This design comes from an exercise in tuning for small area, a short achievable clock period and few clock cycles per item on the open sky130 flow, not from production work.
RTL that was checked went through simulation tests only; none was proved equivalent to the original.
The series may have gaps, and a smaller design here may also do less where the tests do not look.
No functional check of the RTL was part of runs 5 to 7, 15 and 16.
In runs 2 to 21 the design's own scripts or RTL, not TritonCTS, make the clock network.
The flow treats the clock pin as an ideal source. Dropping or thinning the clock tree relies on that and would not hold on a real chip.
Power and IR drop assume default switching activity.

$ cat design.v
module mac_neuron(
	input clk,
	input rst,
	input in_valid,
	output in_ready,
	input [15:0] in_x,
	input [15:0] in_w,
	input in_last,
	output reg out_valid,
	output [15:0] out_data
);
assign in_ready = 1'b1;
reg [15:0] xn;
reg v0, l0;
reg [7:0] b_onen, b_twon, b_neg;
reg [23:0] ha_r, hb_r;
reg cl_r, zl_r, v1, l1;
reg zl0, sg0, sg1;
reg [15:0] m_r;
reg v2, l2;
reg [15:0] acc;
reg first;
wire bs1;
wire pp2;
wire bs3;
wire pp4;
wire bs5;
wire pp6;
wire bs7;
wire pp8;
wire bs9;
wire pp10;
wire bs11;
wire pp12;
wire bs13;
wire pp14;
wire bs15;
wire pp16;
wire bs17;
wire pp18;
wire bs19;
wire pp20;
wire bs21;
wire pp22;
wire bs23;
wire pp24;
wire bs25;
wire pp26;
wire bs27;
wire pp28;
wire bs29;
wire pp30;
wire bs31;
wire pp32;
wire bs33;
wire pp34;
wire bs35;
wire pp36;
wire bs37;
wire pp38;
wire bs39;
wire pp40;
wire bs41;
wire pp42;
wire bs43;
wire pp44;
wire bs45;
wire pp46;
wire bs47;
wire pp48;
wire bs49;
wire pp50;
wire bs51;
wire pp52;
wire bs53;
wire pp54;
wire bs55;
wire pp56;
wire bs57;
wire pp58;
wire bs59;
wire pp60;
wire bs61;
wire pp62;
wire bs63;
wire pp64;
wire bs65;
wire pp66;
wire bs67;
wire pp68;
wire bs69;
wire pp70;
wire bs71;
wire pp72;
wire bs73;
wire pp74;
wire bs75;
wire pp76;
wire bs77;
wire pp78;
wire bs79;
wire pp80;
wire bs81;
wire pp82;
wire bs83;
wire pp84;
wire bs85;
wire pp86;
wire bs87;
wire pp88;
wire bs89;
wire pp90;
wire bs91;
wire pp92;
wire bs93;
wire pp94;
wire bs95;
wire pp96;
wire bs97;
wire pp98;
wire bs99;
wire pp100;
wire bs101;
wire pp102;
wire bs103;
wire pp104;
wire bs105;
wire pp106;
wire bs107;
wire pp108;
wire bs109;
wire pp110;
wire bs111;
wire pp112;
wire bs113;
wire pp114;
wire bs115;
wire pp116;
wire bs117;
wire pp118;
wire bs119;
wire pp120;
wire bs121;
wire pp122;
wire bs123;
wire pp124;
wire bs125;
wire pp126;
wire bs127;
wire pp128;
wire bs129;
wire pp130;
wire bs131;
wire pp132;
wire bs133;
wire pp134;
wire bs135;
wire pp136;
wire bs137;
wire pp138;
wire bs139;
wire pp140;
wire bs141;
wire pp142;
wire bs143;
wire pp144;
wire bs145;
wire pp146;
wire bs147;
wire pp148;
wire bs149;
wire pp150;
wire bs151;
wire pp152;
wire bs153;
wire pp154;
wire bs155;
wire pp156;
wire bs157;
wire pp158;
wire bs159;
wire pp160;
wire bs161;
wire pp162;
wire bs163;
wire pp164;
wire bs165;
wire pp166;
wire bs167;
wire pp168;
wire bs169;
wire pp170;
wire bs171;
wire pp172;
wire bs173;
wire pp174;
wire bs175;
wire pp176;
wire bs177;
wire pp178;
wire bs179;
wire pp180;
wire bs181;
wire pp182;
wire bs183;
wire pp184;
wire bs185;
wire pp186;
wire bs187;
wire pp188;
wire bs189;
wire pp190;
wire bs191;
wire pp192;
wire bs193;
wire pp194;
wire bs195;
wire pp196;
wire bs197;
wire pp198;
wire bs199;
wire pp200;
wire bs201;
wire pp202;
wire bs203;
wire pp204;
wire bs205;
wire pp206;
wire bs207;
wire pp208;
wire bs209;
wire pp210;
wire bs211;
wire pp212;
wire bs213;
wire pp214;
wire bs215;
wire pp216;
wire bs217;
wire pp218;
wire bs219;
wire pp220;
wire bs221;
wire pp222;
wire bs223;
wire pp224;
wire bs225;
wire pp226;
wire bs227;
wire pp228;
wire bs229;
wire pp230;
wire bs231;
wire pp232;
wire bs233;
wire pp234;
wire bs235;
wire pp236;
wire bs237;
wire pp238;
wire bs239;
wire pp240;
wire bs241;
wire pp242;
wire bs243;
wire pp244;
wire bs245;
wire pp246;
wire bs247;
wire pp248;
wire bs249;
wire pp250;
wire bs251;
wire pp252;
wire bs253;
wire pp254;
wire bs255;
wire pp256;
wire bs257;
wire pp258;
wire bs259;
wire pp260;
wire bs261;
wire pp262;
wire bs263;
wire pp264;
wire bs265;
wire pp266;
wire bs267;
wire pp268;
wire bs269;
wire pp270;
wire bs271;
wire pp272;
wire s273;
wire c274;
wire s275;
wire c276;
wire s277;
wire c278;
wire s279;
wire c280;
wire s281;
wire c282;
wire s283;
wire c284;
wire s285;
wire c286;
wire s287;
wire c288;
wire s289;
wire c290;
wire s291;
wire c292;
wire s293;
wire c294;
wire s295;
wire c296;
wire s297;
wire c298;
wire s299;
wire c300;
wire s301;
wire c302;
wire s303;
wire c304;
wire s305;
wire c306;
wire s307;
wire c308;
wire s309;
wire c310;
wire s311;
wire c312;
wire s313;
wire c314;
wire s315;
wire c316;
wire s317;
wire c318;
wire s319;
wire c320;
wire s321;
wire c322;
wire s323;
wire c324;
wire s325;
wire c326;
wire s327;
wire c328;
wire s329;
wire c330;
wire s331;
wire c332;
wire s333;
wire c334;
wire s335;
wire s336;
wire c337;
wire s338;
wire c339;
wire s340;
wire c341;
wire s342;
wire c343;
wire s344;
wire c345;
wire s346;
wire c347;
wire s348;
wire c349;
wire s350;
wire c351;
wire s352;
wire c353;
wire s354;
wire c355;
wire s356;
wire c357;
wire s358;
wire c359;
wire s360;
wire c361;
wire s362;
wire c363;
wire s364;
wire c365;
wire s366;
wire c367;
wire s368;
wire c369;
wire s370;
wire c371;
wire s372;
wire c373;
wire s374;
wire c375;
wire s376;
wire c377;
wire s378;
wire c379;
wire s380;
wire c381;
wire s382;
wire c383;
wire s384;
wire c385;
wire s386;
wire c387;
wire s388;
wire c389;
wire s390;
wire c391;
wire s392;
wire c393;
wire s394;
wire c395;
wire s396;
wire c397;
wire s398;
wire c399;
wire s400;
wire c401;
wire s402;
wire c403;
wire s404;
wire c405;
wire s406;
wire c407;
wire s408;
wire c409;
wire s410;
wire s411;
wire c412;
wire s413;
wire c414;
wire s415;
wire c416;
wire s417;
wire c418;
wire s419;
wire c420;
wire s421;
wire c422;
wire s423;
wire c424;
wire s425;
wire c426;
wire s427;
wire c428;
wire s429;
wire c430;
wire s431;
wire c432;
wire s433;
wire c434;
wire s435;
wire c436;
wire s437;
wire c438;
wire s439;
wire c440;
wire s441;
wire c442;
wire s443;
wire c444;
wire s445;
wire c446;
wire s447;
wire c448;
wire s449;
wire c450;
wire s451;
wire s452;
wire c453;
wire s454;
wire c455;
wire s456;
wire c457;
wire s458;
wire c459;
wire s460;
wire c461;
wire s462;
wire c463;
wire s464;
wire c465;
wire s466;
wire c467;
wire s468;
wire c469;
wire s470;
wire c471;
wire s472;
wire c473;
wire s474;
wire c475;
wire s476;
wire c477;
wire s478;
wire c479;
wire s480;
wire c481;
wire s482;
wire c483;
wire s484;
wire c485;
wire s486;
wire c487;
wire s488;
wire c489;
wire s490;
wire c491;
wire s492;
wire c493;
wire s494;
wire s495;
wire c496;
wire s497;
wire c498;
wire s499;
wire c500;
wire s501;
wire c502;
wire s503;
wire c504;
wire s505;
wire c506;
wire s507;
wire c508;
wire s509;
wire c510;
wire g511;
wire g512;
wire p513;
wire g514;
wire p515;
wire g516;
wire p517;
wire g518;
wire g519;
wire p520;
wire g521;
wire g522;
wire g523;
wire g524;
wire g525;
wire s526;
wire c527;
wire s528;
wire c529;
wire s530;
wire c531;
wire s532;
wire c533;
wire s534;
wire c535;
wire s536;
wire c537;
wire s538;
wire c539;
wire s540;
wire c541;
wire s542;
wire c543;
wire s544;
wire c545;
wire s546;
wire c547;
wire s548;
wire c549;
wire s550;
wire c551;
wire s552;
wire c553;
wire s554;
wire c555;
wire s556;
wire c557;
wire s558;
wire c559;
wire s560;
wire c561;
wire s562;
wire c563;
wire s564;
wire c565;
wire s566;
wire c567;
wire s568;
wire c569;
wire s570;
wire c571;
wire s572;
wire c573;
wire g574;
wire g575;
wire p576;
wire g577;
wire p578;
wire g579;
wire p580;
wire g581;
wire p582;
wire g583;
wire p584;
wire g585;
wire p586;
wire g587;
wire p588;
wire g589;
wire p590;
wire g591;
wire p592;
wire g593;
wire p594;
wire g595;
wire p596;
wire g597;
wire g598;
wire p599;
wire g600;
wire p601;
wire g602;
wire p603;
wire g604;
wire p605;
wire g606;
wire p607;
wire g608;
wire g609;
wire p610;
wire g611;
wire p612;
wire g613;
wire g614;
wire g615;
wire g616;
wire g617;
wire g618;
wire g619;
wire g620;
wire g621;
wire g622;
wire g623;
wire g624;
wire g625;
wire g626;
wire g627;
wire g628;
wire g629;
wire g630;
wire g631;
wire g632;
wire g633;
wire sm634;
wire sm635;
wire sm636;
wire sm637;
wire sm638;
wire sm639;
wire sm640;
wire sm641;
wire sm642;
wire sm643;
wire sm644;
wire sm645;
wire sm646;
wire sm647;
wire sm648;
wire sm649;
wire sm650;
wire sm651;
wire sm652;
wire sm653;
wire sm654;
wire sm655;
wire sm656;
wire sm657;
wire s658;
wire c659;
wire s660;
wire c661;
wire s662;
wire c663;
wire s664;
wire c665;
wire s666;
wire c667;
wire s668;
wire c669;
wire s670;
wire c671;
wire s672;
wire c673;
wire s674;
wire c675;
wire s676;
wire c677;
wire s678;
wire c679;
wire s680;
wire c681;
wire s682;
wire c683;
wire s684;
wire c685;
wire s686;
wire c687;
wire s688;
wire c689;
wire g690;
wire g691;
wire p692;
wire g693;
wire p694;
wire g695;
wire p696;
wire g697;
wire p698;
wire g699;
wire p700;
wire g701;
wire p702;
wire g703;
wire p704;
wire g705;
wire g706;
wire p707;
wire g708;
wire p709;
wire g710;
wire p711;
wire g712;
wire g713;
wire p714;
wire g715;
wire g716;
wire g717;
wire g718;
wire g719;
wire g720;
wire g721;
wire g722;
wire g723;
wire g724;
wire g725;
wire g726;
wire sm727;
wire sm728;
wire sm729;
wire sm730;
wire sm731;
wire sm732;
wire sm733;
wire sm734;
wire sm735;
wire sm736;
wire sm737;
wire sm738;
wire sm739;
wire sm740;
wire sm741;
wire [7:0] e_onen, e_twon, e_neg;
genvar gj;
generate for (gj = 0; gj < 8; gj = gj + 1) begin : enc
	booth_enc u_enc (.w({in_w[2*gj+1], in_w[2*gj], (gj == 0) ? 1'b0 : in_w[(gj == 0) ? 0 : 2*gj-1]}), .onen(e_onen[gj]), .twon(e_twon[gj]), .neg(e_neg[gj]));
end endgenerate
wire [8:0] zx, zw;
assign zx[0] = 1'b1;
assign zw[0] = 1'b1;
generate for (gj = 1; gj < 9; gj = gj + 1) begin : tz
	assign zx[gj] = zx[gj-1] & ~in_x[gj-1];
	assign zw[gj] = zw[gj-1] & ~in_w[gj-1];
end endgenerate
wire zlow = |(zx & {zw[0], zw[1], zw[2], zw[3], zw[4], zw[5], zw[6], zw[7], zw[8]});
always @(posedge clk) begin
	b_onen <= e_onen;
	b_twon <= e_twon;
	b_neg <= e_neg;
	xn <= ~(in_x & {16{in_valid & ~rst}});
	zl0 <= zlow;
	sg0 <= in_x[15] ^ in_w[15];
	l0 <= in_last;
	v0 <= in_valid & ~rst;
end
nor2_c u_bs1 (.a(b_onen[0]), .b(xn[0]), .y(bs1));
xor2_c u_pp2 (.a(bs1), .b(b_neg[0]), .y(pp2));
o22ai_c u_bs3 (.a1(b_onen[0]), .a2(xn[1]), .b1(b_twon[0]), .b2(xn[0]), .y(bs3));
xor2_c u_pp4 (.a(bs3), .b(b_neg[0]), .y(pp4));
o22ai_c u_bs5 (.a1(b_onen[0]), .a2(xn[2]), .b1(b_twon[0]), .b2(xn[1]), .y(bs5));
xor2_c u_pp6 (.a(bs5), .b(b_neg[0]), .y(pp6));
o22ai_c u_bs7 (.a1(b_onen[0]), .a2(xn[3]), .b1(b_twon[0]), .b2(xn[2]), .y(bs7));
xor2_c u_pp8 (.a(bs7), .b(b_neg[0]), .y(pp8));
o22ai_c u_bs9 (.a1(b_onen[0]), .a2(xn[4]), .b1(b_twon[0]), .b2(xn[3]), .y(bs9));
xor2_c u_pp10 (.a(bs9), .b(b_neg[0]), .y(pp10));
o22ai_c u_bs11 (.a1(b_onen[0]), .a2(xn[5]), .b1(b_twon[0]), .b2(xn[4]), .y(bs11));
xor2_c u_pp12 (.a(bs11), .b(b_neg[0]), .y(pp12));
o22ai_c u_bs13 (.a1(b_onen[0]), .a2(xn[6]), .b1(b_twon[0]), .b2(xn[5]), .y(bs13));
xor2_c u_pp14 (.a(bs13), .b(b_neg[0]), .y(pp14));
o22ai_c u_bs15 (.a1(b_onen[0]), .a2(xn[7]), .b1(b_twon[0]), .b2(xn[6]), .y(bs15));
xor2_c u_pp16 (.a(bs15), .b(b_neg[0]), .y(pp16));
o22ai_c u_bs17 (.a1(b_onen[0]), .a2(xn[8]), .b1(b_twon[0]), .b2(xn[7]), .y(bs17));
xor2_c u_pp18 (.a(bs17), .b(b_neg[0]), .y(pp18));
o22ai_c u_bs19 (.a1(b_onen[0]), .a2(xn[9]), .b1(b_twon[0]), .b2(xn[8]), .y(bs19));
xor2_c u_pp20 (.a(bs19), .b(b_neg[0]), .y(pp20));
o22ai_c u_bs21 (.a1(b_onen[0]), .a2(xn[10]), .b1(b_twon[0]), .b2(xn[9]), .y(bs21));
xor2_c u_pp22 (.a(bs21), .b(b_neg[0]), .y(pp22));
o22ai_c u_bs23 (.a1(b_onen[0]), .a2(xn[11]), .b1(b_twon[0]), .b2(xn[10]), .y(bs23));
xor2_c u_pp24 (.a(bs23), .b(b_neg[0]), .y(pp24));
o22ai_c u_bs25 (.a1(b_onen[0]), .a2(xn[12]), .b1(b_twon[0]), .b2(xn[11]), .y(bs25));
xor2_c u_pp26 (.a(bs25), .b(b_neg[0]), .y(pp26));
o22ai_c u_bs27 (.a1(b_onen[0]), .a2(xn[13]), .b1(b_twon[0]), .b2(xn[12]), .y(bs27));
xor2_c u_pp28 (.a(bs27), .b(b_neg[0]), .y(pp28));
o22ai_c u_bs29 (.a1(b_onen[0]), .a2(xn[14]), .b1(b_twon[0]), .b2(xn[13]), .y(bs29));
xor2_c u_pp30 (.a(bs29), .b(b_neg[0]), .y(pp30));
o22ai_c u_bs31 (.a1(b_onen[0]), .a2(xn[15]), .b1(b_twon[0]), .b2(xn[14]), .y(bs31));
xor2_c u_pp32 (.a(bs31), .b(b_neg[0]), .y(pp32));
o22ai_c u_bs33 (.a1(b_onen[0]), .a2(xn[15]), .b1(b_twon[0]), .b2(xn[15]), .y(bs33));
xnor2_c u_pp34 (.a(bs33), .b(b_neg[0]), .y(pp34));
nor2_c u_bs35 (.a(b_onen[1]), .b(xn[0]), .y(bs35));
xor2_c u_pp36 (.a(bs35), .b(b_neg[1]), .y(pp36));
o22ai_c u_bs37 (.a1(b_onen[1]), .a2(xn[1]), .b1(b_twon[1]), .b2(xn[0]), .y(bs37));
xor2_c u_pp38 (.a(bs37), .b(b_neg[1]), .y(pp38));
o22ai_c u_bs39 (.a1(b_onen[1]), .a2(xn[2]), .b1(b_twon[1]), .b2(xn[1]), .y(bs39));
xor2_c u_pp40 (.a(bs39), .b(b_neg[1]), .y(pp40));
o22ai_c u_bs41 (.a1(b_onen[1]), .a2(xn[3]), .b1(b_twon[1]), .b2(xn[2]), .y(bs41));
xor2_c u_pp42 (.a(bs41), .b(b_neg[1]), .y(pp42));
o22ai_c u_bs43 (.a1(b_onen[1]), .a2(xn[4]), .b1(b_twon[1]), .b2(xn[3]), .y(bs43));
xor2_c u_pp44 (.a(bs43), .b(b_neg[1]), .y(pp44));
o22ai_c u_bs45 (.a1(b_onen[1]), .a2(xn[5]), .b1(b_twon[1]), .b2(xn[4]), .y(bs45));
xor2_c u_pp46 (.a(bs45), .b(b_neg[1]), .y(pp46));
o22ai_c u_bs47 (.a1(b_onen[1]), .a2(xn[6]), .b1(b_twon[1]), .b2(xn[5]), .y(bs47));
xor2_c u_pp48 (.a(bs47), .b(b_neg[1]), .y(pp48));
o22ai_c u_bs49 (.a1(b_onen[1]), .a2(xn[7]), .b1(b_twon[1]), .b2(xn[6]), .y(bs49));
xor2_c u_pp50 (.a(bs49), .b(b_neg[1]), .y(pp50));
o22ai_c u_bs51 (.a1(b_onen[1]), .a2(xn[8]), .b1(b_twon[1]), .b2(xn[7]), .y(bs51));
xor2_c u_pp52 (.a(bs51), .b(b_neg[1]), .y(pp52));
o22ai_c u_bs53 (.a1(b_onen[1]), .a2(xn[9]), .b1(b_twon[1]), .b2(xn[8]), .y(bs53));
xor2_c u_pp54 (.a(bs53), .b(b_neg[1]), .y(pp54));
o22ai_c u_bs55 (.a1(b_onen[1]), .a2(xn[10]), .b1(b_twon[1]), .b2(xn[9]), .y(bs55));
xor2_c u_pp56 (.a(bs55), .b(b_neg[1]), .y(pp56));
o22ai_c u_bs57 (.a1(b_onen[1]), .a2(xn[11]), .b1(b_twon[1]), .b2(xn[10]), .y(bs57));
xor2_c u_pp58 (.a(bs57), .b(b_neg[1]), .y(pp58));
o22ai_c u_bs59 (.a1(b_onen[1]), .a2(xn[12]), .b1(b_twon[1]), .b2(xn[11]), .y(bs59));
xor2_c u_pp60 (.a(bs59), .b(b_neg[1]), .y(pp60));
o22ai_c u_bs61 (.a1(b_onen[1]), .a2(xn[13]), .b1(b_twon[1]), .b2(xn[12]), .y(bs61));
xor2_c u_pp62 (.a(bs61), .b(b_neg[1]), .y(pp62));
o22ai_c u_bs63 (.a1(b_onen[1]), .a2(xn[14]), .b1(b_twon[1]), .b2(xn[13]), .y(bs63));
xor2_c u_pp64 (.a(bs63), .b(b_neg[1]), .y(pp64));
o22ai_c u_bs65 (.a1(b_onen[1]), .a2(xn[15]), .b1(b_twon[1]), .b2(xn[14]), .y(bs65));
xor2_c u_pp66 (.a(bs65), .b(b_neg[1]), .y(pp66));
o22ai_c u_bs67 (.a1(b_onen[1]), .a2(xn[15]), .b1(b_twon[1]), .b2(xn[15]), .y(bs67));
xnor2_c u_pp68 (.a(bs67), .b(b_neg[1]), .y(pp68));
nor2_c u_bs69 (.a(b_onen[2]), .b(xn[0]), .y(bs69));
xor2_c u_pp70 (.a(bs69), .b(b_neg[2]), .y(pp70));
o22ai_c u_bs71 (.a1(b_onen[2]), .a2(xn[1]), .b1(b_twon[2]), .b2(xn[0]), .y(bs71));
xor2_c u_pp72 (.a(bs71), .b(b_neg[2]), .y(pp72));
o22ai_c u_bs73 (.a1(b_onen[2]), .a2(xn[2]), .b1(b_twon[2]), .b2(xn[1]), .y(bs73));
xor2_c u_pp74 (.a(bs73), .b(b_neg[2]), .y(pp74));
o22ai_c u_bs75 (.a1(b_onen[2]), .a2(xn[3]), .b1(b_twon[2]), .b2(xn[2]), .y(bs75));
xor2_c u_pp76 (.a(bs75), .b(b_neg[2]), .y(pp76));
o22ai_c u_bs77 (.a1(b_onen[2]), .a2(xn[4]), .b1(b_twon[2]), .b2(xn[3]), .y(bs77));
xor2_c u_pp78 (.a(bs77), .b(b_neg[2]), .y(pp78));
o22ai_c u_bs79 (.a1(b_onen[2]), .a2(xn[5]), .b1(b_twon[2]), .b2(xn[4]), .y(bs79));
xor2_c u_pp80 (.a(bs79), .b(b_neg[2]), .y(pp80));
o22ai_c u_bs81 (.a1(b_onen[2]), .a2(xn[6]), .b1(b_twon[2]), .b2(xn[5]), .y(bs81));
xor2_c u_pp82 (.a(bs81), .b(b_neg[2]), .y(pp82));
o22ai_c u_bs83 (.a1(b_onen[2]), .a2(xn[7]), .b1(b_twon[2]), .b2(xn[6]), .y(bs83));
xor2_c u_pp84 (.a(bs83), .b(b_neg[2]), .y(pp84));
o22ai_c u_bs85 (.a1(b_onen[2]), .a2(xn[8]), .b1(b_twon[2]), .b2(xn[7]), .y(bs85));
xor2_c u_pp86 (.a(bs85), .b(b_neg[2]), .y(pp86));
o22ai_c u_bs87 (.a1(b_onen[2]), .a2(xn[9]), .b1(b_twon[2]), .b2(xn[8]), .y(bs87));
xor2_c u_pp88 (.a(bs87), .b(b_neg[2]), .y(pp88));
o22ai_c u_bs89 (.a1(b_onen[2]), .a2(xn[10]), .b1(b_twon[2]), .b2(xn[9]), .y(bs89));
xor2_c u_pp90 (.a(bs89), .b(b_neg[2]), .y(pp90));
o22ai_c u_bs91 (.a1(b_onen[2]), .a2(xn[11]), .b1(b_twon[2]), .b2(xn[10]), .y(bs91));
xor2_c u_pp92 (.a(bs91), .b(b_neg[2]), .y(pp92));
o22ai_c u_bs93 (.a1(b_onen[2]), .a2(xn[12]), .b1(b_twon[2]), .b2(xn[11]), .y(bs93));
xor2_c u_pp94 (.a(bs93), .b(b_neg[2]), .y(pp94));
o22ai_c u_bs95 (.a1(b_onen[2]), .a2(xn[13]), .b1(b_twon[2]), .b2(xn[12]), .y(bs95));
xor2_c u_pp96 (.a(bs95), .b(b_neg[2]), .y(pp96));
o22ai_c u_bs97 (.a1(b_onen[2]), .a2(xn[14]), .b1(b_twon[2]), .b2(xn[13]), .y(bs97));
xor2_c u_pp98 (.a(bs97), .b(b_neg[2]), .y(pp98));
o22ai_c u_bs99 (.a1(b_onen[2]), .a2(xn[15]), .b1(b_twon[2]), .b2(xn[14]), .y(bs99));
xor2_c u_pp100 (.a(bs99), .b(b_neg[2]), .y(pp100));
o22ai_c u_bs101 (.a1(b_onen[2]), .a2(xn[15]), .b1(b_twon[2]), .b2(xn[15]), .y(bs101));
xnor2_c u_pp102 (.a(bs101), .b(b_neg[2]), .y(pp102));
nor2_c u_bs103 (.a(b_onen[3]), .b(xn[0]), .y(bs103));
xor2_c u_pp104 (.a(bs103), .b(b_neg[3]), .y(pp104));
o22ai_c u_bs105 (.a1(b_onen[3]), .a2(xn[1]), .b1(b_twon[3]), .b2(xn[0]), .y(bs105));
xor2_c u_pp106 (.a(bs105), .b(b_neg[3]), .y(pp106));
o22ai_c u_bs107 (.a1(b_onen[3]), .a2(xn[2]), .b1(b_twon[3]), .b2(xn[1]), .y(bs107));
xor2_c u_pp108 (.a(bs107), .b(b_neg[3]), .y(pp108));
o22ai_c u_bs109 (.a1(b_onen[3]), .a2(xn[3]), .b1(b_twon[3]), .b2(xn[2]), .y(bs109));
xor2_c u_pp110 (.a(bs109), .b(b_neg[3]), .y(pp110));
o22ai_c u_bs111 (.a1(b_onen[3]), .a2(xn[4]), .b1(b_twon[3]), .b2(xn[3]), .y(bs111));
xor2_c u_pp112 (.a(bs111), .b(b_neg[3]), .y(pp112));
o22ai_c u_bs113 (.a1(b_onen[3]), .a2(xn[5]), .b1(b_twon[3]), .b2(xn[4]), .y(bs113));
xor2_c u_pp114 (.a(bs113), .b(b_neg[3]), .y(pp114));
o22ai_c u_bs115 (.a1(b_onen[3]), .a2(xn[6]), .b1(b_twon[3]), .b2(xn[5]), .y(bs115));
xor2_c u_pp116 (.a(bs115), .b(b_neg[3]), .y(pp116));
o22ai_c u_bs117 (.a1(b_onen[3]), .a2(xn[7]), .b1(b_twon[3]), .b2(xn[6]), .y(bs117));
xor2_c u_pp118 (.a(bs117), .b(b_neg[3]), .y(pp118));
o22ai_c u_bs119 (.a1(b_onen[3]), .a2(xn[8]), .b1(b_twon[3]), .b2(xn[7]), .y(bs119));
xor2_c u_pp120 (.a(bs119), .b(b_neg[3]), .y(pp120));
o22ai_c u_bs121 (.a1(b_onen[3]), .a2(xn[9]), .b1(b_twon[3]), .b2(xn[8]), .y(bs121));
xor2_c u_pp122 (.a(bs121), .b(b_neg[3]), .y(pp122));
o22ai_c u_bs123 (.a1(b_onen[3]), .a2(xn[10]), .b1(b_twon[3]), .b2(xn[9]), .y(bs123));
xor2_c u_pp124 (.a(bs123), .b(b_neg[3]), .y(pp124));
o22ai_c u_bs125 (.a1(b_onen[3]), .a2(xn[11]), .b1(b_twon[3]), .b2(xn[10]), .y(bs125));
xor2_c u_pp126 (.a(bs125), .b(b_neg[3]), .y(pp126));
o22ai_c u_bs127 (.a1(b_onen[3]), .a2(xn[12]), .b1(b_twon[3]), .b2(xn[11]), .y(bs127));
xor2_c u_pp128 (.a(bs127), .b(b_neg[3]), .y(pp128));
o22ai_c u_bs129 (.a1(b_onen[3]), .a2(xn[13]), .b1(b_twon[3]), .b2(xn[12]), .y(bs129));
xor2_c u_pp130 (.a(bs129), .b(b_neg[3]), .y(pp130));
o22ai_c u_bs131 (.a1(b_onen[3]), .a2(xn[14]), .b1(b_twon[3]), .b2(xn[13]), .y(bs131));
xor2_c u_pp132 (.a(bs131), .b(b_neg[3]), .y(pp132));
o22ai_c u_bs133 (.a1(b_onen[3]), .a2(xn[15]), .b1(b_twon[3]), .b2(xn[14]), .y(bs133));
xor2_c u_pp134 (.a(bs133), .b(b_neg[3]), .y(pp134));
o22ai_c u_bs135 (.a1(b_onen[3]), .a2(xn[15]), .b1(b_twon[3]), .b2(xn[15]), .y(bs135));
xnor2_c u_pp136 (.a(bs135), .b(b_neg[3]), .y(pp136));
nor2_c u_bs137 (.a(b_onen[4]), .b(xn[0]), .y(bs137));
xor2_c u_pp138 (.a(bs137), .b(b_neg[4]), .y(pp138));
o22ai_c u_bs139 (.a1(b_onen[4]), .a2(xn[1]), .b1(b_twon[4]), .b2(xn[0]), .y(bs139));
xor2_c u_pp140 (.a(bs139), .b(b_neg[4]), .y(pp140));
o22ai_c u_bs141 (.a1(b_onen[4]), .a2(xn[2]), .b1(b_twon[4]), .b2(xn[1]), .y(bs141));
xor2_c u_pp142 (.a(bs141), .b(b_neg[4]), .y(pp142));
o22ai_c u_bs143 (.a1(b_onen[4]), .a2(xn[3]), .b1(b_twon[4]), .b2(xn[2]), .y(bs143));
xor2_c u_pp144 (.a(bs143), .b(b_neg[4]), .y(pp144));
o22ai_c u_bs145 (.a1(b_onen[4]), .a2(xn[4]), .b1(b_twon[4]), .b2(xn[3]), .y(bs145));
xor2_c u_pp146 (.a(bs145), .b(b_neg[4]), .y(pp146));
o22ai_c u_bs147 (.a1(b_onen[4]), .a2(xn[5]), .b1(b_twon[4]), .b2(xn[4]), .y(bs147));
xor2_c u_pp148 (.a(bs147), .b(b_neg[4]), .y(pp148));
o22ai_c u_bs149 (.a1(b_onen[4]), .a2(xn[6]), .b1(b_twon[4]), .b2(xn[5]), .y(bs149));
xor2_c u_pp150 (.a(bs149), .b(b_neg[4]), .y(pp150));
o22ai_c u_bs151 (.a1(b_onen[4]), .a2(xn[7]), .b1(b_twon[4]), .b2(xn[6]), .y(bs151));
xor2_c u_pp152 (.a(bs151), .b(b_neg[4]), .y(pp152));
o22ai_c u_bs153 (.a1(b_onen[4]), .a2(xn[8]), .b1(b_twon[4]), .b2(xn[7]), .y(bs153));
xor2_c u_pp154 (.a(bs153), .b(b_neg[4]), .y(pp154));
o22ai_c u_bs155 (.a1(b_onen[4]), .a2(xn[9]), .b1(b_twon[4]), .b2(xn[8]), .y(bs155));
xor2_c u_pp156 (.a(bs155), .b(b_neg[4]), .y(pp156));
o22ai_c u_bs157 (.a1(b_onen[4]), .a2(xn[10]), .b1(b_twon[4]), .b2(xn[9]), .y(bs157));
xor2_c u_pp158 (.a(bs157), .b(b_neg[4]), .y(pp158));
o22ai_c u_bs159 (.a1(b_onen[4]), .a2(xn[11]), .b1(b_twon[4]), .b2(xn[10]), .y(bs159));
xor2_c u_pp160 (.a(bs159), .b(b_neg[4]), .y(pp160));
o22ai_c u_bs161 (.a1(b_onen[4]), .a2(xn[12]), .b1(b_twon[4]), .b2(xn[11]), .y(bs161));
xor2_c u_pp162 (.a(bs161), .b(b_neg[4]), .y(pp162));
o22ai_c u_bs163 (.a1(b_onen[4]), .a2(xn[13]), .b1(b_twon[4]), .b2(xn[12]), .y(bs163));
xor2_c u_pp164 (.a(bs163), .b(b_neg[4]), .y(pp164));
o22ai_c u_bs165 (.a1(b_onen[4]), .a2(xn[14]), .b1(b_twon[4]), .b2(xn[13]), .y(bs165));
xor2_c u_pp166 (.a(bs165), .b(b_neg[4]), .y(pp166));
o22ai_c u_bs167 (.a1(b_onen[4]), .a2(xn[15]), .b1(b_twon[4]), .b2(xn[14]), .y(bs167));
xor2_c u_pp168 (.a(bs167), .b(b_neg[4]), .y(pp168));
o22ai_c u_bs169 (.a1(b_onen[4]), .a2(xn[15]), .b1(b_twon[4]), .b2(xn[15]), .y(bs169));
xnor2_c u_pp170 (.a(bs169), .b(b_neg[4]), .y(pp170));
nor2_c u_bs171 (.a(b_onen[5]), .b(xn[0]), .y(bs171));
xor2_c u_pp172 (.a(bs171), .b(b_neg[5]), .y(pp172));
o22ai_c u_bs173 (.a1(b_onen[5]), .a2(xn[1]), .b1(b_twon[5]), .b2(xn[0]), .y(bs173));
xor2_c u_pp174 (.a(bs173), .b(b_neg[5]), .y(pp174));
o22ai_c u_bs175 (.a1(b_onen[5]), .a2(xn[2]), .b1(b_twon[5]), .b2(xn[1]), .y(bs175));
xor2_c u_pp176 (.a(bs175), .b(b_neg[5]), .y(pp176));
o22ai_c u_bs177 (.a1(b_onen[5]), .a2(xn[3]), .b1(b_twon[5]), .b2(xn[2]), .y(bs177));
xor2_c u_pp178 (.a(bs177), .b(b_neg[5]), .y(pp178));
o22ai_c u_bs179 (.a1(b_onen[5]), .a2(xn[4]), .b1(b_twon[5]), .b2(xn[3]), .y(bs179));
xor2_c u_pp180 (.a(bs179), .b(b_neg[5]), .y(pp180));
o22ai_c u_bs181 (.a1(b_onen[5]), .a2(xn[5]), .b1(b_twon[5]), .b2(xn[4]), .y(bs181));
xor2_c u_pp182 (.a(bs181), .b(b_neg[5]), .y(pp182));
o22ai_c u_bs183 (.a1(b_onen[5]), .a2(xn[6]), .b1(b_twon[5]), .b2(xn[5]), .y(bs183));
xor2_c u_pp184 (.a(bs183), .b(b_neg[5]), .y(pp184));
o22ai_c u_bs185 (.a1(b_onen[5]), .a2(xn[7]), .b1(b_twon[5]), .b2(xn[6]), .y(bs185));
xor2_c u_pp186 (.a(bs185), .b(b_neg[5]), .y(pp186));
o22ai_c u_bs187 (.a1(b_onen[5]), .a2(xn[8]), .b1(b_twon[5]), .b2(xn[7]), .y(bs187));
xor2_c u_pp188 (.a(bs187), .b(b_neg[5]), .y(pp188));
o22ai_c u_bs189 (.a1(b_onen[5]), .a2(xn[9]), .b1(b_twon[5]), .b2(xn[8]), .y(bs189));
xor2_c u_pp190 (.a(bs189), .b(b_neg[5]), .y(pp190));
o22ai_c u_bs191 (.a1(b_onen[5]), .a2(xn[10]), .b1(b_twon[5]), .b2(xn[9]), .y(bs191));
xor2_c u_pp192 (.a(bs191), .b(b_neg[5]), .y(pp192));
o22ai_c u_bs193 (.a1(b_onen[5]), .a2(xn[11]), .b1(b_twon[5]), .b2(xn[10]), .y(bs193));
xor2_c u_pp194 (.a(bs193), .b(b_neg[5]), .y(pp194));
o22ai_c u_bs195 (.a1(b_onen[5]), .a2(xn[12]), .b1(b_twon[5]), .b2(xn[11]), .y(bs195));
xor2_c u_pp196 (.a(bs195), .b(b_neg[5]), .y(pp196));
o22ai_c u_bs197 (.a1(b_onen[5]), .a2(xn[13]), .b1(b_twon[5]), .b2(xn[12]), .y(bs197));
xor2_c u_pp198 (.a(bs197), .b(b_neg[5]), .y(pp198));
o22ai_c u_bs199 (.a1(b_onen[5]), .a2(xn[14]), .b1(b_twon[5]), .b2(xn[13]), .y(bs199));
xor2_c u_pp200 (.a(bs199), .b(b_neg[5]), .y(pp200));
o22ai_c u_bs201 (.a1(b_onen[5]), .a2(xn[15]), .b1(b_twon[5]), .b2(xn[14]), .y(bs201));
xor2_c u_pp202 (.a(bs201), .b(b_neg[5]), .y(pp202));
o22ai_c u_bs203 (.a1(b_onen[5]), .a2(xn[15]), .b1(b_twon[5]), .b2(xn[15]), .y(bs203));
xnor2_c u_pp204 (.a(bs203), .b(b_neg[5]), .y(pp204));
nor2_c u_bs205 (.a(b_onen[6]), .b(xn[0]), .y(bs205));
xor2_c u_pp206 (.a(bs205), .b(b_neg[6]), .y(pp206));
o22ai_c u_bs207 (.a1(b_onen[6]), .a2(xn[1]), .b1(b_twon[6]), .b2(xn[0]), .y(bs207));
xor2_c u_pp208 (.a(bs207), .b(b_neg[6]), .y(pp208));
o22ai_c u_bs209 (.a1(b_onen[6]), .a2(xn[2]), .b1(b_twon[6]), .b2(xn[1]), .y(bs209));
xor2_c u_pp210 (.a(bs209), .b(b_neg[6]), .y(pp210));
o22ai_c u_bs211 (.a1(b_onen[6]), .a2(xn[3]), .b1(b_twon[6]), .b2(xn[2]), .y(bs211));
xor2_c u_pp212 (.a(bs211), .b(b_neg[6]), .y(pp212));
o22ai_c u_bs213 (.a1(b_onen[6]), .a2(xn[4]), .b1(b_twon[6]), .b2(xn[3]), .y(bs213));
xor2_c u_pp214 (.a(bs213), .b(b_neg[6]), .y(pp214));
o22ai_c u_bs215 (.a1(b_onen[6]), .a2(xn[5]), .b1(b_twon[6]), .b2(xn[4]), .y(bs215));
xor2_c u_pp216 (.a(bs215), .b(b_neg[6]), .y(pp216));
o22ai_c u_bs217 (.a1(b_onen[6]), .a2(xn[6]), .b1(b_twon[6]), .b2(xn[5]), .y(bs217));
xor2_c u_pp218 (.a(bs217), .b(b_neg[6]), .y(pp218));
o22ai_c u_bs219 (.a1(b_onen[6]), .a2(xn[7]), .b1(b_twon[6]), .b2(xn[6]), .y(bs219));
xor2_c u_pp220 (.a(bs219), .b(b_neg[6]), .y(pp220));
o22ai_c u_bs221 (.a1(b_onen[6]), .a2(xn[8]), .b1(b_twon[6]), .b2(xn[7]), .y(bs221));
xor2_c u_pp222 (.a(bs221), .b(b_neg[6]), .y(pp222));
o22ai_c u_bs223 (.a1(b_onen[6]), .a2(xn[9]), .b1(b_twon[6]), .b2(xn[8]), .y(bs223));
xor2_c u_pp224 (.a(bs223), .b(b_neg[6]), .y(pp224));
o22ai_c u_bs225 (.a1(b_onen[6]), .a2(xn[10]), .b1(b_twon[6]), .b2(xn[9]), .y(bs225));
xor2_c u_pp226 (.a(bs225), .b(b_neg[6]), .y(pp226));
o22ai_c u_bs227 (.a1(b_onen[6]), .a2(xn[11]), .b1(b_twon[6]), .b2(xn[10]), .y(bs227));
xor2_c u_pp228 (.a(bs227), .b(b_neg[6]), .y(pp228));
o22ai_c u_bs229 (.a1(b_onen[6]), .a2(xn[12]), .b1(b_twon[6]), .b2(xn[11]), .y(bs229));
xor2_c u_pp230 (.a(bs229), .b(b_neg[6]), .y(pp230));
o22ai_c u_bs231 (.a1(b_onen[6]), .a2(xn[13]), .b1(b_twon[6]), .b2(xn[12]), .y(bs231));
xor2_c u_pp232 (.a(bs231), .b(b_neg[6]), .y(pp232));
o22ai_c u_bs233 (.a1(b_onen[6]), .a2(xn[14]), .b1(b_twon[6]), .b2(xn[13]), .y(bs233));
xor2_c u_pp234 (.a(bs233), .b(b_neg[6]), .y(pp234));
o22ai_c u_bs235 (.a1(b_onen[6]), .a2(xn[15]), .b1(b_twon[6]), .b2(xn[14]), .y(bs235));
xor2_c u_pp236 (.a(bs235), .b(b_neg[6]), .y(pp236));
o22ai_c u_bs237 (.a1(b_onen[6]), .a2(xn[15]), .b1(b_twon[6]), .b2(xn[15]), .y(bs237));
xnor2_c u_pp238 (.a(bs237), .b(b_neg[6]), .y(pp238));
nor2_c u_bs239 (.a(b_onen[7]), .b(xn[0]), .y(bs239));
xor2_c u_pp240 (.a(bs239), .b(b_neg[7]), .y(pp240));
o22ai_c u_bs241 (.a1(b_onen[7]), .a2(xn[1]), .b1(b_twon[7]), .b2(xn[0]), .y(bs241));
xor2_c u_pp242 (.a(bs241), .b(b_neg[7]), .y(pp242));
o22ai_c u_bs243 (.a1(b_onen[7]), .a2(xn[2]), .b1(b_twon[7]), .b2(xn[1]), .y(bs243));
xor2_c u_pp244 (.a(bs243), .b(b_neg[7]), .y(pp244));
o22ai_c u_bs245 (.a1(b_onen[7]), .a2(xn[3]), .b1(b_twon[7]), .b2(xn[2]), .y(bs245));
xor2_c u_pp246 (.a(bs245), .b(b_neg[7]), .y(pp246));
o22ai_c u_bs247 (.a1(b_onen[7]), .a2(xn[4]), .b1(b_twon[7]), .b2(xn[3]), .y(bs247));
xor2_c u_pp248 (.a(bs247), .b(b_neg[7]), .y(pp248));
o22ai_c u_bs249 (.a1(b_onen[7]), .a2(xn[5]), .b1(b_twon[7]), .b2(xn[4]), .y(bs249));
xor2_c u_pp250 (.a(bs249), .b(b_neg[7]), .y(pp250));
o22ai_c u_bs251 (.a1(b_onen[7]), .a2(xn[6]), .b1(b_twon[7]), .b2(xn[5]), .y(bs251));
xor2_c u_pp252 (.a(bs251), .b(b_neg[7]), .y(pp252));
o22ai_c u_bs253 (.a1(b_onen[7]), .a2(xn[7]), .b1(b_twon[7]), .b2(xn[6]), .y(bs253));
xor2_c u_pp254 (.a(bs253), .b(b_neg[7]), .y(pp254));
o22ai_c u_bs255 (.a1(b_onen[7]), .a2(xn[8]), .b1(b_twon[7]), .b2(xn[7]), .y(bs255));
xor2_c u_pp256 (.a(bs255), .b(b_neg[7]), .y(pp256));
o22ai_c u_bs257 (.a1(b_onen[7]), .a2(xn[9]), .b1(b_twon[7]), .b2(xn[8]), .y(bs257));
xor2_c u_pp258 (.a(bs257), .b(b_neg[7]), .y(pp258));
o22ai_c u_bs259 (.a1(b_onen[7]), .a2(xn[10]), .b1(b_twon[7]), .b2(xn[9]), .y(bs259));
xor2_c u_pp260 (.a(bs259), .b(b_neg[7]), .y(pp260));
o22ai_c u_bs261 (.a1(b_onen[7]), .a2(xn[11]), .b1(b_twon[7]), .b2(xn[10]), .y(bs261));
xor2_c u_pp262 (.a(bs261), .b(b_neg[7]), .y(pp262));
o22ai_c u_bs263 (.a1(b_onen[7]), .a2(xn[12]), .b1(b_twon[7]), .b2(xn[11]), .y(bs263));
xor2_c u_pp264 (.a(bs263), .b(b_neg[7]), .y(pp264));
o22ai_c u_bs265 (.a1(b_onen[7]), .a2(xn[13]), .b1(b_twon[7]), .b2(xn[12]), .y(bs265));
xor2_c u_pp266 (.a(bs265), .b(b_neg[7]), .y(pp266));
o22ai_c u_bs267 (.a1(b_onen[7]), .a2(xn[14]), .b1(b_twon[7]), .b2(xn[13]), .y(bs267));
xor2_c u_pp268 (.a(bs267), .b(b_neg[7]), .y(pp268));
o22ai_c u_bs269 (.a1(b_onen[7]), .a2(xn[15]), .b1(b_twon[7]), .b2(xn[14]), .y(bs269));
xor2_c u_pp270 (.a(bs269), .b(b_neg[7]), .y(pp270));
o22ai_c u_bs271 (.a1(b_onen[7]), .a2(xn[15]), .b1(b_twon[7]), .b2(xn[15]), .y(bs271));
xnor2_c u_pp272 (.a(bs271), .b(b_neg[7]), .y(pp272));
ha_cell u_s273 (.a(pp6), .b(pp36), .s(s273), .co(c274));
ha_cell u_s275 (.a(pp8), .b(pp38), .s(s275), .co(c276));
fa_cell u_s277 (.a(pp10), .b(pp40), .c(pp70), .s(s277), .co(c278));
fa_cell u_s279 (.a(pp12), .b(pp42), .c(pp72), .s(s279), .co(c280));
fa_cell u_s281 (.a(pp14), .b(pp44), .c(pp74), .s(s281), .co(c282));
ha_cell u_s283 (.a(pp104), .b(b_neg[3]), .s(s283), .co(c284));
fa_cell u_s285 (.a(pp16), .b(pp46), .c(pp76), .s(s285), .co(c286));
xnor2_c u_s287 (.a(pp18), .b(pp48), .y(s287));
or2_c u_c288 (.a(pp18), .b(pp48), .y(c288));
ha_cell u_s289 (.a(pp22), .b(pp52), .s(s289), .co(c290));
ha_cell u_s291 (.a(pp24), .b(pp54), .s(s291), .co(c292));
fa_cell u_s293 (.a(pp26), .b(pp56), .c(pp86), .s(s293), .co(c294));
ha_cell u_s295 (.a(pp116), .b(pp146), .s(s295), .co(c296));
fa_cell u_s297 (.a(pp28), .b(pp58), .c(pp88), .s(s297), .co(c298));
ha_cell u_s299 (.a(pp118), .b(pp148), .s(s299), .co(c300));
fa_cell u_s301 (.a(pp30), .b(pp60), .c(pp90), .s(s301), .co(c302));
fa_cell u_s303 (.a(pp120), .b(pp150), .c(pp180), .s(s303), .co(c304));
ha_cell u_s305 (.a(pp210), .b(pp240), .s(s305), .co(c306));
fa_cell u_s307 (.a(pp32), .b(pp62), .c(pp92), .s(s307), .co(c308));
fa_cell u_s309 (.a(pp122), .b(pp152), .c(pp182), .s(s309), .co(c310));
ha_cell u_s311 (.a(pp212), .b(pp242), .s(s311), .co(c312));
xnor2_c u_s313 (.a(pp34), .b(pp64), .y(s313));
or2_c u_c314 (.a(pp34), .b(pp64), .y(c314));
fa_cell u_s315 (.a(pp94), .b(pp124), .c(pp154), .s(s315), .co(c316));
fa_cell u_s317 (.a(pp184), .b(pp214), .c(pp244), .s(s317), .co(c318));
xnor2_c u_s319 (.a(pp66), .b(pp96), .y(s319));
or2_c u_c320 (.a(pp66), .b(pp96), .y(c320));
fa_cell u_s321 (.a(pp126), .b(pp156), .c(pp186), .s(s321), .co(c322));
ha_cell u_s323 (.a(pp216), .b(pp246), .s(s323), .co(c324));
fa_cell u_s325 (.a(pp68), .b(pp98), .c(pp128), .s(s325), .co(c326));
fa_cell u_s327 (.a(pp158), .b(pp188), .c(pp218), .s(s327), .co(c328));
xnor2_c u_s329 (.a(pp100), .b(pp130), .y(s329));
or2_c u_c330 (.a(pp100), .b(pp130), .y(c330));
ha_cell u_s331 (.a(pp160), .b(pp190), .s(s331), .co(c332));
fa_cell u_s333 (.a(pp102), .b(pp132), .c(pp162), .s(s333), .co(c334));
inv_c u_s335 (.a(pp134), .y(s335));
ha_cell u_s336 (.a(b_neg[2]), .b(s277), .s(s336), .co(c337));
ha_cell u_s338 (.a(s279), .b(c278), .s(s338), .co(c339));
fa_cell u_s340 (.a(s281), .b(s283), .c(c280), .s(s340), .co(c341));
fa_cell u_s342 (.a(pp106), .b(s285), .c(c282), .s(s342), .co(c343));
fa_cell u_s344 (.a(pp78), .b(pp108), .c(pp138), .s(s344), .co(c345));
ha_cell u_s346 (.a(b_neg[4]), .b(s287), .s(s346), .co(c347));
fa_cell u_s348 (.a(pp20), .b(pp50), .c(pp80), .s(s348), .co(c349));
fa_cell u_s350 (.a(pp110), .b(pp140), .c(c288), .s(s350), .co(c351));
fa_cell u_s352 (.a(pp82), .b(pp112), .c(pp142), .s(s352), .co(c353));
fa_cell u_s354 (.a(pp172), .b(b_neg[5]), .c(s289), .s(s354), .co(c355));
fa_cell u_s356 (.a(pp84), .b(pp114), .c(pp144), .s(s356), .co(c357));
fa_cell u_s358 (.a(pp174), .b(s291), .c(c290), .s(s358), .co(c359));
fa_cell u_s360 (.a(pp176), .b(pp206), .c(b_neg[6]), .s(s360), .co(c361));
fa_cell u_s362 (.a(s293), .b(s295), .c(c292), .s(s362), .co(c363));
fa_cell u_s364 (.a(pp178), .b(pp208), .c(s297), .s(s364), .co(c365));
fa_cell u_s366 (.a(s299), .b(c294), .c(c296), .s(s366), .co(c367));
fa_cell u_s368 (.a(b_neg[7]), .b(s301), .c(s303), .s(s368), .co(c369));
fa_cell u_s370 (.a(s305), .b(c298), .c(c300), .s(s370), .co(c371));
fa_cell u_s372 (.a(s307), .b(s309), .c(s311), .s(s372), .co(c373));
fa_cell u_s374 (.a(c302), .b(c304), .c(c306), .s(s374), .co(c375));
fa_cell u_s376 (.a(s313), .b(s315), .c(s317), .s(s376), .co(c377));
fa_cell u_s378 (.a(c308), .b(c310), .c(c312), .s(s378), .co(c379));
fa_cell u_s380 (.a(s319), .b(s321), .c(s323), .s(s380), .co(c381));
fa_cell u_s382 (.a(c314), .b(c316), .c(c318), .s(s382), .co(c383));
fa_cell u_s384 (.a(pp248), .b(s325), .c(s327), .s(s384), .co(c385));
fa_cell u_s386 (.a(c320), .b(c322), .c(c324), .s(s386), .co(c387));
fa_cell u_s388 (.a(pp220), .b(pp250), .c(s329), .s(s388), .co(c389));
fa_cell u_s390 (.a(s331), .b(c326), .c(c328), .s(s390), .co(c391));
fa_cell u_s392 (.a(pp192), .b(pp222), .c(pp252), .s(s392), .co(c393));
fa_cell u_s394 (.a(s333), .b(c330), .c(c332), .s(s394), .co(c395));
fa_cell u_s396 (.a(pp164), .b(pp194), .c(pp224), .s(s396), .co(c397));
fa_cell u_s398 (.a(pp254), .b(s335), .c(c334), .s(s398), .co(c399));
fa_cell u_s400 (.a(pp136), .b(pp166), .c(pp196), .s(s400), .co(c401));
fa_cell u_s402 (.a(pp226), .b(pp256), .c(pp134), .s(s402), .co(c403));
xnor2_c u_s404 (.a(pp168), .b(pp198), .y(s404));
or2_c u_c405 (.a(pp168), .b(pp198), .y(c405));
ha_cell u_s406 (.a(pp228), .b(pp258), .s(s406), .co(c407));
fa_cell u_s408 (.a(pp170), .b(pp200), .c(pp230), .s(s408), .co(c409));
inv_c u_s410 (.a(pp202), .y(s410));
ha_cell u_s411 (.a(c284), .b(s342), .s(s411), .co(c412));
fa_cell u_s413 (.a(c286), .b(s344), .c(s346), .s(s413), .co(c414));
fa_cell u_s415 (.a(s348), .b(s350), .c(c345), .s(s415), .co(c416));
fa_cell u_s417 (.a(s352), .b(s354), .c(c349), .s(s417), .co(c418));
fa_cell u_s419 (.a(s356), .b(s358), .c(c353), .s(s419), .co(c420));
fa_cell u_s421 (.a(s360), .b(s362), .c(c357), .s(s421), .co(c422));
fa_cell u_s423 (.a(s364), .b(s366), .c(c361), .s(s423), .co(c424));
fa_cell u_s425 (.a(s368), .b(s370), .c(c365), .s(s425), .co(c426));
fa_cell u_s427 (.a(s372), .b(s374), .c(c369), .s(s427), .co(c428));
fa_cell u_s429 (.a(s376), .b(s378), .c(c373), .s(s429), .co(c430));
fa_cell u_s431 (.a(s380), .b(s382), .c(c377), .s(s431), .co(c432));
fa_cell u_s433 (.a(s384), .b(s386), .c(c381), .s(s433), .co(c434));
fa_cell u_s435 (.a(s388), .b(s390), .c(c385), .s(s435), .co(c436));
fa_cell u_s437 (.a(s392), .b(s394), .c(c389), .s(s437), .co(c438));
fa_cell u_s439 (.a(s396), .b(s398), .c(c393), .s(s439), .co(c440));
fa_cell u_s441 (.a(s400), .b(s402), .c(c397), .s(s441), .co(c442));
fa_cell u_s443 (.a(s404), .b(s406), .c(c401), .s(s443), .co(c444));
fa_cell u_s445 (.a(pp260), .b(s408), .c(c405), .s(s445), .co(c446));
fa_cell u_s447 (.a(pp232), .b(pp262), .c(s410), .s(s447), .co(c448));
fa_cell u_s449 (.a(pp204), .b(pp234), .c(pp264), .s(s449), .co(c450));
inv_c u_s451 (.a(pp236), .y(s451));
ha_cell u_s452 (.a(c343), .b(s413), .s(s452), .co(c453));
fa_cell u_s454 (.a(c347), .b(s415), .c(c414), .s(s454), .co(c455));
fa_cell u_s456 (.a(c351), .b(s417), .c(c416), .s(s456), .co(c457));
fa_cell u_s458 (.a(c355), .b(s419), .c(c418), .s(s458), .co(c459));
fa_cell u_s460 (.a(c359), .b(s421), .c(c420), .s(s460), .co(c461));
fa_cell u_s462 (.a(c363), .b(s423), .c(c422), .s(s462), .co(c463));
fa_cell u_s464 (.a(c367), .b(s425), .c(c424), .s(s464), .co(c465));
fa_cell u_s466 (.a(c371), .b(s427), .c(c426), .s(s466), .co(c467));
fa_cell u_s468 (.a(c375), .b(s429), .c(c428), .s(s468), .co(c469));
fa_cell u_s470 (.a(c379), .b(s431), .c(c430), .s(s470), .co(c471));
fa_cell u_s472 (.a(c383), .b(s433), .c(c432), .s(s472), .co(c473));
fa_cell u_s474 (.a(c387), .b(s435), .c(c434), .s(s474), .co(c475));
fa_cell u_s476 (.a(c391), .b(s437), .c(c436), .s(s476), .co(c477));
fa_cell u_s478 (.a(c395), .b(s439), .c(c438), .s(s478), .co(c479));
fa_cell u_s480 (.a(c399), .b(s441), .c(c440), .s(s480), .co(c481));
fa_cell u_s482 (.a(c403), .b(s443), .c(c442), .s(s482), .co(c483));
fa_cell u_s484 (.a(c407), .b(s445), .c(c444), .s(s484), .co(c485));
fa_cell u_s486 (.a(c409), .b(s447), .c(c446), .s(s486), .co(c487));
fa_cell u_s488 (.a(pp202), .b(s449), .c(c448), .s(s488), .co(c489));
fa_cell u_s490 (.a(pp266), .b(s451), .c(c450), .s(s490), .co(c491));
fa_cell u_s492 (.a(pp238), .b(pp268), .c(pp236), .s(s492), .co(c493));
inv_c u_s494 (.a(pp270), .y(s494));
ha_cell u_s495 (.a(pp2), .b(b_neg[0]), .s(s495), .co(c496));
ha_cell u_s497 (.a(pp4), .b(1'b0), .s(s497), .co(c498));
ha_cell u_s499 (.a(b_neg[1]), .b(s273), .s(s499), .co(c500));
ha_cell u_s501 (.a(s275), .b(c274), .s(s501), .co(c502));
ha_cell u_s503 (.a(c276), .b(s336), .s(s503), .co(c504));
ha_cell u_s505 (.a(s338), .b(c337), .s(s505), .co(c506));
ha_cell u_s507 (.a(s340), .b(c339), .s(s507), .co(c508));
ha_cell u_s509 (.a(c341), .b(s411), .s(s509), .co(c510));
a21o_c u_g511 (.a1(s497), .a2(c496), .b1(c498), .y(g511));
a21o_c u_g512 (.a1(s501), .a2(c500), .b1(c502), .y(g512));
and2_c u_p513 (.a(s501), .b(s499), .y(p513));
a21o_c u_g514 (.a1(s505), .a2(c504), .b1(c506), .y(g514));
and2_c u_p515 (.a(s505), .b(s503), .y(p515));
a21o_c u_g516 (.a1(s509), .a2(c508), .b1(c510), .y(g516));
and2_c u_p517 (.a(s509), .b(s507), .y(p517));
a21o_c u_g518 (.a1(p513), .a2(g511), .b1(g512), .y(g518));
a21o_c u_g519 (.a1(p517), .a2(g514), .b1(g516), .y(g519));
and2_c u_p520 (.a(p517), .b(p515), .y(p520));
a21o_c u_g521 (.a1(p520), .a2(g518), .b1(g519), .y(g521));
a21o_c u_g522 (.a1(p515), .a2(g518), .b1(g514), .y(g522));
a21o_c u_g523 (.a1(s499), .a2(g511), .b1(c500), .y(g523));
a21o_c u_g524 (.a1(s503), .a2(g518), .b1(c504), .y(g524));
a21o_c u_g525 (.a1(s507), .a2(g522), .b1(c508), .y(g525));
ha_cell u_s526 (.a(ha_r[0]), .b(hb_r[0]), .s(s526), .co(c527));
ha_cell u_s528 (.a(ha_r[1]), .b(hb_r[1]), .s(s528), .co(c529));
ha_cell u_s530 (.a(ha_r[2]), .b(hb_r[2]), .s(s530), .co(c531));
ha_cell u_s532 (.a(ha_r[3]), .b(hb_r[3]), .s(s532), .co(c533));
ha_cell u_s534 (.a(ha_r[4]), .b(hb_r[4]), .s(s534), .co(c535));
ha_cell u_s536 (.a(ha_r[5]), .b(hb_r[5]), .s(s536), .co(c537));
ha_cell u_s538 (.a(ha_r[6]), .b(hb_r[6]), .s(s538), .co(c539));
ha_cell u_s540 (.a(ha_r[7]), .b(hb_r[7]), .s(s540), .co(c541));
ha_cell u_s542 (.a(ha_r[8]), .b(hb_r[8]), .s(s542), .co(c543));
ha_cell u_s544 (.a(ha_r[9]), .b(hb_r[9]), .s(s544), .co(c545));
ha_cell u_s546 (.a(ha_r[10]), .b(hb_r[10]), .s(s546), .co(c547));
ha_cell u_s548 (.a(ha_r[11]), .b(hb_r[11]), .s(s548), .co(c549));
ha_cell u_s550 (.a(ha_r[12]), .b(hb_r[12]), .s(s550), .co(c551));
ha_cell u_s552 (.a(ha_r[13]), .b(hb_r[13]), .s(s552), .co(c553));
ha_cell u_s554 (.a(ha_r[14]), .b(hb_r[14]), .s(s554), .co(c555));
ha_cell u_s556 (.a(ha_r[15]), .b(hb_r[15]), .s(s556), .co(c557));
ha_cell u_s558 (.a(ha_r[16]), .b(hb_r[16]), .s(s558), .co(c559));
ha_cell u_s560 (.a(ha_r[17]), .b(hb_r[17]), .s(s560), .co(c561));
ha_cell u_s562 (.a(ha_r[18]), .b(hb_r[18]), .s(s562), .co(c563));
ha_cell u_s564 (.a(ha_r[19]), .b(hb_r[19]), .s(s564), .co(c565));
ha_cell u_s566 (.a(ha_r[20]), .b(hb_r[20]), .s(s566), .co(c567));
ha_cell u_s568 (.a(ha_r[21]), .b(hb_r[21]), .s(s568), .co(c569));
ha_cell u_s570 (.a(ha_r[22]), .b(hb_r[22]), .s(s570), .co(c571));
ha_cell u_s572 (.a(ha_r[23]), .b(hb_r[23]), .s(s572), .co(c573));
a21o_c u_g574 (.a1(s526), .a2(cl_r), .b1(c527), .y(g574));
a21o_c u_g575 (.a1(s530), .a2(c529), .b1(c531), .y(g575));
and2_c u_p576 (.a(s530), .b(s528), .y(p576));
a21o_c u_g577 (.a1(s534), .a2(c533), .b1(c535), .y(g577));
and2_c u_p578 (.a(s534), .b(s532), .y(p578));
a21o_c u_g579 (.a1(s538), .a2(c537), .b1(c539), .y(g579));
and2_c u_p580 (.a(s538), .b(s536), .y(p580));
a21o_c u_g581 (.a1(s542), .a2(c541), .b1(c543), .y(g581));
and2_c u_p582 (.a(s542), .b(s540), .y(p582));
a21o_c u_g583 (.a1(s546), .a2(c545), .b1(c547), .y(g583));
and2_c u_p584 (.a(s546), .b(s544), .y(p584));
a21o_c u_g585 (.a1(s550), .a2(c549), .b1(c551), .y(g585));
and2_c u_p586 (.a(s550), .b(s548), .y(p586));
a21o_c u_g587 (.a1(s554), .a2(c553), .b1(c555), .y(g587));
and2_c u_p588 (.a(s554), .b(s552), .y(p588));
a21o_c u_g589 (.a1(s558), .a2(c557), .b1(c559), .y(g589));
and2_c u_p590 (.a(s558), .b(s556), .y(p590));
a21o_c u_g591 (.a1(s562), .a2(c561), .b1(c563), .y(g591));
and2_c u_p592 (.a(s562), .b(s560), .y(p592));
a21o_c u_g593 (.a1(s566), .a2(c565), .b1(c567), .y(g593));
and2_c u_p594 (.a(s566), .b(s564), .y(p594));
a21o_c u_g595 (.a1(s570), .a2(c569), .b1(c571), .y(g595));
and2_c u_p596 (.a(s570), .b(s568), .y(p596));
a21o_c u_g597 (.a1(p576), .a2(g574), .b1(g575), .y(g597));
a21o_c u_g598 (.a1(p580), .a2(g577), .b1(g579), .y(g598));
and2_c u_p599 (.a(p580), .b(p578), .y(p599));
a21o_c u_g600 (.a1(p584), .a2(g581), .b1(g583), .y(g600));
and2_c u_p601 (.a(p584), .b(p582), .y(p601));
a21o_c u_g602 (.a1(p588), .a2(g585), .b1(g587), .y(g602));
and2_c u_p603 (.a(p588), .b(p586), .y(p603));
a21o_c u_g604 (.a1(p592), .a2(g589), .b1(g591), .y(g604));
and2_c u_p605 (.a(p592), .b(p590), .y(p605));
a21o_c u_g606 (.a1(p596), .a2(g593), .b1(g595), .y(g606));
and2_c u_p607 (.a(p596), .b(p594), .y(p607));
a21o_c u_g608 (.a1(p599), .a2(g597), .b1(g598), .y(g608));
a21o_c u_g609 (.a1(p603), .a2(g600), .b1(g602), .y(g609));
and2_c u_p610 (.a(p603), .b(p601), .y(p610));
a21o_c u_g611 (.a1(p607), .a2(g604), .b1(g606), .y(g611));
and2_c u_p612 (.a(p607), .b(p605), .y(p612));
a21o_c u_g613 (.a1(p610), .a2(g608), .b1(g609), .y(g613));
a21o_c u_g614 (.a1(p612), .a2(g613), .b1(g611), .y(g614));
a21o_c u_g615 (.a1(p601), .a2(g608), .b1(g600), .y(g615));
a21o_c u_g616 (.a1(p605), .a2(g613), .b1(g604), .y(g616));
a21o_c u_g617 (.a1(p578), .a2(g597), .b1(g577), .y(g617));
a21o_c u_g618 (.a1(p582), .a2(g608), .b1(g581), .y(g618));
a21o_c u_g619 (.a1(p586), .a2(g615), .b1(g585), .y(g619));
a21o_c u_g620 (.a1(p590), .a2(g613), .b1(g589), .y(g620));
a21o_c u_g621 (.a1(p594), .a2(g616), .b1(g593), .y(g621));
a21o_c u_g622 (.a1(s528), .a2(g574), .b1(c529), .y(g622));
a21o_c u_g623 (.a1(s532), .a2(g597), .b1(c533), .y(g623));
a21o_c u_g624 (.a1(s536), .a2(g617), .b1(c537), .y(g624));
a21o_c u_g625 (.a1(s540), .a2(g608), .b1(c541), .y(g625));
a21o_c u_g626 (.a1(s544), .a2(g618), .b1(c545), .y(g626));
a21o_c u_g627 (.a1(s548), .a2(g615), .b1(c549), .y(g627));
a21o_c u_g628 (.a1(s552), .a2(g619), .b1(c553), .y(g628));
a21o_c u_g629 (.a1(s556), .a2(g613), .b1(c557), .y(g629));
a21o_c u_g630 (.a1(s560), .a2(g620), .b1(c561), .y(g630));
a21o_c u_g631 (.a1(s564), .a2(g616), .b1(c565), .y(g631));
a21o_c u_g632 (.a1(s568), .a2(g621), .b1(c569), .y(g632));
a21o_c u_g633 (.a1(s572), .a2(g614), .b1(c573), .y(g633));
xor2_c u_sm634 (.a(s526), .b(cl_r), .y(sm634));
xor2_c u_sm635 (.a(s528), .b(g574), .y(sm635));
xor2_c u_sm636 (.a(s530), .b(g622), .y(sm636));
xor2_c u_sm637 (.a(s532), .b(g597), .y(sm637));
xor2_c u_sm638 (.a(s534), .b(g623), .y(sm638));
xor2_c u_sm639 (.a(s536), .b(g617), .y(sm639));
xor2_c u_sm640 (.a(s538), .b(g624), .y(sm640));
xor2_c u_sm641 (.a(s540), .b(g608), .y(sm641));
xor2_c u_sm642 (.a(s542), .b(g625), .y(sm642));
xor2_c u_sm643 (.a(s544), .b(g618), .y(sm643));
xor2_c u_sm644 (.a(s546), .b(g626), .y(sm644));
xor2_c u_sm645 (.a(s548), .b(g615), .y(sm645));
xor2_c u_sm646 (.a(s550), .b(g627), .y(sm646));
xor2_c u_sm647 (.a(s552), .b(g619), .y(sm647));
xor2_c u_sm648 (.a(s554), .b(g628), .y(sm648));
xor2_c u_sm649 (.a(s556), .b(g613), .y(sm649));
xor2_c u_sm650 (.a(s558), .b(g629), .y(sm650));
xor2_c u_sm651 (.a(s560), .b(g620), .y(sm651));
xor2_c u_sm652 (.a(s562), .b(g630), .y(sm652));
xor2_c u_sm653 (.a(s564), .b(g616), .y(sm653));
xor2_c u_sm654 (.a(s566), .b(g631), .y(sm654));
xor2_c u_sm655 (.a(s568), .b(g621), .y(sm655));
xor2_c u_sm656 (.a(s570), .b(g632), .y(sm656));
xor2_c u_sm657 (.a(s572), .b(g614), .y(sm657));
ha_cell u_s658 (.a(acc[0]), .b(m_r[0]), .s(s658), .co(c659));
ha_cell u_s660 (.a(acc[1]), .b(m_r[1]), .s(s660), .co(c661));
ha_cell u_s662 (.a(acc[2]), .b(m_r[2]), .s(s662), .co(c663));
ha_cell u_s664 (.a(acc[3]), .b(m_r[3]), .s(s664), .co(c665));
ha_cell u_s666 (.a(acc[4]), .b(m_r[4]), .s(s666), .co(c667));
ha_cell u_s668 (.a(acc[5]), .b(m_r[5]), .s(s668), .co(c669));
ha_cell u_s670 (.a(acc[6]), .b(m_r[6]), .s(s670), .co(c671));
ha_cell u_s672 (.a(acc[7]), .b(m_r[7]), .s(s672), .co(c673));
ha_cell u_s674 (.a(acc[8]), .b(m_r[8]), .s(s674), .co(c675));
ha_cell u_s676 (.a(acc[9]), .b(m_r[9]), .s(s676), .co(c677));
ha_cell u_s678 (.a(acc[10]), .b(m_r[10]), .s(s678), .co(c679));
ha_cell u_s680 (.a(acc[11]), .b(m_r[11]), .s(s680), .co(c681));
ha_cell u_s682 (.a(acc[12]), .b(m_r[12]), .s(s682), .co(c683));
ha_cell u_s684 (.a(acc[13]), .b(m_r[13]), .s(s684), .co(c685));
ha_cell u_s686 (.a(acc[14]), .b(m_r[14]), .s(s686), .co(c687));
ha_cell u_s688 (.a(acc[15]), .b(m_r[15]), .s(s688), .co(c689));
a21o_c u_g690 (.a1(s660), .a2(c659), .b1(c661), .y(g690));
a21o_c u_g691 (.a1(s664), .a2(c663), .b1(c665), .y(g691));
and2_c u_p692 (.a(s664), .b(s662), .y(p692));
a21o_c u_g693 (.a1(s668), .a2(c667), .b1(c669), .y(g693));
and2_c u_p694 (.a(s668), .b(s666), .y(p694));
a21o_c u_g695 (.a1(s672), .a2(c671), .b1(c673), .y(g695));
and2_c u_p696 (.a(s672), .b(s670), .y(p696));
a21o_c u_g697 (.a1(s676), .a2(c675), .b1(c677), .y(g697));
and2_c u_p698 (.a(s676), .b(s674), .y(p698));
a21o_c u_g699 (.a1(s680), .a2(c679), .b1(c681), .y(g699));
and2_c u_p700 (.a(s680), .b(s678), .y(p700));
a21o_c u_g701 (.a1(s684), .a2(c683), .b1(c685), .y(g701));
and2_c u_p702 (.a(s684), .b(s682), .y(p702));
a21o_c u_g703 (.a1(s688), .a2(c687), .b1(c689), .y(g703));
and2_c u_p704 (.a(s688), .b(s686), .y(p704));
a21o_c u_g705 (.a1(p692), .a2(g690), .b1(g691), .y(g705));
a21o_c u_g706 (.a1(p696), .a2(g693), .b1(g695), .y(g706));
and2_c u_p707 (.a(p696), .b(p694), .y(p707));
a21o_c u_g708 (.a1(p700), .a2(g697), .b1(g699), .y(g708));
and2_c u_p709 (.a(p700), .b(p698), .y(p709));
a21o_c u_g710 (.a1(p704), .a2(g701), .b1(g703), .y(g710));
and2_c u_p711 (.a(p704), .b(p702), .y(p711));
a21o_c u_g712 (.a1(p707), .a2(g705), .b1(g706), .y(g712));
a21o_c u_g713 (.a1(p711), .a2(g708), .b1(g710), .y(g713));
and2_c u_p714 (.a(p711), .b(p709), .y(p714));
a21o_c u_g715 (.a1(p714), .a2(g712), .b1(g713), .y(g715));
a21o_c u_g716 (.a1(p709), .a2(g712), .b1(g708), .y(g716));
a21o_c u_g717 (.a1(p694), .a2(g705), .b1(g693), .y(g717));
a21o_c u_g718 (.a1(p698), .a2(g712), .b1(g697), .y(g718));
a21o_c u_g719 (.a1(p702), .a2(g716), .b1(g701), .y(g719));
a21o_c u_g720 (.a1(s662), .a2(g690), .b1(c663), .y(g720));
a21o_c u_g721 (.a1(s666), .a2(g705), .b1(c667), .y(g721));
a21o_c u_g722 (.a1(s670), .a2(g717), .b1(c671), .y(g722));
a21o_c u_g723 (.a1(s674), .a2(g712), .b1(c675), .y(g723));
a21o_c u_g724 (.a1(s678), .a2(g718), .b1(c679), .y(g724));
a21o_c u_g725 (.a1(s682), .a2(g716), .b1(c683), .y(g725));
a21o_c u_g726 (.a1(s686), .a2(g719), .b1(c687), .y(g726));
xor2_c u_sm727 (.a(s660), .b(c659), .y(sm727));
xor2_c u_sm728 (.a(s662), .b(g690), .y(sm728));
xor2_c u_sm729 (.a(s664), .b(g720), .y(sm729));
xor2_c u_sm730 (.a(s666), .b(g705), .y(sm730));
xor2_c u_sm731 (.a(s668), .b(g721), .y(sm731));
xor2_c u_sm732 (.a(s670), .b(g717), .y(sm732));
xor2_c u_sm733 (.a(s672), .b(g722), .y(sm733));
xor2_c u_sm734 (.a(s674), .b(g712), .y(sm734));
xor2_c u_sm735 (.a(s676), .b(g723), .y(sm735));
xor2_c u_sm736 (.a(s678), .b(g718), .y(sm736));
xor2_c u_sm737 (.a(s680), .b(g724), .y(sm737));
xor2_c u_sm738 (.a(s682), .b(g716), .y(sm738));
xor2_c u_sm739 (.a(s684), .b(g725), .y(sm739));
xor2_c u_sm740 (.a(s686), .b(g719), .y(sm740));
xor2_c u_sm741 (.a(s688), .b(g726), .y(sm741));
wire [23:0] s_hi = {sm657, sm656, sm655, sm654, sm653, sm652, sm651, sm650, sm649, sm648, sm647, sm646, sm645, sm644, sm643, sm642, sm641, sm640, sm639, sm638, sm637, sm636, sm635, sm634};
wire [15:0] a_s = {sm741, sm740, sm739, sm738, sm737, sm736, sm735, sm734, sm733, sm732, sm731, sm730, sm729, sm728, sm727, s658};
always @(posedge clk) begin
	ha_r <= {1'b1, pp272, s494, s492, s490, s488, s486, s484, s482, s480, s478, s476, s474, s472, s470, s468, s466, s464, s462, s460, s458, s456, s454, c412};
	hb_r <= {1'b0, pp270, c493, c491, c489, c487, c485, c483, c481, c479, c477, c475, c473, c471, c469, c467, c465, c463, c461, c459, c457, c455, c453, s452};
	cl_r <= g521;
	zl_r <= zl0;
	sg1 <= sg0;
	l1 <= l0;
	v1 <= v0 & ~rst;
end
wire tie = zl_r & ~s_hi[0];
wire [22:0] q = {s_hi[23:2], s_hi[1] & ~tie};
wire [23:0] hp = {s572, s570, s568, s566, s564, s562, s560, s558, s556, s554, s552, s550, s548, s546, s544, s542, s540, s538, s536, s534, s532, s530, s528, s526};
wire [23:0] hg = {c573, c571, c569, c567, c565, c563, c561, c559, c557, c555, c553, c551, c549, c547, c545, c543, c541, c539, c537, c535, c533, c531, c529, c527};
wire [23:0] hor = ha_r | hb_r;
wire z15 = (hp[2] == g622) & (hp[15:3] == hor[14:2]) & ~q[0];
wire top_z = (hp[23:17] == hor[22:16]);
wire top_o = (hp[23:17] == ~hg[22:16]);
wire t16 = s_hi[16];
wire top_eq = t16 ? top_o : top_z;
wire q_pos = ~top_eq & ~sg1;
wire q_neg = (~top_eq & sg1) | (t16 & top_o & z15);
wire [15:0] m = q_pos ? 16'h7FFF : q_neg ? 16'h8001 : q[15:0];
always @(posedge clk) begin
	m_r <= m;
	l2 <= l1;
	v2 <= v1 & ~rst;
end
wire a_pos = ~acc[15] & ~m_r[15] & a_s[15];
wire a_neg = acc[15] & m_r[15] & (~a_s[15] | ~|a_s[14:0]);
wire [15:0] acc_sat = a_pos ? 16'h7FFF : a_neg ? 16'h8001 : a_s;
always @(posedge clk) begin
	acc <= first ? m_r : acc_sat;
	if (rst) begin
		first <= 1'b1;
		out_valid <= 1'b0;
	end else begin
		if (v2) first <= l2;
		out_valid <= v2 & l2;
	end
end
assign out_data = acc;
endmodule
module booth_enc(input [2:0] w, output onen, output twon, output neg);
wire t;
xnor2_c u_one (.a(w[1]), .b(w[0]), .y(onen));
xor2_c u_t (.a(w[2]), .b(w[1]), .y(t));
nand2_c u_two (.a(t), .b(onen), .y(twon));
assign neg = w[2];
endmodule
module inv_c(input a, output y);
assign y = ~a;
endmodule
module nand2_c(input a, input b, output y);
assign y = ~(a & b);
endmodule
module nor2_c(input a, input b, output y);
assign y = ~(a | b);
endmodule
module or2_c(input a, input b, output y);
assign y = a | b;
endmodule
module xor2_c(input a, input b, output y);
assign y = a ^ b;
endmodule
module xnor2_c(input a, input b, output y);
assign y = ~(a ^ b);
endmodule
module a22oi_c(input a1, input a2, input b1, input b2, output y);
assign y = ~((a1 & a2) | (b1 & b2));
endmodule
module a21oi_c(input a1, input a2, input b1, output y);
assign y = ~((a1 & a2) | b1);
endmodule
module o21ai_c(input a1, input a2, input b1, output y);
assign y = ~((a1 | a2) & b1);
endmodule
module o22ai_c(input a1, input a2, input b1, input b2, output y);
assign y = ~((a1 | a2) & (b1 | b2));
endmodule
module a21o_c(input a1, input a2, input b1, output y);
assign y = (a1 & a2) | b1;
endmodule
module and2_c(input a, input b, output y);
assign y = a & b;
endmodule
module fa_cell(input a, input b, input c, output s, output co);
assign s = a ^ b ^ c;
assign co = (a & b) | (a & c) | (b & c);
endmodule
module ha_cell(input a, input b, output s, output co);
assign s = a ^ b;
assign co = a & b;
endmodule
$ cat flow/run.sh
#!/bin/bash
set -euo pipefail
source flow/env.sh
bash standard.sh > std_flow.log 2>&1
$ cat flow/env.sh
export SETUP_SLACK_MARGIN=7.7
export BUFFER_PORTS_ARGS="-buffer_cell sky130_fd_sc_hd__buf_1"
$ cat standard.sh
#!/bin/bash
# synth_recipe.tcl (not shown) runs the flow's synth.tcl, then flattens the netlist and writes it again
# the make line also repeats each setting of config.mk as NAME=value (left out here)
make -C /OpenROAD-flow-scripts/flow DESIGN_CONFIG=/design/flow/config.mk WORK_HOME=/design/flow/orfs CLKGATE_MAP_FILE= SYNTH_SCRIPT=/design/flow/synth_recipe.tcl "${@:-finish}"
$ cat config.mk
export PLATFORM = sky130hd
export DESIGN_NAME = mac_neuron
export DESIGN_NICKNAME = mac_neuron
export VERILOG_FILES = /design/flow/design.v
export SDC_FILE = /design/flow/constraint.sdc
export NUM_CORES = 4
export LEC_CHECK = 0
export CAP_MARGIN = 20
export CORE_MARGIN = 2
export CORE_UTILIZATION = 40
export CTS_BUF_LIST = sky130_fd_sc_hd__clkbuf_4 sky130_fd_sc_hd__clkbuf_8
export CTS_CLUSTER_SIZE = 40
export PLACE_DENSITY = 0.6
export SLEW_MARGIN = 20
export SYNTH_HIERARCHICAL = 1
$ cat constraint.sdc
create_clock -name core_clock -period 11.0 [get_ports {clk}]
set_input_delay 2.2000 -clock core_clock [delete_from_list [all_inputs] [get_ports {clk}]]
set_output_delay 2.2000 -clock core_clock [all_outputs]
set_load 0.01 [all_outputs]
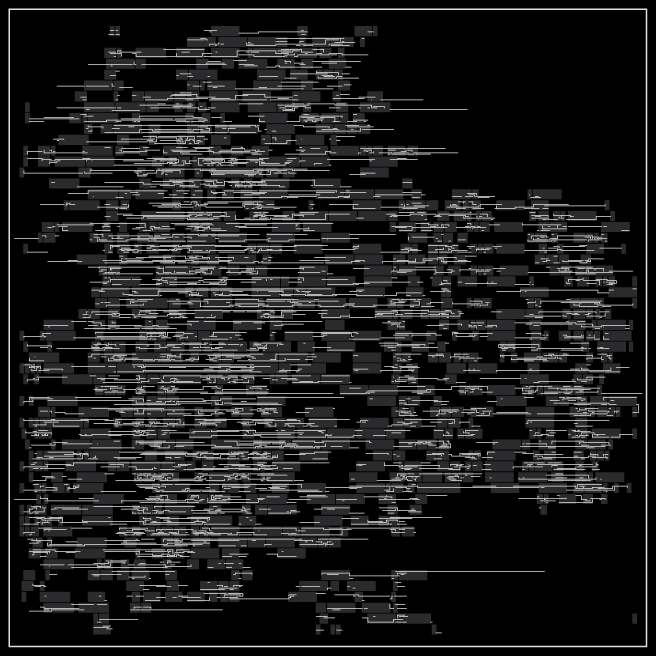
Fig. 1. M1 wires (run 1).
Scale: 4 px per µm.
The layer holds 47% of the routed length. The wires run mostly horizontal. The longest straight run is 57.5 µm. The layer carries 10,300 µm of wire. 1,066 nets have wire on it.
GRT met1 Usage: 0.243
DR vias: 7,040

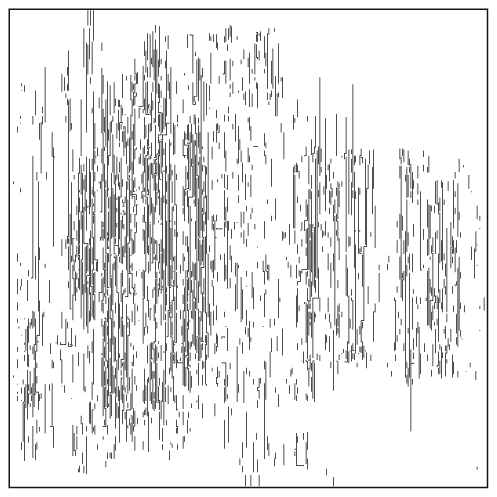
Fig. 2. Met2 routing (run 1).
Scale: 3 px per µm.
The longest straight run is 56.9 µm. 930 nets have wire on it. The layer carries 9,860 µm of wire.
Detailed Route WL: 22,000 µm
Global Route met2 Usage: 0.275

==> impl_metrics.json, run 1 <==
{
  "syn_area_mm2": 0.00960,
  "avgSynthCellArea_um2": 10.3,
  "synth_top_family_by_area": "adder cells",
  "cp-startpoint": "acc[15]",
  "vdd_drop_max_mv": 0.0782,
  "path_class": "reg -> out",
  "rsz0062_at_grt": "true",
  "grt_pass1_vias": 7000,
  "powerDensity_mw_per_mm2": 231,
  "combPwrFrac": 0.525,
  "tns_ns": 0,
  "critical_path_arrival_ns": 0.99,
  "place_ws_ns": 7.56,
  "synthTopCellsByArea": "dfxtp_1 (27%), fa_1 (18%), xor2_1 (16%)",
  "reg2reg_to": "ha_r[10]",
  "ctsResizeCount": 19,
  "ys_types": 39,
  "max_cap_viol_count": 0,
  "yosys.area.top_type": "dfxtp_1",
  "worstHoldStart": "l0",
  "cp_cell_sequence": "buf_1",
  "antenna_found_initial": 0,
  "setup_viol_count_final": 0,
  "num_antenna_cells": 0,
  "final_common_cell": "xor2_1",
  "hold_class": "reg -> reg",
  "cpLargestDelayFamily": "flip-flops",
  "pwr-share-clk": 0.174,
  "cts.clk_slew.worst_paths_ns": 0.08,
  "nNetsFinal": 1179,
  "numPortBuffers": 52,
  "place_congestion": 0.884,
  "htree_levels": 4,
  "syn_inst": 932,
  "drtAntennaViolNets": 0,
  "hold_viol_final": 0,
  "critical_path_buf_inv_count": 1,
  "grt_max_degree": 25,
  "clock-root-buffer": "clkbuf_8",
  "chipHeight_um": 159,
  "start_util": 0.408,
  "status": "complete, no violations",
  "fin_ws_ns": 7.81,
  "netlist.area_leader.share": 0.273,
  "die_x_um": 159,
  "clock_latency_ns": 0.45,
  "p_int_w": 0.00143,
  "layout.cells.non_filler": 1321,
  "cts_tree": "built",
  "die_area_mm2": 0.0253,
  "via_per_inst": 5.33,
  "swShare": 0.415,
  "cp_slowest_cell": "dfxtp_2",
  "first_pass_iters": 5,
  "grt_first_pass_wirelength_um": 36300,
  "fin_hold_ws_ns": 0.334,
  "drt_iter0_markers": 490,
  "final_cell_mix": "xor2_1 (174), o22ai_1 (136), dfxtp_1 (93)",
  "synth_xor_area_frac": 0.185,
  "cts_buffers": 17,
  "grt-ovfl-total": 0,
  "start_kind": "flip-flop",
  "fin_crit_sh": 0.290,
  "rrSetupSlack_ns": 7.84,
  "slew_headroom": 0.474,
  "yosys.area_share.simple": 0.0689,
  "min_to": "l1",
  "crit_fanout": 5,
  "reg2reg_from": "xn[15]",
  "placed_cells": 1291,
  "cts_max_path_buffers": 2,
  "final_cell_area_mm2": 0.0106,
  "io-pin-count": 54,
  "dpl.hpwl_um": 15900,
  "cp.required_ns": 8.80,
  "ctsHoldBuffers": 0,
  "hold_depth": 0,
  "synth_adder_area_share": 0.266,
  "finalMaxSlewViolations": 0,
  "max_freq_mhz": 313,
  "core_mm2": 0.0235,
  "drive_gt1_frac": 0.0778,
  "placed_area_mm2": 0.0101,
  "muxShareOfSynthArea": 0,
  "post_drt_wl_per_cell_um": 16.7,
  "fin_total_pwr_w": 0.00244,
  "critPathMaxStageDelay_ns": 0.38,
  "placementRows": 56,
  "post-cts-setup-buffers": 0,
  "area_growth_pct": 10.1,
  "clock_sinks": 131,
  "synth_warnings": 7,
  "p_seq_frac": 0.301,
  "fin_util": 0.449,
  "grt_util_all_layers": 0.178,
  "synth_compound_area_frac": 0.181,
  "drc": 0,
  "cellLeakagePower_nw": 4.63,
  "synth_seq_area_share": 0.273,
  "worstRegToRegCells": 6,
  "synth_seq_cells": 131,
  "fin_worst_skew_ns": 0.0192,
  "worst_pin_slew_ns": 0.783,
  "setup.worst_path.end_class": "output port",
  "final.min_clock_period_ns": 3.19,
  "power_switching_w": 0.00101
}
Testbench counts for the RTL of run 1, summed over its fixed seeds: cycles 8,224, items 8,192.
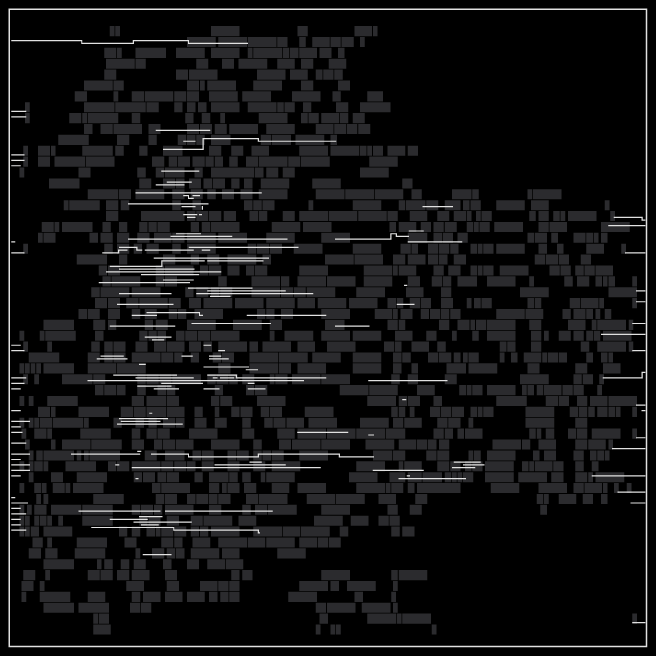
Fig. 3. Met3 routing (run 1).
Scale: 4 px per µm.
102 nets have wire on it. The longest straight run is 53.8 µm. The layer holds 6.7% of the routed length.

## run 1: layer usage
metal  share of wire  vias to the layer above  global-route usage
met5               0                        -                   0
met4           0.020                        0              0.0649
li1                -                     3445                   -
met3           0.067                       29              0.0435
met2            0.45                      250               0.275
met1            0.47                     3316               0.243
## run 1: worst register-to-register path: stages (launching register included)
cell,delay (ns)
dfxtp_2,0.62
o22ai_1,0.18
xnor2_1,0.18
fa_1,0.60
fa_1,0.46
fa_1,0.57
fa_1,0.41
## run 1: power by group through the flow
stage | Sequential (W) | Combinational [W] | Clock [W]
4_1_cts | 0.000731 | 0.00130 | 0.000439
2_1_floorplan | 0.000707 | 0.00103 | 0
3_5_place_dp | 0.000741 | 0.00129 | 0
3_3_place_gp | 0.000738 | 0.00126 | 0
6_report | 0.000734 | 0.00128 | 0.000425
5_1_grt | 0.000750 | 0.00148 | 0.000461
## run 1: modules after synthesis (local to each module, per instance), a selection
module	cell area, µm²	times used	cells
xnor2_c	8.76	21	1
o22ai_c	6.26	128	1
nor2_c	3.75	8	1
ha_cell	12.5	65	1
a21o_c	7.51	56	1
booth_enc	7.51	8	1
xor2_c	8.76	168	1
## run 1: area by class of cell
cell class              instances  area, µm²
multi-input cells             752       6750
flip-flops and latches        131       2670
inverters                      33        124
well taps                     319        399
repair buffers                 56        225
clock buffers                  18        241
clock inverters                12        160
fillers                      2286      13000
## run 1: registers in the layout, indices dropped and copies added (netlist names), 8 cells and up
name and cells:
hb_r 23, xn 16, ha_r 23, m_r 16
b_onen 8, b_neg 8, acc 16, b_twon 8
## run 1: cells in the mapped netlist, drive strengths merged
library cell    n
clkbuf          6
a221oi          1
o21ai           3
a21o           59
nor2           20
inv            33
nor4            8
nand3          14
a22o            1
or3             1
o32ai           1
nand2          31
fa             87
dfxtp         131
o211ai         14
a41o            1
nand2b          1
xor2          174
and2           23
conb            2
a21oi          35
ha             65
o22ai         136
nand4           1
or2             5
nor2b           5
and4            1
nor3           15
buf            13
o21a           14
or4             2
xnor2          29
## run 1: worst max path at each step
stage                         endpoint  slack, ns  cells past startpoint
after floorplan                ha_r[7]       7.85                      6
after global placement         ha_r[7]       7.57                      6
after detailed placement       ha_r[7]       7.56                      6
after CTS                     ha_r[10]       7.69                      6
after global routing          ha_r[10]       7.69                      6
final                     out_data[15]       7.81                      1
## Run 2: what changed since run 1
==> flow/env.sh (replaced) <==
export SETUP_SLACK_MARGIN=7.7
export BUFFER_PORTS_ARGS="-buffer_cell sky130_fd_sc_hd__buf_1"
export PRE_CTS_TCL=$PWD/flow/manual_cts.tcl
export MCTS_NBUF=8
export MCTS_NROOT=2
==> flow/manual_cts.tcl (new file) <==
# Clock tree of one or two levels: the clock port drives MCTS_NROOT buffers (or, with
# MCTS_NROOT 0, the leaf buffers directly); the leaf buffers each drive the flip-flops of
# one cluster (balanced k-means on their placement). Sourced as PRE_CTS_TCL: it replaces
# clock_tree_synthesis for this design.
rename clock_tree_synthesis orig_clock_tree_synthesis

# balanced k-means: returns {assign mx my used}
proc mcts_kmeans {xs ys k} {
  set n [llength $xs]
  set cx 0; set cy 0
  foreach x $xs y $ys { set cx [expr {$cx + $x}]; set cy [expr {$cy + $y}] }
  set cx [expr {$cx / $n}]; set cy [expr {$cy / $n}]
  set order {}
  for {set i 0} {$i < $n} {incr i} {
    lappend order [list $i [expr {atan2([lindex $ys $i] - $cy, [lindex $xs $i] - $cx)}]]
  }
  set order [lsort -real -index 1 $order]
  set assign [lrepeat $n 0]
  for {set j 0} {$j < $n} {incr j} { lset assign [lindex $order $j 0] [expr {$j * $k / $n}] }
  set cap [expr {int(ceil(double($n) / $k)) + 1}]
  set used [lrepeat $k 0]
  for {set iter 0} {$iter < 30} {incr iter} {
    set mx [lrepeat $k 0.0]; set my [lrepeat $k 0.0]; set cnt [lrepeat $k 0]
    for {set i 0} {$i < $n} {incr i} {
      set c [lindex $assign $i]
      lset mx $c [expr {[lindex $mx $c] + [lindex $xs $i]}]
      lset my $c [expr {[lindex $my $c] + [lindex $ys $i]}]
      lset cnt $c [expr {[lindex $cnt $c] + 1}]
    }
    for {set c 0} {$c < $k} {incr c} {
      if {[lindex $cnt $c] > 0} {
        lset mx $c [expr {[lindex $mx $c] / [lindex $cnt $c]}]
        lset my $c [expr {[lindex $my $c] / [lindex $cnt $c]}]
      }
    }
    set pairs {}
    for {set i 0} {$i < $n} {incr i} {
      for {set c 0} {$c < $k} {incr c} {
        set d [expr {abs([lindex $xs $i] - [lindex $mx $c]) + abs([lindex $ys $i] - [lindex $my $c])}]
        lappend pairs [list $d $i $c]
      }
    }
    set pairs [lsort -real -index 0 $pairs]
    set done [lrepeat $n 0]; set used [lrepeat $k 0]
    set new [lrepeat $n 0]
    foreach p $pairs {
      lassign $p d i c
      if {[lindex $done $i]} continue
      if {[lindex $used $c] >= $cap} continue
      lset new $i $c; lset done $i 1; lset used $c [expr {[lindex $used $c] + 1}]
    }
    set assign $new
  }
  return [list $assign $mx $my $used]
}

proc clock_tree_synthesis {args} {
  set nleaf [expr {[info exists ::env(MCTS_NBUF)] ? $::env(MCTS_NBUF) : 8}]
  set nroot [expr {[info exists ::env(MCTS_NROOT)] ? $::env(MCTS_NROOT) : 2}]
  set leafm [expr {[info exists ::env(MCTS_CELL)] ? $::env(MCTS_CELL) : "sky130_fd_sc_hd__clkbuf_16"}]
  set rootm [expr {[info exists ::env(MCTS_ROOT_CELL)] ? $::env(MCTS_ROOT_CELL) : "sky130_fd_sc_hd__clkbuf_16"}]
  set block [ord::get_db_block]
  set db [ord::get_db]
  set clknet [$block findNet clk]
  set sinks [$clknet getITerms]
  set n [llength $sinks]
  puts "manual cts: $n sinks, $nleaf leaf buffers ($leafm), $nroot root buffers ($rootm)"
  set xs {}; set ys {}
  foreach it $sinks {
    set bb [[$it getInst] getBBox]
    lappend xs [expr {([$bb xMin] + [$bb xMax]) / 2.0}]
    lappend ys [expr {([$bb yMin] + [$bb yMax]) / 2.0}]
  }
  lassign [mcts_kmeans $xs $ys $nleaf] assign mx my used
  puts "manual cts: leaf cluster sizes $used"
  set lnets {}
  for {set c 0} {$c < $nleaf} {incr c} {
    set inst [odb::dbInst_create $block [$db findMaster $leafm] "mcts_leaf_$c"]
    set net [odb::dbNet_create $block "mcts_clk_leaf_$c"]
    $net setSigType CLOCK
    [$inst findITerm X] connect $net
    $inst setLocation [expr {int([lindex $mx $c])}] [expr {int([lindex $my $c])}]
    $inst setPlacementStatus PLACED
    lappend leaves $inst
    set bnet($c) $net
  }
  for {set i 0} {$i < $n} {incr i} {
    set it [lindex $sinks $i]
    $it disconnect
    $it connect $bnet([lindex $assign $i])
  }
  if {$nroot == 0} {
    foreach inst $leaves { [$inst findITerm A] connect $clknet }
    return
  }
  lassign [mcts_kmeans $mx $my $nroot] rassign rx ry rused
  puts "manual cts: root cluster sizes $rused"
  for {set r 0} {$r < $nroot} {incr r} {
    set inst [odb::dbInst_create $block [$db findMaster $rootm] "mcts_root_$r"]
    set net [odb::dbNet_create $block "mcts_clk_root_$r"]
    $net setSigType CLOCK
    [$inst findITerm A] connect $clknet
    [$inst findITerm X] connect $net
    $inst setLocation [expr {int([lindex $rx $r])}] [expr {int([lindex $ry $r])}]
    $inst setPlacementStatus PLACED
    set rnet($r) $net
  }
  for {set c 0} {$c < $nleaf} {incr c} {
    [[lindex $leaves $c] findITerm A] connect $rnet([lindex $rassign $c])
  }
}
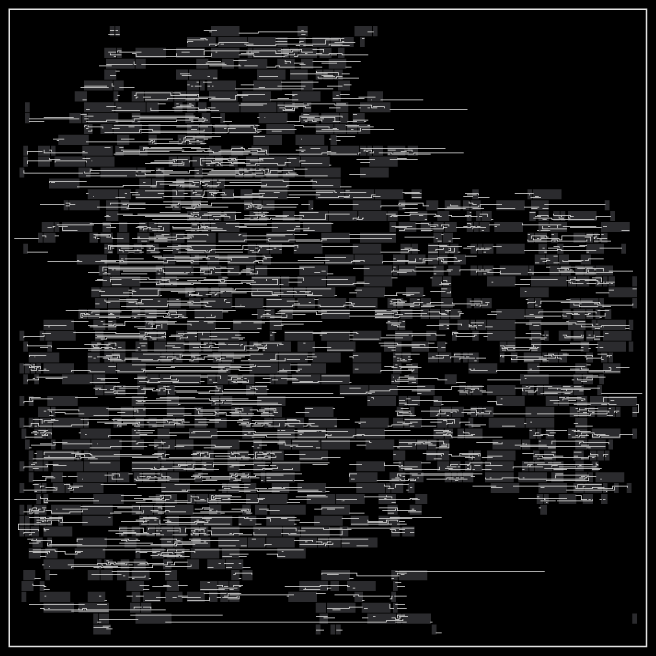
Fig. 4. M1 wires (run 2).
Scale: 4 px per µm.
The longest straight run is 55.2 µm. The layer holds 47% of the routed length. 1,055 nets have wire on it. The layer carries 10,100 µm of wire.
DR vias: 6,937
GRT met1 Usage: 0.242

==> run 2 against run 1 <==
Effect of this change: still clean; worst hold slack worse by 0.0020 ns; utilization shrank 0.65 points; combinational power about the same; clock skew is 0.016 ns higher; fmax grew 1.5%; register-to-register slack improved by 0.02 ns; area after synthesis is the same; critical path depth is 5 higher; critical endpoint is now ha_r[10]; die area is the same; final area fell by 1.4%.
==> impl_metrics.json, run 2 <==
{
  "powerDensity_mw_per_mm2": 224,
  "pwr-share-clk": 0.137,
  "yosys.area.top_type": "dfxtp_1",
  "rrSetupSlack_ns": 7.86,
  "synthTopCellsByArea": "dfxtp_1 (27%), fa_1 (18%), xor2_1 (16%)",
  "antenna_found_initial": 0,
  "final.min_clock_period_ns": 3.14,
  "crit_fanout": 24,
  "top_regs": "ha_r (23), hb_r (23)",
  "io-pin-count": 54,
  "chipHeight_um": 159,
  "area_growth_pct": 8.48,
  "die_area_mm2": 0.0253,
  "seqCellArea_mm2": 0.00267,
  "setup_viol_count_final": 0,
  "ys_types": 39,
  "clock_latency_ns": 0.32,
  "final_common_cell": "xor2_1",
  "status": "complete, no violations",
  "cellLeakagePower_nw": 4.56,
  "finalMaxSlewViolations": 0,
  "combPwrFrac": 0.549,
  "start_util": 0.408,
  "start_kind": "flip-flop",
  "core_mm2": 0.0235,
  "grt_max_degree": 25,
  "nNetsFinal": 1172,
  "path_class": "reg -> reg",
  "reg2reg_from": "xn[15]",
  "fin_util": 0.443,
  "syn_area_mm2": 0.00960,
  "vdd_drop_max_mv": 0.0918,
  "p_int_w": 0.00137,
  "placementRows": 56,
  "grt-ovfl-total": 0,
  "tns_ns": 0,
  "placed_cells": 1291,
  "drc": 0,
  "die_x_um": 159,
  "layout.cells.non_filler": 1301,
  "num_antenna_cells": 0,
  "placed_area_mm2": 0.0101,
  "p_seq_frac": 0.314,
  "yosys-top-cells-count": "xor2_1 (174), o22ai_1 (136), dfxtp_1 (131)",
  "synth.most_common_cell": "xor2_1",
  "top_usage_layer": "met2",
  "fill_cells": 2298,
  "fin_crit_sh": 0.286,
  "worstHoldStart": "l0",
  "ys_async_sr_fraction": 0,
  "final_cell_area_mm2": 0.0104,
  "grt_pass1_vias": 6868,
  "max_cap_viol_count": 0,
  "synth_top_flop_cell": "dfxtp_1",
  "rsz0062_at_grt": "false",
  "avgSynthCellArea_um2": 10.3,
  "multi_input_area_mm2": 0.00675,
  "synth_seq_cells": 131,
  "worst_pin_slew_ns": 0.782,
  "drt_iter0_markers": 481,
  "setup.worst_path.end_class": "flip-flop",
  "synth_warnings": 7,
  "post_drt_wl_per_cell_um": 16.6,
  "synth_edf_count": 0,
  "drive_gt1_frac": 0.0580,
  "swShare": 0.415,
  "cp.required_ns": 11.19
}
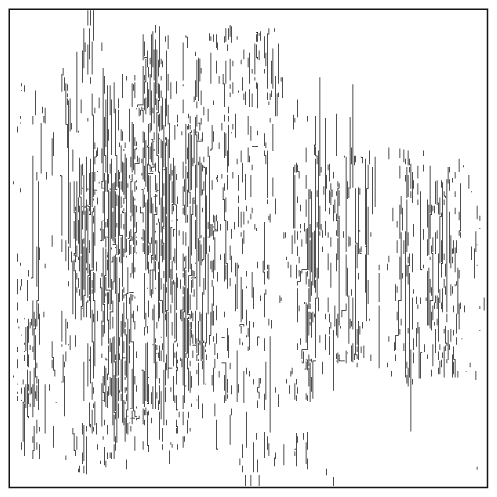
Fig. 5. Met2 routing (run 2).
Scale: 3 px per µm.
924 nets have wire on it. The layer holds 44% of the routed length. The layer carries 9,530 µm of wire. The longest straight run is 56.9 µm.
Detailed Route WL: 21,600 µm
Global Route met2 Usage: 0.271

[run 2: cell counts after synthesis]
No cell type changed its count.
[run 2: layer usage]
metal / wire [µm] / up-vias
met4: 494 / 0
met3: 1470 / 30
met5: 0 / -
met2: 9530 / 243
met1: 10100 / 3253
li1: - / 3411
[run 2: cell type report]
type                       instances  area share
inverter                          33      0.0119
sequential                       131       0.256
multi-input combinational        752       0.648
tap                              319      0.0383
timing repair buffer              56      0.0216
buffer                            10      0.0240
[run 2: cell families after synthesis]
logic type                 synth area share
other                              0.000782
AOI/OAI and AO/OA                     0.181
buffers and inverters                0.0253
DFF                                   0.273
adders and majority gates             0.266
xor gates and xnor gates              0.185
and+or+nand+nor                      0.0689
[run 2: per-stage QoR]
step	total power [W]	setup WS [ns]	hold slack, ns
after CTS	0.00229	7.70	0.319
after detailed placement	0.00203	7.56	0.319
after global routing	0.00258	7.70	0.345
after floorplan	0.00174	7.85	0.310
after global placement	0.00200	7.57	0.311
final	0.00233	7.86	0.332
[run 2: what timing repair did]
action                                  in CTS  in global routing
pin swaps                                    0                  1
gates cloned                                 0                  0
resized for setup                           19                 19
buffers inserted                             0                  0
endpoints found under the setup margin      17                 34
hold buffers                                 0                  0
[run 2: power by group through the flow]
stage	combinational (W)	sequential, W	clock, W
6_report	0.00128	0.000734	0.000319
2_1_floorplan	0.00103	0.000707	0
3_5_place_dp	0.00129	0.000741	0
4_1_cts	0.00130	0.000742	0.000252
5_1_grt	0.00148	0.000750	0.000348
3_3_place_gp	0.00126	0.000738	0
[run 2: worst max-delay path, stage by stage (launching register included)]
cell and delay (ns):
dfxtp_2 0.61, o22ai_1 0.18, xnor2_1 0.18, fa_1 0.60
fa_1 0.46, fa_1 0.57, fa_1 0.41
[run 2: worst paths after layout]
path / end / depth (start not counted)
worst max register to register: ha_r[10] / 6
worst min register to register: l1 / 0
worst min-delay path: l1 / 0
worst max-delay path: ha_r[10] / 6
[run 2: per-module statistics from Yosys (local to each module, per instance), a selection]
module,copies in the design,cells inside,area [µm²],flops+latches
booth_enc,8,1,7.51,0
inv_c,4,1,3.75,0
nand2_c,8,1,3.75,0
xor2_c,168,1,8.76,0
and2_c,23,1,6.26,0
o22ai_c,128,1,6.26,0
mac_neuron,1,351,3860,131
fa_cell,87,1,20.0,0
xnor2_c,21,1,8.76,0
or2_c,5,1,6.26,0
## Run 3: what changed since run 2
--- a/config.mk
+++ b/config.mk
@@ -7,9 +7,9 @@
 export LEC_CHECK = 0
 export CAP_MARGIN = 20
 export CORE_MARGIN = 2
-export CORE_UTILIZATION = 40
+export CORE_UTILIZATION = 60.0
 export CTS_BUF_LIST = sky130_fd_sc_hd__clkbuf_4 sky130_fd_sc_hd__clkbuf_8
 export CTS_CLUSTER_SIZE = 40
-export PLACE_DENSITY = 0.6
+export PLACE_DENSITY = 0.8
 export SLEW_MARGIN = 20
 export SYNTH_HIERARCHICAL = 1
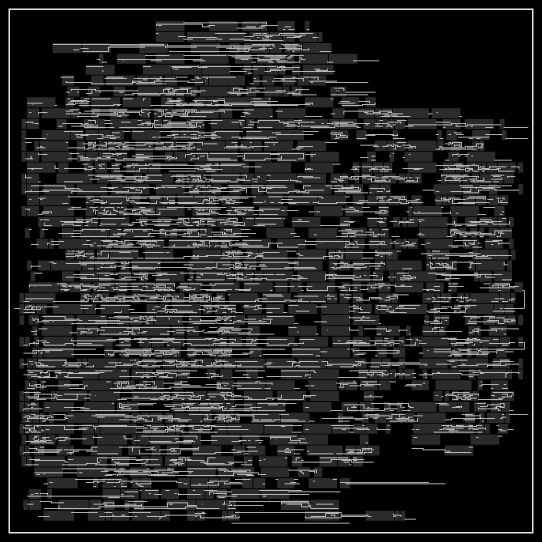
Fig. 6. M1 wires (run 3).
Scale: 4 px per µm.
The layer carries 8,810 µm of wire. 1,068 nets have wire on it.

==> run 3 against run 2 <==
Effect of this change: critical path depth stayed put; clock skew is 0.016 ns lower; register-to-register slack worse by 0.08 ns; clock power is 3% lower; first-iteration DRC count is 26% higher; sequential cell count stayed put; via count is 3.7% higher; area after synthesis stayed put; wire length is 2.2% lower; critical endpoint unchanged; largest cell class unchanged.
==> impl_metrics.json, run 3 <==
{
  "status": "complete, no violations",
  "seqCellArea_mm2": 0.00267,
  "grt_first_pass_wirelength_um": 34900,
  "start_util": 0.609,
  "hold_depth": 0,
  "grt_max_degree": 25,
  "cellLeakagePower_nw": 4.57,
  "synthTopCellsByArea": "dfxtp_1 (27%), fa_1 (18%), xor2_1 (16%)",
  "area_growth_pct": 7.30,
  "placed_area_mm2": 0.00998,
  "max_freq_mhz": 311,
  "wl_met1_um": 8810,
  "fill_cells": 1263,
  "chipHeight_um": 131,
  "highest_layer": "met4",
  "netlist.area_leader.share": 0.273,
  "grt_pass1_vias": 7247,
  "worst_pin_slew_ns": 0.703,
  "ys_async_sr_fraction": 0,
  "post_drt_wl_per_cell_um": 17.7,
  "yosys.area.top_type": "dfxtp_1",
  "core_mm2": 0.0158,
  "tns_ns": 0,
  "top_usage_layer": "met2",
  "avgSynthCellArea_um2": 10.3,
  "synth_warnings": 7,
  "top_regs": "ha_r (23), hb_r (23)",
  "dr_wl_met2_um": 9900,
  "setup.worst_path.end_class": "flip-flop",
  "via_per_inst": 6.01,
  "nNetsFinal": 1172,
  "combPwrFrac": 0.557,
  "met3_usage": 0.0448,
  "crit_end": "ha_r[10]",
  "drt_iter0_markers": 606,
  "crit_fanout": 16,
  "fin_worst_skew_ns": 0.0190,
  "ctsHoldBuffers": 0,
  "vdd_drop_max_mv": 0.126,
  "syn_area_mm2": 0.00960,
  "grt-ovfl-total": 0,
  "fin_crit_sh": 0.293,
  "antenna_found_initial": 0,
  "globalRouteMet2Util": 0.441,
  "cts.clk_slew.worst_paths_ns": 0.07,
  "multi_input_area_mm2": 0.00676,
  "post-cts-setup-buffers": 0,
  "final_common_cell": "xor2_1",
  "synth_seq_area_share": 0.273,
  "fin_util": 0.653,
  "cp_slowest_cell": "dfxtp_1",
  "power_switching_w": 0.000976,
  "rsz0062_at_grt": "true",
  "drtAntennaViolNets": 0,
  "final_cell_area_mm2": 0.0103,
  "reg2reg_to": "ha_r[10]",
  "fin_hold_ws_ns": 0.333,
  "numPortBuffers": 52,
  "routed-wl-met3_um": 1820,
  "synth_edf_count": 0,
  "die_x_um": 131,
  "grt_util_all_layers": 0.253,
  "critical_path_arrival_ns": 3.40,
  "final_cell_mix": "xor2_1 (174), o22ai_1 (136), dfxtp_1 (96)",
  "final.min_clock_period_ns": 3.22,
  "met1_usage": 0.323,
  "cp.required_ns": 11.18,
  "die_area_mm2": 0.0170,
  "synth_seq_cells": 131,
  "placementRows": 46,
  "swShare": 0.415,
  "place_congestion": 0.951,
  "drive_gt1_frac": 0.0580,
  "yosys-top-cells-count": "xor2_1 (174), o22ai_1 (136), dfxtp_1 (131)",
  "drc": 0,
  "pwr-share-clk": 0.131,
  "ys_types": 39,
  "critPathMaxStageDelay_ns": 0.76,
  "rrSetupSlack_ns": 7.78,
  "hold_class": "reg -> reg",
  "reg2reg_from": "b_twon[6]",
  "setup_viol_count_final": 0,
  "syn_inst": 932,
  "crit_top_cell": "fa_1",
  "slew_headroom": 0.531,
  "dpl.hpwl_um": 15300,
  "max_cap_viol_count": 0,
  "synth_top_flop_cell": "dfxtp_1",
  "finalMaxSlewViolations": 0,
  "clock_latency_ns": 0.31,
  "ctsResizeCount": 16,
  "first_pass_iters": 5,
  "synth.most_common_cell": "xor2_1",
  "p_int_w": 0.00138,
  "powerDensity_mw_per_mm2": 228,
  "p_seq_frac": 0.312,
  "path_class": "reg -> reg",
  "io-pin-count": 54,
  "hold_viol_final": 0,
  "cp-startpoint": "b_twon[6]",
  "num_antenna_cells": 0,
  "worstRegToRegCells": 6,
  "start_kind": "flip-flop",
  "cp_cell_sequence": "o22ai_1 > xor2_1 > fa_1 > fa_1 > fa_1 > fa_1"
}
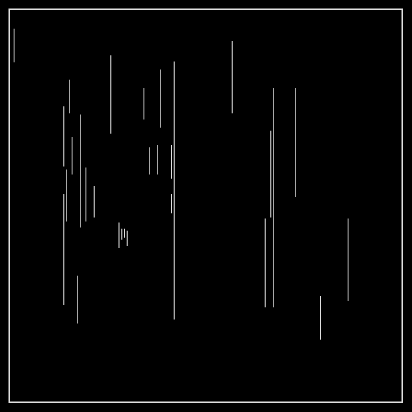
Fig. 7. Metal 4 (run 3).
Scale: 3 px per µm.
The wires run mostly vertical. The layer carries 615 µm of wire. The longest straight run is 85.7 µm. The layer holds 2.9% of the routed length.
DR vias: 7,195
Detailed Route WL: 21,100 µm

[run 3: cells by family after synthesis]
logic type	count (synthesis)	synth area share
buffers and inverters	52	0.0253
other	2	0.000782
and+or+nand+nor	127	0.0689
xor gates and xnor gates	203	0.185
DFF	131	0.273
adders and majority gates	152	0.266
AOI/OAI and AO/OA	265	0.181
[run 3: power by group through the flow]
stage	registers (W)	logic, W	clock network [W]
final	0.000733	0.00131	0.000309
after global routing	0.000749	0.00150	0.000335
after CTS	0.000739	0.00132	0.000252
after detailed placement	0.000737	0.00130	0
after global placement	0.000731	0.00124	0
after floorplan	0.000707	0.00103	0
[run 3: cell type report]
class                           instances  area share
Buffer                                 10      0.0243
Multi-Input combinational cell        752       0.656
Tap cell                              216      0.0262
Sequential cell                       131       0.259
Inverter                               33      0.0120
Timing Repair Buffer                   56      0.0231
[run 3: per-stage QoR]
step | setup WS (ns) | std cells | power (W)
floorplan | 7.85 | 935 | 0.00174
global placement | 7.53 | 1187 | 0.00197
detailed placement | 7.47 | 1187 | 0.00204
CTS | 7.70 | 1197 | 0.00231
global route | 7.69 | 1198 | 0.00258
finish | 7.78 | 1198 | 0.00235
[run 3: how the worst min path moves through the flow]
stage | from | to | slack [ns]
after floorplan | l0 | l1 | 0.31
after global placement | l1 | l2 | 0.31
after detailed placement | l1 | l2 | 0.31
after CTS | l0 | l1 | 0.32
after global routing | l0 | l1 | 0.35
final | l0 | l1 | 0.33
[run 3: Yosys stat by module (local to each module, per instance)]
| module | cells inside | cell area, µm² | times used |
|---|---|---|---|
| xnor2_c | 1 | 8.76 | 21 |
| and2_c | 1 | 6.26 | 23 |
| fa_cell | 1 | 20.0 | 87 |
| mac_neuron | 351 | 3860 | 1 |
| xor2_c | 1 | 8.76 | 168 |
| ha_cell | 1 | 12.5 | 65 |
| a21o_c | 1 | 7.51 | 56 |
| inv_c | 1 | 3.75 | 4 |
| o22ai_c | 1 | 6.26 | 128 |
| booth_enc | 1 | 7.51 | 8 |
| nor2_c | 1 | 3.75 | 8 |
| or2_c | 1 | 6.26 | 5 |
| nand2_c | 1 | 3.75 | 8 |
[run 3: worst max-delay path: cells and delay by family (launching register included)]
kind	cells	cell delay, ns
AO/OA/AOI/OAI	1	0.17
adder cells (fa/ha/maj)	4	1.98
flip-flops	1	0.76
XOR/XNOR	1	0.19
## Run 4: what changed since run 3
--- a/config.mk
+++ b/config.mk
@@ -7,9 +7,9 @@
 export LEC_CHECK = 0
 export CAP_MARGIN = 20
 export CORE_MARGIN = 2
-export CORE_UTILIZATION = 60.0
+export CORE_UTILIZATION = 50.0
 export CTS_BUF_LIST = sky130_fd_sc_hd__clkbuf_4 sky130_fd_sc_hd__clkbuf_8
 export CTS_CLUSTER_SIZE = 40
-export PLACE_DENSITY = 0.8
+export PLACE_DENSITY = 0.7
 export SLEW_MARGIN = 20
 export SYNTH_HIERARCHICAL = 1
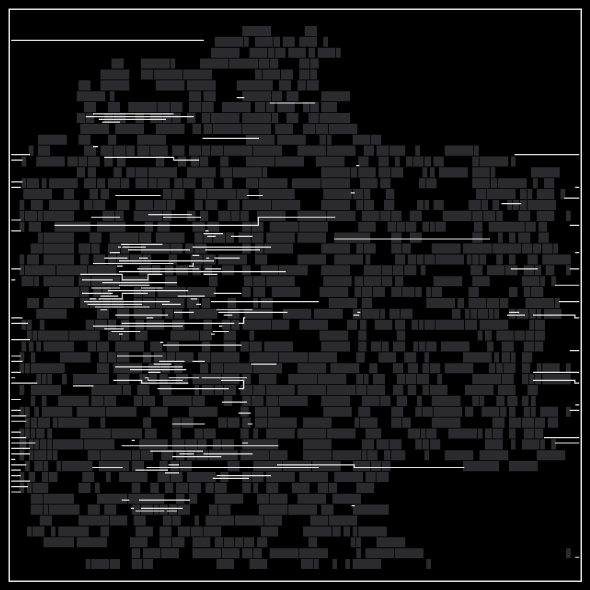
Fig. 8. Met3 routing (run 4).
Scale: 4 px per µm.
112 nets have wire on it. The layer holds 7.0% of the routed length. The layer carries 1,470 µm of wire. The longest straight run is 50.8 µm.

==> run 4 against run 3 <==
Effect of this change: critical endpoint is now ha_r[8]; final area increased by 0.13%; via count decreased by 1.6%; sequential share of layout area about the same; wire length decreased by 0.21%; combinational power about the same; fmax decreased by 0.93%; critical path type unchanged; die area increased by 19%; area after synthesis unchanged; highest routed layer unchanged.
==> impl_metrics.json, run 4 <==
{
  "status": "complete, no violations",
  "max_freq_mhz": 308,
  "crit_fanout": 16,
  "drt_iter0_markers": 577,
  "fin_crit_sh": 0.296,
  "chipHeight_um": 143,
  "drive_gt1_frac": 0.0622,
  "avgSynthCellArea_um2": 10.3,
  "setup.worst_path.end_class": "flip-flop",
  "synth_top_flop_cell": "dfxtp_1",
  "slew_headroom": 0.495,
  "antenna_found_initial": 0,
  "max_cap_viol_count": 0,
  "grt_first_pass_wirelength_um": 35200,
  "synth_seq_area_share": 0.273,
  "post_drt_wl_per_cell_um": 17.4,
  "grt_pass1_vias": 7184,
  "critical_path_arrival_ns": 3.43,
  "post-cts-setup-buffers": 0,
  "cts.clk_slew.worst_paths_ns": 0.08,
  "path_class": "reg -> reg",
  "worstRegToRegCells": 6,
  "worstHoldStart": "l1",
  "critical_path_buf_inv_count": 0,
  "drc": 0,
  "ys_async_sr_fraction": 0,
  "place_congestion": 0.902,
  "drtAntennaViolNets": 0,
  "combPwrFrac": 0.553,
  "cp_cell_sequence": "o22ai_1 > xor2_1 > fa_1 > fa_1 > fa_1 > fa_1",
  "place_ws_ns": 7.52,
  "syn_area_mm2": 0.00960,
  "placed_area_mm2": 0.0100,
  "fill_cells": 1672,
  "grt_util_all_layers": 0.210,
  "swShare": 0.412,
  "reg2reg_from": "b_twon[7]",
  "synthTopCellsByArea": "dfxtp_1 (27%), fa_1 (18%), xor2_1 (16%)",
  "dr_wl_met2_um": 9860,
  "power_switching_w": 0.000962,
  "crit_top_cell": "fa_1",
  "routed-wl-met3_um": 1470,
  "setup_viol_count_final": 0,
  "core_mm2": 0.0188,
  "synth.most_common_cell": "xor2_1",
  "die_area_mm2": 0.0203,
  "numPortBuffers": 52,
  "grt-ovfl-total": 0,
  "area_growth_pct": 7.44,
  "num_antenna_cells": 0,
  "yosys.area.top_type": "dfxtp_1",
  "finalMaxSlewViolations": 0,
  "fin_ws_ns": 7.75,
  "start_kind": "flip-flop",
  "vdd_drop_max_mv": 0.117,
  "ctsHoldBuffers": 0,
  "synth_warnings": 7,
  "vias": 7083,
  "final_cell_mix": "xor2_1 (174), o22ai_1 (136), dfxtp_1 (95)",
  "clock_latency_ns": 0.31,
  "final_common_cell": "xor2_1",
  "hold_class": "reg -> reg",
  "nNetsFinal": 1171,
  "highest_layer": "met4",
  "io-pin-count": 54,
  "min_to": "l2",
  "critPathMaxStageDelay_ns": 0.77,
  "die_x_um": 143,
  "yosys-top-cells-count": "xor2_1 (174), o22ai_1 (136), dfxtp_1 (131)",
  "cellLeakagePower_nw": 4.56,
  "grt_max_degree": 25,
  "seqCellArea_mm2": 0.00267,
  "wl_met1_um": 9420,
  "start_util": 0.512,
  "dpl.hpwl_um": 15000,
  "cp.required_ns": 11.18,
  "fin_worst_skew_ns": 0.0194,
  "powerDensity_mw_per_mm2": 226,
  "tns_ns": 0,
  "hold_depth": 0,
  "synth_edf_count": 0,
  "multi_input_area_mm2": 0.00676,
  "final_cell_area_mm2": 0.0103,
  "top_regs": "ha_r (23), hb_r (23)",
  "ctsResizeCount": 25,
  "via_per_inst": 5.83,
  "first_pass_iters": 5,
  "p_int_w": 0.00137,
  "cp_slowest_cell": "dfxtp_1",
  "syn_inst": 932,
  "p_seq_frac": 0.315,
  "synth_seq_cells": 131,
  "ys_types": 39,
  "reg2reg_to": "ha_r[8]",
  "rsz0062_at_grt": "false",
  "final.min_clock_period_ns": 3.25,
  "worst_pin_slew_ns": 0.752,
  "hold_viol_final": 0,
  "rrSetupSlack_ns": 7.75,
  "netlist.area_leader.share": 0.273,
  "pwr-share-clk": 0.133,
  "wl_um": 21100,
  "cpLargestDelayFamily": "adder cells"
}
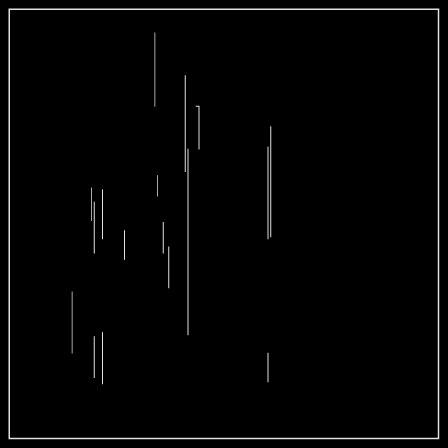
Fig. 9. Metal 4 (run 4).
Scale: 3 px per µm.
The longest straight run is 61.9 µm. The layer carries 346 µm of wire. 13 nets have wire on it. The layer holds 1.6% of the routed length. The wires run mostly vertical.

==> run 4: cell counts after synthesis <==
Identical to the previous run, type by type.
==> run 4: per-stage QoR <==
| step | utilization | hold slack, ns | power (W) | cells |
|---|---|---|---|---|
| after global routing | 0.550 | 0.328 | 0.00256 | 1215 |
| after CTS | 0.549 | 0.317 | 0.00230 | 1215 |
| after detailed placement | 0.533 | 0.315 | 0.00203 | 1205 |
| final | 0.550 | 0.324 | 0.00233 | 1215 |
| after global placement | 0.533 | 0.311 | 0.00199 | 1205 |
| after floorplan | - | 0.310 | 0.00174 | 935 |
==> run 4: layout make-up <==
| class | count | area share |
|---|---|---|
| Multi-Input combinational cell | 752 | 0.655 |
| Sequential cell | 131 | 0.259 |
| Tap cell | 234 | 0.0284 |
| Buffer | 10 | 0.0243 |
| Timing Repair Buffer | 55 | 0.0213 |
| Inverter | 33 | 0.0120 |
==> run 4: power groups by stage <==
stage | registers [W] | logic, W | clock network [W]
global placement | 0.000736 | 0.00125 | 0
CTS | 0.000742 | 0.00130 | 0.000252
finish | 0.000734 | 0.00129 | 0.000309
global route | 0.000751 | 0.00147 | 0.000335
detailed placement | 0.000740 | 0.00129 | 0
floorplan | 0.000707 | 0.00103 | 0
==> run 4: per-layer routing <==
metal  track usage  vias up
met1         0.283     3349
li1              -     3400
met3        0.0246       36
met4        0.0615        0
met5             0        -
met2         0.356      298
==> run 4: cells by family after synthesis <==
family | after synthesis | share of synthesized area
simple gates | 127 | 0.0689
fa+ha+maj | 152 | 0.266
xor+xnor | 203 | 0.185
buf+inv | 52 | 0.0253
compound gates | 265 | 0.181
other cells | 2 | 0.000782
flops | 131 | 0.273
==> run 4: per-module statistics from Yosys, one instance, submodules excluded, a selection <==
module | cells | times used
xnor2_c | 1 | 21
and2_c | 1 | 23
nand2_c | 1 | 8
o22ai_c | 1 | 128
inv_c | 1 | 4
mac_neuron | 351 | 1
or2_c | 1 | 5
nor2_c | 1 | 8
fa_cell | 1 | 87
booth_enc | 1 | 8
ha_cell | 1 | 65
xor2_c | 1 | 168
==> run 4: worst max path at each step <==
stage,from,end,cells past startpoint
global placement,rst,xn[14],3
CTS,b_onen[1],ha_r[7],6
global route,b_twon[7],ha_r[8],6
finish,b_twon[7],ha_r[8],6
floorplan,xn[15],ha_r[7],6
detailed placement,xn[15],ha_r[7],6
## Run 5: what changed since run 4
--- a/design.v
+++ b/design.v
@@ -1394,17 +1394,19 @@
 wire top_o = (hp[23:17] == ~hg[22:16]);
 wire t16 = s_hi[16];
 wire top_eq = t16 ? top_o : top_z;
-wire q_pos = ~top_eq & ~sg1;
-wire q_neg = (~top_eq & sg1) | (t16 & top_o & z15);
-wire [15:0] m = q_pos ? 16'h7FFF : q_neg ? 16'h8001 : q[15:0];
+wire q_is8000 = t16 & top_o & z15;
+wire [15:0] m = top_eq ? {q[15:1], q[0] | q_is8000} : {sg1, {14{~sg1}}, 1'b1};
 always @(posedge clk) begin
 	m_r <= m;
 	l2 <= l1;
 	v2 <= v1 & ~rst;
 end
-wire a_pos = ~acc[15] & ~m_r[15] & a_s[15];
-wire a_neg = acc[15] & m_r[15] & (~a_s[15] | ~|a_s[14:0]);
-wire [15:0] acc_sat = a_pos ? 16'h7FFF : a_neg ? 16'h8001 : a_s;
+wire [15:0] ap = {s688, s686, s684, s682, s680, s678, s676, s674, s672, s670, s668, s666, s664, s662, s660, s658};
+wire [15:0] aor = acc | m_r;
+wire a_ovf = ~ap[15] & (g726 ^ acc[15]);
+wire a_z15 = ~ap[0] & (ap[14:1] == aor[13:0]);
+wire a_is8000 = a_s[15] & a_z15;
+wire [15:0] acc_sat = a_ovf ? {acc[15], {14{~acc[15]}}, 1'b1} : {a_s[15:1], a_s[0] | a_is8000};
 always @(posedge clk) begin
 	acc <= first ? m_r : acc_sat;
 	if (rst) begin
--- a/config.mk
+++ b/config.mk
@@ -7,9 +7,9 @@
 export LEC_CHECK = 0
 export CAP_MARGIN = 20
 export CORE_MARGIN = 2
-export CORE_UTILIZATION = 50.0
+export CORE_UTILIZATION = 40
 export CTS_BUF_LIST = sky130_fd_sc_hd__clkbuf_4 sky130_fd_sc_hd__clkbuf_8
 export CTS_CLUSTER_SIZE = 40
-export PLACE_DENSITY = 0.7
+export PLACE_DENSITY = 0.6
 export SLEW_MARGIN = 20
 export SYNTH_HIERARCHICAL = 1
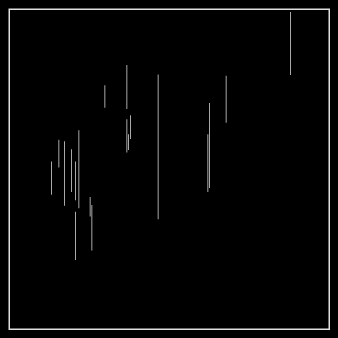
Fig. 10. Metal 4 (run 5).
Scale: 2 px per µm.
14 nets have wire on it. The layer holds 2.2% of the routed length. The longest straight run is 72.1 µm.
DR vias: 6,879
Detailed Route WL: 21,500 µm

==> run 5 against run 4 <==
Effect of this change: still clean; global-route usage shrank 4.3 points; final area increased by 1.4%; die area is 25% higher; critical path depth decreased by 5; synthesized cell count decreased by 0.21%; critical endpoint is now out_data[15].
==> impl_metrics.json, run 5 <==
{
  "status": "complete, no violations",
  "reg2reg_to": "ha_r[7]",
  "layout.cells.non_filler": 1299,
  "start_kind": "flip-flop",
  "synthTopCellsByArea": "dfxtp_1 (27%), fa_1 (18%), xor2_1 (17%)",
  "final_cell_mix": "xor2_1 (191), o22ai_1 (133), dfxtp_1 (94)",
  "numPortBuffers": 52,
  "top_regs": "ha_r (23), hb_r (23)",
  "routed-wl-met3_um": 1310,
  "path_class": "reg -> out",
  "die_x_um": 159,
  "die_area_mm2": 0.0253,
  "cts.clk_slew.worst_paths_ns": 0.07,
  "antenna_found_initial": 0,
  "chipHeight_um": 159,
  "finalMaxSlewViolations": 0,
  "final.min_clock_period_ns": 3.20,
  "fin_ws_ns": 7.80,
  "final_cell_area_mm2": 0.0105,
  "cp.required_ns": 8.80,
  "placementRows": 56,
  "ys_types": 34,
  "grt_first_pass_wirelength_um": 35600,
  "fin_total_pwr_w": 0.00232,
  "grt_pass1_vias": 6874,
  "num_antenna_cells": 0,
  "cp_slowest_cell": "edfxtp_1",
  "placed_area_mm2": 0.0101,
  "yosys-top-cells-count": "xor2_1 (191), o22ai_1 (133), dfxtp_1 (130)",
  "final_common_cell": "xor2_1",
  "worst_pin_slew_ns": 1.01,
  "dpl.hpwl_um": 15400,
  "worstRegToRegCells": 6,
  "reg2reg_from": "xn[9]",
  "vdd_drop_max_mv": 0.104,
  "via_per_inst": 5.30,
  "rsz0062_at_grt": "false",
  "place_ws_ns": 7.22,
  "nNetsFinal": 1170,
  "drive_gt1_frac": 0.0592,
  "ys_async_sr_fraction": 0,
  "powerDensity_mw_per_mm2": 222,
  "area_growth_pct": 8.54,
  "synth_warnings": 7,
  "synth_seq_cells": 131,
  "post_drt_wl_per_cell_um": 16.5,
  "avgSynthCellArea_um2": 10.4,
  "cellLeakagePower_nw": 4.64,
  "place_congestion": 0.869,
  "hold_viol_final": 0,
  "critical_path_arrival_ns": 1.00,
  "hold_depth": 0,
  "placed_cells": 1288,
  "critical_path_buf_inv_count": 1,
  "drt_iter0_markers": 406,
  "grt_max_degree": 35,
  "critPathMaxStageDelay_ns": 0.51,
  "max_freq_mhz": 313,
  "setup_viol_count_final": 0,
  "fin_crit_sh": 0.290,
  "post-cts-setup-buffers": 0,
  "yosys.area.top_type": "dfxtp_1",
  "hold_class": "reg -> reg",
  "synth_top_flop_cell": "dfxtp_1",
  "core_mm2": 0.0235,
  "grt-ovfl-total": 0,
  "ctsHoldBuffers": 0,
  "cpLargestDelayFamily": "flip-flops",
  "dr_wl_met2_um": 9650,
  "syn_area_mm2": 0.00964,
  "drc": 0,
  "highest_layer": "met4",
  "fin_util": 0.444,
  "syn_inst": 930,
  "netlist.area_leader.share": 0.270,
  "setup.worst_path.end_class": "output port",
  "max_cap_viol_count": 0,
  "first_pass_iters": 5,
  "cp_cell_sequence": "buf_1",
  "synth_edf_count": 1,
  "ctsResizeCount": 27,
  "wl_met1_um": 10000,
  "slew_headroom": 0.328,
  "synth.most_common_cell": "xor2_1",
  "grt_util_all_layers": 0.167,
  "io-pin-count": 54,
  "worstHoldStart": "l0",
  "min_to": "l1",
  "rrSetupSlack_ns": 7.84,
  "tns_ns": 0,
  "crit_fanout": 4,
  "start_util": 0.409,
  "fin_hold_ws_ns": 0.329,
  "synth_seq_area_share": 0.273,
  "drtAntennaViolNets": 0
}
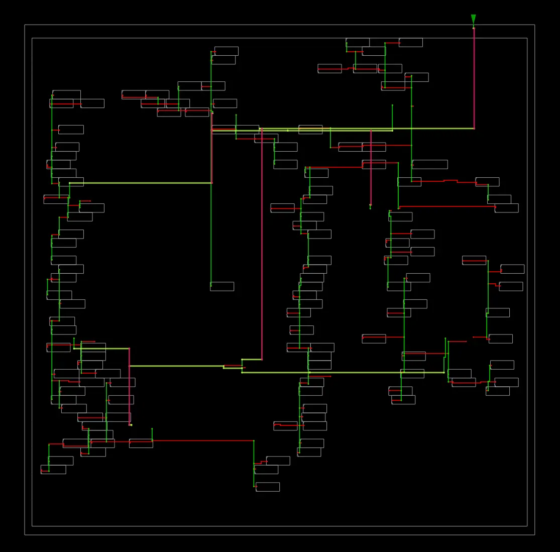
Fig. 11. Clock routing (run 5).
insertion delay to the later sink of the worst-skew pair: 0.31 ns
Final Skew: 0.0139 ns
P_clk: 0.000315 W
seq_cells: 131

-- run 5: cell types whose count changed in the layout (fill, tap and decap cells not counted), sizes merged, moves of 4 or more --
cell / before / now
a21oi: 35 / 5
o21ai: 3 / 32
inv: 33 / 7
nor2: 20 / 41
xor2: 174 / 191
o211ai: 14 / 1
a21o: 59 / 71
nand2: 31 / 43
nand3: 14 / 3
o21a: 14 / 6
nor3: 15 / 8
xnor2: 29 / 35
nand4: 1 / 5
-- run 5: cell families after synthesis --
| kind of cell | synth area share |
|---|---|
| AO/OA/AOI/OAI | 0.168 |
| XOR/XNOR | 0.205 |
| adder cells (fa/ha/maj) | 0.265 |
| buffers and inverters | 0.0166 |
| flip-flops | 0.273 |
| other | 0.000779 |
| AND/OR/NAND/NOR | 0.0708 |
-- run 5: layout make-up --
| class | instances | area [µm²] |
|---|---|---|
| Inverter | 7 | 26.3 |
| Multi-Input combinational cell | 775 | 6870 |
| Timing Repair Buffer | 57 | 235 |
| Tap cell | 319 | 399 |
| Sequential cell | 131 | 2680 |
| Fill cell | 2340 | 13100 |
| Buffer | 10 | 250 |
-- run 5: routing by layer --
metal  track usage  vias to the layer above
met2         0.280                      226
li1              -                     3370
met5             0                        -
met4        0.0331                        0
met1         0.233                     3242
met3        0.0198                       41
-- run 5: worst max-delay path by stage --
| stage | from | to | slack, ns | cells past startpoint |
|---|---|---|---|---|
| after floorplan | xn[15] | ha_r[7] | 7.85 | 6 |
| after global placement | acc[1] | acc[3] | 7.29 | 12 |
| after detailed placement | acc[1] | acc[12] | 7.22 | 12 |
| after CTS | b_onen[5] | ha_r[8] | 7.70 | 6 |
| after global routing | xn[6] | cl_r | 7.72 | 9 |
| final | acc[15] | out_data[15] | 7.80 | 1 |
-- run 5: modules after synthesis, one instance, submodules excluded --
module | cells inside | copies in the design
booth_enc | 1 | 8
o22ai_c | 1 | 128
nand2_c | 1 | 8
mac_neuron | 349 | 1
or2_c | 1 | 5
xor2_c | 1 | 168
xnor2_c | 1 | 21
nor2_c | 1 | 8
fa_cell | 1 | 87
a21o_c | 1 | 56
inv_c | 1 | 4
ha_cell | 1 | 65
and2_c | 1 | 23
-- run 5: report_power, final --
group          internal [W]  switching, W
clock              0.000162      0.000153
sequential         0.000605      0.000128
combinational      0.000613      0.000660
total               0.00138      0.000941
## Run 6: what changed since run 5
==> flow/env.sh (replaced) <==
export SETUP_SLACK_MARGIN=7.9
export BUFFER_PORTS_ARGS="-buffer_cell sky130_fd_sc_hd__buf_1"
export PRE_CTS_TCL=$PWD/flow/manual_cts.tcl
export MCTS_NBUF=8
export MCTS_NROOT=2
export MCTS_CELL=sky130_fd_sc_hd__clkbuf_8
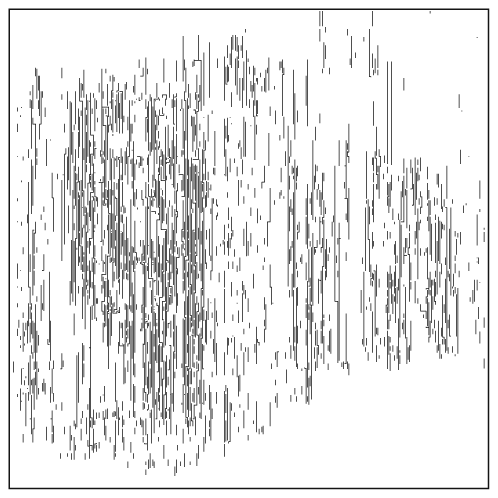
Fig. 12. Met2 routing (run 6).
Scale: 3 px per µm.
The layer holds 45% of the routed length. The wires run mostly vertical.
DR vias: 6,976
Detailed Route WL: 22,000 µm
Global Route met2 Usage: 0.279

==> run 6 against run 5 <==
Effect of this change: worst hold slack gained 0.010 ns; final cell count grew 0.46%; largest cell class unchanged; synthesized cell count is the same; highest routed layer unchanged; sequential power is essentially flat; die area is the same; combinational power is essentially flat; sequential share of layout area grew 0.58 points; critical endpoint unchanged; critical path type unchanged; first-iteration DRC count grew 26%; area after synthesis is the same; clock skew grew 0.013 ns; fmax grew 2.1%.
==> impl_metrics.json, run 6 <==
{
  "rsz0062_at_grt": "true",
  "cp.required_ns": 8.80,
  "hold_class": "reg -> reg",
  "final_cell_area_mm2": 0.0106,
  "syn_area_mm2": 0.00964,
  "worstRegToRegCells": 6,
  "max_cap_viol_count": 0,
  "place_ws_ns": 7.16,
  "via_per_inst": 5.35,
  "start_kind": "flip-flop",
  "reg2reg_from": "b_onen[1]",
  "cts.clk_slew.worst_paths_ns": 0.11,
  "drive_gt1_frac": 0.0943,
  "io-pin-count": 54,
  "fin_util": 0.449,
  "synth_warnings": 7,
  "vdd_drop_max_mv": 0.0971,
  "cellLeakagePower_nw": 4.69,
  "finalMaxSlewViolations": 0,
  "setup.worst_path.end_class": "output port",
  "cp_slowest_cell": "edfxtp_1",
  "drt_iter0_markers": 510,
  "synthTopCellsByArea": "dfxtp_1 (27%), fa_1 (18%), xor2_1 (17%)",
  "fin_ws_ns": 7.87,
  "ys_types": 34,
  "cp.depth": 1,
  "multi_input_area_mm2": 0.00691,
  "tns_ns": 0,
  "placed_area_mm2": 0.0101,
  "grt_pass1_vias": 6998,
  "nNetsFinal": 1176,
  "fin_hold_ws_ns": 0.339,
  "clock_latency_ns": 0.32,
  "grt_max_degree": 35,
  "rrSetupSlack_ns": 7.99,
  "drc": 0,
  "die_area_mm2": 0.0253,
  "numPortBuffers": 52,
  "antenna_found_initial": 0,
  "status": "complete, no violations",
  "ys_async_sr_fraction": 0,
  "yosys-top-cells-count": "xor2_1 (191), o22ai_1 (133), dfxtp_1 (130)",
  "synth_edf_count": 1,
  "setup_viol_count_final": 0,
  "grt-ovfl-total": 0,
  "drtAntennaViolNets": 0,
  "final.min_clock_period_ns": 3.13,
  "hold_viol_final": 0,
  "dpl.hpwl_um": 15700,
  "synth_top_flop_cell": "dfxtp_1",
  "syn_inst": 930,
  "crit_fanout": 3,
  "seqCellArea_mm2": 0.00277,
  "yosys.area.top_type": "dfxtp_1",
  "reg2reg_to": "ha_r[6]",
  "fin_crit_sh": 0.285,
  "grt_first_pass_wirelength_um": 36500,
  "crit_end": "out_data[15]",
  "place_congestion": 0.846,
  "area_growth_pct": 9.79,
  "chipHeight_um": 159,
  "path_class": "reg -> out",
  "final_common_cell": "xor2_1",
  "fill_cells": 2270,
  "max_freq_mhz": 319,
  "start_util": 0.409,
  "synth_seq_area_share": 0.273,
  "final_cell_mix": "xor2_1 (190), o22ai_1 (131), fa_1 (87)",
  "post_drt_wl_per_cell_um": 16.9,
  "fin_worst_skew_ns": 0.0269,
  "placementRows": 56,
  "synth.most_common_cell": "xor2_1",
  "powerDensity_mw_per_mm2": 214,
  "cp-startpoint": "acc[15]",
  "netlist.area_leader.share": 0.270,
  "critical_path_buf_inv_count": 1,
  "critical_path_arrival_ns": 0.93,
  "top_regs": "ha_r (23), hb_r (23)",
  "avgSynthCellArea_um2": 10.4,
  "cpLargestDelayFamily": "flip-flops",
  "core_mm2": 0.0235,
  "synth_seq_cells": 131,
  "die_x_um": 159,
  "first_pass_iters": 5,
  "slew_headroom": 0.319,
  "grt_util_all_layers": 0.171,
  "critPathMaxStageDelay_ns": 0.45,
  "worst_pin_slew_ns": 1.02,
  "num_antenna_cells": 0,
  "cp_cell_sequence": "clkbuf_2"
}
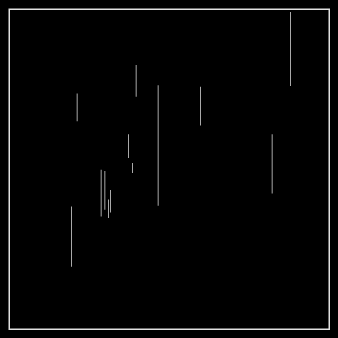
Fig. 13. Metal 4 (run 6).
Scale: 2 px per µm.
The layer holds 1.3% of the routed length. The layer carries 282 µm of wire. The wires run mostly vertical.

-- run 6: cell counts after synthesis --
No cell type changed its count.
-- run 6: power by group --
part | leakage [nW] | switching, W | internal, W | total, W
Clock | 0.0822 | 0.000144 | 0.0000991 | 0.000244
Combinational | 3.50 | 0.000669 | 0.000626 | 0.00130
Sequential | 1.10 | 0.000127 | 0.000603 | 0.000730
Total | 4.69 | 0.000941 | 0.00133 | 0.00227
-- run 6: modules after synthesis (local to each module, per instance), a selection --
module,cell area [µm²],flops+latches
xor2_c,8.76,0
o22ai_c,6.26,0
inv_c,3.75,0
mac_neuron,3890,131
a21o_c,7.51,0
nand2_c,3.75,0
ha_cell,12.5,0
fa_cell,20.0,0
and2_c,6.26,0
or2_c,6.26,0
xnor2_c,8.76,0
-- run 6: metal layers --
metal,global-route usage,vias to the layer above,wire [µm]
met5,0,-,0
met4,0.0244,0,282
met3,0.0276,28,1560
met2,0.279,253,9850
met1,0.244,3318,10300
li1,-,3377,-
-- run 6: final cells by class --
type | instances | share of cell area
Multi-Input combinational cell | 775 | 0.653
Tap cell | 319 | 0.0377
Buffer | 10 | 0.0151
Sequential cell | 131 | 0.262
Timing Repair Buffer | 63 | 0.0296
Inverter | 7 | 0.00248
-- run 6: logic make-up after synthesis --
group / share of synthesized area
AO/OA/AOI/OAI: 0.168
buffers and inverters: 0.0166
XOR/XNOR: 0.205
adder cells (fa/ha/maj): 0.265
flip-flops: 0.273
other: 0.000779
AND/OR/NAND/NOR: 0.0708
-- run 6: timing repair --
action,in CTS,in global routing
setup buffers,1,6
hold buffers,0,0
pin swaps,3,5
gates resized for setup,48,57
endpoints found under the hold margin,0,0
endpoints found under the setup margin,55,61
-- run 6: worst min path at each step --
stage | start | end | slack (ns) | cells past startpoint
final | l0 | l1 | 0.34 | 0
after global routing | zl0 | zl_r | 0.35 | 0
after CTS | l0 | l1 | 0.31 | 0
after detailed placement | l0 | l1 | 0.31 | 0
after global placement | l0 | l1 | 0.31 | 0
after floorplan | l0 | l1 | 0.31 | 0
-- run 6: through the flow --
| step | std cells | total power, W |
|---|---|---|
| floorplan | 933 | 0.00172 |
| global placement | 1288 | 0.00200 |
| detailed placement | 1288 | 0.00202 |
| CTS | 1299 | 0.00221 |
| global route | 1305 | 0.00251 |
| finish | 1305 | 0.00227 |
## Run 7: what changed since run 6
==> flow/env.sh (replaced) <==
export SETUP_SLACK_MARGIN=8.0
export BUFFER_PORTS_ARGS="-buffer_cell sky130_fd_sc_hd__buf_1"
export PRE_CTS_TCL=$PWD/flow/manual_cts.tcl
export MCTS_NBUF=8
export MCTS_NROOT=2
export MCTS_CELL=sky130_fd_sc_hd__clkbuf_8
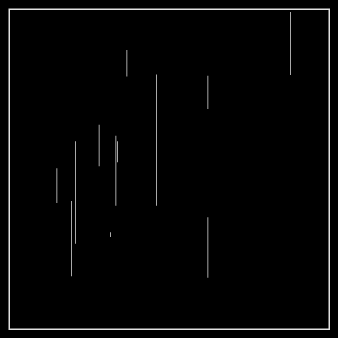
Fig. 14. Metal 4 (run 7).
Scale: 2 px per µm.
10 nets have wire on it. The layer carries 328 µm of wire. The wires run mostly vertical.

==> run 7 against run 6 <==
Effect of this change: critical path depth stayed put; register-to-register slack improved by 0.02 ns; sequential share of layout area is 1.5 points lower; sequential power is essentially flat; fmax is 0.38% lower; first-iteration DRC count up 3.7%; largest cell class unchanged.
==> impl_metrics.json, run 7 <==
{
  "ys_types": 34,
  "slew_headroom": 0.296,
  "status": "complete, no violations",
  "place_congestion": 0.832,
  "netlist.area_leader.share": 0.270,
  "critPathMaxStageDelay_ns": 0.46,
  "cp_cell_sequence": "clkbuf_2",
  "grt_util_all_layers": 0.167,
  "vias": 7206,
  "fin_worst_skew_ns": 0.0285,
  "grt_max_degree": 35,
  "cp.required_ns": 8.80,
  "max_freq_mhz": 318,
  "tns_ns": 0,
  "synth_seq_area_share": 0.273,
  "core_mm2": 0.0235,
  "drtAntennaViolNets": 0,
  "synthTopCellsByArea": "dfxtp_1 (27%), fa_1 (18%), xor2_1 (17%)",
  "pg_clk_w": 0.000242,
  "p_int_w": 0.00137,
  "p_seq_w": 0.000727,
  "final_common_cell": "xor2_1",
  "grt_pass1_vias": 6889,
  "p_seq_frac": 0.312,
  "numPortBuffers": 52,
  "num_antenna_cells": 0,
  "max_cap_viol_count": 0,
  "globalRouteMet2Util": 0.279,
  "final.min_clock_period_ns": 3.14,
  "setup_viol_count_final": 0,
  "antenna_found_initial": 0,
  "cp_slowest_cell": "edfxtp_1",
  "p_comb_w": 0.00137,
  "yosys-top-cells-count": "xor2_1 (191), o22ai_1 (133), dfxtp_1 (130)",
  "fill_cells": 2260,
  "cpLargestDelayFamily": "flip-flops",
  "nNetsFinal": 1229,
  "clock_latency_ns": 0.32,
  "vdd_drop_max_mv": 0.0999,
  "syn_area_mm2": 0.00964,
  "dpl.hpwl_um": 15700,
  "drt_iter0_markers": 529,
  "top_usage_layer": "met2",
  "grt_first_pass_wirelength_um": 35800,
  "die_x_um": 159,
  "final_cell_area_mm2": 0.0113,
  "drc": 0,
  "swShare": 0.411,
  "first_pass_iters": 5,
  "placementRows": 56,
  "hold_class": "reg -> reg",
  "die_area_mm2": 0.0253,
  "fin_crit_sh": 0.286,
  "critical_path_arrival_ns": 0.94,
  "hold_viol_final": 0,
  "final_cell_mix": "xor2_1 (184), o22ai_1 (118), fa_1 (82)",
  "synth_edf_count": 1,
  "setup.worst_path.end_class": "output port",
  "pwr-share-clk": 0.104,
  "combPwrFrac": 0.585,
  "grt-ovfl-total": 0,
  "start_util": 0.409,
  "cts.clk_slew.worst_paths_ns": 0.11,
  "syn_inst": 930,
  "synth_seq_cells": 131,
  "powerDensity_mw_per_mm2": 206,
  "power_switching_w": 0.000960,
  "rsz0062_at_grt": "true",
  "ctsHoldBuffers": 0,
  "cellLeakagePower_nw": 5.01,
  "yosys.area.top_type": "dfxtp_1",
  "met3_usage": 0.0175,
  "wl_um": 23000,
  "io-pin-count": 54,
  "synth_warnings": 7,
  "start_kind": "flip-flop",
  "synth_top_flop_cell": "dfxtp_1",
  "post_drt_wl_per_cell_um": 16.9,
  "critical_path_buf_inv_count": 1,
  "chipHeight_um": 159,
  "synth.most_common_cell": "xor2_1",
  "worst_pin_slew_ns": 1.05,
  "placed_area_mm2": 0.0101,
  "area_growth_pct": 17.5,
  "top_power_group": "combinational cells",
  "avgSynthCellArea_um2": 10.4,
  "path_class": "reg -> out",
  "rrSetupSlack_ns": 8.01,
  "finalMaxSlewViolations": 0,
  "met1_usage": 0.238,
  "via_per_inst": 5.31,
  "drive_gt1_frac": 0.180,
  "top_regs": "ha_r (23), hb_r (23)",
  "ys_async_sr_fraction": 0,
  "crit_fanout": 3
}
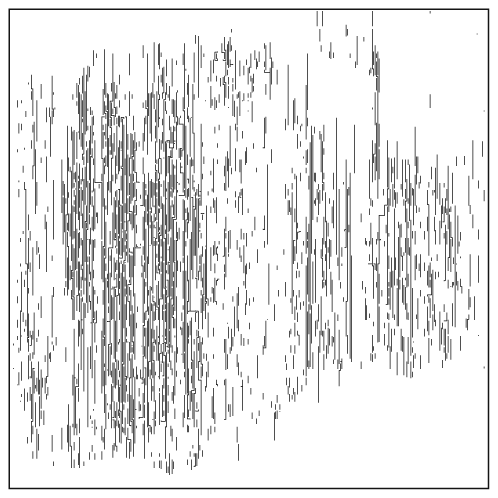
Fig. 15. Met2 routing (run 7).
Scale: 3 px per µm.
The layer holds 46% of the routed length. The layer carries 10,700 µm of wire. 992 nets have wire on it.

## run 7: cell counts after synthesis
Identical to the previous run, type by type.
## run 7: per-layer routing
layer,vias to the layer above,part of all wire
li1,3485,-
met1,3446,0.46
met2,248,0.46
met3,27,0.059
met4,0,0.014
met5,-,0
## run 7: area by class of cell
cell class | instances | area [µm²] | share of cell area
Multi-Input combinational cell | 776 | 7120 | 0.629
Sequential cell | 131 | 2800 | 0.247
Tap cell | 319 | 399 | 0.0352
Inverter | 7 | 26.3 | 0.00232
Timing Repair Buffer | 115 | 820 | 0.0724
Buffer | 10 | 160 | 0.0141
## run 7: metrics by stage
| step | util | total power [W] | hold slack, ns | setup WS (ns) | instances |
|---|---|---|---|---|---|
| after floorplan | - | 0.00172 | 0.310 | 7.96 | 933 |
| after global placement | 0.431 | 0.00200 | 0.311 | 7.25 | 1286 |
| after detailed placement | 0.431 | 0.00202 | 0.312 | 7.24 | 1286 |
| after CTS | 0.445 | 0.00221 | 0.312 | 7.75 | 1299 |
| after global routing | 0.481 | 0.00256 | 0.345 | 7.81 | 1358 |
| final | 0.481 | 0.00233 | 0.339 | 7.86 | 1358 |
## run 7: repair_timing
item                                    CTS  global route
resized for setup                        80           113
setup buffers                             3            58
endpoints found under the setup margin   58            60
pin swaps                                 4            29
cloned                                    0             1
## run 7: worst paths after layout
| kind | from | to | cells past startpoint |
|---|---|---|---|
| worst max-delay path | acc[15] | out_data[15] | 1 |
| worst min-delay path | zl0 | zl_r | 0 |
| worst max register to register | b_twon[2] | cl_r | 9 |
| worst min register to register | zl0 | zl_r | 0 |
## run 7: kinds of logic after synthesis
logic type / count (synthesis) / synth area share
AND/OR/NAND/NOR: 142 / 0.0708
adder cells (fa/ha/maj): 152 / 0.265
other: 2 / 0.000779
AO/OA/AOI/OAI: 250 / 0.168
flip-flops: 131 / 0.273
buffers and inverters: 27 / 0.0166
XOR/XNOR: 226 / 0.205
## run 7: Yosys stat by module, one instance, submodules excluded, a selection
| module | cells | cell area (µm²) | flip-flops and latches |
|---|---|---|---|
| fa_cell | 1 | 20.0 | 0 |
| ha_cell | 1 | 12.5 | 0 |
| xnor2_c | 1 | 8.76 | 0 |
| xor2_c | 1 | 8.76 | 0 |
| a21o_c | 1 | 7.51 | 0 |
| booth_enc | 1 | 7.51 | 0 |
| and2_c | 1 | 6.26 | 0 |
| or2_c | 1 | 6.26 | 0 |
| nand2_c | 1 | 3.75 | 0 |
## Run 8: what changed since run 7
--- a/design.v
+++ b/design.v
@@ -1406,7 +1406,7 @@
 wire a_ovf = ~ap[15] & (g726 ^ acc[15]);
 wire a_z15 = ~ap[0] & (ap[14:1] == aor[13:0]);
 wire a_is8000 = a_s[15] & a_z15;
-wire [15:0] acc_sat = a_ovf ? {acc[15], {14{~acc[15]}}, 1'b1} : {a_s[15:1], a_s[0] | a_is8000};
+wire [15:0] acc_sat = a_ovf ? {m_r[15], {14{~m_r[15]}}, 1'b1} : {a_s[15:1], a_s[0] | a_is8000};
 always @(posedge clk) begin
 	acc <= first ? m_r : acc_sat;
 	if (rst) begin
==> flow/env.sh (replaced) <==
export SETUP_SLACK_MARGIN=7.8
export BUFFER_PORTS_ARGS="-buffer_cell sky130_fd_sc_hd__buf_1"
export PRE_CTS_TCL=$PWD/flow/manual_cts.tcl
export MCTS_NBUF=8
export MCTS_NROOT=2
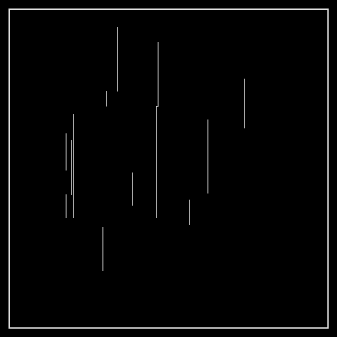
Fig. 16. Metal 4 (run 8).
Scale: 2 px per µm.
The layer carries 348 µm of wire. The layer holds 1.6% of the routed length.
DR vias: 6,838
Detailed Route WL: 21,700 µm

==> run 8 against run 7 <==
Effect of this change: die area down 0.73%; critical path depth up 4; clock skew down 0.0097 ns; largest cell class unchanged; highest routed layer unchanged.
==> impl_metrics.json, run 8 <==
{
  "via_per_inst": 5.37,
  "tns_ns": 0,
  "slew_headroom": 0.462,
  "critPathMaxStageDelay_ns": 0.73,
  "num_antenna_cells": 0,
  "final.min_clock_period_ns": 3.13,
  "placementRows": 56,
  "fill_cells": 2278,
  "place_ws_ns": 7.50,
  "drive_gt1_frac": 0.0713,
  "fin_ws_ns": 7.87,
  "worstRegToRegCells": 5,
  "rrSetupSlack_ns": 7.87,
  "ys_async_sr_fraction": 0,
  "start_kind": "flip-flop",
  "placed_cells": 1259,
  "max_cap_viol_count": 0,
  "die_area_mm2": 0.0252,
  "core_mm2": 0.0235,
  "syn_inst": 898,
  "post_drt_wl_per_cell_um": 17.0,
  "layout.cells.non_filler": 1273,
  "synth_seq_cells": 131,
  "path_class": "reg -> reg",
  "fin_total_pwr_w": 0.00231,
  "drt_iter0_markers": 449,
  "die_x_um": 159,
  "crit_top_cell": "fa_1",
  "clock_latency_ns": 0.32,
  "cp.required_ns": 11.18,
  "cpLargestDelayFamily": "adder cells",
  "vdd_drop_max_mv": 0.0862,
  "synth.most_common_cell": "xor2_1",
  "max_freq_mhz": 319,
  "place_congestion": 0.861,
  "final_common_cell": "xor2_1",
  "cp_cell_sequence": "xor2_1 > fa_1 > fa_1 > fa_1 > fa_1",
  "hold_depth": 0,
  "cellLeakagePower_nw": 4.64,
  "drtAntennaViolNets": 0,
  "setup_viol_count_final": 0,
  "drc": 0,
  "synth_seq_area_share": 0.274,
  "hold_viol_final": 0,
  "netlist.area_leader.share": 0.274,
  "critical_path_arrival_ns": 3.31,
  "synth_edf_count": 0,
  "setup.worst_path.end_class": "flip-flop",
  "grt_util_all_layers": 0.176,
  "worstHoldStart": "l1",
  "top_regs": "ha_r (23), hb_r (23)",
  "nNetsFinal": 1144,
  "syn_area_mm2": 0.00956,
  "fin_worst_skew_ns": 0.0188,
  "crit_fanout": 18,
  "reg2reg_from": "b_neg[6]",
  "powerDensity_mw_per_mm2": 220,
  "fin_crit_sh": 0.285,
  "fin_hold_ws_ns": 0.330,
  "yosys-top-cells-count": "xor2_1 (191), o22ai_1 (133), dfxtp_1 (131)",
  "synthTopCellsByArea": "dfxtp_1 (27%), fa_1 (18%), xor2_1 (17%)",
  "grt_pass1_vias": 6899,
  "cts.clk_slew.worst_paths_ns": 0.07,
  "cp_slowest_cell": "dfxtp_2",
  "grt_first_pass_wirelength_um": 35900,
  "critical_path_buf_inv_count": 0,
  "reg2reg_to": "ha_r[10]",
  "antenna_found_initial": 0,
  "rsz0062_at_grt": "false",
  "finalMaxSlewViolations": 0,
  "ys_types": 36,
  "final_cell_mix": "xor2_1 (190), o22ai_1 (133), dfxtp_1 (94)",
  "io-pin-count": 54,
  "hold_class": "reg -> reg",
  "numPortBuffers": 52,
  "grt_max_degree": 25,
  "grt-ovfl-total": 0,
  "chipHeight_um": 159,
  "min_to": "l2",
  "yosys.area.top_type": "dfxtp_1",
  "first_pass_iters": 5,
  "start_util": 0.407,
  "worst_pin_slew_ns": 0.806,
  "status": "complete, no violations",
  "synth_top_flop_cell": "dfxtp_1",
  "area_growth_pct": 9.75,
  "avgSynthCellArea_um2": 10.7,
  "synth_warnings": 7,
  "dpl.hpwl_um": 15700
}
Testbench counts for the RTL of run 8, summed over its fixed seeds: cycles 8,224, items 8,192.
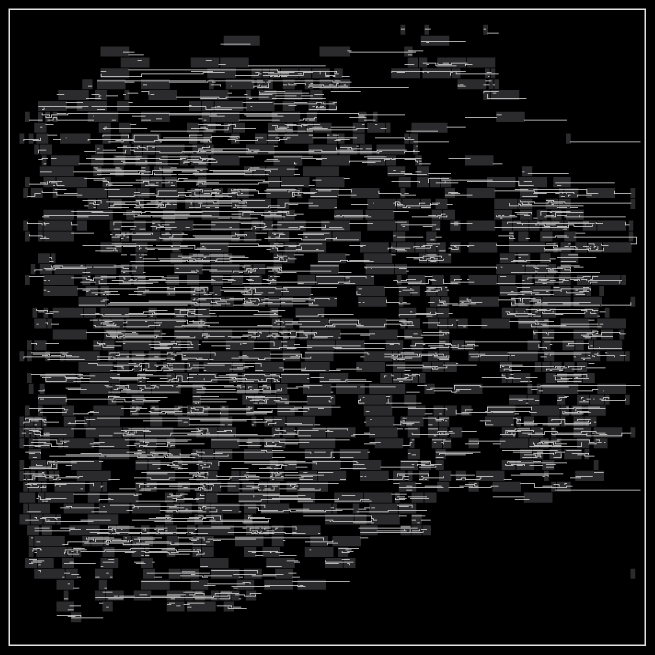
Fig. 17. M1 wires (run 8).
Scale: 4 px per µm.
The longest straight run is 72.7 µm. The layer holds 47% of the routed length.
GRT met1 Usage: 0.252

==> run 8: area by class of cell <==
type | count | area [µm²] | area share
flip-flops and latches | 131 | 2680 | 0.256
plain buffers | 10 | 250 | 0.0238
well taps | 319 | 399 | 0.0380
inverters | 9 | 33.8 | 0.00322
repair buffers | 61 | 298 | 0.0284
multi-input cells | 743 | 6830 | 0.651
==> run 8: per-module statistics from Yosys (local to each module, per instance), excerpt <==
module      flip-flops and latches  area (µm²)  times used  cells inside
booth_enc                        0        7.51           8             1
inv_c                            0        3.75           4             1
ha_cell                          0        12.5          65             1
xor2_c                           0        8.76         168             1
and2_c                           0        6.26          23             1
a21o_c                           0        7.51          56             1
fa_cell                          0        20.0          87             1
mac_neuron                     131        3820           1           317
xnor2_c                          0        8.76          21             1
or2_c                            0        6.26           5             1
nor2_c                           0        3.75           8             1
==> run 8: timing repair <==
action,4_1_cts,5_1_grt
gates resized for setup,51,9
hold buffers,0,0
pin swaps,3,2
setup endpoints to repair,27,21
setup buffers,1,3
==> run 8: where the power goes <==
group	switching, W	internal [W]
Sequential	0.000126	0.000604
Clock	0.000151	0.000162
Combinational	0.000656	0.000615
Total	0.000933	0.00138
==> run 8: kinds of logic (layout without fill, tap and decap cells) <==
logic type	count (synthesis)	in the layout	share of synthesized area
multiplexers	1	1	0.00118
AO/OA/AOI/OAI	234	234	0.169
adder cells (fa/ha/maj)	152	152	0.267
buffers and inverters	27	80	0.0167
other	2	5	0.000785
flip-flops	131	131	0.274
AND/OR/NAND/NOR	125	125	0.0642
XOR/XNOR	226	226	0.207
==> run 8: stage by stage <==
stage	area, µm²	util
after floorplan	9580	-
after global placement	10100	0.430
after detailed placement	10100	0.430
after CTS	10400	0.445
after global routing	10500	0.447
final	10500	0.447
==> run 8: how the worst max path moves through the flow <==
stage / from / endpoint / depth (start not counted)
after floorplan: xn[15] / ha_r[7] / 6
after global placement: acc[1] / acc[15] / 11
after detailed placement: xn[15] / ha_r[10] / 6
after CTS: in_w[0] / zl0 / 5
after global routing: xn[5] / cl_r / 9
final: b_neg[6] / ha_r[10] / 5
==> run 8: per-layer routing <==
metal  track usage  vias to the layer above  part of all wire
li1              -                     3304                 -
met1         0.252                     3269              0.47
met2         0.288                      239              0.45
met3        0.0220                       26             0.061
met4        0.0335                        0             0.016
met5             0                        -                 0
## Run 9: what changed since run 8
==> flow/env.sh (replaced) <==
export SETUP_SLACK_MARGIN=8.0
export BUFFER_PORTS_ARGS="-buffer_cell sky130_fd_sc_hd__buf_1"
export PRE_CTS_TCL=$PWD/flow/manual_cts.tcl
export MCTS_NBUF=8
export MCTS_NROOT=2
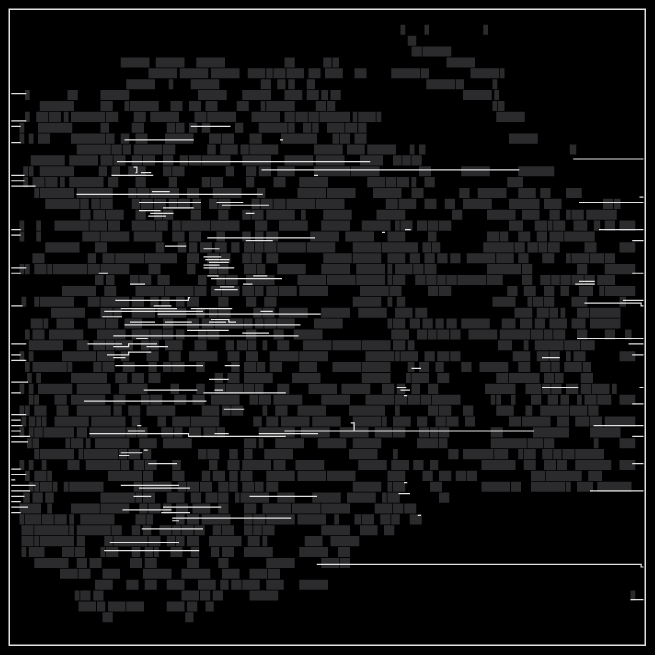
Fig. 18. Met3 routing (run 9).
Scale: 4 px per µm.
114 nets have wire on it. The longest straight run is 81.0 µm. The layer carries 1,430 µm of wire. The wires run mostly horizontal. The layer holds 6.5% of the routed length.

==> run 9 against run 8 <==
Effect of this change: still clean on timing, DRC and antenna; final cell count rose by 4.0%; fmax increased by 4.3%; clock power barely moved; area after synthesis did not move; die area unchanged; clock skew about the same; register-to-register slack improved by 0.19 ns; sequential power about the same.
==> impl_metrics.json, run 9 <==
{
  "place_ws_ns": 7.60,
  "fin_crit_sh": 0.273,
  "drt_iter0_markers": 418,
  "drc": 0,
  "via_per_inst": 5.32,
  "area_growth_pct": 17.5,
  "syn_inst": 898,
  "critPathMaxStageDelay_ns": 0.36,
  "ys_types": 36,
  "critical_path_arrival_ns": 0.80,
  "hold_viol_final": 0,
  "worst_pin_slew_ns": 0.872,
  "place_congestion": 0.849,
  "worstHoldStart": "zl0",
  "seqCellArea_mm2": 0.00280,
  "start_util": 0.407,
  "fin_util": 0.479,
  "top_regs": "ha_r (23), hb_r (23)",
  "grt_first_pass_wirelength_um": 34400,
  "chipHeight_um": 159,
  "fin_ws_ns": 8.00,
  "first_pass_iters": 5,
  "rsz0062_at_grt": "true",
  "max_cap_viol_count": 0,
  "final_common_cell": "xor2_1",
  "cp_cell_sequence": "buf_2",
  "synthTopCellsByArea": "dfxtp_1 (27%), fa_1 (18%), xor2_1 (17%)",
  "multi_input_area_mm2": 0.00700,
  "max_freq_mhz": 333,
  "hold_class": "reg -> reg",
  "powerDensity_mw_per_mm2": 212,
  "grt_max_degree": 19,
  "post_drt_wl_per_cell_um": 16.7,
  "grt_util_all_layers": 0.169,
  "synth_edf_count": 0,
  "crit_fanout": 3,
  "setup.worst_path.end_class": "output port",
  "die_x_um": 159,
  "finalMaxSlewViolations": 0,
  "yosys-top-cells-count": "xor2_1 (191), o22ai_1 (133), dfxtp_1 (131)",
  "synth_seq_cells": 131,
  "ys_async_sr_fraction": 0,
  "cp-startpoint": "acc[15]",
  "avgSynthCellArea_um2": 10.7,
  "start_kind": "flip-flop",
  "worstRegToRegCells": 11,
  "path_class": "reg -> out",
  "final_cell_mix": "xor2_1 (187), o22ai_1 (120), fa_1 (85)",
  "syn_area_mm2": 0.00956,
  "netlist.area_leader.share": 0.274,
  "synth_seq_area_share": 0.274,
  "setup_viol_count_final": 0,
  "reg2reg_to": "acc[0]",
  "yosys.area.top_type": "dfxtp_1",
  "fin_hold_ws_ns": 0.327,
  "nNetsFinal": 1195,
  "vias": 7038,
  "tns_ns": 0,
  "io-pin-count": 54,
  "hold_depth": 0,
  "synth.most_common_cell": "xor2_1",
  "min_to": "zl_r",
  "dpl.hpwl_um": 15300,
  "drtAntennaViolNets": 0,
  "placed_cells": 1257,
  "rrSetupSlack_ns": 8.06,
  "cellLeakagePower_nw": 4.96,
  "num_antenna_cells": 0,
  "cp.required_ns": 8.80,
  "placementRows": 56,
  "final.min_clock_period_ns": 3.00,
  "die_area_mm2": 0.0252,
  "wl_um": 22100,
  "synth_warnings": 7,
  "core_mm2": 0.0235,
  "critical_path_buf_inv_count": 1,
  "status": "complete, no violations",
  "vdd_drop_max_mv": 0.107,
  "cp_slowest_cell": "dfxtp_4",
  "layout.cells.non_filler": 1324,
  "numPortBuffers": 52
}
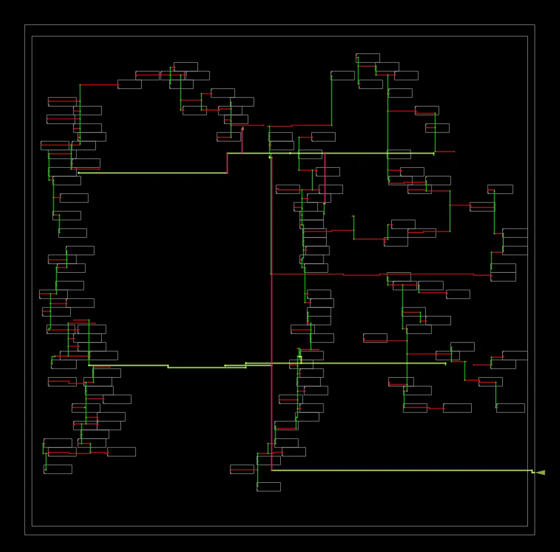
Fig. 19. Clock routing (run 9).
P_clk: 0.000314 W
Final Skew: 0.0183 ns

run 9: layout make-up:
type	instances	area share
repair buffers	112	0.0673
well taps	319	0.0355
multi-input cells	743	0.623
plain buffers	10	0.0223
inverters	9	0.00301
flip-flops and latches	131	0.249
run 9: cells by family after synthesis:
group	synth area share
compound gates	0.169
xor+xnor	0.207
fa+ha+maj	0.267
flops	0.274
simple gates	0.0642
buf+inv	0.0167
other cells	0.000785
mux	0.00118
run 9: through the flow:
| step | instance area (µm²) | total power, W |
|---|---|---|
| 4_1_cts | 10600 | 0.00227 |
| 6_report | 11200 | 0.00238 |
| 3_3_place_gp | 10100 | 0.00198 |
| 2_1_floorplan | 9590 | 0.00170 |
| 5_1_grt | 11200 | 0.00262 |
| 3_5_place_dp | 10100 | 0.00200 |
run 9: where the power goes:
part	switching, W	internal [W]	total (W)
registers	0.000123	0.000605	0.000728
logic	0.000674	0.000665	0.00134
clock network	0.000152	0.000162	0.000314
total	0.000949	0.00143	0.00238
run 9: what timing repair did:
action / in CTS / in global routing
buffers inserted: 4 / 53
endpoints found under the setup margin: 58 / 61
pin swaps: 5 / 13
hold buffers: 0 / 0
gates resized for setup: 79 / 100
run 9: modules after synthesis (local to each module, per instance), a selection:
module	times used	cells inside	flip-flops and latches
booth_enc	8	1	0
o22ai_c	128	1	0
and2_c	23	1	0
a21o_c	56	1	0
fa_cell	87	1	0
xor2_c	168	1	0
ha_cell	65	1	0
or2_c	5	1	0
nor2_c	8	1	0
inv_c	4	1	0
xnor2_c	21	1	0
mac_neuron	1	317	131
run 9: worst max path at each step:
stage	endpoint	slack, ns	depth (start not counted)
final	out_data[15]	8.00	1
after global routing	acc[0]	7.92	11
after CTS	zl0	7.79	5
after detailed placement	ha_r[7]	7.60	6
after global placement	acc[15]	7.42	11
after floorplan	zl0	7.96	4
run 9: layer usage:
metal / vias up / routed length (µm) / share of wire / GRT usage
met2: 239 / 9830 / 0.44 / 0.272
met3: 36 / 1430 / 0.065 / 0.0231
met4: 0 / 441 / 0.020 / 0.0335
met5: - / 0 / 0 / 0
met1: 3358 / 10400 / 0.47 / 0.242
li1: 3405 / - / - / -
## Run 10: what changed since run 9
==> flow/env.sh (replaced) <==
export SETUP_SLACK_MARGIN=7.9
export BUFFER_PORTS_ARGS="-buffer_cell sky130_fd_sc_hd__buf_1"
export PRE_CTS_TCL=$PWD/flow/manual_cts.tcl
export MCTS_NBUF=8
export MCTS_NROOT=2
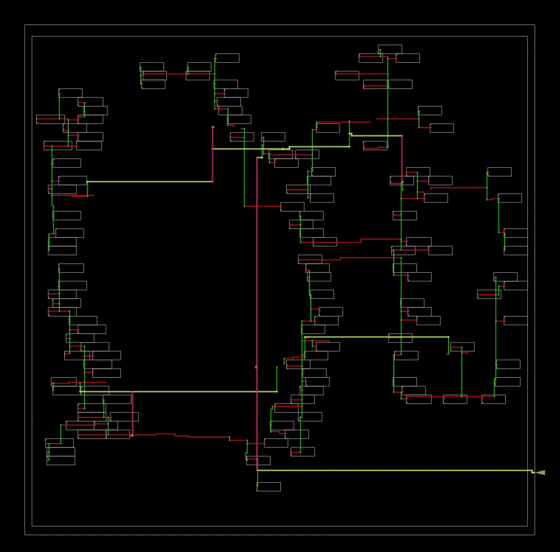
Fig. 20. Clock routing (run 10).
P_clk: 0.000312 W
Final Skew: 0.0197 ns

==> run 10 against run 9 <==
Effect of this change: still clean on timing, DRC and antenna; first-iteration DRC count rose by 4.8%; power down 2.6%; die area stayed put; sequential cell count stayed put; synthesized cell count stayed put; combinational power decreased by 4%; critical path depth did not move; via count shrank 3.6%; clock power about the same; utilization decreased by 2.7 points; clock skew up 0.0015 ns; critical path type unchanged; critical endpoint is now out_data[9].
==> impl_metrics.json, run 10 <==
{
  "start_util": 0.407,
  "cpLargestDelayFamily": "flip-flops",
  "syn_inst": 898,
  "setup.worst_path.end_class": "output port",
  "finalMaxSlewViolations": 0,
  "fin_crit_sh": 0.278,
  "placed_cells": 1259,
  "max_cap_viol_count": 0,
  "chipHeight_um": 159,
  "drt_iter0_markers": 438,
  "syn_area_mm2": 0.00956,
  "post_drt_wl_per_cell_um": 16.8,
  "antenna_found_initial": 0,
  "critical_path_buf_inv_count": 1,
  "grt_first_pass_wirelength_um": 35200,
  "placementRows": 56,
  "drive_gt1_frac": 0.0881,
  "vdd_drop_max_mv": 0.0930,
  "grt_util_all_layers": 0.173,
  "layout.cells.non_filler": 1273,
  "yosys.area.top_type": "dfxtp_1",
  "critPathMaxStageDelay_ns": 0.37,
  "synth.most_common_cell": "xor2_1",
  "cp.required_ns": 8.80,
  "rsz0062_at_grt": "true",
  "cp_slowest_cell": "dfxtp_1",
  "yosys-top-cells-count": "xor2_1 (191), o22ai_1 (133), dfxtp_1 (131)",
  "final_common_cell": "xor2_1",
  "synth_seq_cells": 131,
  "drc": 0,
  "dpl.hpwl_um": 15500,
  "fin_total_pwr_w": 0.00232,
  "ys_types": 36,
  "final.min_clock_period_ns": 3.06,
  "cts.clk_slew.worst_paths_ns": 0.08,
  "rrSetupSlack_ns": 7.99,
  "numPortBuffers": 52,
  "top_regs": "ha_r (23), hb_r (23)",
  "slew_headroom": 0.425,
  "setup_viol_count_final": 0,
  "status": "complete, no violations",
  "die_x_um": 159,
  "cp_cell_sequence": "buf_1",
  "place_congestion": 0.853,
  "synth_seq_area_share": 0.274,
  "crit_fanout": 3,
  "io-pin-count": 54,
  "fin_ws_ns": 7.94,
  "die_area_mm2": 0.0252,
  "first_pass_iters": 5,
  "synth_warnings": 7,
  "nNetsFinal": 1144,
  "ys_async_sr_fraction": 0,
  "num_antenna_cells": 0,
  "synth_edf_count": 0,
  "via_per_inst": 5.33,
  "avgSynthCellArea_um2": 10.7,
  "netlist.area_leader.share": 0.274,
  "area_growth_pct": 10.8,
  "final_cell_mix": "xor2_1 (190), o22ai_1 (132), dfxtp_1 (90)",
  "hold_viol_final": 0,
  "grt-ovfl-total": 0,
  "max_freq_mhz": 327,
  "path_class": "reg -> out",
  "critical_path_arrival_ns": 0.86,
  "cellLeakagePower_nw": 4.66,
  "synthTopCellsByArea": "dfxtp_1 (27%), fa_1 (18%), xor2_1 (17%)",
  "synth_top_flop_cell": "dfxtp_1",
  "core_mm2": 0.0235,
  "ctsHoldBuffers": 0,
  "powerDensity_mw_per_mm2": 219,
  "grt_pass1_vias": 6736,
  "tns_ns": 0,
  "hold_class": "reg -> reg",
  "drtAntennaViolNets": 0,
  "place_ws_ns": 7.56,
  "worst_pin_slew_ns": 0.861,
  "fin_util": 0.452,
  "clock_latency_ns": 0.31,
  "grt_max_degree": 25,
  "start_kind": "flip-flop"
}
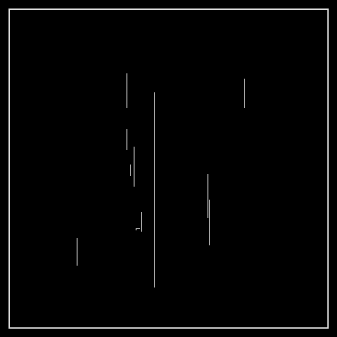
Fig. 21. Metal 4 (run 10).
Scale: 2 px per µm.
The layer carries 234 µm of wire. The layer holds 1.1% of the routed length. The wires run mostly vertical.
Detailed Route WL: 21,500 µm
DR vias: 6,786

run 10: cell counts after synthesis:
Identical to the previous run, type by type.
run 10: cells by family (layout without fill, tap and decap cells):
logic type,count (synthesis),in the layout,synth area share
compound gates,234,234,0.169
xor+xnor,226,226,0.207
fa+ha+maj,152,152,0.267
buf+inv,27,80,0.0167
flops,131,131,0.274
mux,1,1,0.00118
other cells,2,5,0.000785
simple gates,125,125,0.0642
run 10: worst paths after layout:
kind	cells after the start	end	from
setup / recovery	1	out_data[9]	acc[9]
hold / removal	0	l2	l1
setup reg to reg	6	ha_r[12]	b_twon[4]
hold reg to reg	0	l2	l1
run 10: what timing repair did:
item                       4_1_cts  5_1_grt
resized for setup               47       47
setup buffers                    3        1
gates cloned                     0        0
pin swaps                        4        1
setup endpoints to repair       52       46
run 10: Yosys stat by module, one instance, submodules excluded, a selection:
module	cells inside	cell area [µm²]
booth_enc	1	7.51
fa_cell	1	20.0
ha_cell	1	12.5
inv_c	1	3.75
mac_neuron	317	3820
nand2_c	1	3.75
nor2_c	1	3.75
o22ai_c	1	6.26
or2_c	1	6.26
xnor2_c	1	8.76
xor2_c	1	8.76
run 10: final cells by class:
| type | instances | area (µm²) |
|---|---|---|
| fillers | 2229 | 12900 |
| multi-input cells | 743 | 6870 |
| flip-flops and latches | 131 | 2750 |
| well taps | 319 | 399 |
| repair buffers | 61 | 293 |
| plain buffers | 10 | 250 |
| inverters | 9 | 33.8 |
run 10: through the flow:
step / instance area (µm²) / hold slack (ns)
floorplan: 9580 / 0.310
finish: 10600 / 0.329
CTS: 10500 / 0.313
global placement: 10100 / 0.311
global route: 10600 / 0.342
detailed placement: 10100 / 0.313
run 10: report_power, final:
group          total (W)  switching (W)  internal (W)
sequential      0.000729       0.000126      0.000603
clock           0.000312       0.000150      0.000162
combinational    0.00128       0.000655      0.000622
run 10: worst reg2reg max path, stage by stage (launching register included):
cell and delay, ns:
dfxtp_2 0.55, o22ai_1 0.14, xor2_1 0.19, fa_1 0.47, fa_1 0.57, fa_1 0.44, fa_1 0.51
run 10: routing by layer:
| metal | track usage | share of wire |
|---|---|---|
| met1 | 0.253 | 0.48 |
| met2 | 0.281 | 0.44 |
| met3 | 0.0215 | 0.065 |
| met4 | 0.0236 | 0.011 |
| met5 | 0 | 0 |
## Run 11: what changed since run 10
--- a/design.v
+++ b/design.v
@@ -15,7 +15,7 @@
 reg [7:0] b_onen, b_twon, b_neg;
 reg [23:0] ha_r, hb_r;
 reg cl_r, zl_r, v1, l1;
-reg zl0, sg0, sg1;
+reg zl0, sg1;
 reg [15:0] m_r;
 reg v2, l2;
 reg [15:0] acc;
@@ -780,7 +780,6 @@
 	b_neg <= e_neg;
 	xn <= ~(in_x & {16{in_valid & ~rst}});
 	zl0 <= zlow;
-	sg0 <= in_x[15] ^ in_w[15];
 	l0 <= in_last;
 	v0 <= in_valid & ~rst;
 end
@@ -1380,7 +1379,7 @@
 	hb_r <= {1'b0, pp270, c493, c491, c489, c487, c485, c483, c481, c479, c477, c475, c473, c471, c469, c467, c465, c463, c461, c459, c457, c455, c453, s452};
 	cl_r <= g521;
 	zl_r <= zl0;
-	sg1 <= sg0;
+	sg1 <= ~xn[15] ^ b_neg[7];   
 	l1 <= l0;
 	v1 <= v0 & ~rst;
 end
==> flow/env.sh (replaced) <==
export SETUP_SLACK_MARGIN=7.9
export BUFFER_PORTS_ARGS="-buffer_cell sky130_fd_sc_hd__buf_1"
export PRE_CTS_TCL=$PWD/flow/manual_cts.tcl
export MCTS_NBUF=6
export MCTS_NROOT=2
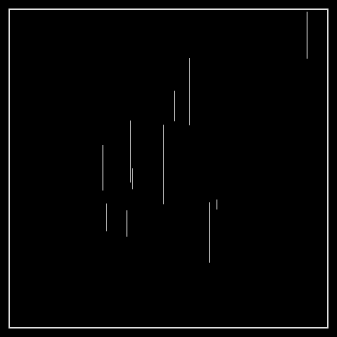
Fig. 22. Metal 4 (run 11).
Scale: 2 px per µm.
The longest straight run is 39.4 µm. The layer holds 1.1% of the routed length.

==> run 11 against run 10 <==
Effect of this change: die area fell by 0.20%; via count rose by 2.1%; final cell count rose by 0.71%.
==> impl_metrics.json, run 11 <==
{
  "grt_max_degree": 26,
  "die_x_um": 158,
  "drtAntennaViolNets": 0,
  "antenna_found_initial": 0,
  "worstHoldStart": "l0",
  "start_kind": "flip-flop",
  "area_growth_pct": 11.5,
  "setup.worst_path.end_class": "output port",
  "cp.required_ns": 8.80,
  "start_util": 0.407,
  "die_area_mm2": 0.0251,
  "fin_crit_sh": 0.277,
  "placementRows": 56,
  "final.min_clock_period_ns": 3.05,
  "vias": 6926,
  "tns_ns": 0,
  "rrSetupSlack_ns": 7.97,
  "ys_types": 36,
  "avgSynthCellArea_um2": 10.6,
  "powerDensity_mw_per_mm2": 213,
  "yosys-top-cells-count": "xor2_1 (190), o22ai_1 (133), dfxtp_1 (130)",
  "chipHeight_um": 158,
  "clock_latency_ns": 0.31,
  "ctsHoldBuffers": 0,
  "fin_hold_ws_ns": 0.331,
  "max_freq_mhz": 328,
  "wl_um": 22200,
  "drc": 0,
  "worst_pin_slew_ns": 0.809,
  "numPortBuffers": 52,
  "rsz0062_at_grt": "false",
  "hold_viol_final": 0,
  "critPathMaxStageDelay_ns": 0.38,
  "layout.cells.non_filler": 1282,
  "final_cell_mix": "xor2_1 (188), o22ai_1 (131), dfxtp_1 (88)",
  "status": "complete, no violations",
  "core_mm2": 0.0235,
  "io-pin-count": 54,
  "synth_top_flop_cell": "dfxtp_1",
  "synthTopCellsByArea": "dfxtp_1 (27%), fa_1 (18%), xor2_1 (17%)",
  "setup_viol_count_final": 0,
  "netlist.area_leader.share": 0.273,
  "hold_class": "reg -> reg",
  "cp.depth": 1,
  "reg2reg_from": "xn[6]",
  "dpl.hpwl_um": 15700,
  "worstRegToRegCells": 7,
  "nNetsFinal": 1153,
  "synth_warnings": 7,
  "place_congestion": 0.847,
  "synth.most_common_cell": "xor2_1",
  "ys_async_sr_fraction": 0,
  "place_ws_ns": 7.54,
  "cpLargestDelayFamily": "flip-flops",
  "cellLeakagePower_nw": 4.69,
  "hold_depth": 0,
  "finalMaxSlewViolations": 0,
  "cp_slowest_cell": "dfxtp_2",
  "cp-startpoint": "acc[1]",
  "via_per_inst": 5.40,
  "grt_pass1_vias": 6762,
  "critical_path_buf_inv_count": 1,
  "fin_total_pwr_w": 0.00227,
  "critical_path_arrival_ns": 0.85,
  "cp_cell_sequence": "clkbuf_2",
  "post_drt_wl_per_cell_um": 17.3,
  "slew_headroom": 0.460,
  "drive_gt1_frac": 0.102,
  "synth_edf_count": 0,
  "first_pass_iters": 5,
  "grt_first_pass_wirelength_um": 36100,
  "synth_seq_cells": 130,
  "syn_area_mm2": 0.00954,
  "fill_cells": 2261,
  "yosys.area.top_type": "dfxtp_1",
  "grt-ovfl-total": 0,
  "grt_util_all_layers": 0.177,
  "vdd_drop_max_mv": 0.0917,
  "num_antenna_cells": 0,
  "synth_seq_area_share": 0.273,
  "syn_inst": 897,
  "fin_ws_ns": 7.95,
  "path_class": "reg -> out",
  "max_cap_viol_count": 0,
  "crit_fanout": 3,
  "top_regs": "ha_r (23), hb_r (23)",
  "placed_cells": 1259,
  "final_common_cell": "xor2_1",
  "drt_iter0_markers": 515,
  "cts.clk_slew.worst_paths_ns": 0.09
}
Testbench counts for the RTL of run 11, summed over its fixed seeds: cycles 8,224, items 8,192.
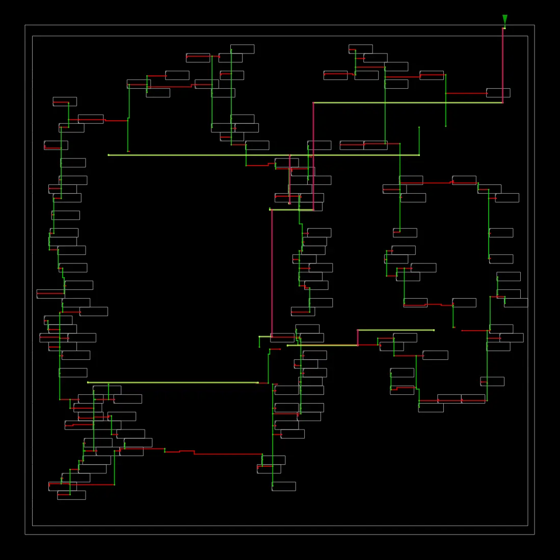
Fig. 23. Clock routing (run 11).
seq_cells: 130
P_clk: 0.000274 W
Final Skew: 0.0114 ns

[run 11: through the flow]
step / cell area, µm² / util
floorplan: 9560 / -
global placement: 10100 / 0.429
detailed placement: 10100 / 0.430
CTS: 10400 / 0.442
global route: 10600 / 0.453
finish: 10600 / 0.453
[run 11: layout make-up]
cell class / count / area, µm² / share of cell area
Sequential cell: 130 / 2740 / 0.257
Buffer: 8 / 200 / 0.0188
Tap cell: 319 / 399 / 0.0375
Timing Repair Buffer: 73 / 392 / 0.0368
Inverter: 9 / 33.8 / 0.00317
Multi-Input combinational cell: 743 / 6880 / 0.646
[run 11: worst paths after layout]
kind,to
max reg2reg,ha_r[9]
max,out_data[1]
min reg2reg,l1
min,l1
[run 11: report_power, final]
| part | total, W | leakage [nW] | internal [W] | switching [W] |
|---|---|---|---|---|
| combinational | 0.00127 | 3.49 | 0.000618 | 0.000656 |
| clock | 0.000274 | 0.0986 | 0.000131 | 0.000143 |
| sequential | 0.000723 | 1.09 | 0.000597 | 0.000126 |
| total | 0.00227 | 4.69 | 0.00135 | 0.000926 |
[run 11: modules after synthesis, one instance, submodules excluded, excerpt]
module / flops+latches / area, µm² / copies in the design / cells
fa_cell: 0 / 20.0 / 87 / 1
ha_cell: 0 / 12.5 / 65 / 1
xnor2_c: 0 / 8.76 / 21 / 1
booth_enc: 0 / 7.51 / 8 / 1
nor2_c: 0 / 3.75 / 8 / 1
inv_c: 0 / 3.75 / 4 / 1
[run 11: repair_timing]
item / CTS / global route
endpoints found under the setup margin: 51 / 55
setup buffers: 1 / 14
pin swaps: 3 / 5
resized for setup: 47 / 54
[run 11: cells by family (layout without fill, tap and decap cells)]
logic type               after synthesis  in the layout  share of synthesized area
other                                  2              5                   0.000787
flip-flops                           130            130                      0.273
adder cells (fa/ha/maj)              152            152                      0.268
multiplexers                           1              1                    0.00118
AND/OR/NAND/NOR                      125            125                     0.0644
AO/OA/AOI/OAI                        234            234                      0.169
XOR/XNOR                             226            226                      0.207
buffers and inverters                 27             90                     0.0168
[run 11: per-layer routing]
layer	vias up	GRT usage	routed length (µm)
met3	23	0.0215	1640
met2	281	0.282	9870
met4	0	0.0266	235
li1	3308	-	-
met5	-	0	0
met1	3314	0.263	10400
## Run 12: what changed since run 11
==> flow/env.sh (replaced) <==
export SETUP_SLACK_MARGIN=7.9
export BUFFER_PORTS_ARGS="-buffer_cell sky130_fd_sc_hd__buf_1"
export PRE_CTS_TCL=$PWD/flow/manual_cts.tcl
export MCTS_NBUF=8
export MCTS_NROOT=2
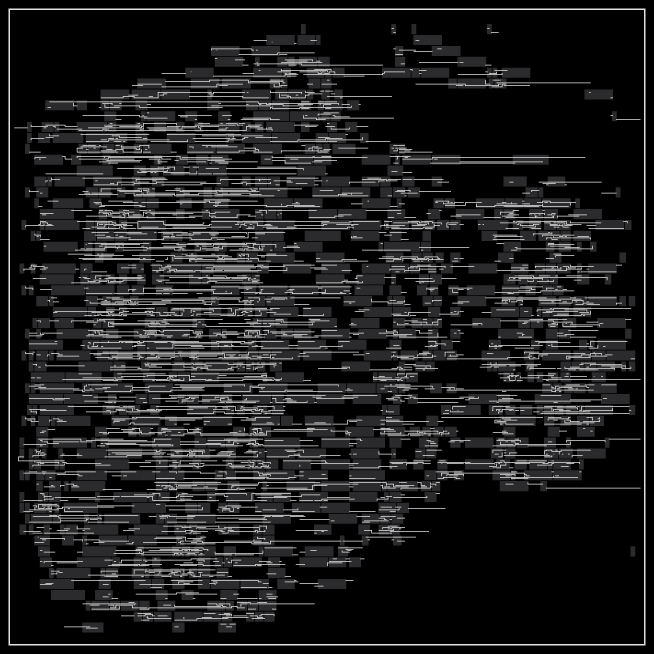
Fig. 24. M1 wires (run 12).
Scale: 4 px per µm.
1,011 nets have wire on it. The wires run mostly horizontal. The layer holds 47% of the routed length. The longest straight run is 52.2 µm. The layer carries 10,400 µm of wire.
DR vias: 6,962
GRT met1 Usage: 0.264

==> run 12 against run 11 <==
Effect of this change: synthesized cell count stayed put; sequential share of layout area is 0.10 points higher; critical path depth unchanged; sequential cell count unchanged; largest cell class unchanged.
==> impl_metrics.json, run 12 <==
{
  "fin_util": 0.451,
  "chipHeight_um": 158,
  "grt_util_all_layers": 0.178,
  "setup.worst_path.end_class": "output port",
  "critPathMaxStageDelay_ns": 0.38,
  "place_congestion": 0.847,
  "avgSynthCellArea_um2": 10.6,
  "fin_worst_skew_ns": 0.0157,
  "fin_crit_sh": 0.278,
  "tns_ns": 0,
  "clock_latency_ns": 0.31,
  "dr_wl_met2_um": 9880,
  "fin_total_pwr_w": 0.00230,
  "globalRouteMet2Util": 0.282,
  "path_class": "reg -> out",
  "worst_pin_slew_ns": 0.816,
  "dpl.hpwl_um": 15700,
  "wl_met1_um": 10400,
  "synth_seq_area_share": 0.273,
  "cpLargestDelayFamily": "flip-flops",
  "first_pass_iters": 5,
  "start_kind": "flip-flop",
  "seqCellArea_mm2": 0.00273,
  "met3_usage": 0.0220,
  "fill_cells": 2260,
  "netlist.area_leader.share": 0.273,
  "core_mm2": 0.0235,
  "placementRows": 56,
  "max_freq_mhz": 327,
  "cp_slowest_cell": "dfxtp_2",
  "drt_iter0_markers": 616,
  "top_regs": "ha_r (23), hb_r (23)",
  "placed_cells": 1259,
  "yosys-top-cells-count": "xor2_1 (190), o22ai_1 (133), dfxtp_1 (130)",
  "num_antenna_cells": 0,
  "setup_viol_count_final": 0,
  "worstHoldStart": "zl0",
  "status": "complete, no violations",
  "die_area_mm2": 0.0251,
  "synth_edf_count": 0,
  "final_cell_mix": "xor2_1 (188), o22ai_1 (132), dfxtp_1 (90)",
  "area_growth_pct": 10.8,
  "min_to": "zl_r",
  "synth_seq_cells": 130,
  "critical_path_buf_inv_count": 1,
  "io-pin-count": 54,
  "antenna_found_initial": 0,
  "cp_cell_sequence": "clkbuf_2",
  "rsz0062_at_grt": "true",
  "hold_viol_final": 0,
  "finalMaxSlewViolations": 0,
  "synth_top_flop_cell": "dfxtp_1",
  "worstRegToRegCells": 11,
  "wl_um": 22300,
  "top_usage_layer": "met2",
  "rrSetupSlack_ns": 7.99,
  "synth.most_common_cell": "xor2_1",
  "layout.cells.non_filler": 1271,
  "ctsHoldBuffers": 0,
  "numPortBuffers": 52,
  "reg2reg_from": "m_r[1]",
  "post_drt_wl_per_cell_um": 17.5,
  "slew_headroom": 0.455,
  "max_cap_viol_count": 0,
  "ys_async_sr_fraction": 0,
  "critical_path_arrival_ns": 0.86,
  "powerDensity_mw_per_mm2": 218,
  "cp.required_ns": 8.80,
  "drc": 0,
  "yosys.area.top_type": "dfxtp_1",
  "syn_inst": 897,
  "nNetsFinal": 1142,
  "crit_fanout": 3,
  "highest_layer": "met4",
  "die_x_um": 158,
  "final.min_clock_period_ns": 3.06,
  "ys_types": 36,
  "via_per_inst": 5.48,
  "syn_area_mm2": 0.00954,
  "hold_class": "reg -> reg",
  "cellLeakagePower_nw": 4.66,
  "drive_gt1_frac": 0.0903,
  "drtAntennaViolNets": 0,
  "start_util": 0.407,
  "reg2reg_to": "acc[0]",
  "hold_depth": 0,
  "multi_input_area_mm2": 0.00686,
  "grt-ovfl-total": 0,
  "synth_warnings": 7,
  "synthTopCellsByArea": "dfxtp_1 (27%), fa_1 (18%), xor2_1 (17%)",
  "cts.clk_slew.worst_paths_ns": 0.08,
  "final_common_cell": "xor2_1",
  "grt_max_degree": 26,
  "vdd_drop_max_mv": 0.122,
  "grt_first_pass_wirelength_um": 36300,
  "grt_pass1_vias": 6779,
  "routed-wl-met3_um": 1590,
  "fin_hold_ws_ns": 0.328
}
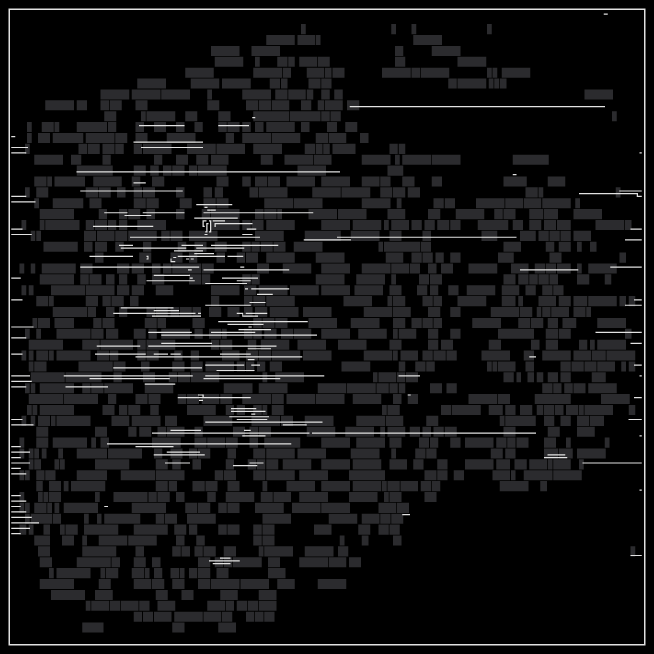
Fig. 25. Met3 routing (run 12).
Scale: 4 px per µm.
The layer holds 7.1% of the routed length. The longest straight run is 65.6 µm. The wires run mostly horizontal.

-- run 12: cell counts after synthesis --
Identical to the previous run, type by type.
-- run 12: worst max path at each step --
stage / to / slack (ns) / depth (start not counted) / from
final: out_data[1] / 7.94 / 1 / acc[1]
after global routing: acc[0] / 7.87 / 11 / acc[2]
after CTS: zl0 / 7.76 / 5 / in_w[0]
after detailed placement: ha_r[9] / 7.54 / 5 / b_neg[4]
after global placement: acc[15] / 7.43 / 11 / acc[1]
after floorplan: ha_r[7] / 7.92 / 5 / b_neg[4]
-- run 12: kinds of logic after synthesis --
logic type	after synthesis	share of synthesized area
and+or+nand+nor	125	0.0644
other	2	0.000787
adders and majority gates	152	0.268
xor gates and xnor gates	226	0.207
DFF	130	0.273
muxes	1	0.00118
buffers and inverters	27	0.0168
AOI/OAI and AO/OA	234	0.169
-- run 12: cell type report --
| class | instances | area share |
|---|---|---|
| sequential | 130 | 0.258 |
| buffer | 10 | 0.0237 |
| multi-input combinational | 743 | 0.648 |
| timing repair buffer | 60 | 0.0287 |
| tap | 319 | 0.0377 |
| inverter | 9 | 0.00319 |
-- run 12: per-stage QoR --
step	instance area, µm²	worst slack, ns
after detailed placement	10100	7.54
after global placement	10100	7.43
after CTS	10400	7.76
after floorplan	9560	7.92
after global routing	10600	7.87
final	10600	7.94
-- run 12: power by group --
group	total (W)	switching, W	internal, W	leakage (nW)
combinational	0.00127	0.000654	0.000613	3.45
sequential	0.000724	0.000127	0.000597	1.09
clock	0.000310	0.000149	0.000162	0.123
-- run 12: timing repair --
item / CTS / global route
endpoints found under the setup margin: 51 / 55
pin swaps: 3 / 2
gates resized for setup: 47 / 52
setup buffers: 1 / 1
-- run 12: per-module statistics from Yosys (local to each module, per instance) --
module / cell area, µm² / cells inside / copies in the design / flops+latches
a21o_c: 7.51 / 1 / 56 / 0
and2_c: 6.26 / 1 / 23 / 0
booth_enc: 7.51 / 1 / 8 / 0
fa_cell: 20.0 / 1 / 87 / 0
ha_cell: 12.5 / 1 / 65 / 0
inv_c: 3.75 / 1 / 4 / 0
mac_neuron: 3800 / 316 / 1 / 130
nand2_c: 3.75 / 1 / 8 / 0
nor2_c: 3.75 / 1 / 8 / 0
o22ai_c: 6.26 / 1 / 128 / 0
or2_c: 6.26 / 1 / 5 / 0
xnor2_c: 8.76 / 1 / 21 / 0
xor2_c: 8.76 / 1 / 168 / 0
## Run 13: what changed since run 12
==> flow/env.sh (replaced) <==
export SETUP_SLACK_MARGIN=7.9
export BUFFER_PORTS_ARGS="-buffer_cell sky130_fd_sc_hd__buf_1"
export PRE_CTS_TCL=$PWD/flow/manual_cts.tcl
export MCTS_NBUF=4
export MCTS_NROOT=0
--- a/config.mk
+++ b/config.mk
@@ -7,9 +7,9 @@
 export LEC_CHECK = 0
 export CAP_MARGIN = 20
 export CORE_MARGIN = 2
-export CORE_UTILIZATION = 40
+export CORE_UTILIZATION = 60
 export CTS_BUF_LIST = sky130_fd_sc_hd__clkbuf_4 sky130_fd_sc_hd__clkbuf_8
 export CTS_CLUSTER_SIZE = 40
-export PLACE_DENSITY = 0.6
+export PLACE_DENSITY = 0.8
 export SLEW_MARGIN = 20
 export SYNTH_HIERARCHICAL = 1
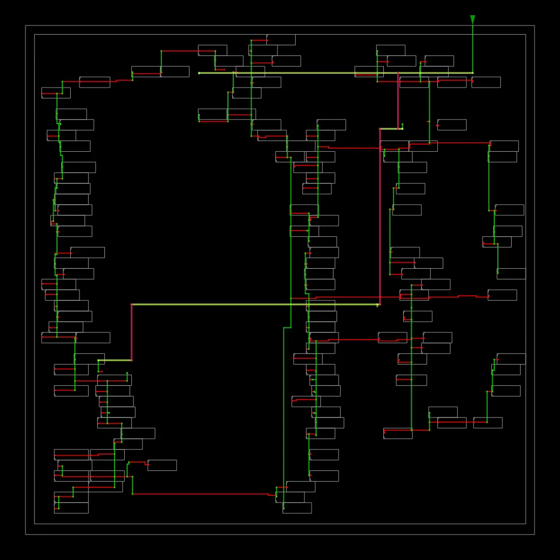
Fig. 26. Clock routing (run 13).
P_clk: 0.000185 W
Final Skew: 0.0106 ns
insertion delay to the later sink of the worst-skew pair: 0.18 ns

==> run 13 against run 12 <==
Effect of this change: critical endpoint is now zl0; global-route usage grew 6.4 points; still clean; sequential power shrank 0.7%; first-iteration DRC count is 13% higher; clock power is about 40% lower; via count is 0.36% higher; register-to-register slack hardly changed; wire length is 8.1% lower; final area decreased by 2.0%.
==> impl_metrics.json, run 13 <==
{
  "status": "complete, no violations",
  "via_per_inst": 5.97,
  "place_congestion": 0.904,
  "path_class": "in -> reg",
  "top_regs": "ha_r (23), hb_r (23)",
  "cellLeakagePower_nw": 4.60,
  "io-pin-count": 54,
  "antenna_found_initial": 0,
  "crit_fanout": 2,
  "netlist.area_leader.share": 0.273,
  "final.min_clock_period_ns": 3.03,
  "dpl.hpwl_um": 14600,
  "hold_class": "reg -> reg",
  "grt_first_pass_wirelength_um": 33600,
  "syn_area_mm2": 0.00954,
  "post-cts-setup-buffers": 1,
  "wl_um": 20500,
  "placementRows": 46,
  "worstRegToRegCells": 6,
  "first_pass_iters": 7,
  "finalMaxSlewViolations": 0,
  "rsz0062_at_grt": "false",
  "final_cell_mix": "xor2_1 (189), o22ai_1 (133), dfxtp_1 (91)",
  "synth_top_family_by_area": "adder cells",
  "crit_top_cell": "a21oi_1",
  "critical_path_arrival_ns": 3.14,
  "powerDensity_mw_per_mm2": 208,
  "ys_types": 36,
  "hold_depth": 0,
  "hold_viol_final": 0,
  "worst_pin_slew_ns": 0.787,
  "max_cap_viol_count": 0,
  "critical_path_buf_inv_count": 1,
  "synth_warnings": 7,
  "cp.depth": 5,
  "post_drt_wl_per_cell_um": 17.5,
  "start_kind": "input port",
  "yosys-top-cells-count": "xor2_1 (190), o22ai_1 (133), dfxtp_1 (130)",
  "cp.required_ns": 11.12,
  "grt_util_all_layers": 0.242,
  "synthTopCellsByArea": "dfxtp_1 (27%), fa_1 (18%), xor2_1 (17%)",
  "area_growth_pct": 8.63,
  "cts.clk_slew.worst_paths_ns": 0.12,
  "drtAntennaViolNets": 0,
  "cp_cell_sequence": "buf_8 > or4_4 > nor2_1 > a21oi_1 > a21oi_1",
  "cpLargestDelayFamily": "simple AND/OR/NAND/NOR gates",
  "grt-ovfl-total": 0,
  "die_area_mm2": 0.0169,
  "fin_util": 0.660,
  "cp_slowest_cell": "or4_4",
  "ctsResizeCount": 44,
  "synth_seq_cells": 130,
  "synth.most_common_cell": "xor2_1",
  "synth_top_flop_cell": "dfxtp_1",
  "yosys.area.top_type": "dfxtp_1",
  "numPortBuffers": 52,
  "slew_headroom": 0.475,
  "synth_seq_area_share": 0.273,
  "ys_async_sr_fraction": 0,
  "synth_adder_area_share": 0.268,
  "setup_viol_count_final": 0
}
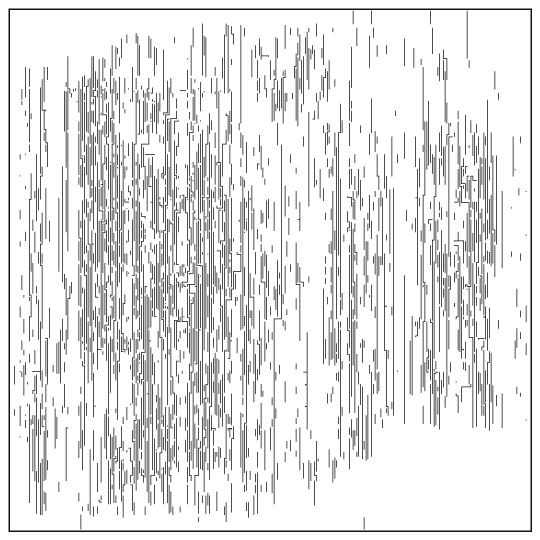
Fig. 27. Met2 routing (run 13).
Scale: 4 px per µm.
The layer carries 9,790 µm of wire. 951 nets have wire on it. The layer holds 48% of the routed length. The longest straight run is 56.8 µm. The wires run mostly vertical.

[run 13: per-module statistics from Yosys (local to each module, per instance)]
module | cells | flops+latches | copies in the design
a21o_c | 1 | 0 | 56
and2_c | 1 | 0 | 23
booth_enc | 1 | 0 | 8
fa_cell | 1 | 0 | 87
ha_cell | 1 | 0 | 65
inv_c | 1 | 0 | 4
mac_neuron | 316 | 130 | 1
nand2_c | 1 | 0 | 8
nor2_c | 1 | 0 | 8
o22ai_c | 1 | 0 | 128
or2_c | 1 | 0 | 5
xnor2_c | 1 | 0 | 21
xor2_c | 1 | 0 | 168
[run 13: logic make-up (layout without fill, tap and decap cells)]
logic type / after synthesis / count (layout)
other: 2 / 5
flip-flops: 130 / 130
AND/OR/NAND/NOR: 125 / 125
AO/OA/AOI/OAI: 234 / 234
XOR/XNOR: 226 / 226
adder cells (fa/ha/maj): 152 / 152
buffers and inverters: 27 / 82
multiplexers: 1 / 1
[run 13: path summary, 6_finish.rpt]
path              startpoint  slack [ns]  endpoint
hold / removal            l1        0.34        l2
setup / recovery     in_w[0]        7.97       zl0
setup reg to reg      xn[14]        7.98   ha_r[6]
hold reg to reg           l1        0.34        l2
[run 13: power breakdown]
part | internal, W | leakage [nW] | switching, W | total (W)
Combinational | 0.000611 | 3.46 | 0.000637 | 0.00125
Sequential | 0.000596 | 1.09 | 0.000124 | 0.000719
Clock | 0.0000680 | 0.0493 | 0.000117 | 0.000185
[run 13: area by class of cell]
| class | instances | area, µm² |
|---|---|---|
| Inverter | 9 | 33.8 |
| Multi-Input combinational cell | 743 | 6860 |
| Tap cell | 216 | 270 |
| Fill cell | 1226 | 5350 |
| Timing Repair Buffer | 69 | 372 |
| Buffer | 4 | 100 |
| Sequential cell | 130 | 2730 |
[run 13: per-stage QoR]
step	setup slack (ns)	instances	cell area, µm²	hold WS, ns
global route	7.88	1171	10400	0.352
floorplan	7.92	900	9560	0.310
detailed placement	7.40	1155	9950	0.314
CTS	7.77	1160	10100	0.314
global placement	7.50	1155	9950	0.312
finish	7.97	1171	10400	0.339
[run 13: metal layers]
metal | track usage | routed length, µm | vias to the layer above
met5 | 0 | 0 | -
met4 | 0.0588 | 277 | 0
met3 | 0.0336 | 1630 | 36
met2 | 0.408 | 9790 | 330
met1 | 0.333 | 8800 | 3313
li1 | - | - | 3308
## Run 14: what changed since run 13
==> flow/env.sh (replaced) <==
export SETUP_SLACK_MARGIN=8.0
export BUFFER_PORTS_ARGS="-buffer_cell sky130_fd_sc_hd__buf_1"
export PRE_CTS_TCL=$PWD/flow/manual_cts.tcl
export MCTS_NBUF=4
export MCTS_NROOT=0
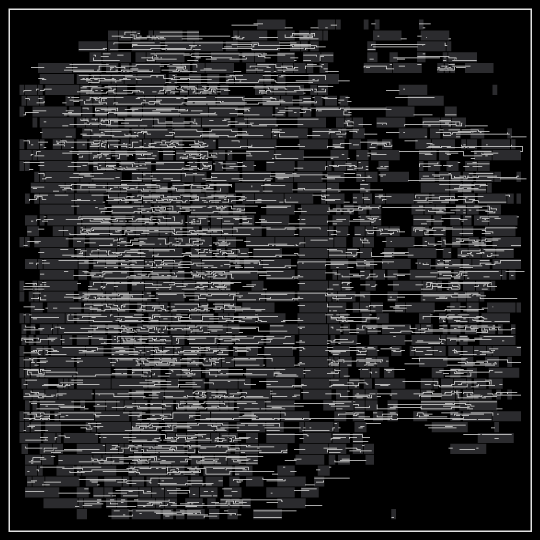
Fig. 28. M1 wires (run 14).
Scale: 4 px per µm.
The layer holds 39% of the routed length. The longest straight run is 35.9 µm.
Detailed Route WL: 23,400 µm
GRT met1 Usage: 0.338
DR vias: 7,623

==> run 14 against run 13 <==
Effect of this change: critical path depth increased by 1; final cell count increased by 5.0%; wire length increased by 14%; first-iteration DRC count increased by 40%.
==> impl_metrics.json, run 14 <==
{
  "max_cap_viol_count": 0,
  "synth_warnings": 7,
  "seqCellArea_mm2": 0.00276,
  "die_x_um": 130,
  "synth.most_common_cell": "xor2_1",
  "yosys.area.top_type": "dfxtp_1",
  "fin_util": 0.702,
  "setup.worst_path.end_class": "flip-flop",
  "avgSynthCellArea_um2": 10.6,
  "grt-ovfl-total": 0,
  "numPortBuffers": 52,
  "synthTopCellsByArea": "dfxtp_1 (27%), fa_1 (18%), xor2_1 (17%)",
  "critical_path_arrival_ns": 3.14,
  "p_int_w": 0.00131,
  "ctsHoldBuffers": 0,
  "grt_max_degree": 35,
  "clock_latency_ns": 0.18,
  "synth_top_flop_cell": "dfxtp_1",
  "synth_edf_count": 0,
  "drc": 0,
  "drt_iter0_markers": 972,
  "placed_area_mm2": 0.00994,
  "num_antenna_cells": 0,
  "hold_class": "reg -> reg",
  "rsz0062_at_grt": "true",
  "cp.required_ns": 11.07,
  "swShare": 0.413,
  "pwr-share-clk": 0.085,
  "status": "complete, no violations",
  "start_kind": "flip-flop",
  "top_regs": "ha_r (23), hb_r (23)",
  "hold_viol_final": 0,
  "ys_async_sr_fraction": 0,
  "worst_pin_slew_ns": 0.779,
  "drive_gt1_frac": 0.164,
  "area_growth_pct": 15.5,
  "crit_top_cell": "fa_1",
  "synth_seq_area_share": 0.273,
  "finalMaxSlewViolations": 0,
  "final_cell_area_mm2": 0.0110,
  "tns_ns": 0,
  "slew_headroom": 0.480,
  "syn_area_mm2": 0.00954,
  "grt_pass1_vias": 6896,
  "cts.clk_slew.worst_paths_ns": 0.12,
  "vdd_drop_max_mv": 0.108,
  "cp_cell_sequence": "o22ai_2 > xor2_1 > fa_1 > fa_1 > fa_1 > fa_1",
  "syn_inst": 897,
  "max_freq_mhz": 325,
  "crit_fanout": 7,
  "cpLargestDelayFamily": "adder cells",
  "grt_first_pass_wirelength_um": 34100,
  "antenna_found_initial": 1,
  "io-pin-count": 54,
  "fill_cells": 1127,
  "combPwrFrac": 0.595,
  "drtAntennaViolNets": 0,
  "cellLeakagePower_nw": 4.90,
  "first_pass_iters": 6,
  "via_per_inst": 6.20,
  "fin_worst_skew_ns": 0.0114,
  "final.min_clock_period_ns": 3.08,
  "synth_seq_cells": 130,
  "start_util": 0.607,
  "path_class": "reg -> reg",
  "power_switching_w": 0.000920,
  "place_congestion": 0.906,
  "chipHeight_um": 130,
  "die_area_mm2": 0.0169,
  "critical_path_buf_inv_count": 0,
  "grt_util_all_layers": 0.248,
  "nNetsFinal": 1204,
  "p_seq_frac": 0.320,
  "fin_crit_sh": 0.280,
  "dpl.hpwl_um": 14800,
  "powerDensity_mw_per_mm2": 202,
  "ys_types": 36,
  "placementRows": 46,
  "netlist.area_leader.share": 0.273,
  "cp_slowest_cell": "fa_1",
  "yosys-top-cells-count": "xor2_1 (190), o22ai_1 (133), dfxtp_1 (130)",
  "final_cell_mix": "xor2_1 (185), o22ai_1 (121), dfxtp_1 (86)",
  "multi_input_area_mm2": 0.00704,
  "final_common_cell": "xor2_1",
  "critPathMaxStageDelay_ns": 0.55,
  "setup_viol_count_final": 0,
  "post_drt_wl_per_cell_um": 19.0,
  "core_mm2": 0.0157
}
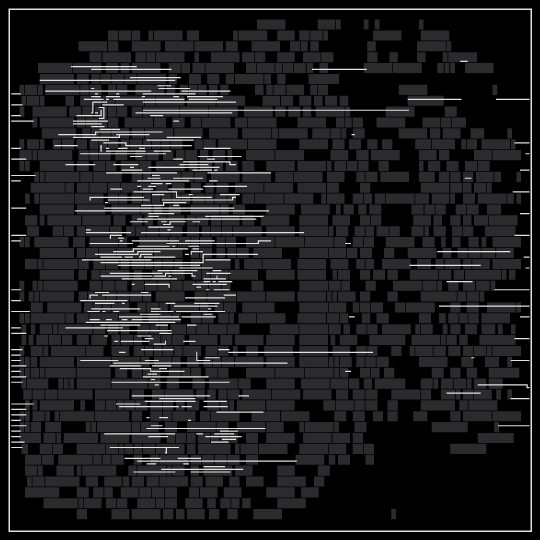
Fig. 29. Met3 routing (run 14).
Scale: 4 px per µm.
The layer holds 9.7% of the routed length. 189 nets have wire on it.

run 14: changes by cell type in the layout (fill, tap and decap cells not counted), sizes merged:
cell / previous run / this run
buf: 69 / 121
clkbuf: 4 / 11
run 14: path summary, 6_finish.rpt:
kind	startpoint	end	slack (ns)	depth (start not counted)
max	xn[4]	ha_r[8]	7.92	6
min	zl0	zl_r	0.34	0
max reg2reg	xn[4]	ha_r[8]	7.92	6
min reg2reg	zl0	zl_r	0.34	0
run 14: power groups by stage:
| stage | Clock, W | Combinational, W | Sequential, W |
|---|---|---|---|
| after CTS | 0.000138 | 0.00125 | 0.000731 |
| after global placement | 0 | 0.00119 | 0.000727 |
| after global routing | 0.000208 | 0.00149 | 0.000727 |
| final | 0.000190 | 0.00132 | 0.000712 |
| after floorplan | 0 | 0.000987 | 0.000699 |
| after detailed placement | 0 | 0.00124 | 0.000732 |
run 14: per-stage QoR:
| step | hold WS, ns | cells | setup WS, ns | power, W |
|---|---|---|---|---|
| after global placement | 0.310 | 1153 | 7.49 | 0.00192 |
| after floorplan | 0.310 | 900 | 7.96 | 0.00169 |
| after detailed placement | 0.315 | 1153 | 7.37 | 0.00197 |
| after global routing | 0.355 | 1230 | 7.89 | 0.00242 |
| after CTS | 0.315 | 1159 | 7.78 | 0.00212 |
| final | 0.343 | 1230 | 7.92 | 0.00223 |
run 14: cell type report:
cell class                      count  share of cell area
Multi-Input combinational cell    743               0.639
Sequential cell                   130               0.250
Timing Repair Buffer              128              0.0745
Tap cell                          216              0.0245
Buffer                              4             0.00908
Inverter                            9             0.00306
run 14: cell families (layout without fill, tap and decap cells):
group / after synthesis / count (layout) / share of synthesized area
muxes: 1 / 1 / 0.00118
other: 2 / 5 / 0.000787
adders and majority gates: 152 / 152 / 0.268
and+or+nand+nor: 125 / 125 / 0.0644
DFF: 130 / 130 / 0.273
xor gates and xnor gates: 226 / 226 / 0.207
buffers and inverters: 27 / 141 / 0.0168
AOI/OAI and AO/OA: 234 / 234 / 0.169
run 14: what timing repair did:
item / in CTS / in global routing
pin swaps: 3 / 42
setup buffers: 2 / 71
endpoints found under the setup margin: 56 / 51
resized for setup: 79 / 47
run 14: per-layer routing:
metal	track usage	wire [µm]	share of wire	vias to the layer above
met4	0.0531	1000	0.043	0
met1	0.338	9040	0.39	3605
met2	0.427	11100	0.47	482
met3	0.0340	2260	0.097	114
met5	0	0	0	-
li1	-	-	-	3422
## Run 15: what changed since run 14
--- a/design.v
+++ b/design.v
@@ -726,41 +726,53 @@
 wire p704;
 wire g705;
 wire g706;
-wire p707;
-wire g708;
-wire p709;
-wire g710;
-wire p711;
-wire g712;
+wire g707;
+wire p708;
+wire g709;
+wire p710;
+wire g711;
+wire p712;
 wire g713;
 wire p714;
 wire g715;
-wire g716;
+wire p716;
 wire g717;
-wire g718;
+wire p718;
 wire g719;
 wire g720;
 wire g721;
 wire g722;
 wire g723;
-wire g724;
+wire p724;
 wire g725;
-wire g726;
-wire sm727;
-wire sm728;
-wire sm729;
-wire sm730;
-wire sm731;
-wire sm732;
-wire sm733;
-wire sm734;
-wire sm735;
-wire sm736;
-wire sm737;
-wire sm738;
+wire p726;
+wire g727;
+wire p728;
+wire g729;
+wire p730;
+wire g731;
+wire g732;
+wire g733;
+wire g734;
+wire g735;
+wire g736;
+wire g737;
+wire g738;
 wire sm739;
 wire sm740;
 wire sm741;
+wire sm742;
+wire sm743;
+wire sm744;
+wire sm745;
+wire sm746;
+wire sm747;
+wire sm748;
+wire sm749;
+wire sm750;
+wire sm751;
+wire sm752;
+wire sm753;
 wire [7:0] e_onen, e_twon, e_neg;
 genvar gj;
 generate for (gj = 0; gj < 8; gj = gj + 1) begin : enc
@@ -1335,45 +1347,57 @@
 and2_c u_p702 (.a(s684), .b(s682), .y(p702));
 a21o_c u_g703 (.a1(s688), .a2(c687), .b1(c689), .y(g703));
 and2_c u_p704 (.a(s688), .b(s686), .y(p704));
-a21o_c u_g705 (.a1(p692), .a2(g690), .b1(g691), .y(g705));
-a21o_c u_g706 (.a1(p696), .a2(g693), .b1(g695), .y(g706));
-and2_c u_p707 (.a(p696), .b(p694), .y(p707));
-a21o_c u_g708 (.a1(p700), .a2(g697), .b1(g699), .y(g708));
-and2_c u_p709 (.a(p700), .b(p698), .y(p709));
-a21o_c u_g710 (.a1(p704), .a2(g701), .b1(g703), .y(g710));
-and2_c u_p711 (.a(p704), .b(p702), .y(p711));
-a21o_c u_g712 (.a1(p707), .a2(g705), .b1(g706), .y(g712));
-a21o_c u_g713 (.a1(p711), .a2(g708), .b1(g710), .y(g713));
-and2_c u_p714 (.a(p711), .b(p709), .y(p714));
-a21o_c u_g715 (.a1(p714), .a2(g712), .b1(g713), .y(g715));
-a21o_c u_g716 (.a1(p709), .a2(g712), .b1(g708), .y(g716));
-a21o_c u_g717 (.a1(p694), .a2(g705), .b1(g693), .y(g717));
-a21o_c u_g718 (.a1(p698), .a2(g712), .b1(g697), .y(g718));
-a21o_c u_g719 (.a1(p702), .a2(g716), .b1(g701), .y(g719));
-a21o_c u_g720 (.a1(s662), .a2(g690), .b1(c663), .y(g720));
-a21o_c u_g721 (.a1(s666), .a2(g705), .b1(c667), .y(g721));
-a21o_c u_g722 (.a1(s670), .a2(g717), .b1(c671), .y(g722));
-a21o_c u_g723 (.a1(s674), .a2(g712), .b1(c675), .y(g723));
-a21o_c u_g724 (.a1(s678), .a2(g718), .b1(c679), .y(g724));
-a21o_c u_g725 (.a1(s682), .a2(g716), .b1(c683), .y(g725));
-a21o_c u_g726 (.a1(s686), .a2(g719), .b1(c687), .y(g726));
-xor2_c u_sm727 (.a(s660), .b(c659), .y(sm727));
-xor2_c u_sm728 (.a(s662), .b(g690), .y(sm728));
-xor2_c u_sm729 (.a(s664), .b(g720), .y(sm729));
-xor2_c u_sm730 (.a(s666), .b(g705), .y(sm730));
-xor2_c u_sm731 (.a(s668), .b(g721), .y(sm731));
-xor2_c u_sm732 (.a(s670), .b(g717), .y(sm732));
-xor2_c u_sm733 (.a(s672), .b(g722), .y(sm733));
-xor2_c u_sm734 (.a(s674), .b(g712), .y(sm734));
-xor2_c u_sm735 (.a(s676), .b(g723), .y(sm735));
-xor2_c u_sm736 (.a(s678), .b(g718), .y(sm736));
-xor2_c u_sm737 (.a(s680), .b(g724), .y(sm737));
-xor2_c u_sm738 (.a(s682), .b(g716), .y(sm738));
-xor2_c u_sm739 (.a(s684), .b(g725), .y(sm739));
-xor2_c u_sm740 (.a(s686), .b(g719), .y(sm740));
-xor2_c u_sm741 (.a(s688), .b(g726), .y(sm741));
+a21o_c u_g705 (.a1(s662), .a2(g690), .b1(c663), .y(g705));
+a21o_c u_g706 (.a1(p692), .a2(g690), .b1(g691), .y(g706));
+a21o_c u_g707 (.a1(s670), .a2(g693), .b1(c671), .y(g707));
+and2_c u_p708 (.a(s670), .b(p694), .y(p708));
+a21o_c u_g709 (.a1(p696), .a2(g693), .b1(g695), .y(g709));
+and2_c u_p710 (.a(p696), .b(p694), .y(p710));
+a21o_c u_g711 (.a1(s678), .a2(g697), .b1(c679), .y(g711));
+and2_c u_p712 (.a(s678), .b(p698), .y(p712));
+a21o_c u_g713 (.a1(p700), .a2(g697), .b1(g699), .y(g713));
+and2_c u_p714 (.a(p700), .b(p698), .y(p714));
+a21o_c u_g715 (.a1(s686), .a2(g701), .b1(c687), .y(g715));
+and2_c u_p716 (.a(s686), .b(p702), .y(p716));
+a21o_c u_g717 (.a1(p704), .a2(g701), .b1(g703), .y(g717));
+and2_c u_p718 (.a(p704), .b(p702), .y(p718));
+a21o_c u_g719 (.a1(s666), .a2(g706), .b1(c667), .y(g719));
+a21o_c u_g720 (.a1(p694), .a2(g706), .b1(g693), .y(g720));
+a21o_c u_g721 (.a1(p708), .a2(g706), .b1(g707), .y(g721));
+a21o_c u_g722 (.a1(p710), .a2(g706), .b1(g709), .y(g722));
+a21o_c u_g723 (.a1(s682), .a2(g713), .b1(c683), .y(g723));
+and2_c u_p724 (.a(s682), .b(p714), .y(p724));
+a21o_c u_g725 (.a1(p702), .a2(g713), .b1(g701), .y(g725));
+and2_c u_p726 (.a(p702), .b(p714), .y(p726));
+a21o_c u_g727 (.a1(p716), .a2(g713), .b1(g715), .y(g727));
+and2_c u_p728 (.a(p716), .b(p714), .y(p728));
+a21o_c u_g729 (.a1(p718), .a2(g713), .b1(g717), .y(g729));
+and2_c u_p730 (.a(p718), .b(p714), .y(p730));
+a21o_c u_g731 (.a1(s674), .a2(g722), .b1(c675), .y(g731));
+a21o_c u_g732 (.a1(p698), .a2(g722), .b1(g697), .y(g732));
+a21o_c u_g733 (.a1(p712), .a2(g722), .b1(g711), .y(g733));
+a21o_c u_g734 (.a1(p714), .a2(g722), .b1(g713), .y(g734));
+a21o_c u_g735 (.a1(p724), .a2(g722), .b1(g723), .y(g735));
+a21o_c u_g736 (.a1(p726), .a2(g722), .b1(g725), .y(g736));
+a21o_c u_g737 (.a1(p728), .a2(g722), .b1(g727), .y(g737));
+a21o_c u_g738 (.a1(p730), .a2(g722), .b1(g729), .y(g738));
+xor2_c u_sm739 (.a(s660), .b(c659), .y(sm739));
+xor2_c u_sm740 (.a(s662), .b(g690), .y(sm740));
+xor2_c u_sm741 (.a(s664), .b(g705), .y(sm741));
+xor2_c u_sm742 (.a(s666), .b(g706), .y(sm742));
+xor2_c u_sm743 (.a(s668), .b(g719), .y(sm743));
+xor2_c u_sm744 (.a(s670), .b(g720), .y(sm744));
+xor2_c u_sm745 (.a(s672), .b(g721), .y(sm745));
+xor2_c u_sm746 (.a(s674), .b(g722), .y(sm746));
+xor2_c u_sm747 (.a(s676), .b(g731), .y(sm747));
+xor2_c u_sm748 (.a(s678), .b(g732), .y(sm748));
+xor2_c u_sm749 (.a(s680), .b(g733), .y(sm749));
+xor2_c u_sm750 (.a(s682), .b(g734), .y(sm750));
+xor2_c u_sm751 (.a(s684), .b(g735), .y(sm751));
+xor2_c u_sm752 (.a(s686), .b(g736), .y(sm752));
+xor2_c u_sm753 (.a(s688), .b(g737), .y(sm753));
 wire [23:0] s_hi = {sm657, sm656, sm655, sm654, sm653, sm652, sm651, sm650, sm649, sm648, sm647, sm646, sm645, sm644, sm643, sm642, sm641, sm640, sm639, sm638, sm637, sm636, sm635, sm634};
-wire [15:0] a_s = {sm741, sm740, sm739, sm738, sm737, sm736, sm735, sm734, sm733, sm732, sm731, sm730, sm729, sm728, sm727, s658};
+wire [15:0] a_s = {sm753, sm752, sm751, sm750, sm749, sm748, sm747, sm746, sm745, sm744, sm743, sm742, sm741, sm740, sm739, s658};
 always @(posedge clk) begin
 	ha_r <= {1'b1, pp272, s494, s492, s490, s488, s486, s484, s482, s480, s478, s476, s474, s472, s470, s468, s466, s464, s462, s460, s458, s456, s454, c412};
 	hb_r <= {1'b0, pp270, c493, c491, c489, c487, c485, c483, c481, c479, c477, c475, c473, c471, c469, c467, c465, c463, c461, c459, c457, c455, c453, s452};
@@ -1402,7 +1426,7 @@
 end
 wire [15:0] ap = {s688, s686, s684, s682, s680, s678, s676, s674, s672, s670, s668, s666, s664, s662, s660, s658};
 wire [15:0] aor = acc | m_r;
-wire a_ovf = ~ap[15] & (g726 ^ acc[15]);
+wire a_ovf = ~ap[15] & (g737 ^ acc[15]);
 wire a_z15 = ~ap[0] & (ap[14:1] == aor[13:0]);
 wire a_is8000 = a_s[15] & a_z15;
 wire [15:0] acc_sat = a_ovf ? {m_r[15], {14{~m_r[15]}}, 1'b1} : {a_s[15:1], a_s[0] | a_is8000};
==> flow/env.sh (replaced) <==
export SETUP_SLACK_MARGIN=7.9
export BUFFER_PORTS_ARGS="-buffer_cell sky130_fd_sc_hd__buf_1"
export PRE_CTS_TCL=$PWD/flow/manual_cts.tcl
export MCTS_NBUF=8
export MCTS_NROOT=2
--- a/config.mk
+++ b/config.mk
@@ -7,9 +7,9 @@
 export LEC_CHECK = 0
 export CAP_MARGIN = 20
 export CORE_MARGIN = 2
-export CORE_UTILIZATION = 60
+export CORE_UTILIZATION = 40.0
 export CTS_BUF_LIST = sky130_fd_sc_hd__clkbuf_4 sky130_fd_sc_hd__clkbuf_8
 export CTS_CLUSTER_SIZE = 40
-export PLACE_DENSITY = 0.8
+export PLACE_DENSITY = 0.6
 export SLEW_MARGIN = 20
 export SYNTH_HIERARCHICAL = 1
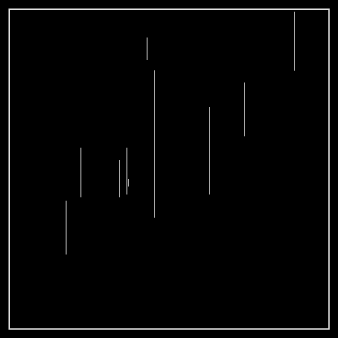
Fig. 30. Metal 4 (run 15).
Scale: 2 px per µm.
The wires run mostly vertical. The layer holds 1.3% of the routed length. The layer carries 280 µm of wire.
Detailed Route WL: 22,400 µm
DR vias: 7,021

==> run 15 against run 14 <==
Effect of this change: still clean on timing, DRC and antenna; via count fell by 7.9%; power rose by 3.6%; die area rose by 50%; area after synthesis rose by 0.87%; critical path type is now reg -> out; largest power group unchanged; highest routed layer unchanged.
==> impl_metrics.json, run 15 <==
{
  "status": "complete, no violations",
  "path_class": "reg -> out",
  "synthTopCellsByArea": "dfxtp_1 (27%), fa_1 (18%), xor2_1 (17%)",
  "critPathMaxStageDelay_ns": 0.37,
  "avgSynthCellArea_um2": 10.6,
  "setup.worst_path.end_class": "output port",
  "num_antenna_cells": 0,
  "hold_class": "reg -> reg",
  "cts.clk_slew.worst_paths_ns": 0.07,
  "ys_types": 36,
  "clock_latency_ns": 0.31,
  "fin_hold_ws_ns": 0.330,
  "synth_top_flop_cell": "dfxtp_1",
  "grt_pass1_vias": 6901,
  "numPortBuffers": 52,
  "setup_viol_count_final": 0,
  "grt_max_degree": 26,
  "yosys-top-cells-count": "xor2_1 (190), o22ai_1 (133), dfxtp_1 (130)",
  "top_regs": "ha_r (23), hb_r (23)",
  "finalMaxSlewViolations": 0,
  "ctsHoldBuffers": 0,
  "grt-ovfl-total": 0,
  "cp_cell_sequence": "buf_1",
  "die_x_um": 159,
  "start_util": 0.409,
  "synth.most_common_cell": "xor2_1",
  "crit_fanout": 3,
  "slew_headroom": 0.471,
  "synth_edf_count": 0,
  "drive_gt1_frac": 0.0956,
  "cellLeakagePower_nw": 4.80,
  "fin_crit_sh": 0.279,
  "synth_seq_cells": 130,
  "chipHeight_um": 159,
  "area_growth_pct": 11.9,
  "hold_viol_final": 0,
  "rsz0062_at_grt": "true",
  "yosys.area.top_type": "dfxtp_1",
  "final_cell_mix": "xor2_1 (190), o22ai_1 (130), dfxtp_1 (90)",
  "powerDensity_mw_per_mm2": 214,
  "die_area_mm2": 0.0253,
  "tns_ns": 0,
  "ys_async_sr_fraction": 0,
  "fin_worst_skew_ns": 0.0214,
  "worst_pin_slew_ns": 0.792,
  "drc": 0,
  "cpLargestDelayFamily": "flip-flops",
  "core_mm2": 0.0235,
  "cp_slowest_cell": "dfxtp_1",
  "drt_iter0_markers": 564,
  "start_kind": "flip-flop",
  "final_common_cell": "xor2_1",
  "syn_inst": 909,
  "dpl.hpwl_um": 15900,
  "io-pin-count": 54,
  "max_cap_viol_count": 0,
  "synth_seq_area_share": 0.270,
  "first_pass_iters": 5,
  "max_freq_mhz": 326,
  "syn_area_mm2": 0.00963,
  "drtAntennaViolNets": 0,
  "critical_path_arrival_ns": 0.86,
  "critical_path_buf_inv_count": 1,
  "synth_warnings": 7,
  "netlist.area_leader.share": 0.270,
  "cp.required_ns": 8.80,
  "grt_util_all_layers": 0.172,
  "vdd_drop_max_mv": 0.133,
  "grt_first_pass_wirelength_um": 36400,
  "place_congestion": 0.855,
  "final.min_clock_period_ns": 3.06,
  "placementRows": 56,
  "antenna_found_initial": 0,
  "nNetsFinal": 1173,
  "post_drt_wl_per_cell_um": 17.2,
  "rrSetupSlack_ns": 8.01,
  "via_per_inst": 5.39
}
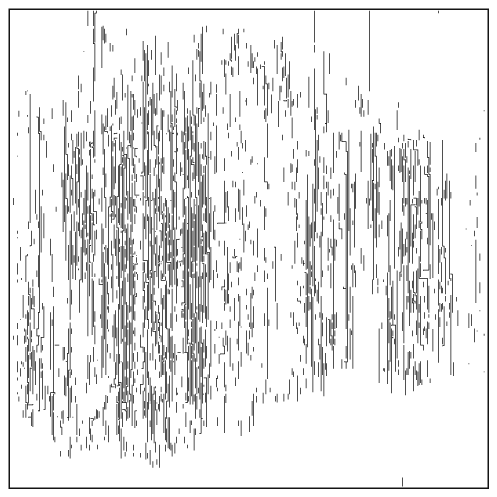
Fig. 31. Met2 routing (run 15).
Scale: 3 px per µm.
949 nets have wire on it. The layer carries 10,300 µm of wire.

run 15: worst paths after layout:
kind	end	depth (start not counted)	startpoint
worst min register to register	l2	0	l1
worst max-delay path	out_data[1]	1	acc[1]
worst min-delay path	l2	0	l1
worst max register to register	ha_r[8]	6	xn[10]
run 15: through the flow:
step                cells  setup slack, ns   util  power [W]  area [µm²]
floorplan             912             7.92      -    0.00170        9650
global placement     1270             7.42  0.431    0.00197       10200
detailed placement   1270             7.40  0.431    0.00200       10200
CTS                  1281             7.77  0.446    0.00226       10500
global route         1302             7.89  0.458    0.00253       10800
finish               1302             7.94  0.458    0.00231       10800
run 15: Yosys stat by module, one instance, submodules excluded, excerpt:
module	cell area (µm²)	cells
ha_cell	12.5	1
booth_enc	7.51	1
xor2_c	8.76	1
mac_neuron	3800	316
inv_c	3.75	1
nor2_c	3.75	1
and2_c	6.26	1
o22ai_c	6.26	1
run 15: metal layers:
layer / up-vias / routed length, µm / track usage
met5: - / 0 / 0
met4: 0 / 279 / 0.0298
met3: 22 / 1450 / 0.0211
met2: 245 / 10300 / 0.280
met1: 3371 / 10400 / 0.248
li1: 3383 / - / -
run 15: layout make-up:
| class | instances | area (µm²) |
|---|---|---|
| timing repair buffer | 78 | 429 |
| fill | 2276 | 12800 |
| tap | 319 | 399 |
| multi-input combinational | 756 | 6930 |
| buffer | 10 | 250 |
| inverter | 9 | 33.8 |
| sequential | 130 | 2740 |
run 15: power by group:
part / total (W) / switching (W) / internal [W]
Sequential: 0.000722 / 0.000125 / 0.000597
Clock: 0.000311 / 0.000149 / 0.000162
Combinational: 0.00127 / 0.000657 / 0.000615
Total: 0.00231 / 0.000932 / 0.00137
run 15: timing repair:
item / 4_1_cts / 5_1_grt
setup endpoints to repair: 55 / 33
pin swaps: 3 / 4
gates cloned: 0 / 1
setup buffers: 1 / 20
hold endpoints to repair: 0 / 0
resized for setup: 49 / 40
run 15: cells by family after synthesis:
kind of cell / share of synthesized area
mux: 0.00117
other cells: 0.000780
fa+ha+maj: 0.265
flops: 0.270
buf+inv: 0.0166
compound gates: 0.172
xor+xnor: 0.206
simple gates: 0.0677
## Run 16: what changed since run 15
--- a/config.mk
+++ b/config.mk
@@ -7,9 +7,9 @@
 export LEC_CHECK = 0
 export CAP_MARGIN = 20
 export CORE_MARGIN = 2
-export CORE_UTILIZATION = 40.0
+export CORE_UTILIZATION = 60.0
 export CTS_BUF_LIST = sky130_fd_sc_hd__clkbuf_4 sky130_fd_sc_hd__clkbuf_8
 export CTS_CLUSTER_SIZE = 40
-export PLACE_DENSITY = 0.6
+export PLACE_DENSITY = 0.8
 export SLEW_MARGIN = 20
 export SYNTH_HIERARCHICAL = 1
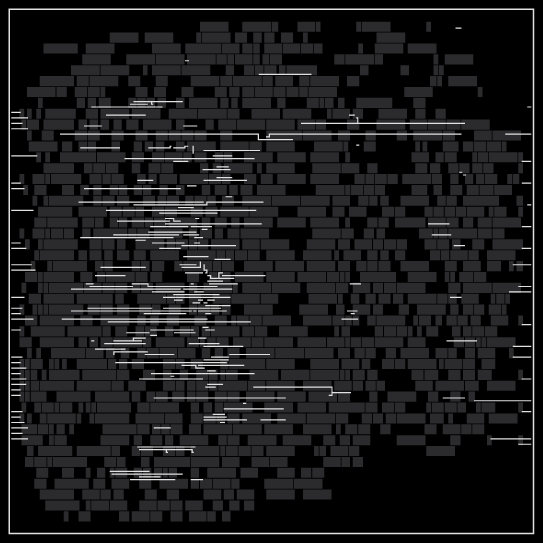
Fig. 32. Met3 routing (run 16).
Scale: 4 px per µm.
The longest straight run is 49.5 µm. The layer carries 1,550 µm of wire. The wires run mostly horizontal.
met3 usage: 0.0366
Detailed Route WL: 20,700 µm
DR vias: 7,123

==> run 16 against run 15 <==
Effect of this change: clock power about the same; first-iteration DRC count down 0.71%; power down 0.32%; via count up 1.5%; worst setup slack better by 0.0042 ns; combinational power about the same; global-route usage up 7.4 points; sequential power about the same; worst hold slack about the same.
==> impl_metrics.json, run 16 <==
{
  "status": "complete, no violations",
  "placed_cells": 1168,
  "vdd_drop_max_mv": 0.119,
  "grt-ovfl-total": 0,
  "chipHeight_um": 131,
  "start_util": 0.610,
  "hold_depth": 0,
  "final_cell_mix": "xor2_1 (190), o22ai_1 (130), dfxtp_1 (90)",
  "final.min_clock_period_ns": 3.06,
  "area_growth_pct": 8.94,
  "reg2reg_from": "xn[7]",
  "die_area_mm2": 0.0171,
  "ys_types": 36,
  "setup_viol_count_final": 0,
  "cellLeakagePower_nw": 4.71,
  "max_freq_mhz": 327,
  "antenna_found_initial": 0,
  "worstRegToRegCells": 9,
  "final_cell_area_mm2": 0.0105,
  "syn_inst": 909,
  "power_switching_w": 0.000929,
  "start_kind": "flip-flop",
  "fin_hold_ws_ns": 0.330,
  "top_regs": "ha_r (23), hb_r (23)",
  "cp-startpoint": "acc[7]",
  "critical_path_buf_inv_count": 1,
  "rrSetupSlack_ns": 7.96,
  "fin_crit_sh": 0.278,
  "grt_pass1_vias": 7031,
  "numPortBuffers": 52,
  "synth_top_flop_cell": "dfxtp_1",
  "setup.worst_path.end_class": "output port",
  "grt_util_all_layers": 0.245,
  "globalRouteMet2Util": 0.413,
  "via_per_inst": 6.03,
  "avgSynthCellArea_um2": 10.6,
  "max_cap_viol_count": 0,
  "rsz0062_at_grt": "true",
  "yosys-top-cells-count": "xor2_1 (190), o22ai_1 (133), dfxtp_1 (130)",
  "path_class": "reg -> out",
  "placementRows": 46,
  "io-pin-count": 54,
  "num_antenna_cells": 0,
  "reg2reg_to": "cl_r",
  "core_mm2": 0.0158,
  "first_pass_iters": 5,
  "drtAntennaViolNets": 0,
  "syn_area_mm2": 0.00963,
  "cp_slowest_cell": "dfxtp_1",
  "synth_seq_cells": 130,
  "pwr-share-clk": 0.136,
  "p_seq_frac": 0.314,
  "synth_warnings": 7,
  "slew_headroom": 0.516,
  "grt_max_degree": 26,
  "crit_fanout": 3,
  "drt_iter0_markers": 560,
  "synth.most_common_cell": "xor2_1",
  "powerDensity_mw_per_mm2": 219,
  "fin_ws_ns": 7.94,
  "p_int_w": 0.00137,
  "critPathMaxStageDelay_ns": 0.38,
  "ys_async_sr_fraction": 0,
  "nNetsFinal": 1156,
  "cp.depth": 1,
  "placed_area_mm2": 0.0100,
  "tns_ns": 0,
  "post_drt_wl_per_cell_um": 17.5,
  "fin_worst_skew_ns": 0.0210,
  "grt_first_pass_wirelength_um": 34100,
  "critical_path_arrival_ns": 0.86,
  "clock_latency_ns": 0.31,
  "place_congestion": 0.929,
  "drc": 0,
  "combPwrFrac": 0.550,
  "place_ws_ns": 7.65,
  "synth_edf_count": 0,
  "swShare": 0.404,
  "netlist.area_leader.share": 0.270,
  "multi_input_area_mm2": 0.00691,
  "seqCellArea_mm2": 0.00273,
  "cp_cell_sequence": "buf_1",
  "synth_seq_area_share": 0.270,
  "hold_class": "reg -> reg",
  "hold_viol_final": 0,
  "ctsHoldBuffers": 0,
  "finalMaxSlewViolations": 0,
  "layout.cells.non_filler": 1182,
  "dpl.hpwl_um": 14900,
  "top_usage_layer": "met2",
  "synthTopCellsByArea": "dfxtp_1 (27%), fa_1 (18%), xor2_1 (17%)",
  "crit_end": "out_data[7]",
  "fill_cells": 1246,
  "cpLargestDelayFamily": "flip-flops",
  "yosys.area.top_type": "dfxtp_1",
  "final_common_cell": "xor2_1",
  "cp.required_ns": 8.80,
  "worst_pin_slew_ns": 0.725,
  "die_x_um": 131,
  "drive_gt1_frac": 0.0787,
  "met1_usage": 0.335,
  "cts.clk_slew.worst_paths_ns": 0.08
}
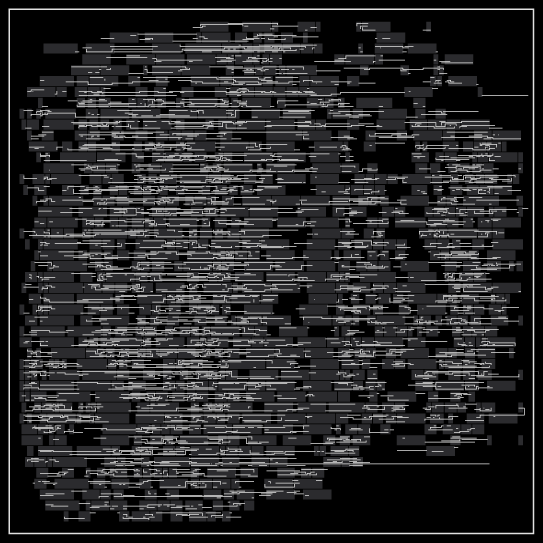
Fig. 33. M1 wires (run 16).
Scale: 4 px per µm.
The layer carries 8,970 µm of wire. The wires run mostly horizontal.

[run 16: per-module statistics from Yosys, one instance, submodules excluded, excerpt]
module,times used,flip-flops and latches
nor2_c,8,0
xnor2_c,21,0
ha_cell,65,0
inv_c,4,0
or2_c,5,0
o22ai_c,128,0
nand2_c,8,0
fa_cell,87,0
xor2_c,168,0
mac_neuron,1,130
booth_enc,8,0
[run 16: area by class of cell]
type	instances	area share
Buffer	10	0.0239
Inverter	9	0.00322
Multi-Input combinational cell	755	0.659
Sequential cell	130	0.260
Tap cell	216	0.0258
Timing Repair Buffer	62	0.0285
[run 16: timing repair]
| item | in CTS | in global routing |
|---|---|---|
| resized for setup | 46 | 36 |
| cloned | 0 | 0 |
| pin swaps | 3 | 1 |
| endpoints found under the setup margin | 24 | 18 |
| setup buffers | 1 | 3 |
[run 16: power groups by stage]
stage	logic, W	registers (W)	clock network (W)
after global routing	0.00144	0.000738	0.000336
after global placement	0.00121	0.000723	0
after floorplan	0.00100	0.000699	0
after detailed placement	0.00126	0.000728	0
final	0.00126	0.000721	0.000313
after CTS	0.00127	0.000731	0.000251
[run 16: metal layers]
| layer | up-vias | part of all wire |
|---|---|---|
| met5 | - | 0 |
| met4 | 0 | 0.025 |
| met3 | 58 | 0.075 |
| met2 | 327 | 0.47 |
| met1 | 3395 | 0.43 |
| li1 | 3343 | - |
[run 16: logic make-up (layout without fill, tap and decap cells)]
group / after synthesis / after routing / share of synthesized area
adders and majority gates: 152 / 152 / 0.265
xor gates and xnor gates: 226 / 226 / 0.206
other: 2 / 5 / 0.000780
AOI/OAI and AO/OA: 240 / 240 / 0.172
muxes: 1 / 1 / 0.00117
buffers and inverters: 27 / 81 / 0.0166
and+or+nand+nor: 131 / 131 / 0.0677
DFF: 130 / 130 / 0.270
[run 16: through the flow]
stage / power (W) / utilization
after floorplan: 0.00170 / -
after global placement: 0.00193 / 0.636
after detailed placement: 0.00198 / 0.637
after CTS: 0.00225 / 0.658
after global routing: 0.00251 / 0.665
final: 0.00230 / 0.665
[run 16: worst min path at each step]
stage               from  to  slack, ns
CTS                   l1  l2       0.32
global route          l1  l2       0.34
global placement      l0  l1       0.31
detailed placement    l1  l2       0.32
floorplan             l0  l1       0.31
finish                l0  l1       0.33
==> run 17: too many edits to list; what changed since run 16 <==
design.v: 1495 -> 1472 lines; modules unchanged: 15
  mac_neuron: edited, 1444 -> 1416 lines
  booth_enc0: new, 5 lines
==> module booth_enc0 as of run 17 <==
module booth_enc0(input [1:0] w, output onen, output twon, output neg);
inv_c u_one (.a(w[0]), .y(onen));
nand2_c u_two (.a(w[1]), .b(onen), .y(twon));
assign neg = w[1];
endmodule
--- a/config.mk
+++ b/config.mk
@@ -8,8 +8,8 @@
 export CAP_MARGIN = 20
 export CORE_MARGIN = 2
-export CORE_UTILIZATION = 60.0
+export CORE_UTILIZATION = 40
 export CTS_BUF_LIST = sky130_fd_sc_hd__clkbuf_4 sky130_fd_sc_hd__clkbuf_8
 export CTS_CLUSTER_SIZE = 40
-export PLACE_DENSITY = 0.8
+export PLACE_DENSITY = 0.6
 export SLEW_MARGIN = 20
 export SYNTH_HIERARCHICAL = 1
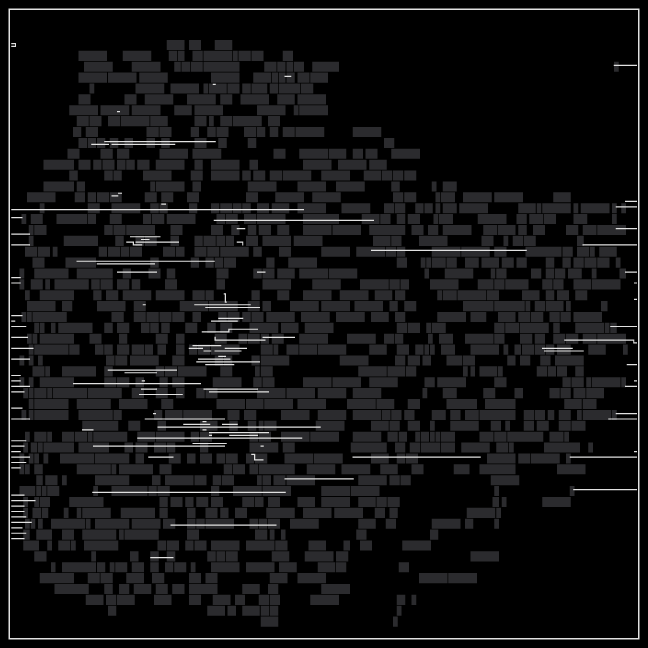
Fig. 34. Met3 routing (run 17).
Scale: 4 px per µm.
The longest straight run is 72.9 µm. The layer holds 5.2% of the routed length. The layer carries 1,070 µm of wire. The wires run mostly horizontal.
met3 usage: 0.0201
DR vias: 6,656
Detailed Route WL: 20,800 µm

==> run 17 against run 16 <==
Effect of this change: via count fell by 6.6%; clock skew rose by 0.0012 ns; clock power barely moved; critical path type unchanged; highest routed layer unchanged.
==> impl_metrics.json, run 17 <==
{
  "tns_ns": 0,
  "fin_worst_skew_ns": 0.0222,
  "clock_latency_ns": 0.32,
  "chipHeight_um": 157,
  "hold_viol_final": 0,
  "placementRows": 55,
  "ys_types": 38,
  "area_growth_pct": 12.5,
  "powerDensity_mw_per_mm2": 217,
  "yosys.area.top_type": "dfxtp_1",
  "synthTopCellsByArea": "dfxtp_1 (28%), fa_1 (19%), xor2_1 (17%)",
  "synth_top_flop_cell": "dfxtp_1",
  "final_common_cell": "xor2_1",
  "slew_headroom": 0.446,
  "start_util": 0.411,
  "die_x_um": 157,
  "final_cell_area_mm2": 0.0105,
  "ys_async_sr_fraction": 0,
  "worst_pin_slew_ns": 0.829,
  "critical_path_buf_inv_count": 1,
  "start_kind": "flip-flop",
  "p_int_w": 0.00138,
  "critPathMaxStageDelay_ns": 0.41,
  "max_freq_mhz": 323,
  "via_per_inst": 5.31,
  "status": "complete, no violations",
  "setup.worst_path.end_class": "output port",
  "syn_area_mm2": 0.00936,
  "finalMaxSlewViolations": 0,
  "cpLargestDelayFamily": "flip-flops",
  "post_drt_wl_per_cell_um": 16.6,
  "cp_cell_sequence": "buf_1",
  "ctsResizeCount": 43,
  "io-pin-count": 54,
  "placed_area_mm2": 0.00988,
  "post-cts-setup-buffers": 9,
  "dpl.hpwl_um": 14800,
  "p_seq_frac": 0.310,
  "max_cap_viol_count": 0,
  "seqCellArea_mm2": 0.00273,
  "nNetsFinal": 1129,
  "final.min_clock_period_ns": 3.10,
  "final_cell_mix": "xor2_1 (184), o22ai_1 (129), dfxtp_1 (89)",
  "pwr-share-clk": 0.137,
  "setup_viol_count_final": 0,
  "place_congestion": 0.829,
  "grt-ovfl-total": 0,
  "num_antenna_cells": 0,
  "first_pass_iters": 5,
  "vdd_drop_max_mv": 0.108,
  "synth.most_common_cell": "xor2_1",
  "fin_crit_sh": 0.282,
  "multi_input_area_mm2": 0.00667,
  "hold_class": "reg -> reg",
  "grt_util_all_layers": 0.167,
  "yosys-top-cells-count": "xor2_1 (185), dfxtp_1 (130), o22ai_1 (129)",
  "top_regs": "ha_r (23), hb_r (23)",
  "synth_warnings": 7,
  "cts.clk_slew.worst_paths_ns": 0.08,
  "power_switching_w": 0.000908,
  "rsz0062_at_grt": "true",
  "numPortBuffers": 52,
  "path_class": "reg -> out",
  "drive_gt1_frac": 0.0999,
  "fin_total_pwr_w": 0.00228,
  "cp_slowest_cell": "dfxtp_1",
  "swShare": 0.398,
  "drt_iter0_markers": 521,
  "syn_inst": 874,
  "grt_first_pass_wirelength_um": 33900,
  "grt_pass1_vias": 6514,
  "grt_max_degree": 26,
  "cellLeakagePower_nw": 4.62,
  "cp.required_ns": 8.80,
  "die_area_mm2": 0.0246,
  "antenna_found_initial": 0,
  "core_mm2": 0.0228,
  "synth_edf_count": 0,
  "drtAntennaViolNets": 0,
  "combPwrFrac": 0.553,
  "avgSynthCellArea_um2": 10.7
}
Testbench counts for the RTL of run 17, summed over its fixed seeds: cycles 8,224, items 8,192.
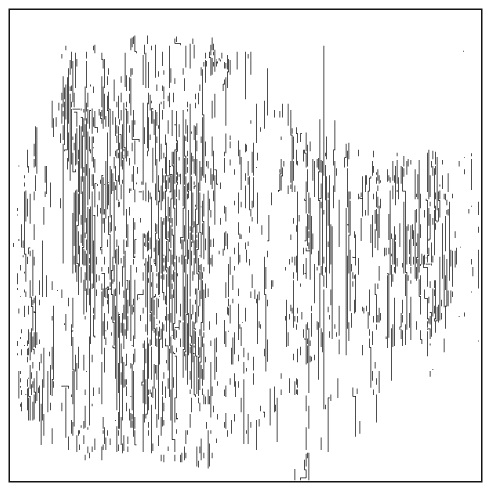
Fig. 35. Met2 routing (run 17).
Scale: 3 px per µm.
The layer carries 9,240 µm of wire. The longest straight run is 53.7 µm. The wires run mostly vertical. The layer holds 45% of the routed length. 909 nets have wire on it.

run 17: Yosys stat by module (local to each module, per instance), excerpt:
module | copies in the design | cells inside | area [µm²] | flops+latches
a21o_c | 55 | 1 | 7.51 | 0
and2_c | 24 | 1 | 6.26 | 0
booth_enc | 7 | 1 | 7.51 | 0
booth_enc0 | 1 | 1 | 7.51 | 0
ha_cell | 63 | 1 | 12.5 | 0
inv_c | 5 | 1 | 3.75 | 0
nand2_c | 8 | 1 | 3.75 | 0
nor2_c | 8 | 1 | 3.75 | 0
or2_c | 5 | 1 | 6.26 | 0
xor2_c | 167 | 1 | 8.76 | 0
run 17: cells by family after synthesis:
kind of cell             synth area share
AND/OR/NAND/NOR                    0.0601
flip-flops                          0.278
buffers and inverters              0.0215
other                            0.000401
XOR/XNOR                            0.197
multiplexers                       0.0162
AO/OA/AOI/OAI                       0.156
adder cells (fa/ha/maj)             0.270
run 17: stage by stage:
step           hold slack [ns]   util  setup WS (ns)  std cells
2_1_floorplan            0.310      -           7.92        874
3_3_place_gp             0.312  0.434           7.41       1226
3_5_place_dp             0.312  0.434           7.61       1226
4_1_cts                  0.312  0.452           7.79       1245
5_1_grt                  0.344  0.462           7.85       1254
6_report                 0.331  0.462           7.90       1254
run 17: layer usage:
layer  track usage  part of all wire  wire, µm  vias up
li1              -                 -         -     3227
met1         0.245              0.49     10200     3222
met2         0.270              0.45      9240      186
met3        0.0201             0.052      1070       21
met4        0.0271             0.011       232        0
met5             0                 0         0        -
run 17: layout make-up:
| type | instances | share of cell area |
|---|---|---|
| Tap cell | 313 | 0.0372 |
| Inverter | 23 | 0.00820 |
| Sequential cell | 130 | 0.260 |
| Multi-Input combinational cell | 705 | 0.634 |
| Timing Repair Buffer | 73 | 0.0377 |
| Buffer | 10 | 0.0238 |
run 17: power by group through the flow:
stage / Combinational (W) / Sequential (W) / Clock, W
floorplan: 0.000955 / 0.000690 / 0
global placement: 0.00119 / 0.000716 / 0
detailed placement: 0.00121 / 0.000717 / 0
CTS: 0.00124 / 0.000720 / 0.000252
global route: 0.00145 / 0.000726 / 0.000344
finish: 0.00126 / 0.000709 / 0.000313
run 17: worst paths after layout:
path                              from     endpoint  slack [ns]  cells past startpoint
worst max-delay path            acc[2]  out_data[2]        7.90                      1
worst max register to register  xn[13]      ha_r[7]        7.99                      6
worst min-delay path                l0           l1        0.33                      0
worst min register to register      l0           l1        0.33                      0
## Run 18: what changed since run 17
==> flow/env.sh (replaced) <==
export SETUP_SLACK_MARGIN=7.8
export BUFFER_PORTS_ARGS="-buffer_cell sky130_fd_sc_hd__buf_1"
export PRE_CTS_TCL=$PWD/flow/manual_cts.tcl
export MCTS_NBUF=8
export MCTS_NROOT=2
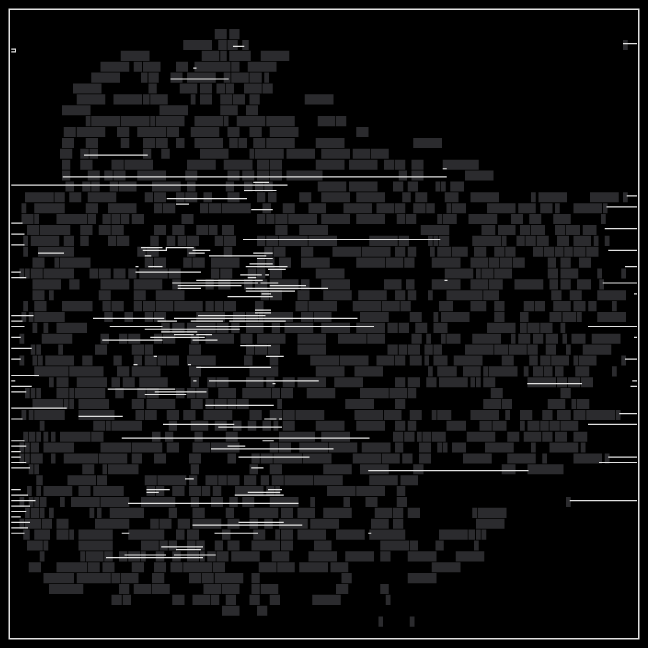
Fig. 36. Met3 routing (run 18).
Scale: 4 px per µm.
The wires run mostly horizontal. The longest straight run is 95.7 µm. 104 nets have wire on it. The layer holds 7.0% of the routed length. The layer carries 1,490 µm of wire.

==> run 18 against run 17 <==
Effect of this change: via count rose by 0.78%; power down 1.8%; global-route usage up 0.76 points; fmax is 2.5% lower; worst hold slack worse by 0.0058 ns; area after synthesis did not move; critical path depth increased by 10; worst setup slack worse by 0.081 ns; final area fell by 1.8%; critical endpoint is now acc[1]; sequential cell count unchanged; die area unchanged; highest routed layer unchanged.
==> impl_metrics.json, run 18 <==
{
  "final_cell_area_mm2": 0.0103,
  "grt_util_all_layers": 0.175,
  "drtAntennaViolNets": 0,
  "avgSynthCellArea_um2": 10.7,
  "fin_util": 0.454,
  "layout.cells.non_filler": 1249,
  "setup_viol_count_final": 0,
  "cp_slowest_cell": "nor4_2",
  "yosys.area.top_type": "dfxtp_1",
  "swShare": 0.402,
  "rrSetupSlack_ns": 7.82,
  "hold_viol_final": 0,
  "top_power_group": "combinational cells",
  "synthTopCellsByArea": "dfxtp_1 (28%), fa_1 (19%), xor2_1 (17%)",
  "max_freq_mhz": 315,
  "cts.clk_slew.worst_paths_ns": 0.07,
  "vias": 6708,
  "critical_path_arrival_ns": 3.43,
  "slew_headroom": 0.466,
  "drt_iter0_markers": 416,
  "ctsHoldBuffers": 0,
  "synth_top_flop_cell": "dfxtp_1",
  "yosys-top-cells-count": "xor2_1 (185), dfxtp_1 (130), o22ai_1 (129)",
  "numPortBuffers": 52,
  "dpl.hpwl_um": 15000,
  "p_comb_w": 0.00123,
  "top_regs": "ha_r (23), hb_r (23)",
  "crit_fanout": 8,
  "antenna_found_initial": 0,
  "p_int_w": 0.00134,
  "wl_um": 21300,
  "reg2reg_to": "acc[1]",
  "path_class": "reg -> reg",
  "drc": 0,
  "via_per_inst": 5.37,
  "rsz0062_at_grt": "true",
  "status": "complete, no violations",
  "first_pass_iters": 5,
  "pwr-share-clk": 0.139,
  "worstRegToRegCells": 11,
  "core_mm2": 0.0228,
  "drive_gt1_frac": 0.0759,
  "p_seq_w": 0.000703,
  "grt_pass1_vias": 6845,
  "fill_cells": 2181,
  "syn_inst": 874,
  "worstHoldStart": "l1",
  "critPathMaxStageDelay_ns": 0.60,
  "final_cell_mix": "xor2_1 (185), o22ai_1 (129), dfxtp_1 (97)",
  "syn_area_mm2": 0.00936,
  "start_util": 0.411,
  "hold_class": "reg -> reg",
  "netlist.area_leader.share": 0.278,
  "start_kind": "flip-flop",
  "area_growth_pct": 10.4,
  "die_area_mm2": 0.0246,
  "placed_area_mm2": 0.00990,
  "clock_latency_ns": 0.31,
  "placed_cells": 1230,
  "p_seq_frac": 0.313,
  "combPwrFrac": 0.548,
  "ys_types": 38,
  "powerDensity_mw_per_mm2": 217,
  "multi_input_area_mm2": 0.00661,
  "crit_top_cell": "a21o_1",
  "placementRows": 55,
  "cellLeakagePower_nw": 4.56,
  "die_x_um": 157,
  "final.min_clock_period_ns": 3.18,
  "power_switching_w": 0.000902,
  "setup.worst_path.end_class": "flip-flop",
  "post_drt_wl_per_cell_um": 17.0,
  "fin_crit_sh": 0.289,
  "cp_cell_sequence": "ha_1 > a21o_1 > a21o_1 > a21o_1 > a21o_1 > a21o_1 > a21o_1 > xnor2_1 > nor4_2 > buf_4 > a221o_1",
  "synth_seq_cells": 130,
  "pg_clk_w": 0.000312,
  "chipHeight_um": 157,
  "reg2reg_from": "acc[1]",
  "ys_async_sr_fraction": 0,
  "num_antenna_cells": 0,
  "synth_warnings": 7,
  "synth.most_common_cell": "xor2_1",
  "max_cap_viol_count": 0,
  "fin_worst_skew_ns": 0.0217,
  "grt_max_degree": 26
}
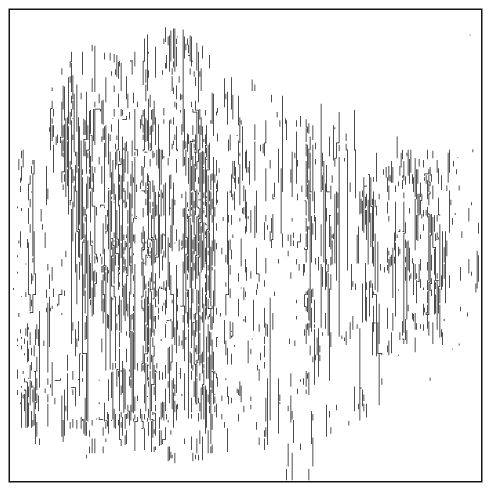
Fig. 37. Met2 routing (run 18).
Scale: 3 px per µm.
The wires run mostly vertical. The layer holds 45% of the routed length. The layer carries 9,490 µm of wire.

==> run 18: metal layers <==
layer  share of wire  global-route usage  vias up
met5               0                   0        -
met4           0.019              0.0380        0
met3           0.070              0.0259       37
met2            0.45               0.288      240
met1            0.46               0.244     3199
li1                -                   -     3232
==> run 18: modules after synthesis (local to each module, per instance) <==
module      copies in the design  cell area (µm²)  cells
nor2_c                         8             3.75      1
or2_c                          5             6.26      1
fa_cell                       87             20.0      1
booth_enc                      7             7.51      1
mac_neuron                     1             3660    296
xnor2_c                       20             8.76      1
xor2_c                       167             8.76      1
ha_cell                       63             12.5      1
a21o_c                        55             7.51      1
booth_enc0                     1             7.51      1
o22ai_c                      128             6.26      1
inv_c                          5             3.75      1
nand2_c                        8             3.75      1
and2_c                        24             6.26      1
==> run 18: stage by stage <==
stage	setup slack, ns	total power, W
floorplan	7.81	0.00164
global placement	7.44	0.00191
detailed placement	7.37	0.00193
CTS	7.80	0.00220
global route	7.71	0.00249
finish	7.82	0.00224
==> run 18: kinds of logic after synthesis <==
logic type | synth area share
XOR/XNOR | 0.197
AND/OR/NAND/NOR | 0.0601
other | 0.000401
multiplexers | 0.0162
AO/OA/AOI/OAI | 0.156
adder cells (fa/ha/maj) | 0.270
flip-flops | 0.278
buffers and inverters | 0.0215
==> run 18: worst max-delay path, delay by kind of cell, from the launching register on <==
kind / cells / cell delay, ns
compound gates: 7 / 1.40
xor+xnor: 1 / 0.15
fa+ha+maj: 1 / 0.35
buf+inv: 1 / 0.30
flops: 1 / 0.33
simple gates: 1 / 0.60
==> run 18: what timing repair did <==
action,in CTS,in global routing
setup buffers,4,4
gates cloned,1,0
setup endpoints to repair,54,30
resized for setup,42,15
pin swaps,6,3
hold endpoints to repair,0,0
==> run 18: final cells by class <==
type,count,area share
tap,313,0.0379
multi-input combinational,705,0.639
buffer,10,0.0242
sequential,130,0.258
timing repair buffer,68,0.0321
inverter,23,0.00835
==> run 18: worst max-delay path by stage <==
stage                  from  endpoint  slack [ns]
floorplan            xn[15]   ha_r[7]        7.81
global placement     acc[1]   acc[15]        7.44
detailed placement   acc[1]   acc[15]        7.37
CTS                 in_w[0]       zl0        7.80
global route         acc[1]    acc[1]        7.71
finish               acc[1]    acc[1]        7.82
## Run 19: what changed since run 18
==> flow/env.sh (replaced) <==
export SETUP_SLACK_MARGIN=8.0
export BUFFER_PORTS_ARGS="-buffer_cell sky130_fd_sc_hd__buf_1"
export PRE_CTS_TCL=$PWD/flow/manual_cts.tcl
export MCTS_NBUF=8
export MCTS_NROOT=2
export MCTS_OUTBUF=sky130_fd_sc_hd__buf_4
export MCTS_OUTFF=sky130_fd_sc_hd__dfxtp_2
--- a/flow/manual_cts.tcl
+++ b/flow/manual_cts.tcl
@@ -89,6 +89,7 @@
     $it disconnect
     $it connect $bnet([lindex $assign $i])
   }
+  mcts_size_outputs
   if {$nroot == 0} {
     foreach inst $leaves { [$inst findITerm A] connect $clknet }
     return
@@ -109,3 +110,34 @@
     [[lindex $leaves $c] findITerm A] connect $rnet([lindex $rassign $c])
   }
 }
+
+# Output ports: their buffers (inserted by buffer_ports) are sized up, as are the
+# flip-flops that drive them, when MCTS_OUTBUF names a cell.
+proc mcts_size_outputs {} {
+  if {![info exists ::env(MCTS_OUTBUF)]} { return }
+  set block [ord::get_db_block]
+  set db [ord::get_db]
+  set bm [$db findMaster $::env(MCTS_OUTBUF)]
+  foreach bt [$block getBTerms] {
+    if {[$bt getIoType] ne "OUTPUT"} continue
+    set net [$bt getNet]
+    foreach it [$net getITerms] {
+      if {![$it isOutputSignal]} continue
+      set inst [$it getInst]
+      set m [[$inst getMaster] getName]
+      if {[string match "sky130_fd_sc_hd__buf_*" $m] || [string match "sky130_fd_sc_hd__clkdlybuf*" $m]} {
+        $inst swapMaster $bm
+        if {[info exists ::env(MCTS_OUTFF)]} {
+          set a [$inst findITerm A]
+          foreach it2 [[$a getNet] getITerms] {
+            if {![$it2 isOutputSignal]} continue
+            set ff [$it2 getInst]
+            if {[string match "sky130_fd_sc_hd__dfxtp_*" [[$ff getMaster] getName]]} {
+              $ff swapMaster [$db findMaster $::env(MCTS_OUTFF)]
+            }
+          }
+        }
+      }
+    }
+  }
+}
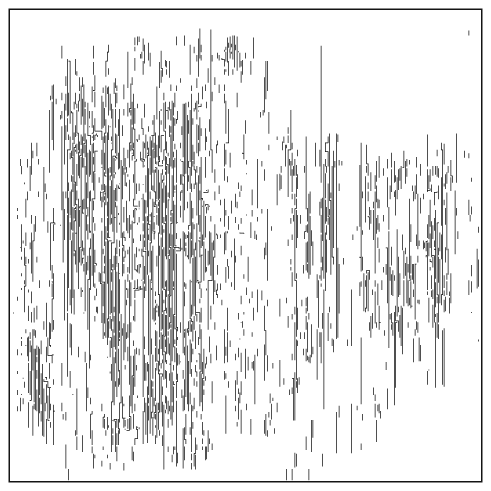
Fig. 38. Met2 routing (run 19).
Scale: 3 px per µm.
The wires run mostly vertical. The layer carries 10,100 µm of wire. The longest straight run is 68.3 µm. The layer holds 46% of the routed length.
DR vias: 6,966
Global Route met2 Usage: 0.293

==> run 19 against run 18 <==
Effect of this change: still clean; first-iteration DRC count down 0.96%; clock skew rose by 0.0034 ns; worst hold slack gained 0.0030 ns; worst setup slack better by 0.17 ns; die area unchanged; via count up 3.8%; sequential cell count stayed put; clock power down 1%; largest cell class unchanged.
==> impl_metrics.json, run 19 <==
{
  "clock_latency_ns": 0.31,
  "fill_cells": 2119,
  "avgSynthCellArea_um2": 10.7,
  "rrSetupSlack_ns": 8.03,
  "cpLargestDelayFamily": "flip-flops",
  "num_antenna_cells": 0,
  "start_kind": "flip-flop",
  "final_cell_area_mm2": 0.0113,
  "max_freq_mhz": 332,
  "critPathMaxStageDelay_ns": 0.37,
  "place_congestion": 0.846,
  "top_regs": "ha_r (23), hb_r (23)",
  "seq_share": 0.247,
  "setup_viol_count_final": 0,
  "fin_util": 0.494,
  "finalMaxSlewViolations": 0,
  "grt-ovfl-total": 0,
  "fin_total_pwr_w": 0.00235,
  "hold_depth": 0,
  "seqCellArea_mm2": 0.00278,
  "multi_input_area_share": 0.609,
  "multi_input_area_mm2": 0.00686,
  "final.min_clock_period_ns": 3.01,
  "fin_hold_ws_ns": 0.328,
  "syn_area_mm2": 0.00936,
  "critical_path_buf_inv_count": 1,
  "ys_async_sr_fraction": 0,
  "dpl.hpwl_um": 14900,
  "synth_seq_cells": 130,
  "swShare": 0.393,
  "cellLeakagePower_nw": 4.94,
  "final_cell_mix": "xor2_1 (182), o22ai_1 (114), fa_1 (86)",
  "core_mm2": 0.0228,
  "syn_inst": 874,
  "drt_iter0_markers": 412,
  "cp.depth": 1,
  "worst_pin_slew_ns": 0.821,
  "non_clock_inverter_count": 23,
  "grt_pass1_vias": 6769,
  "numPortBuffers": 52,
  "synthTopCellsByArea": "dfxtp_1 (28%), fa_1 (19%), xor2_1 (17%)",
  "crit_end": "out_data[7]",
  "grt_max_degree": 20,
  "drive_gt1_frac": 0.202,
  "critical_path_arrival_ns": 0.81,
  "yosys.area.top_type": "dfxtp_1",
  "synth_edf_count": 0,
  "hold_class": "reg -> reg",
  "start_util": 0.411,
  "status": "complete, no violations",
  "cp_slowest_cell": "dfxtp_4",
  "netlist.area_leader.share": 0.278,
  "cp_cell_sequence": "buf_6",
  "crit_fanout": 3,
  "powerDensity_mw_per_mm2": 208,
  "setup.worst_path.end_class": "output port",
  "grt_first_pass_wirelength_um": 34900,
  "max_cap_viol_count": 0,
  "post_drt_wl_per_cell_um": 16.8,
  "nNetsFinal": 1180,
  "fin_crit_sh": 0.274,
  "path_class": "reg -> out",
  "synth.most_common_cell": "xor2_1",
  "reg2reg_from": "b_onen[2]",
  "drtAntennaViolNets": 0
}
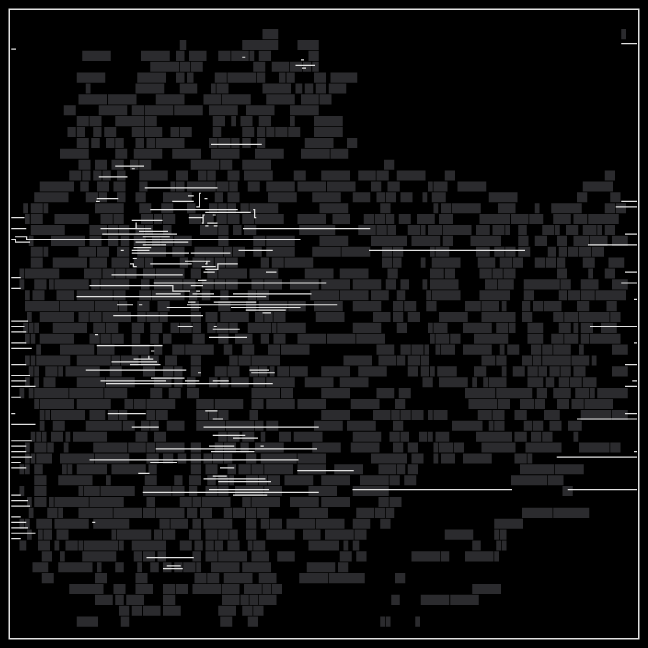
Fig. 39. Met3 routing (run 19).
Scale: 4 px per µm.
113 nets have wire on it. The layer holds 6.5% of the routed length. The layer carries 1,420 µm of wire.
met3 usage: 0.0242
Detailed Route WL: 21,900 µm

## run 19: cell count changes in the layout (fill, tap and decap cells not counted), moves of 6 or more
cell     change
buf_4       +57
dfxtp_4     +33
dfxtp_1     -26
buf_1       -17
o22ai_1     -15
buf_6       +14
o22ai_2     +14
dfxtp_2      -7
ha_1         -6
ha_4         +6
## run 19: power groups by stage
| stage | combinational (W) | clock (W) | sequential (W) |
|---|---|---|---|
| 2_1_floorplan | 0.000955 | 0 | 0.000690 |
| 3_3_place_gp | 0.00119 | 0 | 0.000720 |
| 3_5_place_dp | 0.00120 | 0 | 0.000723 |
| 4_1_cts | 0.00125 | 0.000251 | 0.000726 |
| 5_1_grt | 0.00151 | 0.000338 | 0.000735 |
| 6_report | 0.00132 | 0.000308 | 0.000721 |
## run 19: cells by family after synthesis
group,Yosys count,share of synthesized area
XOR/XNOR,211,0.197
buffers and inverters,40,0.0215
AND/OR/NAND/NOR,113,0.0601
multiplexers,15,0.0162
adder cells (fa/ha/maj),150,0.270
flip-flops,130,0.278
other,1,0.000401
AO/OA/AOI/OAI,214,0.156
## run 19: per-module statistics from Yosys (local to each module, per instance)
| module | copies in the design | cells inside |
|---|---|---|
| mac_neuron | 1 | 296 |
| fa_cell | 87 | 1 |
| ha_cell | 63 | 1 |
| xnor2_c | 20 | 1 |
| xor2_c | 167 | 1 |
| a21o_c | 55 | 1 |
| booth_enc | 7 | 1 |
| booth_enc0 | 1 | 1 |
| and2_c | 24 | 1 |
| o22ai_c | 128 | 1 |
| or2_c | 5 | 1 |
| inv_c | 5 | 1 |
| nand2_c | 8 | 1 |
| nor2_c | 8 | 1 |
## run 19: metrics by stage
step,instances,worst slack [ns]
floorplan,874,7.96
global placement,1224,7.43
detailed placement,1225,7.61
CTS,1251,7.80
global route,1305,7.94
finish,1305,7.99
## run 19: per-layer routing
metal / part of all wire / vias up / track usage / routed length, µm
met2: 0.46 / 259 / 0.293 / 10100
met5: 0 / - / 0 / 0
li1: - / 3322 / - / -
met4: 0.018 / 0 / 0.0288 / 392
met3: 0.065 / 38 / 0.0242 / 1420
met1: 0.46 / 3347 / 0.238 / 9990
## run 19: what timing repair did
action	4_1_cts	5_1_grt
resized for setup	83	59
endpoints found under the setup margin	60	52
hold buffers	0	0
gates cloned	1	0
buffers inserted	15	54
pin swaps	9	33
## Run 20: what changed since run 19
--- a/flow/env.sh
+++ b/flow/env.sh
@@ -1,4 +1,4 @@
-export SETUP_SLACK_MARGIN=8.0
+export SETUP_SLACK_MARGIN=7.9
 export BUFFER_PORTS_ARGS="-buffer_cell sky130_fd_sc_hd__buf_1"
 export PRE_CTS_TCL=$PWD/flow/manual_cts.tcl
 export MCTS_NBUF=8
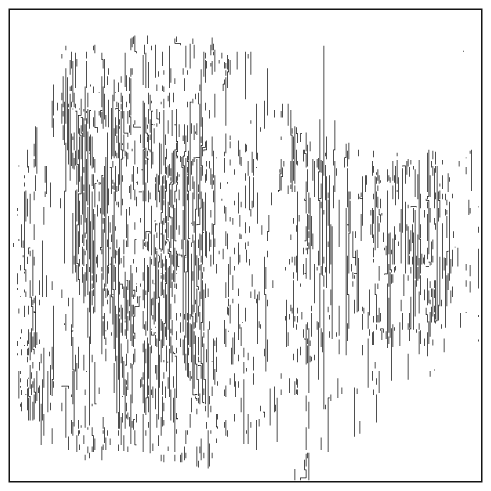
Fig. 40. Met2 routing (run 20).
Scale: 3 px per µm.
The wires run mostly vertical. The layer carries 9,290 µm of wire.

==> run 20 against run 19 <==
Effect of this change: still clean; synthesized cell count unchanged; register-to-register slack worse by 0.04 ns; sequential cell count unchanged; critical path type unchanged; critical endpoint is now out_data[15]; largest power group unchanged.
==> impl_metrics.json, run 20 <==
{
  "cpLargestDelayFamily": "flip-flops",
  "synth_seq_area_share": 0.278,
  "met1_usage": 0.244,
  "io-pin-count": 54,
  "avgSynthCellArea_um2": 10.7,
  "final.min_clock_period_ns": 3.02,
  "vias": 6730,
  "setup.worst_path.end_class": "output port",
  "fin_ws_ns": 7.98,
  "hold_viol_final": 0,
  "worst_pin_slew_ns": 0.836,
  "final_common_cell": "xor2_1",
  "critical_path_buf_inv_count": 1,
  "start_util": 0.411,
  "place_ws_ns": 7.61,
  "reg2reg_from": "xn[13]",
  "slew_headroom": 0.442,
  "netlist.area_leader.share": 0.278,
  "grt_max_degree": 26,
  "drc": 0,
  "synth_warnings": 7,
  "core_mm2": 0.0228,
  "crit_fanout": 3,
  "highest_layer": "met4",
  "max_cap_viol_count": 0,
  "dpl.hpwl_um": 14800,
  "routed-wl-met3_um": 1160,
  "cellLeakagePower_nw": 4.67,
  "synth.most_common_cell": "xor2_1",
  "finalMaxSlewViolations": 0,
  "cp.required_ns": 8.80,
  "chipHeight_um": 157,
  "met3_usage": 0.0201,
  "num_antenna_cells": 0,
  "max_freq_mhz": 331,
  "final_cell_area_mm2": 0.0106,
  "area_growth_pct": 13.2,
  "place_congestion": 0.829,
  "drtAntennaViolNets": 0,
  "synthTopCellsByArea": "dfxtp_1 (28%), fa_1 (19%), xor2_1 (17%)",
  "yosys.area.top_type": "dfxtp_1",
  "ys_types": 38,
  "synth_seq_cells": 130,
  "synth_edf_count": 0,
  "critPathMaxStageDelay_ns": 0.37,
  "start_kind": "flip-flop",
  "post_drt_wl_per_cell_um": 16.5,
  "grt_first_pass_wirelength_um": 33900,
  "worstRegToRegCells": 6,
  "seqCellArea_mm2": 0.00275,
  "syn_inst": 874,
  "vdd_drop_max_mv": 0.108,
  "ys_async_sr_fraction": 0,
  "fill_cells": 2181,
  "final_cell_mix": "xor2_1 (184), o22ai_1 (129), fa_1 (87)",
  "synth_top_flop_cell": "dfxtp_1",
  "wl_um": 20800,
  "setup_viol_count_final": 0,
  "nNetsFinal": 1131,
  "multi_input_area_mm2": 0.00665,
  "cp_cell_sequence": "buf_4",
  "ctsHoldBuffers": 0,
  "syn_area_mm2": 0.00936,
  "worstHoldStart": "l0",
  "critical_path_arrival_ns": 0.82,
  "min_to": "l1",
  "globalRouteMet2Util": 0.270,
  "first_pass_iters": 5,
  "dr_wl_met2_um": 9290,
  "grt_pass1_vias": 6520,
  "hold_depth": 0,
  "fin_worst_skew_ns": 0.0217,
  "path_class": "reg -> out",
  "rrSetupSlack_ns": 7.99,
  "grt-ovfl-total": 0,
  "cp_slowest_cell": "dfxtp_2",
  "cts.clk_slew.worst_paths_ns": 0.08,
  "top_regs": "ha_r (23), hb_r (23)",
  "fin_hold_ws_ns": 0.329,
  "hold_class": "reg -> reg",
  "via_per_inst": 5.36,
  "drt_iter0_markers": 496,
  "yosys-top-cells-count": "xor2_1 (185), dfxtp_1 (130), o22ai_1 (129)",
  "grt_util_all_layers": 0.167,
  "numPortBuffers": 52,
  "reg2reg_to": "ha_r[7]",
  "fin_total_pwr_w": 0.00229,
  "fin_crit_sh": 0.275,
  "antenna_found_initial": 0,
  "top_usage_layer": "met2",
  "placed_area_mm2": 0.00988,
  "die_area_mm2": 0.0246,
  "powerDensity_mw_per_mm2": 216,
  "tns_ns": 0,
  "drive_gt1_frac": 0.127,
  "rsz0062_at_grt": "false",
  "die_x_um": 157,
  "placementRows": 55,
  "status": "complete, no violations",
  "wl_met1_um": 10100,
  "clock_latency_ns": 0.32
}
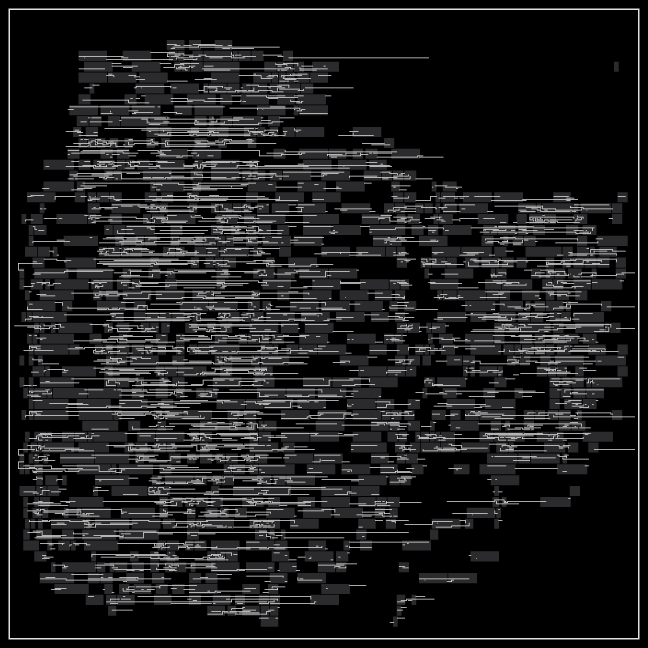
Fig. 41. M1 wires (run 20).
Scale: 4 px per µm.
The layer carries 10,100 µm of wire. The longest straight run is 66.2 µm. The wires run mostly horizontal. The layer holds 49% of the routed length.

run 20: cell counts after synthesis:
No cell type changed its count.
run 20: where the power goes:
| part | leakage, nW | switching [W] | internal [W] |
|---|---|---|---|
| Clock | 0.123 | 0.000148 | 0.000162 |
| Sequential | 1.09 | 0.000109 | 0.000601 |
| Combinational | 3.46 | 0.000647 | 0.000625 |
run 20: kinds of logic (layout without fill, tap and decap cells):
kind of cell / Yosys count / count (layout) / share of synthesized area
flip-flops: 130 / 130 / 0.278
AO/OA/AOI/OAI: 214 / 214 / 0.156
AND/OR/NAND/NOR: 113 / 114 / 0.0601
multiplexers: 15 / 15 / 0.0162
other: 1 / 1 / 0.000401
buffers and inverters: 40 / 108 / 0.0215
adder cells (fa/ha/maj): 150 / 150 / 0.270
XOR/XNOR: 211 / 211 / 0.197
run 20: worst reg2reg max path, stage by stage (launching register included):
cell and delay, ns:
dfxtp_4 0.41, o22ai_1 0.21, xor2_1 0.22, fa_1 0.51
fa_1 0.54, fa_1 0.58, fa_1 0.41
run 20: per-module statistics from Yosys, one instance, submodules excluded, a selection:
module | times used | flops+latches | cells
or2_c | 5 | 0 | 1
nor2_c | 8 | 0 | 1
booth_enc0 | 1 | 0 | 1
a21o_c | 55 | 0 | 1
and2_c | 24 | 0 | 1
nand2_c | 8 | 0 | 1
inv_c | 5 | 0 | 1
xnor2_c | 20 | 0 | 1
run 20: through the flow:
stage	util	cells
after floorplan	-	874
after global placement	0.434	1226
after detailed placement	0.434	1226
after CTS	0.456	1245
after global routing	0.465	1256
final	0.465	1256
run 20: area by class of cell:
| class | instances | share of cell area |
|---|---|---|
| timing repair buffer | 75 | 0.0442 |
| sequential | 130 | 0.260 |
| buffer | 10 | 0.0236 |
| inverter | 23 | 0.00815 |
| tap | 313 | 0.0370 |
| multi-input combinational | 705 | 0.627 |
run 20: worst max-delay path by stage:
| stage | startpoint | end | cells after the start |
|---|---|---|---|
| after global placement | acc[1] | acc[15] | 11 |
| final | acc[15] | out_data[15] | 1 |
| after CTS | in_w[0] | zl0 | 5 |
| after floorplan | b_neg[4] | ha_r[7] | 5 |
| after global routing | m_r[1] | acc[0] | 11 |
| after detailed placement | b_neg[6] | ha_r[8] | 5 |
run 20: repair_timing:
action,in CTS,in global routing
setup buffers,9,10
gates cloned,0,1
endpoints found under the setup margin,48,45
gates resized for setup,43,40
pin swaps,7,11
## Run 21: what changed since run 20
--- a/config.mk
+++ b/config.mk
@@ -7,9 +7,9 @@
 export LEC_CHECK = 0
 export CAP_MARGIN = 20
 export CORE_MARGIN = 2
-export CORE_UTILIZATION = 40
+export CORE_UTILIZATION = 50
 export CTS_BUF_LIST = sky130_fd_sc_hd__clkbuf_4 sky130_fd_sc_hd__clkbuf_8
 export CTS_CLUSTER_SIZE = 40
-export PLACE_DENSITY = 0.6
+export PLACE_DENSITY = 0.7
 export SLEW_MARGIN = 20
 export SYNTH_HIERARCHICAL = 1
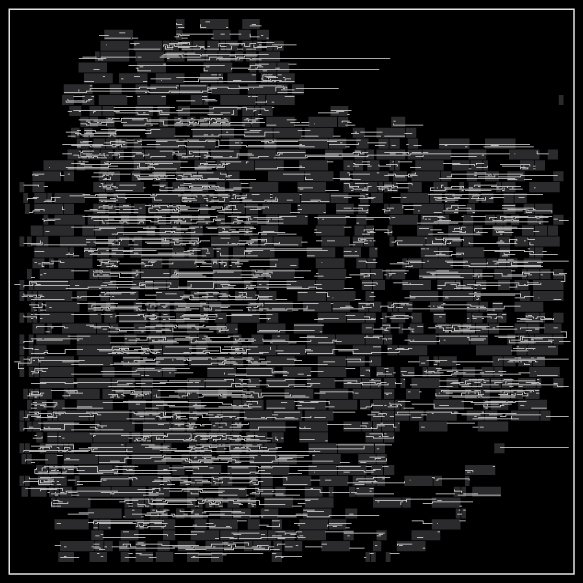
Fig. 42. M1 wires (run 21).
Scale: 4 px per µm.
1,009 nets have wire on it. The wires run mostly horizontal. The longest straight run is 34.5 µm.
GRT met1 Usage: 0.279
DR vias: 6,747
Detailed Route WL: 20,500 µm

==> run 21 against run 20 <==
Effect of this change: register-to-register slack got worse by 0.06 ns; die area decreased by 20%; area after synthesis is the same; first-iteration DRC count fell by 2.0%; worst setup slack got worse by 0.047 ns; clock skew up 0.0040 ns; critical path type is now reg -> reg; largest cell class unchanged.
==> impl_metrics.json, run 21 <==
{
  "status": "complete, no violations",
  "via_per_inst": 5.76,
  "grt_max_degree": 26,
  "hold_class": "reg -> reg",
  "final_cell_mix": "xor2_1 (183), o22ai_1 (128), fa_1 (87)",
  "final_cell_area_mm2": 0.0104,
  "drive_gt1_frac": 0.122,
  "synth_adder_area_share": 0.270,
  "max_freq_mhz": 326,
  "fin_worst_skew_ns": 0.0257,
  "highest_layer": "met4",
  "place_congestion": 0.861,
  "core_mm2": 0.0185,
  "cp-startpoint": "acc[1]",
  "dpl.hpwl_um": 14600,
  "synth_warnings": 7,
  "hold_viol_final": 0,
  "io-pin-count": 54,
  "slew_headroom": 0.471,
  "powerDensity_mw_per_mm2": 217,
  "placementRows": 50,
  "muxShareOfSynthArea": 0.0162,
  "dr_wl_met2_um": 9760,
  "start_util": 0.506,
  "synth_compound_area_frac": 0.156,
  "synth_xor_area_frac": 0.197,
  "hold_depth": 0,
  "setup_viol_count_final": 0,
  "synth_edf_count": 0,
  "die_area_mm2": 0.0198,
  "max_cap_viol_count": 0,
  "cellLeakagePower_nw": 4.63,
  "synth_top_family_by_area": "adder cells",
  "drtAntennaViolNets": 0,
  "yosys-top-cells-count": "xor2_1 (185), dfxtp_1 (130), o22ai_1 (129)",
  "wl_met1_um": 9360,
  "num_antenna_cells": 0,
  "grt_util_all_layers": 0.205,
  "numPortBuffers": 52,
  "crit_fanout": 4,
  "critPathMaxStageDelay_ns": 0.54,
  "tns_ns": 0,
  "first_pass_iters": 5,
  "fin_hold_ws_ns": 0.328,
  "grt_pass1_vias": 6842,
  "placed_area_mm2": 0.00978,
  "min_to": "zl_r",
  "area_growth_pct": 11.3,
  "worstRegToRegCells": 11,
  "final.min_clock_period_ns": 3.07,
  "routed-wl-met3_um": 1130,
  "cp_slowest_cell": "or4_1",
  "critical_path_arrival_ns": 3.29,
  "yosys.area_share.simple": 0.0601,
  "rsz0062_at_grt": "true",
  "grt_first_pass_wirelength_um": 33700,
  "crit_top_cell": "a21o_1",
  "finalMaxSlewViolations": 0,
  "synth_top_flop_cell": "dfxtp_1",
  "fill_cells": 1614,
  "top_regs": "ha_r (23), hb_r (23)",
  "syn_inst": 874,
  "fin_crit_sh": 0.279,
  "grt-ovfl-total": 0,
  "start_kind": "flip-flop",
  "cp_cell_sequence": "ha_1 > a21o_1 > a21o_1 > a21o_1 > a21o_1 > a21o_1 > a21o_1 > xor2_2 > nand4_1 > or4_1 > a32oi_1",
  "chipHeight_um": 141,
  "path_class": "reg -> reg",
  "synthTopCellsByArea": "dfxtp_1 (28%), fa_1 (19%), xor2_1 (17%)",
  "synth_seq_area_share": 0.278,
  "nNetsFinal": 1126,
  "yosys.area.top_type": "dfxtp_1",
  "vdd_drop_max_mv": 0.106,
  "antenna_found_initial": 0,
  "syn_area_mm2": 0.00936,
  "synth.most_common_cell": "xor2_1",
  "final_common_cell": "xor2_1",
  "top_usage_layer": "met2",
  "rrSetupSlack_ns": 7.93,
  "cpLargestDelayFamily": "compound AO/OA/AOI/OAI gates",
  "netlist.area_leader.share": 0.278,
  "ys_types": 38,
  "worstHoldStart": "zl0",
  "cp.required_ns": 11.22,
  "critical_path_buf_inv_count": 0,
  "die_x_um": 141,
  "setup.worst_path.end_class": "flip-flop",
  "met3_usage": 0.0207,
  "drt_iter0_markers": 486,
  "ys_async_sr_fraction": 0,
  "cts.clk_slew.worst_paths_ns": 0.08,
  "post_drt_wl_per_cell_um": 17.5,
  "reg2reg_from": "acc[1]",
  "worst_pin_slew_ns": 0.792,
  "avgSynthCellArea_um2": 10.7,
  "clock_latency_ns": 0.31,
  "synth_seq_cells": 130,
  "reg2reg_to": "acc[0]",
  "ctsHoldBuffers": 0,
  "drc": 0
}
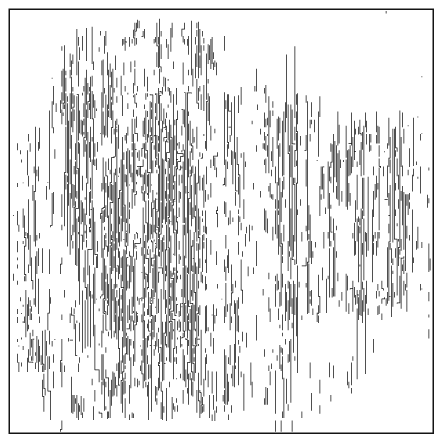
Fig. 43. Met2 routing (run 21).
Scale: 3 px per µm.
The longest straight run is 53.7 µm. 936 nets have wire on it. The layer carries 9,760 µm of wire. The layer holds 48% of the routed length.
Global Route met2 Usage: 0.358

==> run 21: power breakdown <==
part	leakage [nW]	internal [W]	total, W	switching, W
Sequential	1.09	0.000601	0.000711	0.000110
Combinational	3.42	0.000600	0.00124	0.000644
Clock	0.123	0.000162	0.000311	0.000149
==> run 21: area by class of cell <==
class	instances	area, µm²	area share
inverter	23	86.3	0.00829
tap	234	293	0.0281
timing repair buffer	71	418	0.0401
buffer	10	250	0.0240
multi-input combinational	704	6620	0.636
sequential	130	2750	0.264
==> run 21: worst max path at each step <==
stage                     endpoint  cells past startpoint
final                       acc[0]                     11
after global routing        acc[0]                     11
after CTS                      zl0                      5
after detailed placement   acc[15]                     11
after global placement     acc[15]                     11
after floorplan            ha_r[7]                      5
==> run 21: Yosys stat by module, one instance, submodules excluded, excerpt <==
| module | cells | area [µm²] | times used | flops+latches |
|---|---|---|---|---|
| mac_neuron | 296 | 3660 | 1 | 130 |
| nand2_c | 1 | 3.75 | 8 | 0 |
| and2_c | 1 | 6.26 | 24 | 0 |
| nor2_c | 1 | 3.75 | 8 | 0 |
| xor2_c | 1 | 8.76 | 167 | 0 |
| inv_c | 1 | 3.75 | 5 | 0 |
| ha_cell | 1 | 12.5 | 63 | 0 |
| booth_enc0 | 1 | 7.51 | 1 | 0 |
| o22ai_c | 1 | 6.26 | 128 | 0 |
| fa_cell | 1 | 20.0 | 87 | 0 |
| booth_enc | 1 | 7.51 | 7 | 0 |
==> run 21: cells by family (layout without fill, tap and decap cells) <==
group,Yosys count,count (layout)
buffers and inverters,40,104
other,1,1
xor gates and xnor gates,211,211
AOI/OAI and AO/OA,214,214
DFF,130,130
adders and majority gates,150,150
muxes,15,15
and+or+nand+nor,113,113
==> run 21: timing repair <==
| item | CTS | global route |
|---|---|---|
| buffers inserted | 8 | 7 |
| resized for setup | 44 | 34 |
| pin swaps | 6 | 6 |
| endpoints found under the setup margin | 54 | 36 |
==> run 21: metrics by stage <==
stage,power [W],setup slack [ns],utilization,cells
after detailed placement,0.00193,7.42,0.528,1147
after global routing,0.00250,7.75,0.563,1172
after global placement,0.00188,7.47,0.528,1147
final,0.00226,7.93,0.563,1172
after floorplan,0.00164,7.92,-,874
after CTS,0.00221,7.76,0.554,1165

## port drivers added, routing unchanged
In the flow no input, the clock included, has a driving cell. The finished layouts below were timed again as built, in two steps.
Step 1: set_driving_cell puts a clkbuf_16 on clk and a buf_2 on each other input, an assumption about the parent block.
Step 2, shift: input delay + t, output delay - t, t = (earliest + latest rising clock arrival at the registers) / 2. This alone moves slack from input paths to output paths.
Slacks: no drivers / after step 1 / after step 2; pairs: no drivers / after step 1.
run | t (ns) | setup WS [ns]
run 1 | 0.485 | 7.809 / 7.764 / 7.708
run 2 | 0.365 | 7.857 / 7.823 / 7.702
run 3 | 0.359 | 7.780 / 7.780 / 7.667
run 4 | 0.363 | 7.749 / 7.749 / 7.688
run 5 | 0.367 | 7.805 / 7.742 / 7.722
run 6 | 0.370 | 7.869 / 7.807 / 7.763
run 7 | 0.371 | 7.857 / 7.794 / 7.736
run 8 | 0.365 | 7.868 / 7.844 / 7.765
run 9 | 0.362 | 7.998 / 7.937 / 7.746
run 10 | 0.362 | 7.944 / 7.885 / 7.715
run 11 | 0.358 | 7.948 / 7.891 / 7.740
run 12 | 0.365 | 7.940 / 7.877 / 7.736
run 13 | 0.264 | 7.972 / 7.943 / 7.750
run 14 | 0.268 | 7.923 / 7.922 / 7.748
run 15 | 0.359 | 7.936 / 7.874 / 7.761
run 16 | 0.361 | 7.941 / 7.883 / 7.767
run 17 | 0.366 | 7.901 / 7.839 / 7.755
run 18 | 0.362 | 7.820 / 7.807 / 7.768
run 19 | 0.366 | 7.988 / 7.925 / 7.729
run 20 | 0.366 | 7.979 / 7.916 / 7.755
run 21 | 0.364 | 7.932 / 7.918 / 7.716
After both steps setup and hold are still met in every run listed.
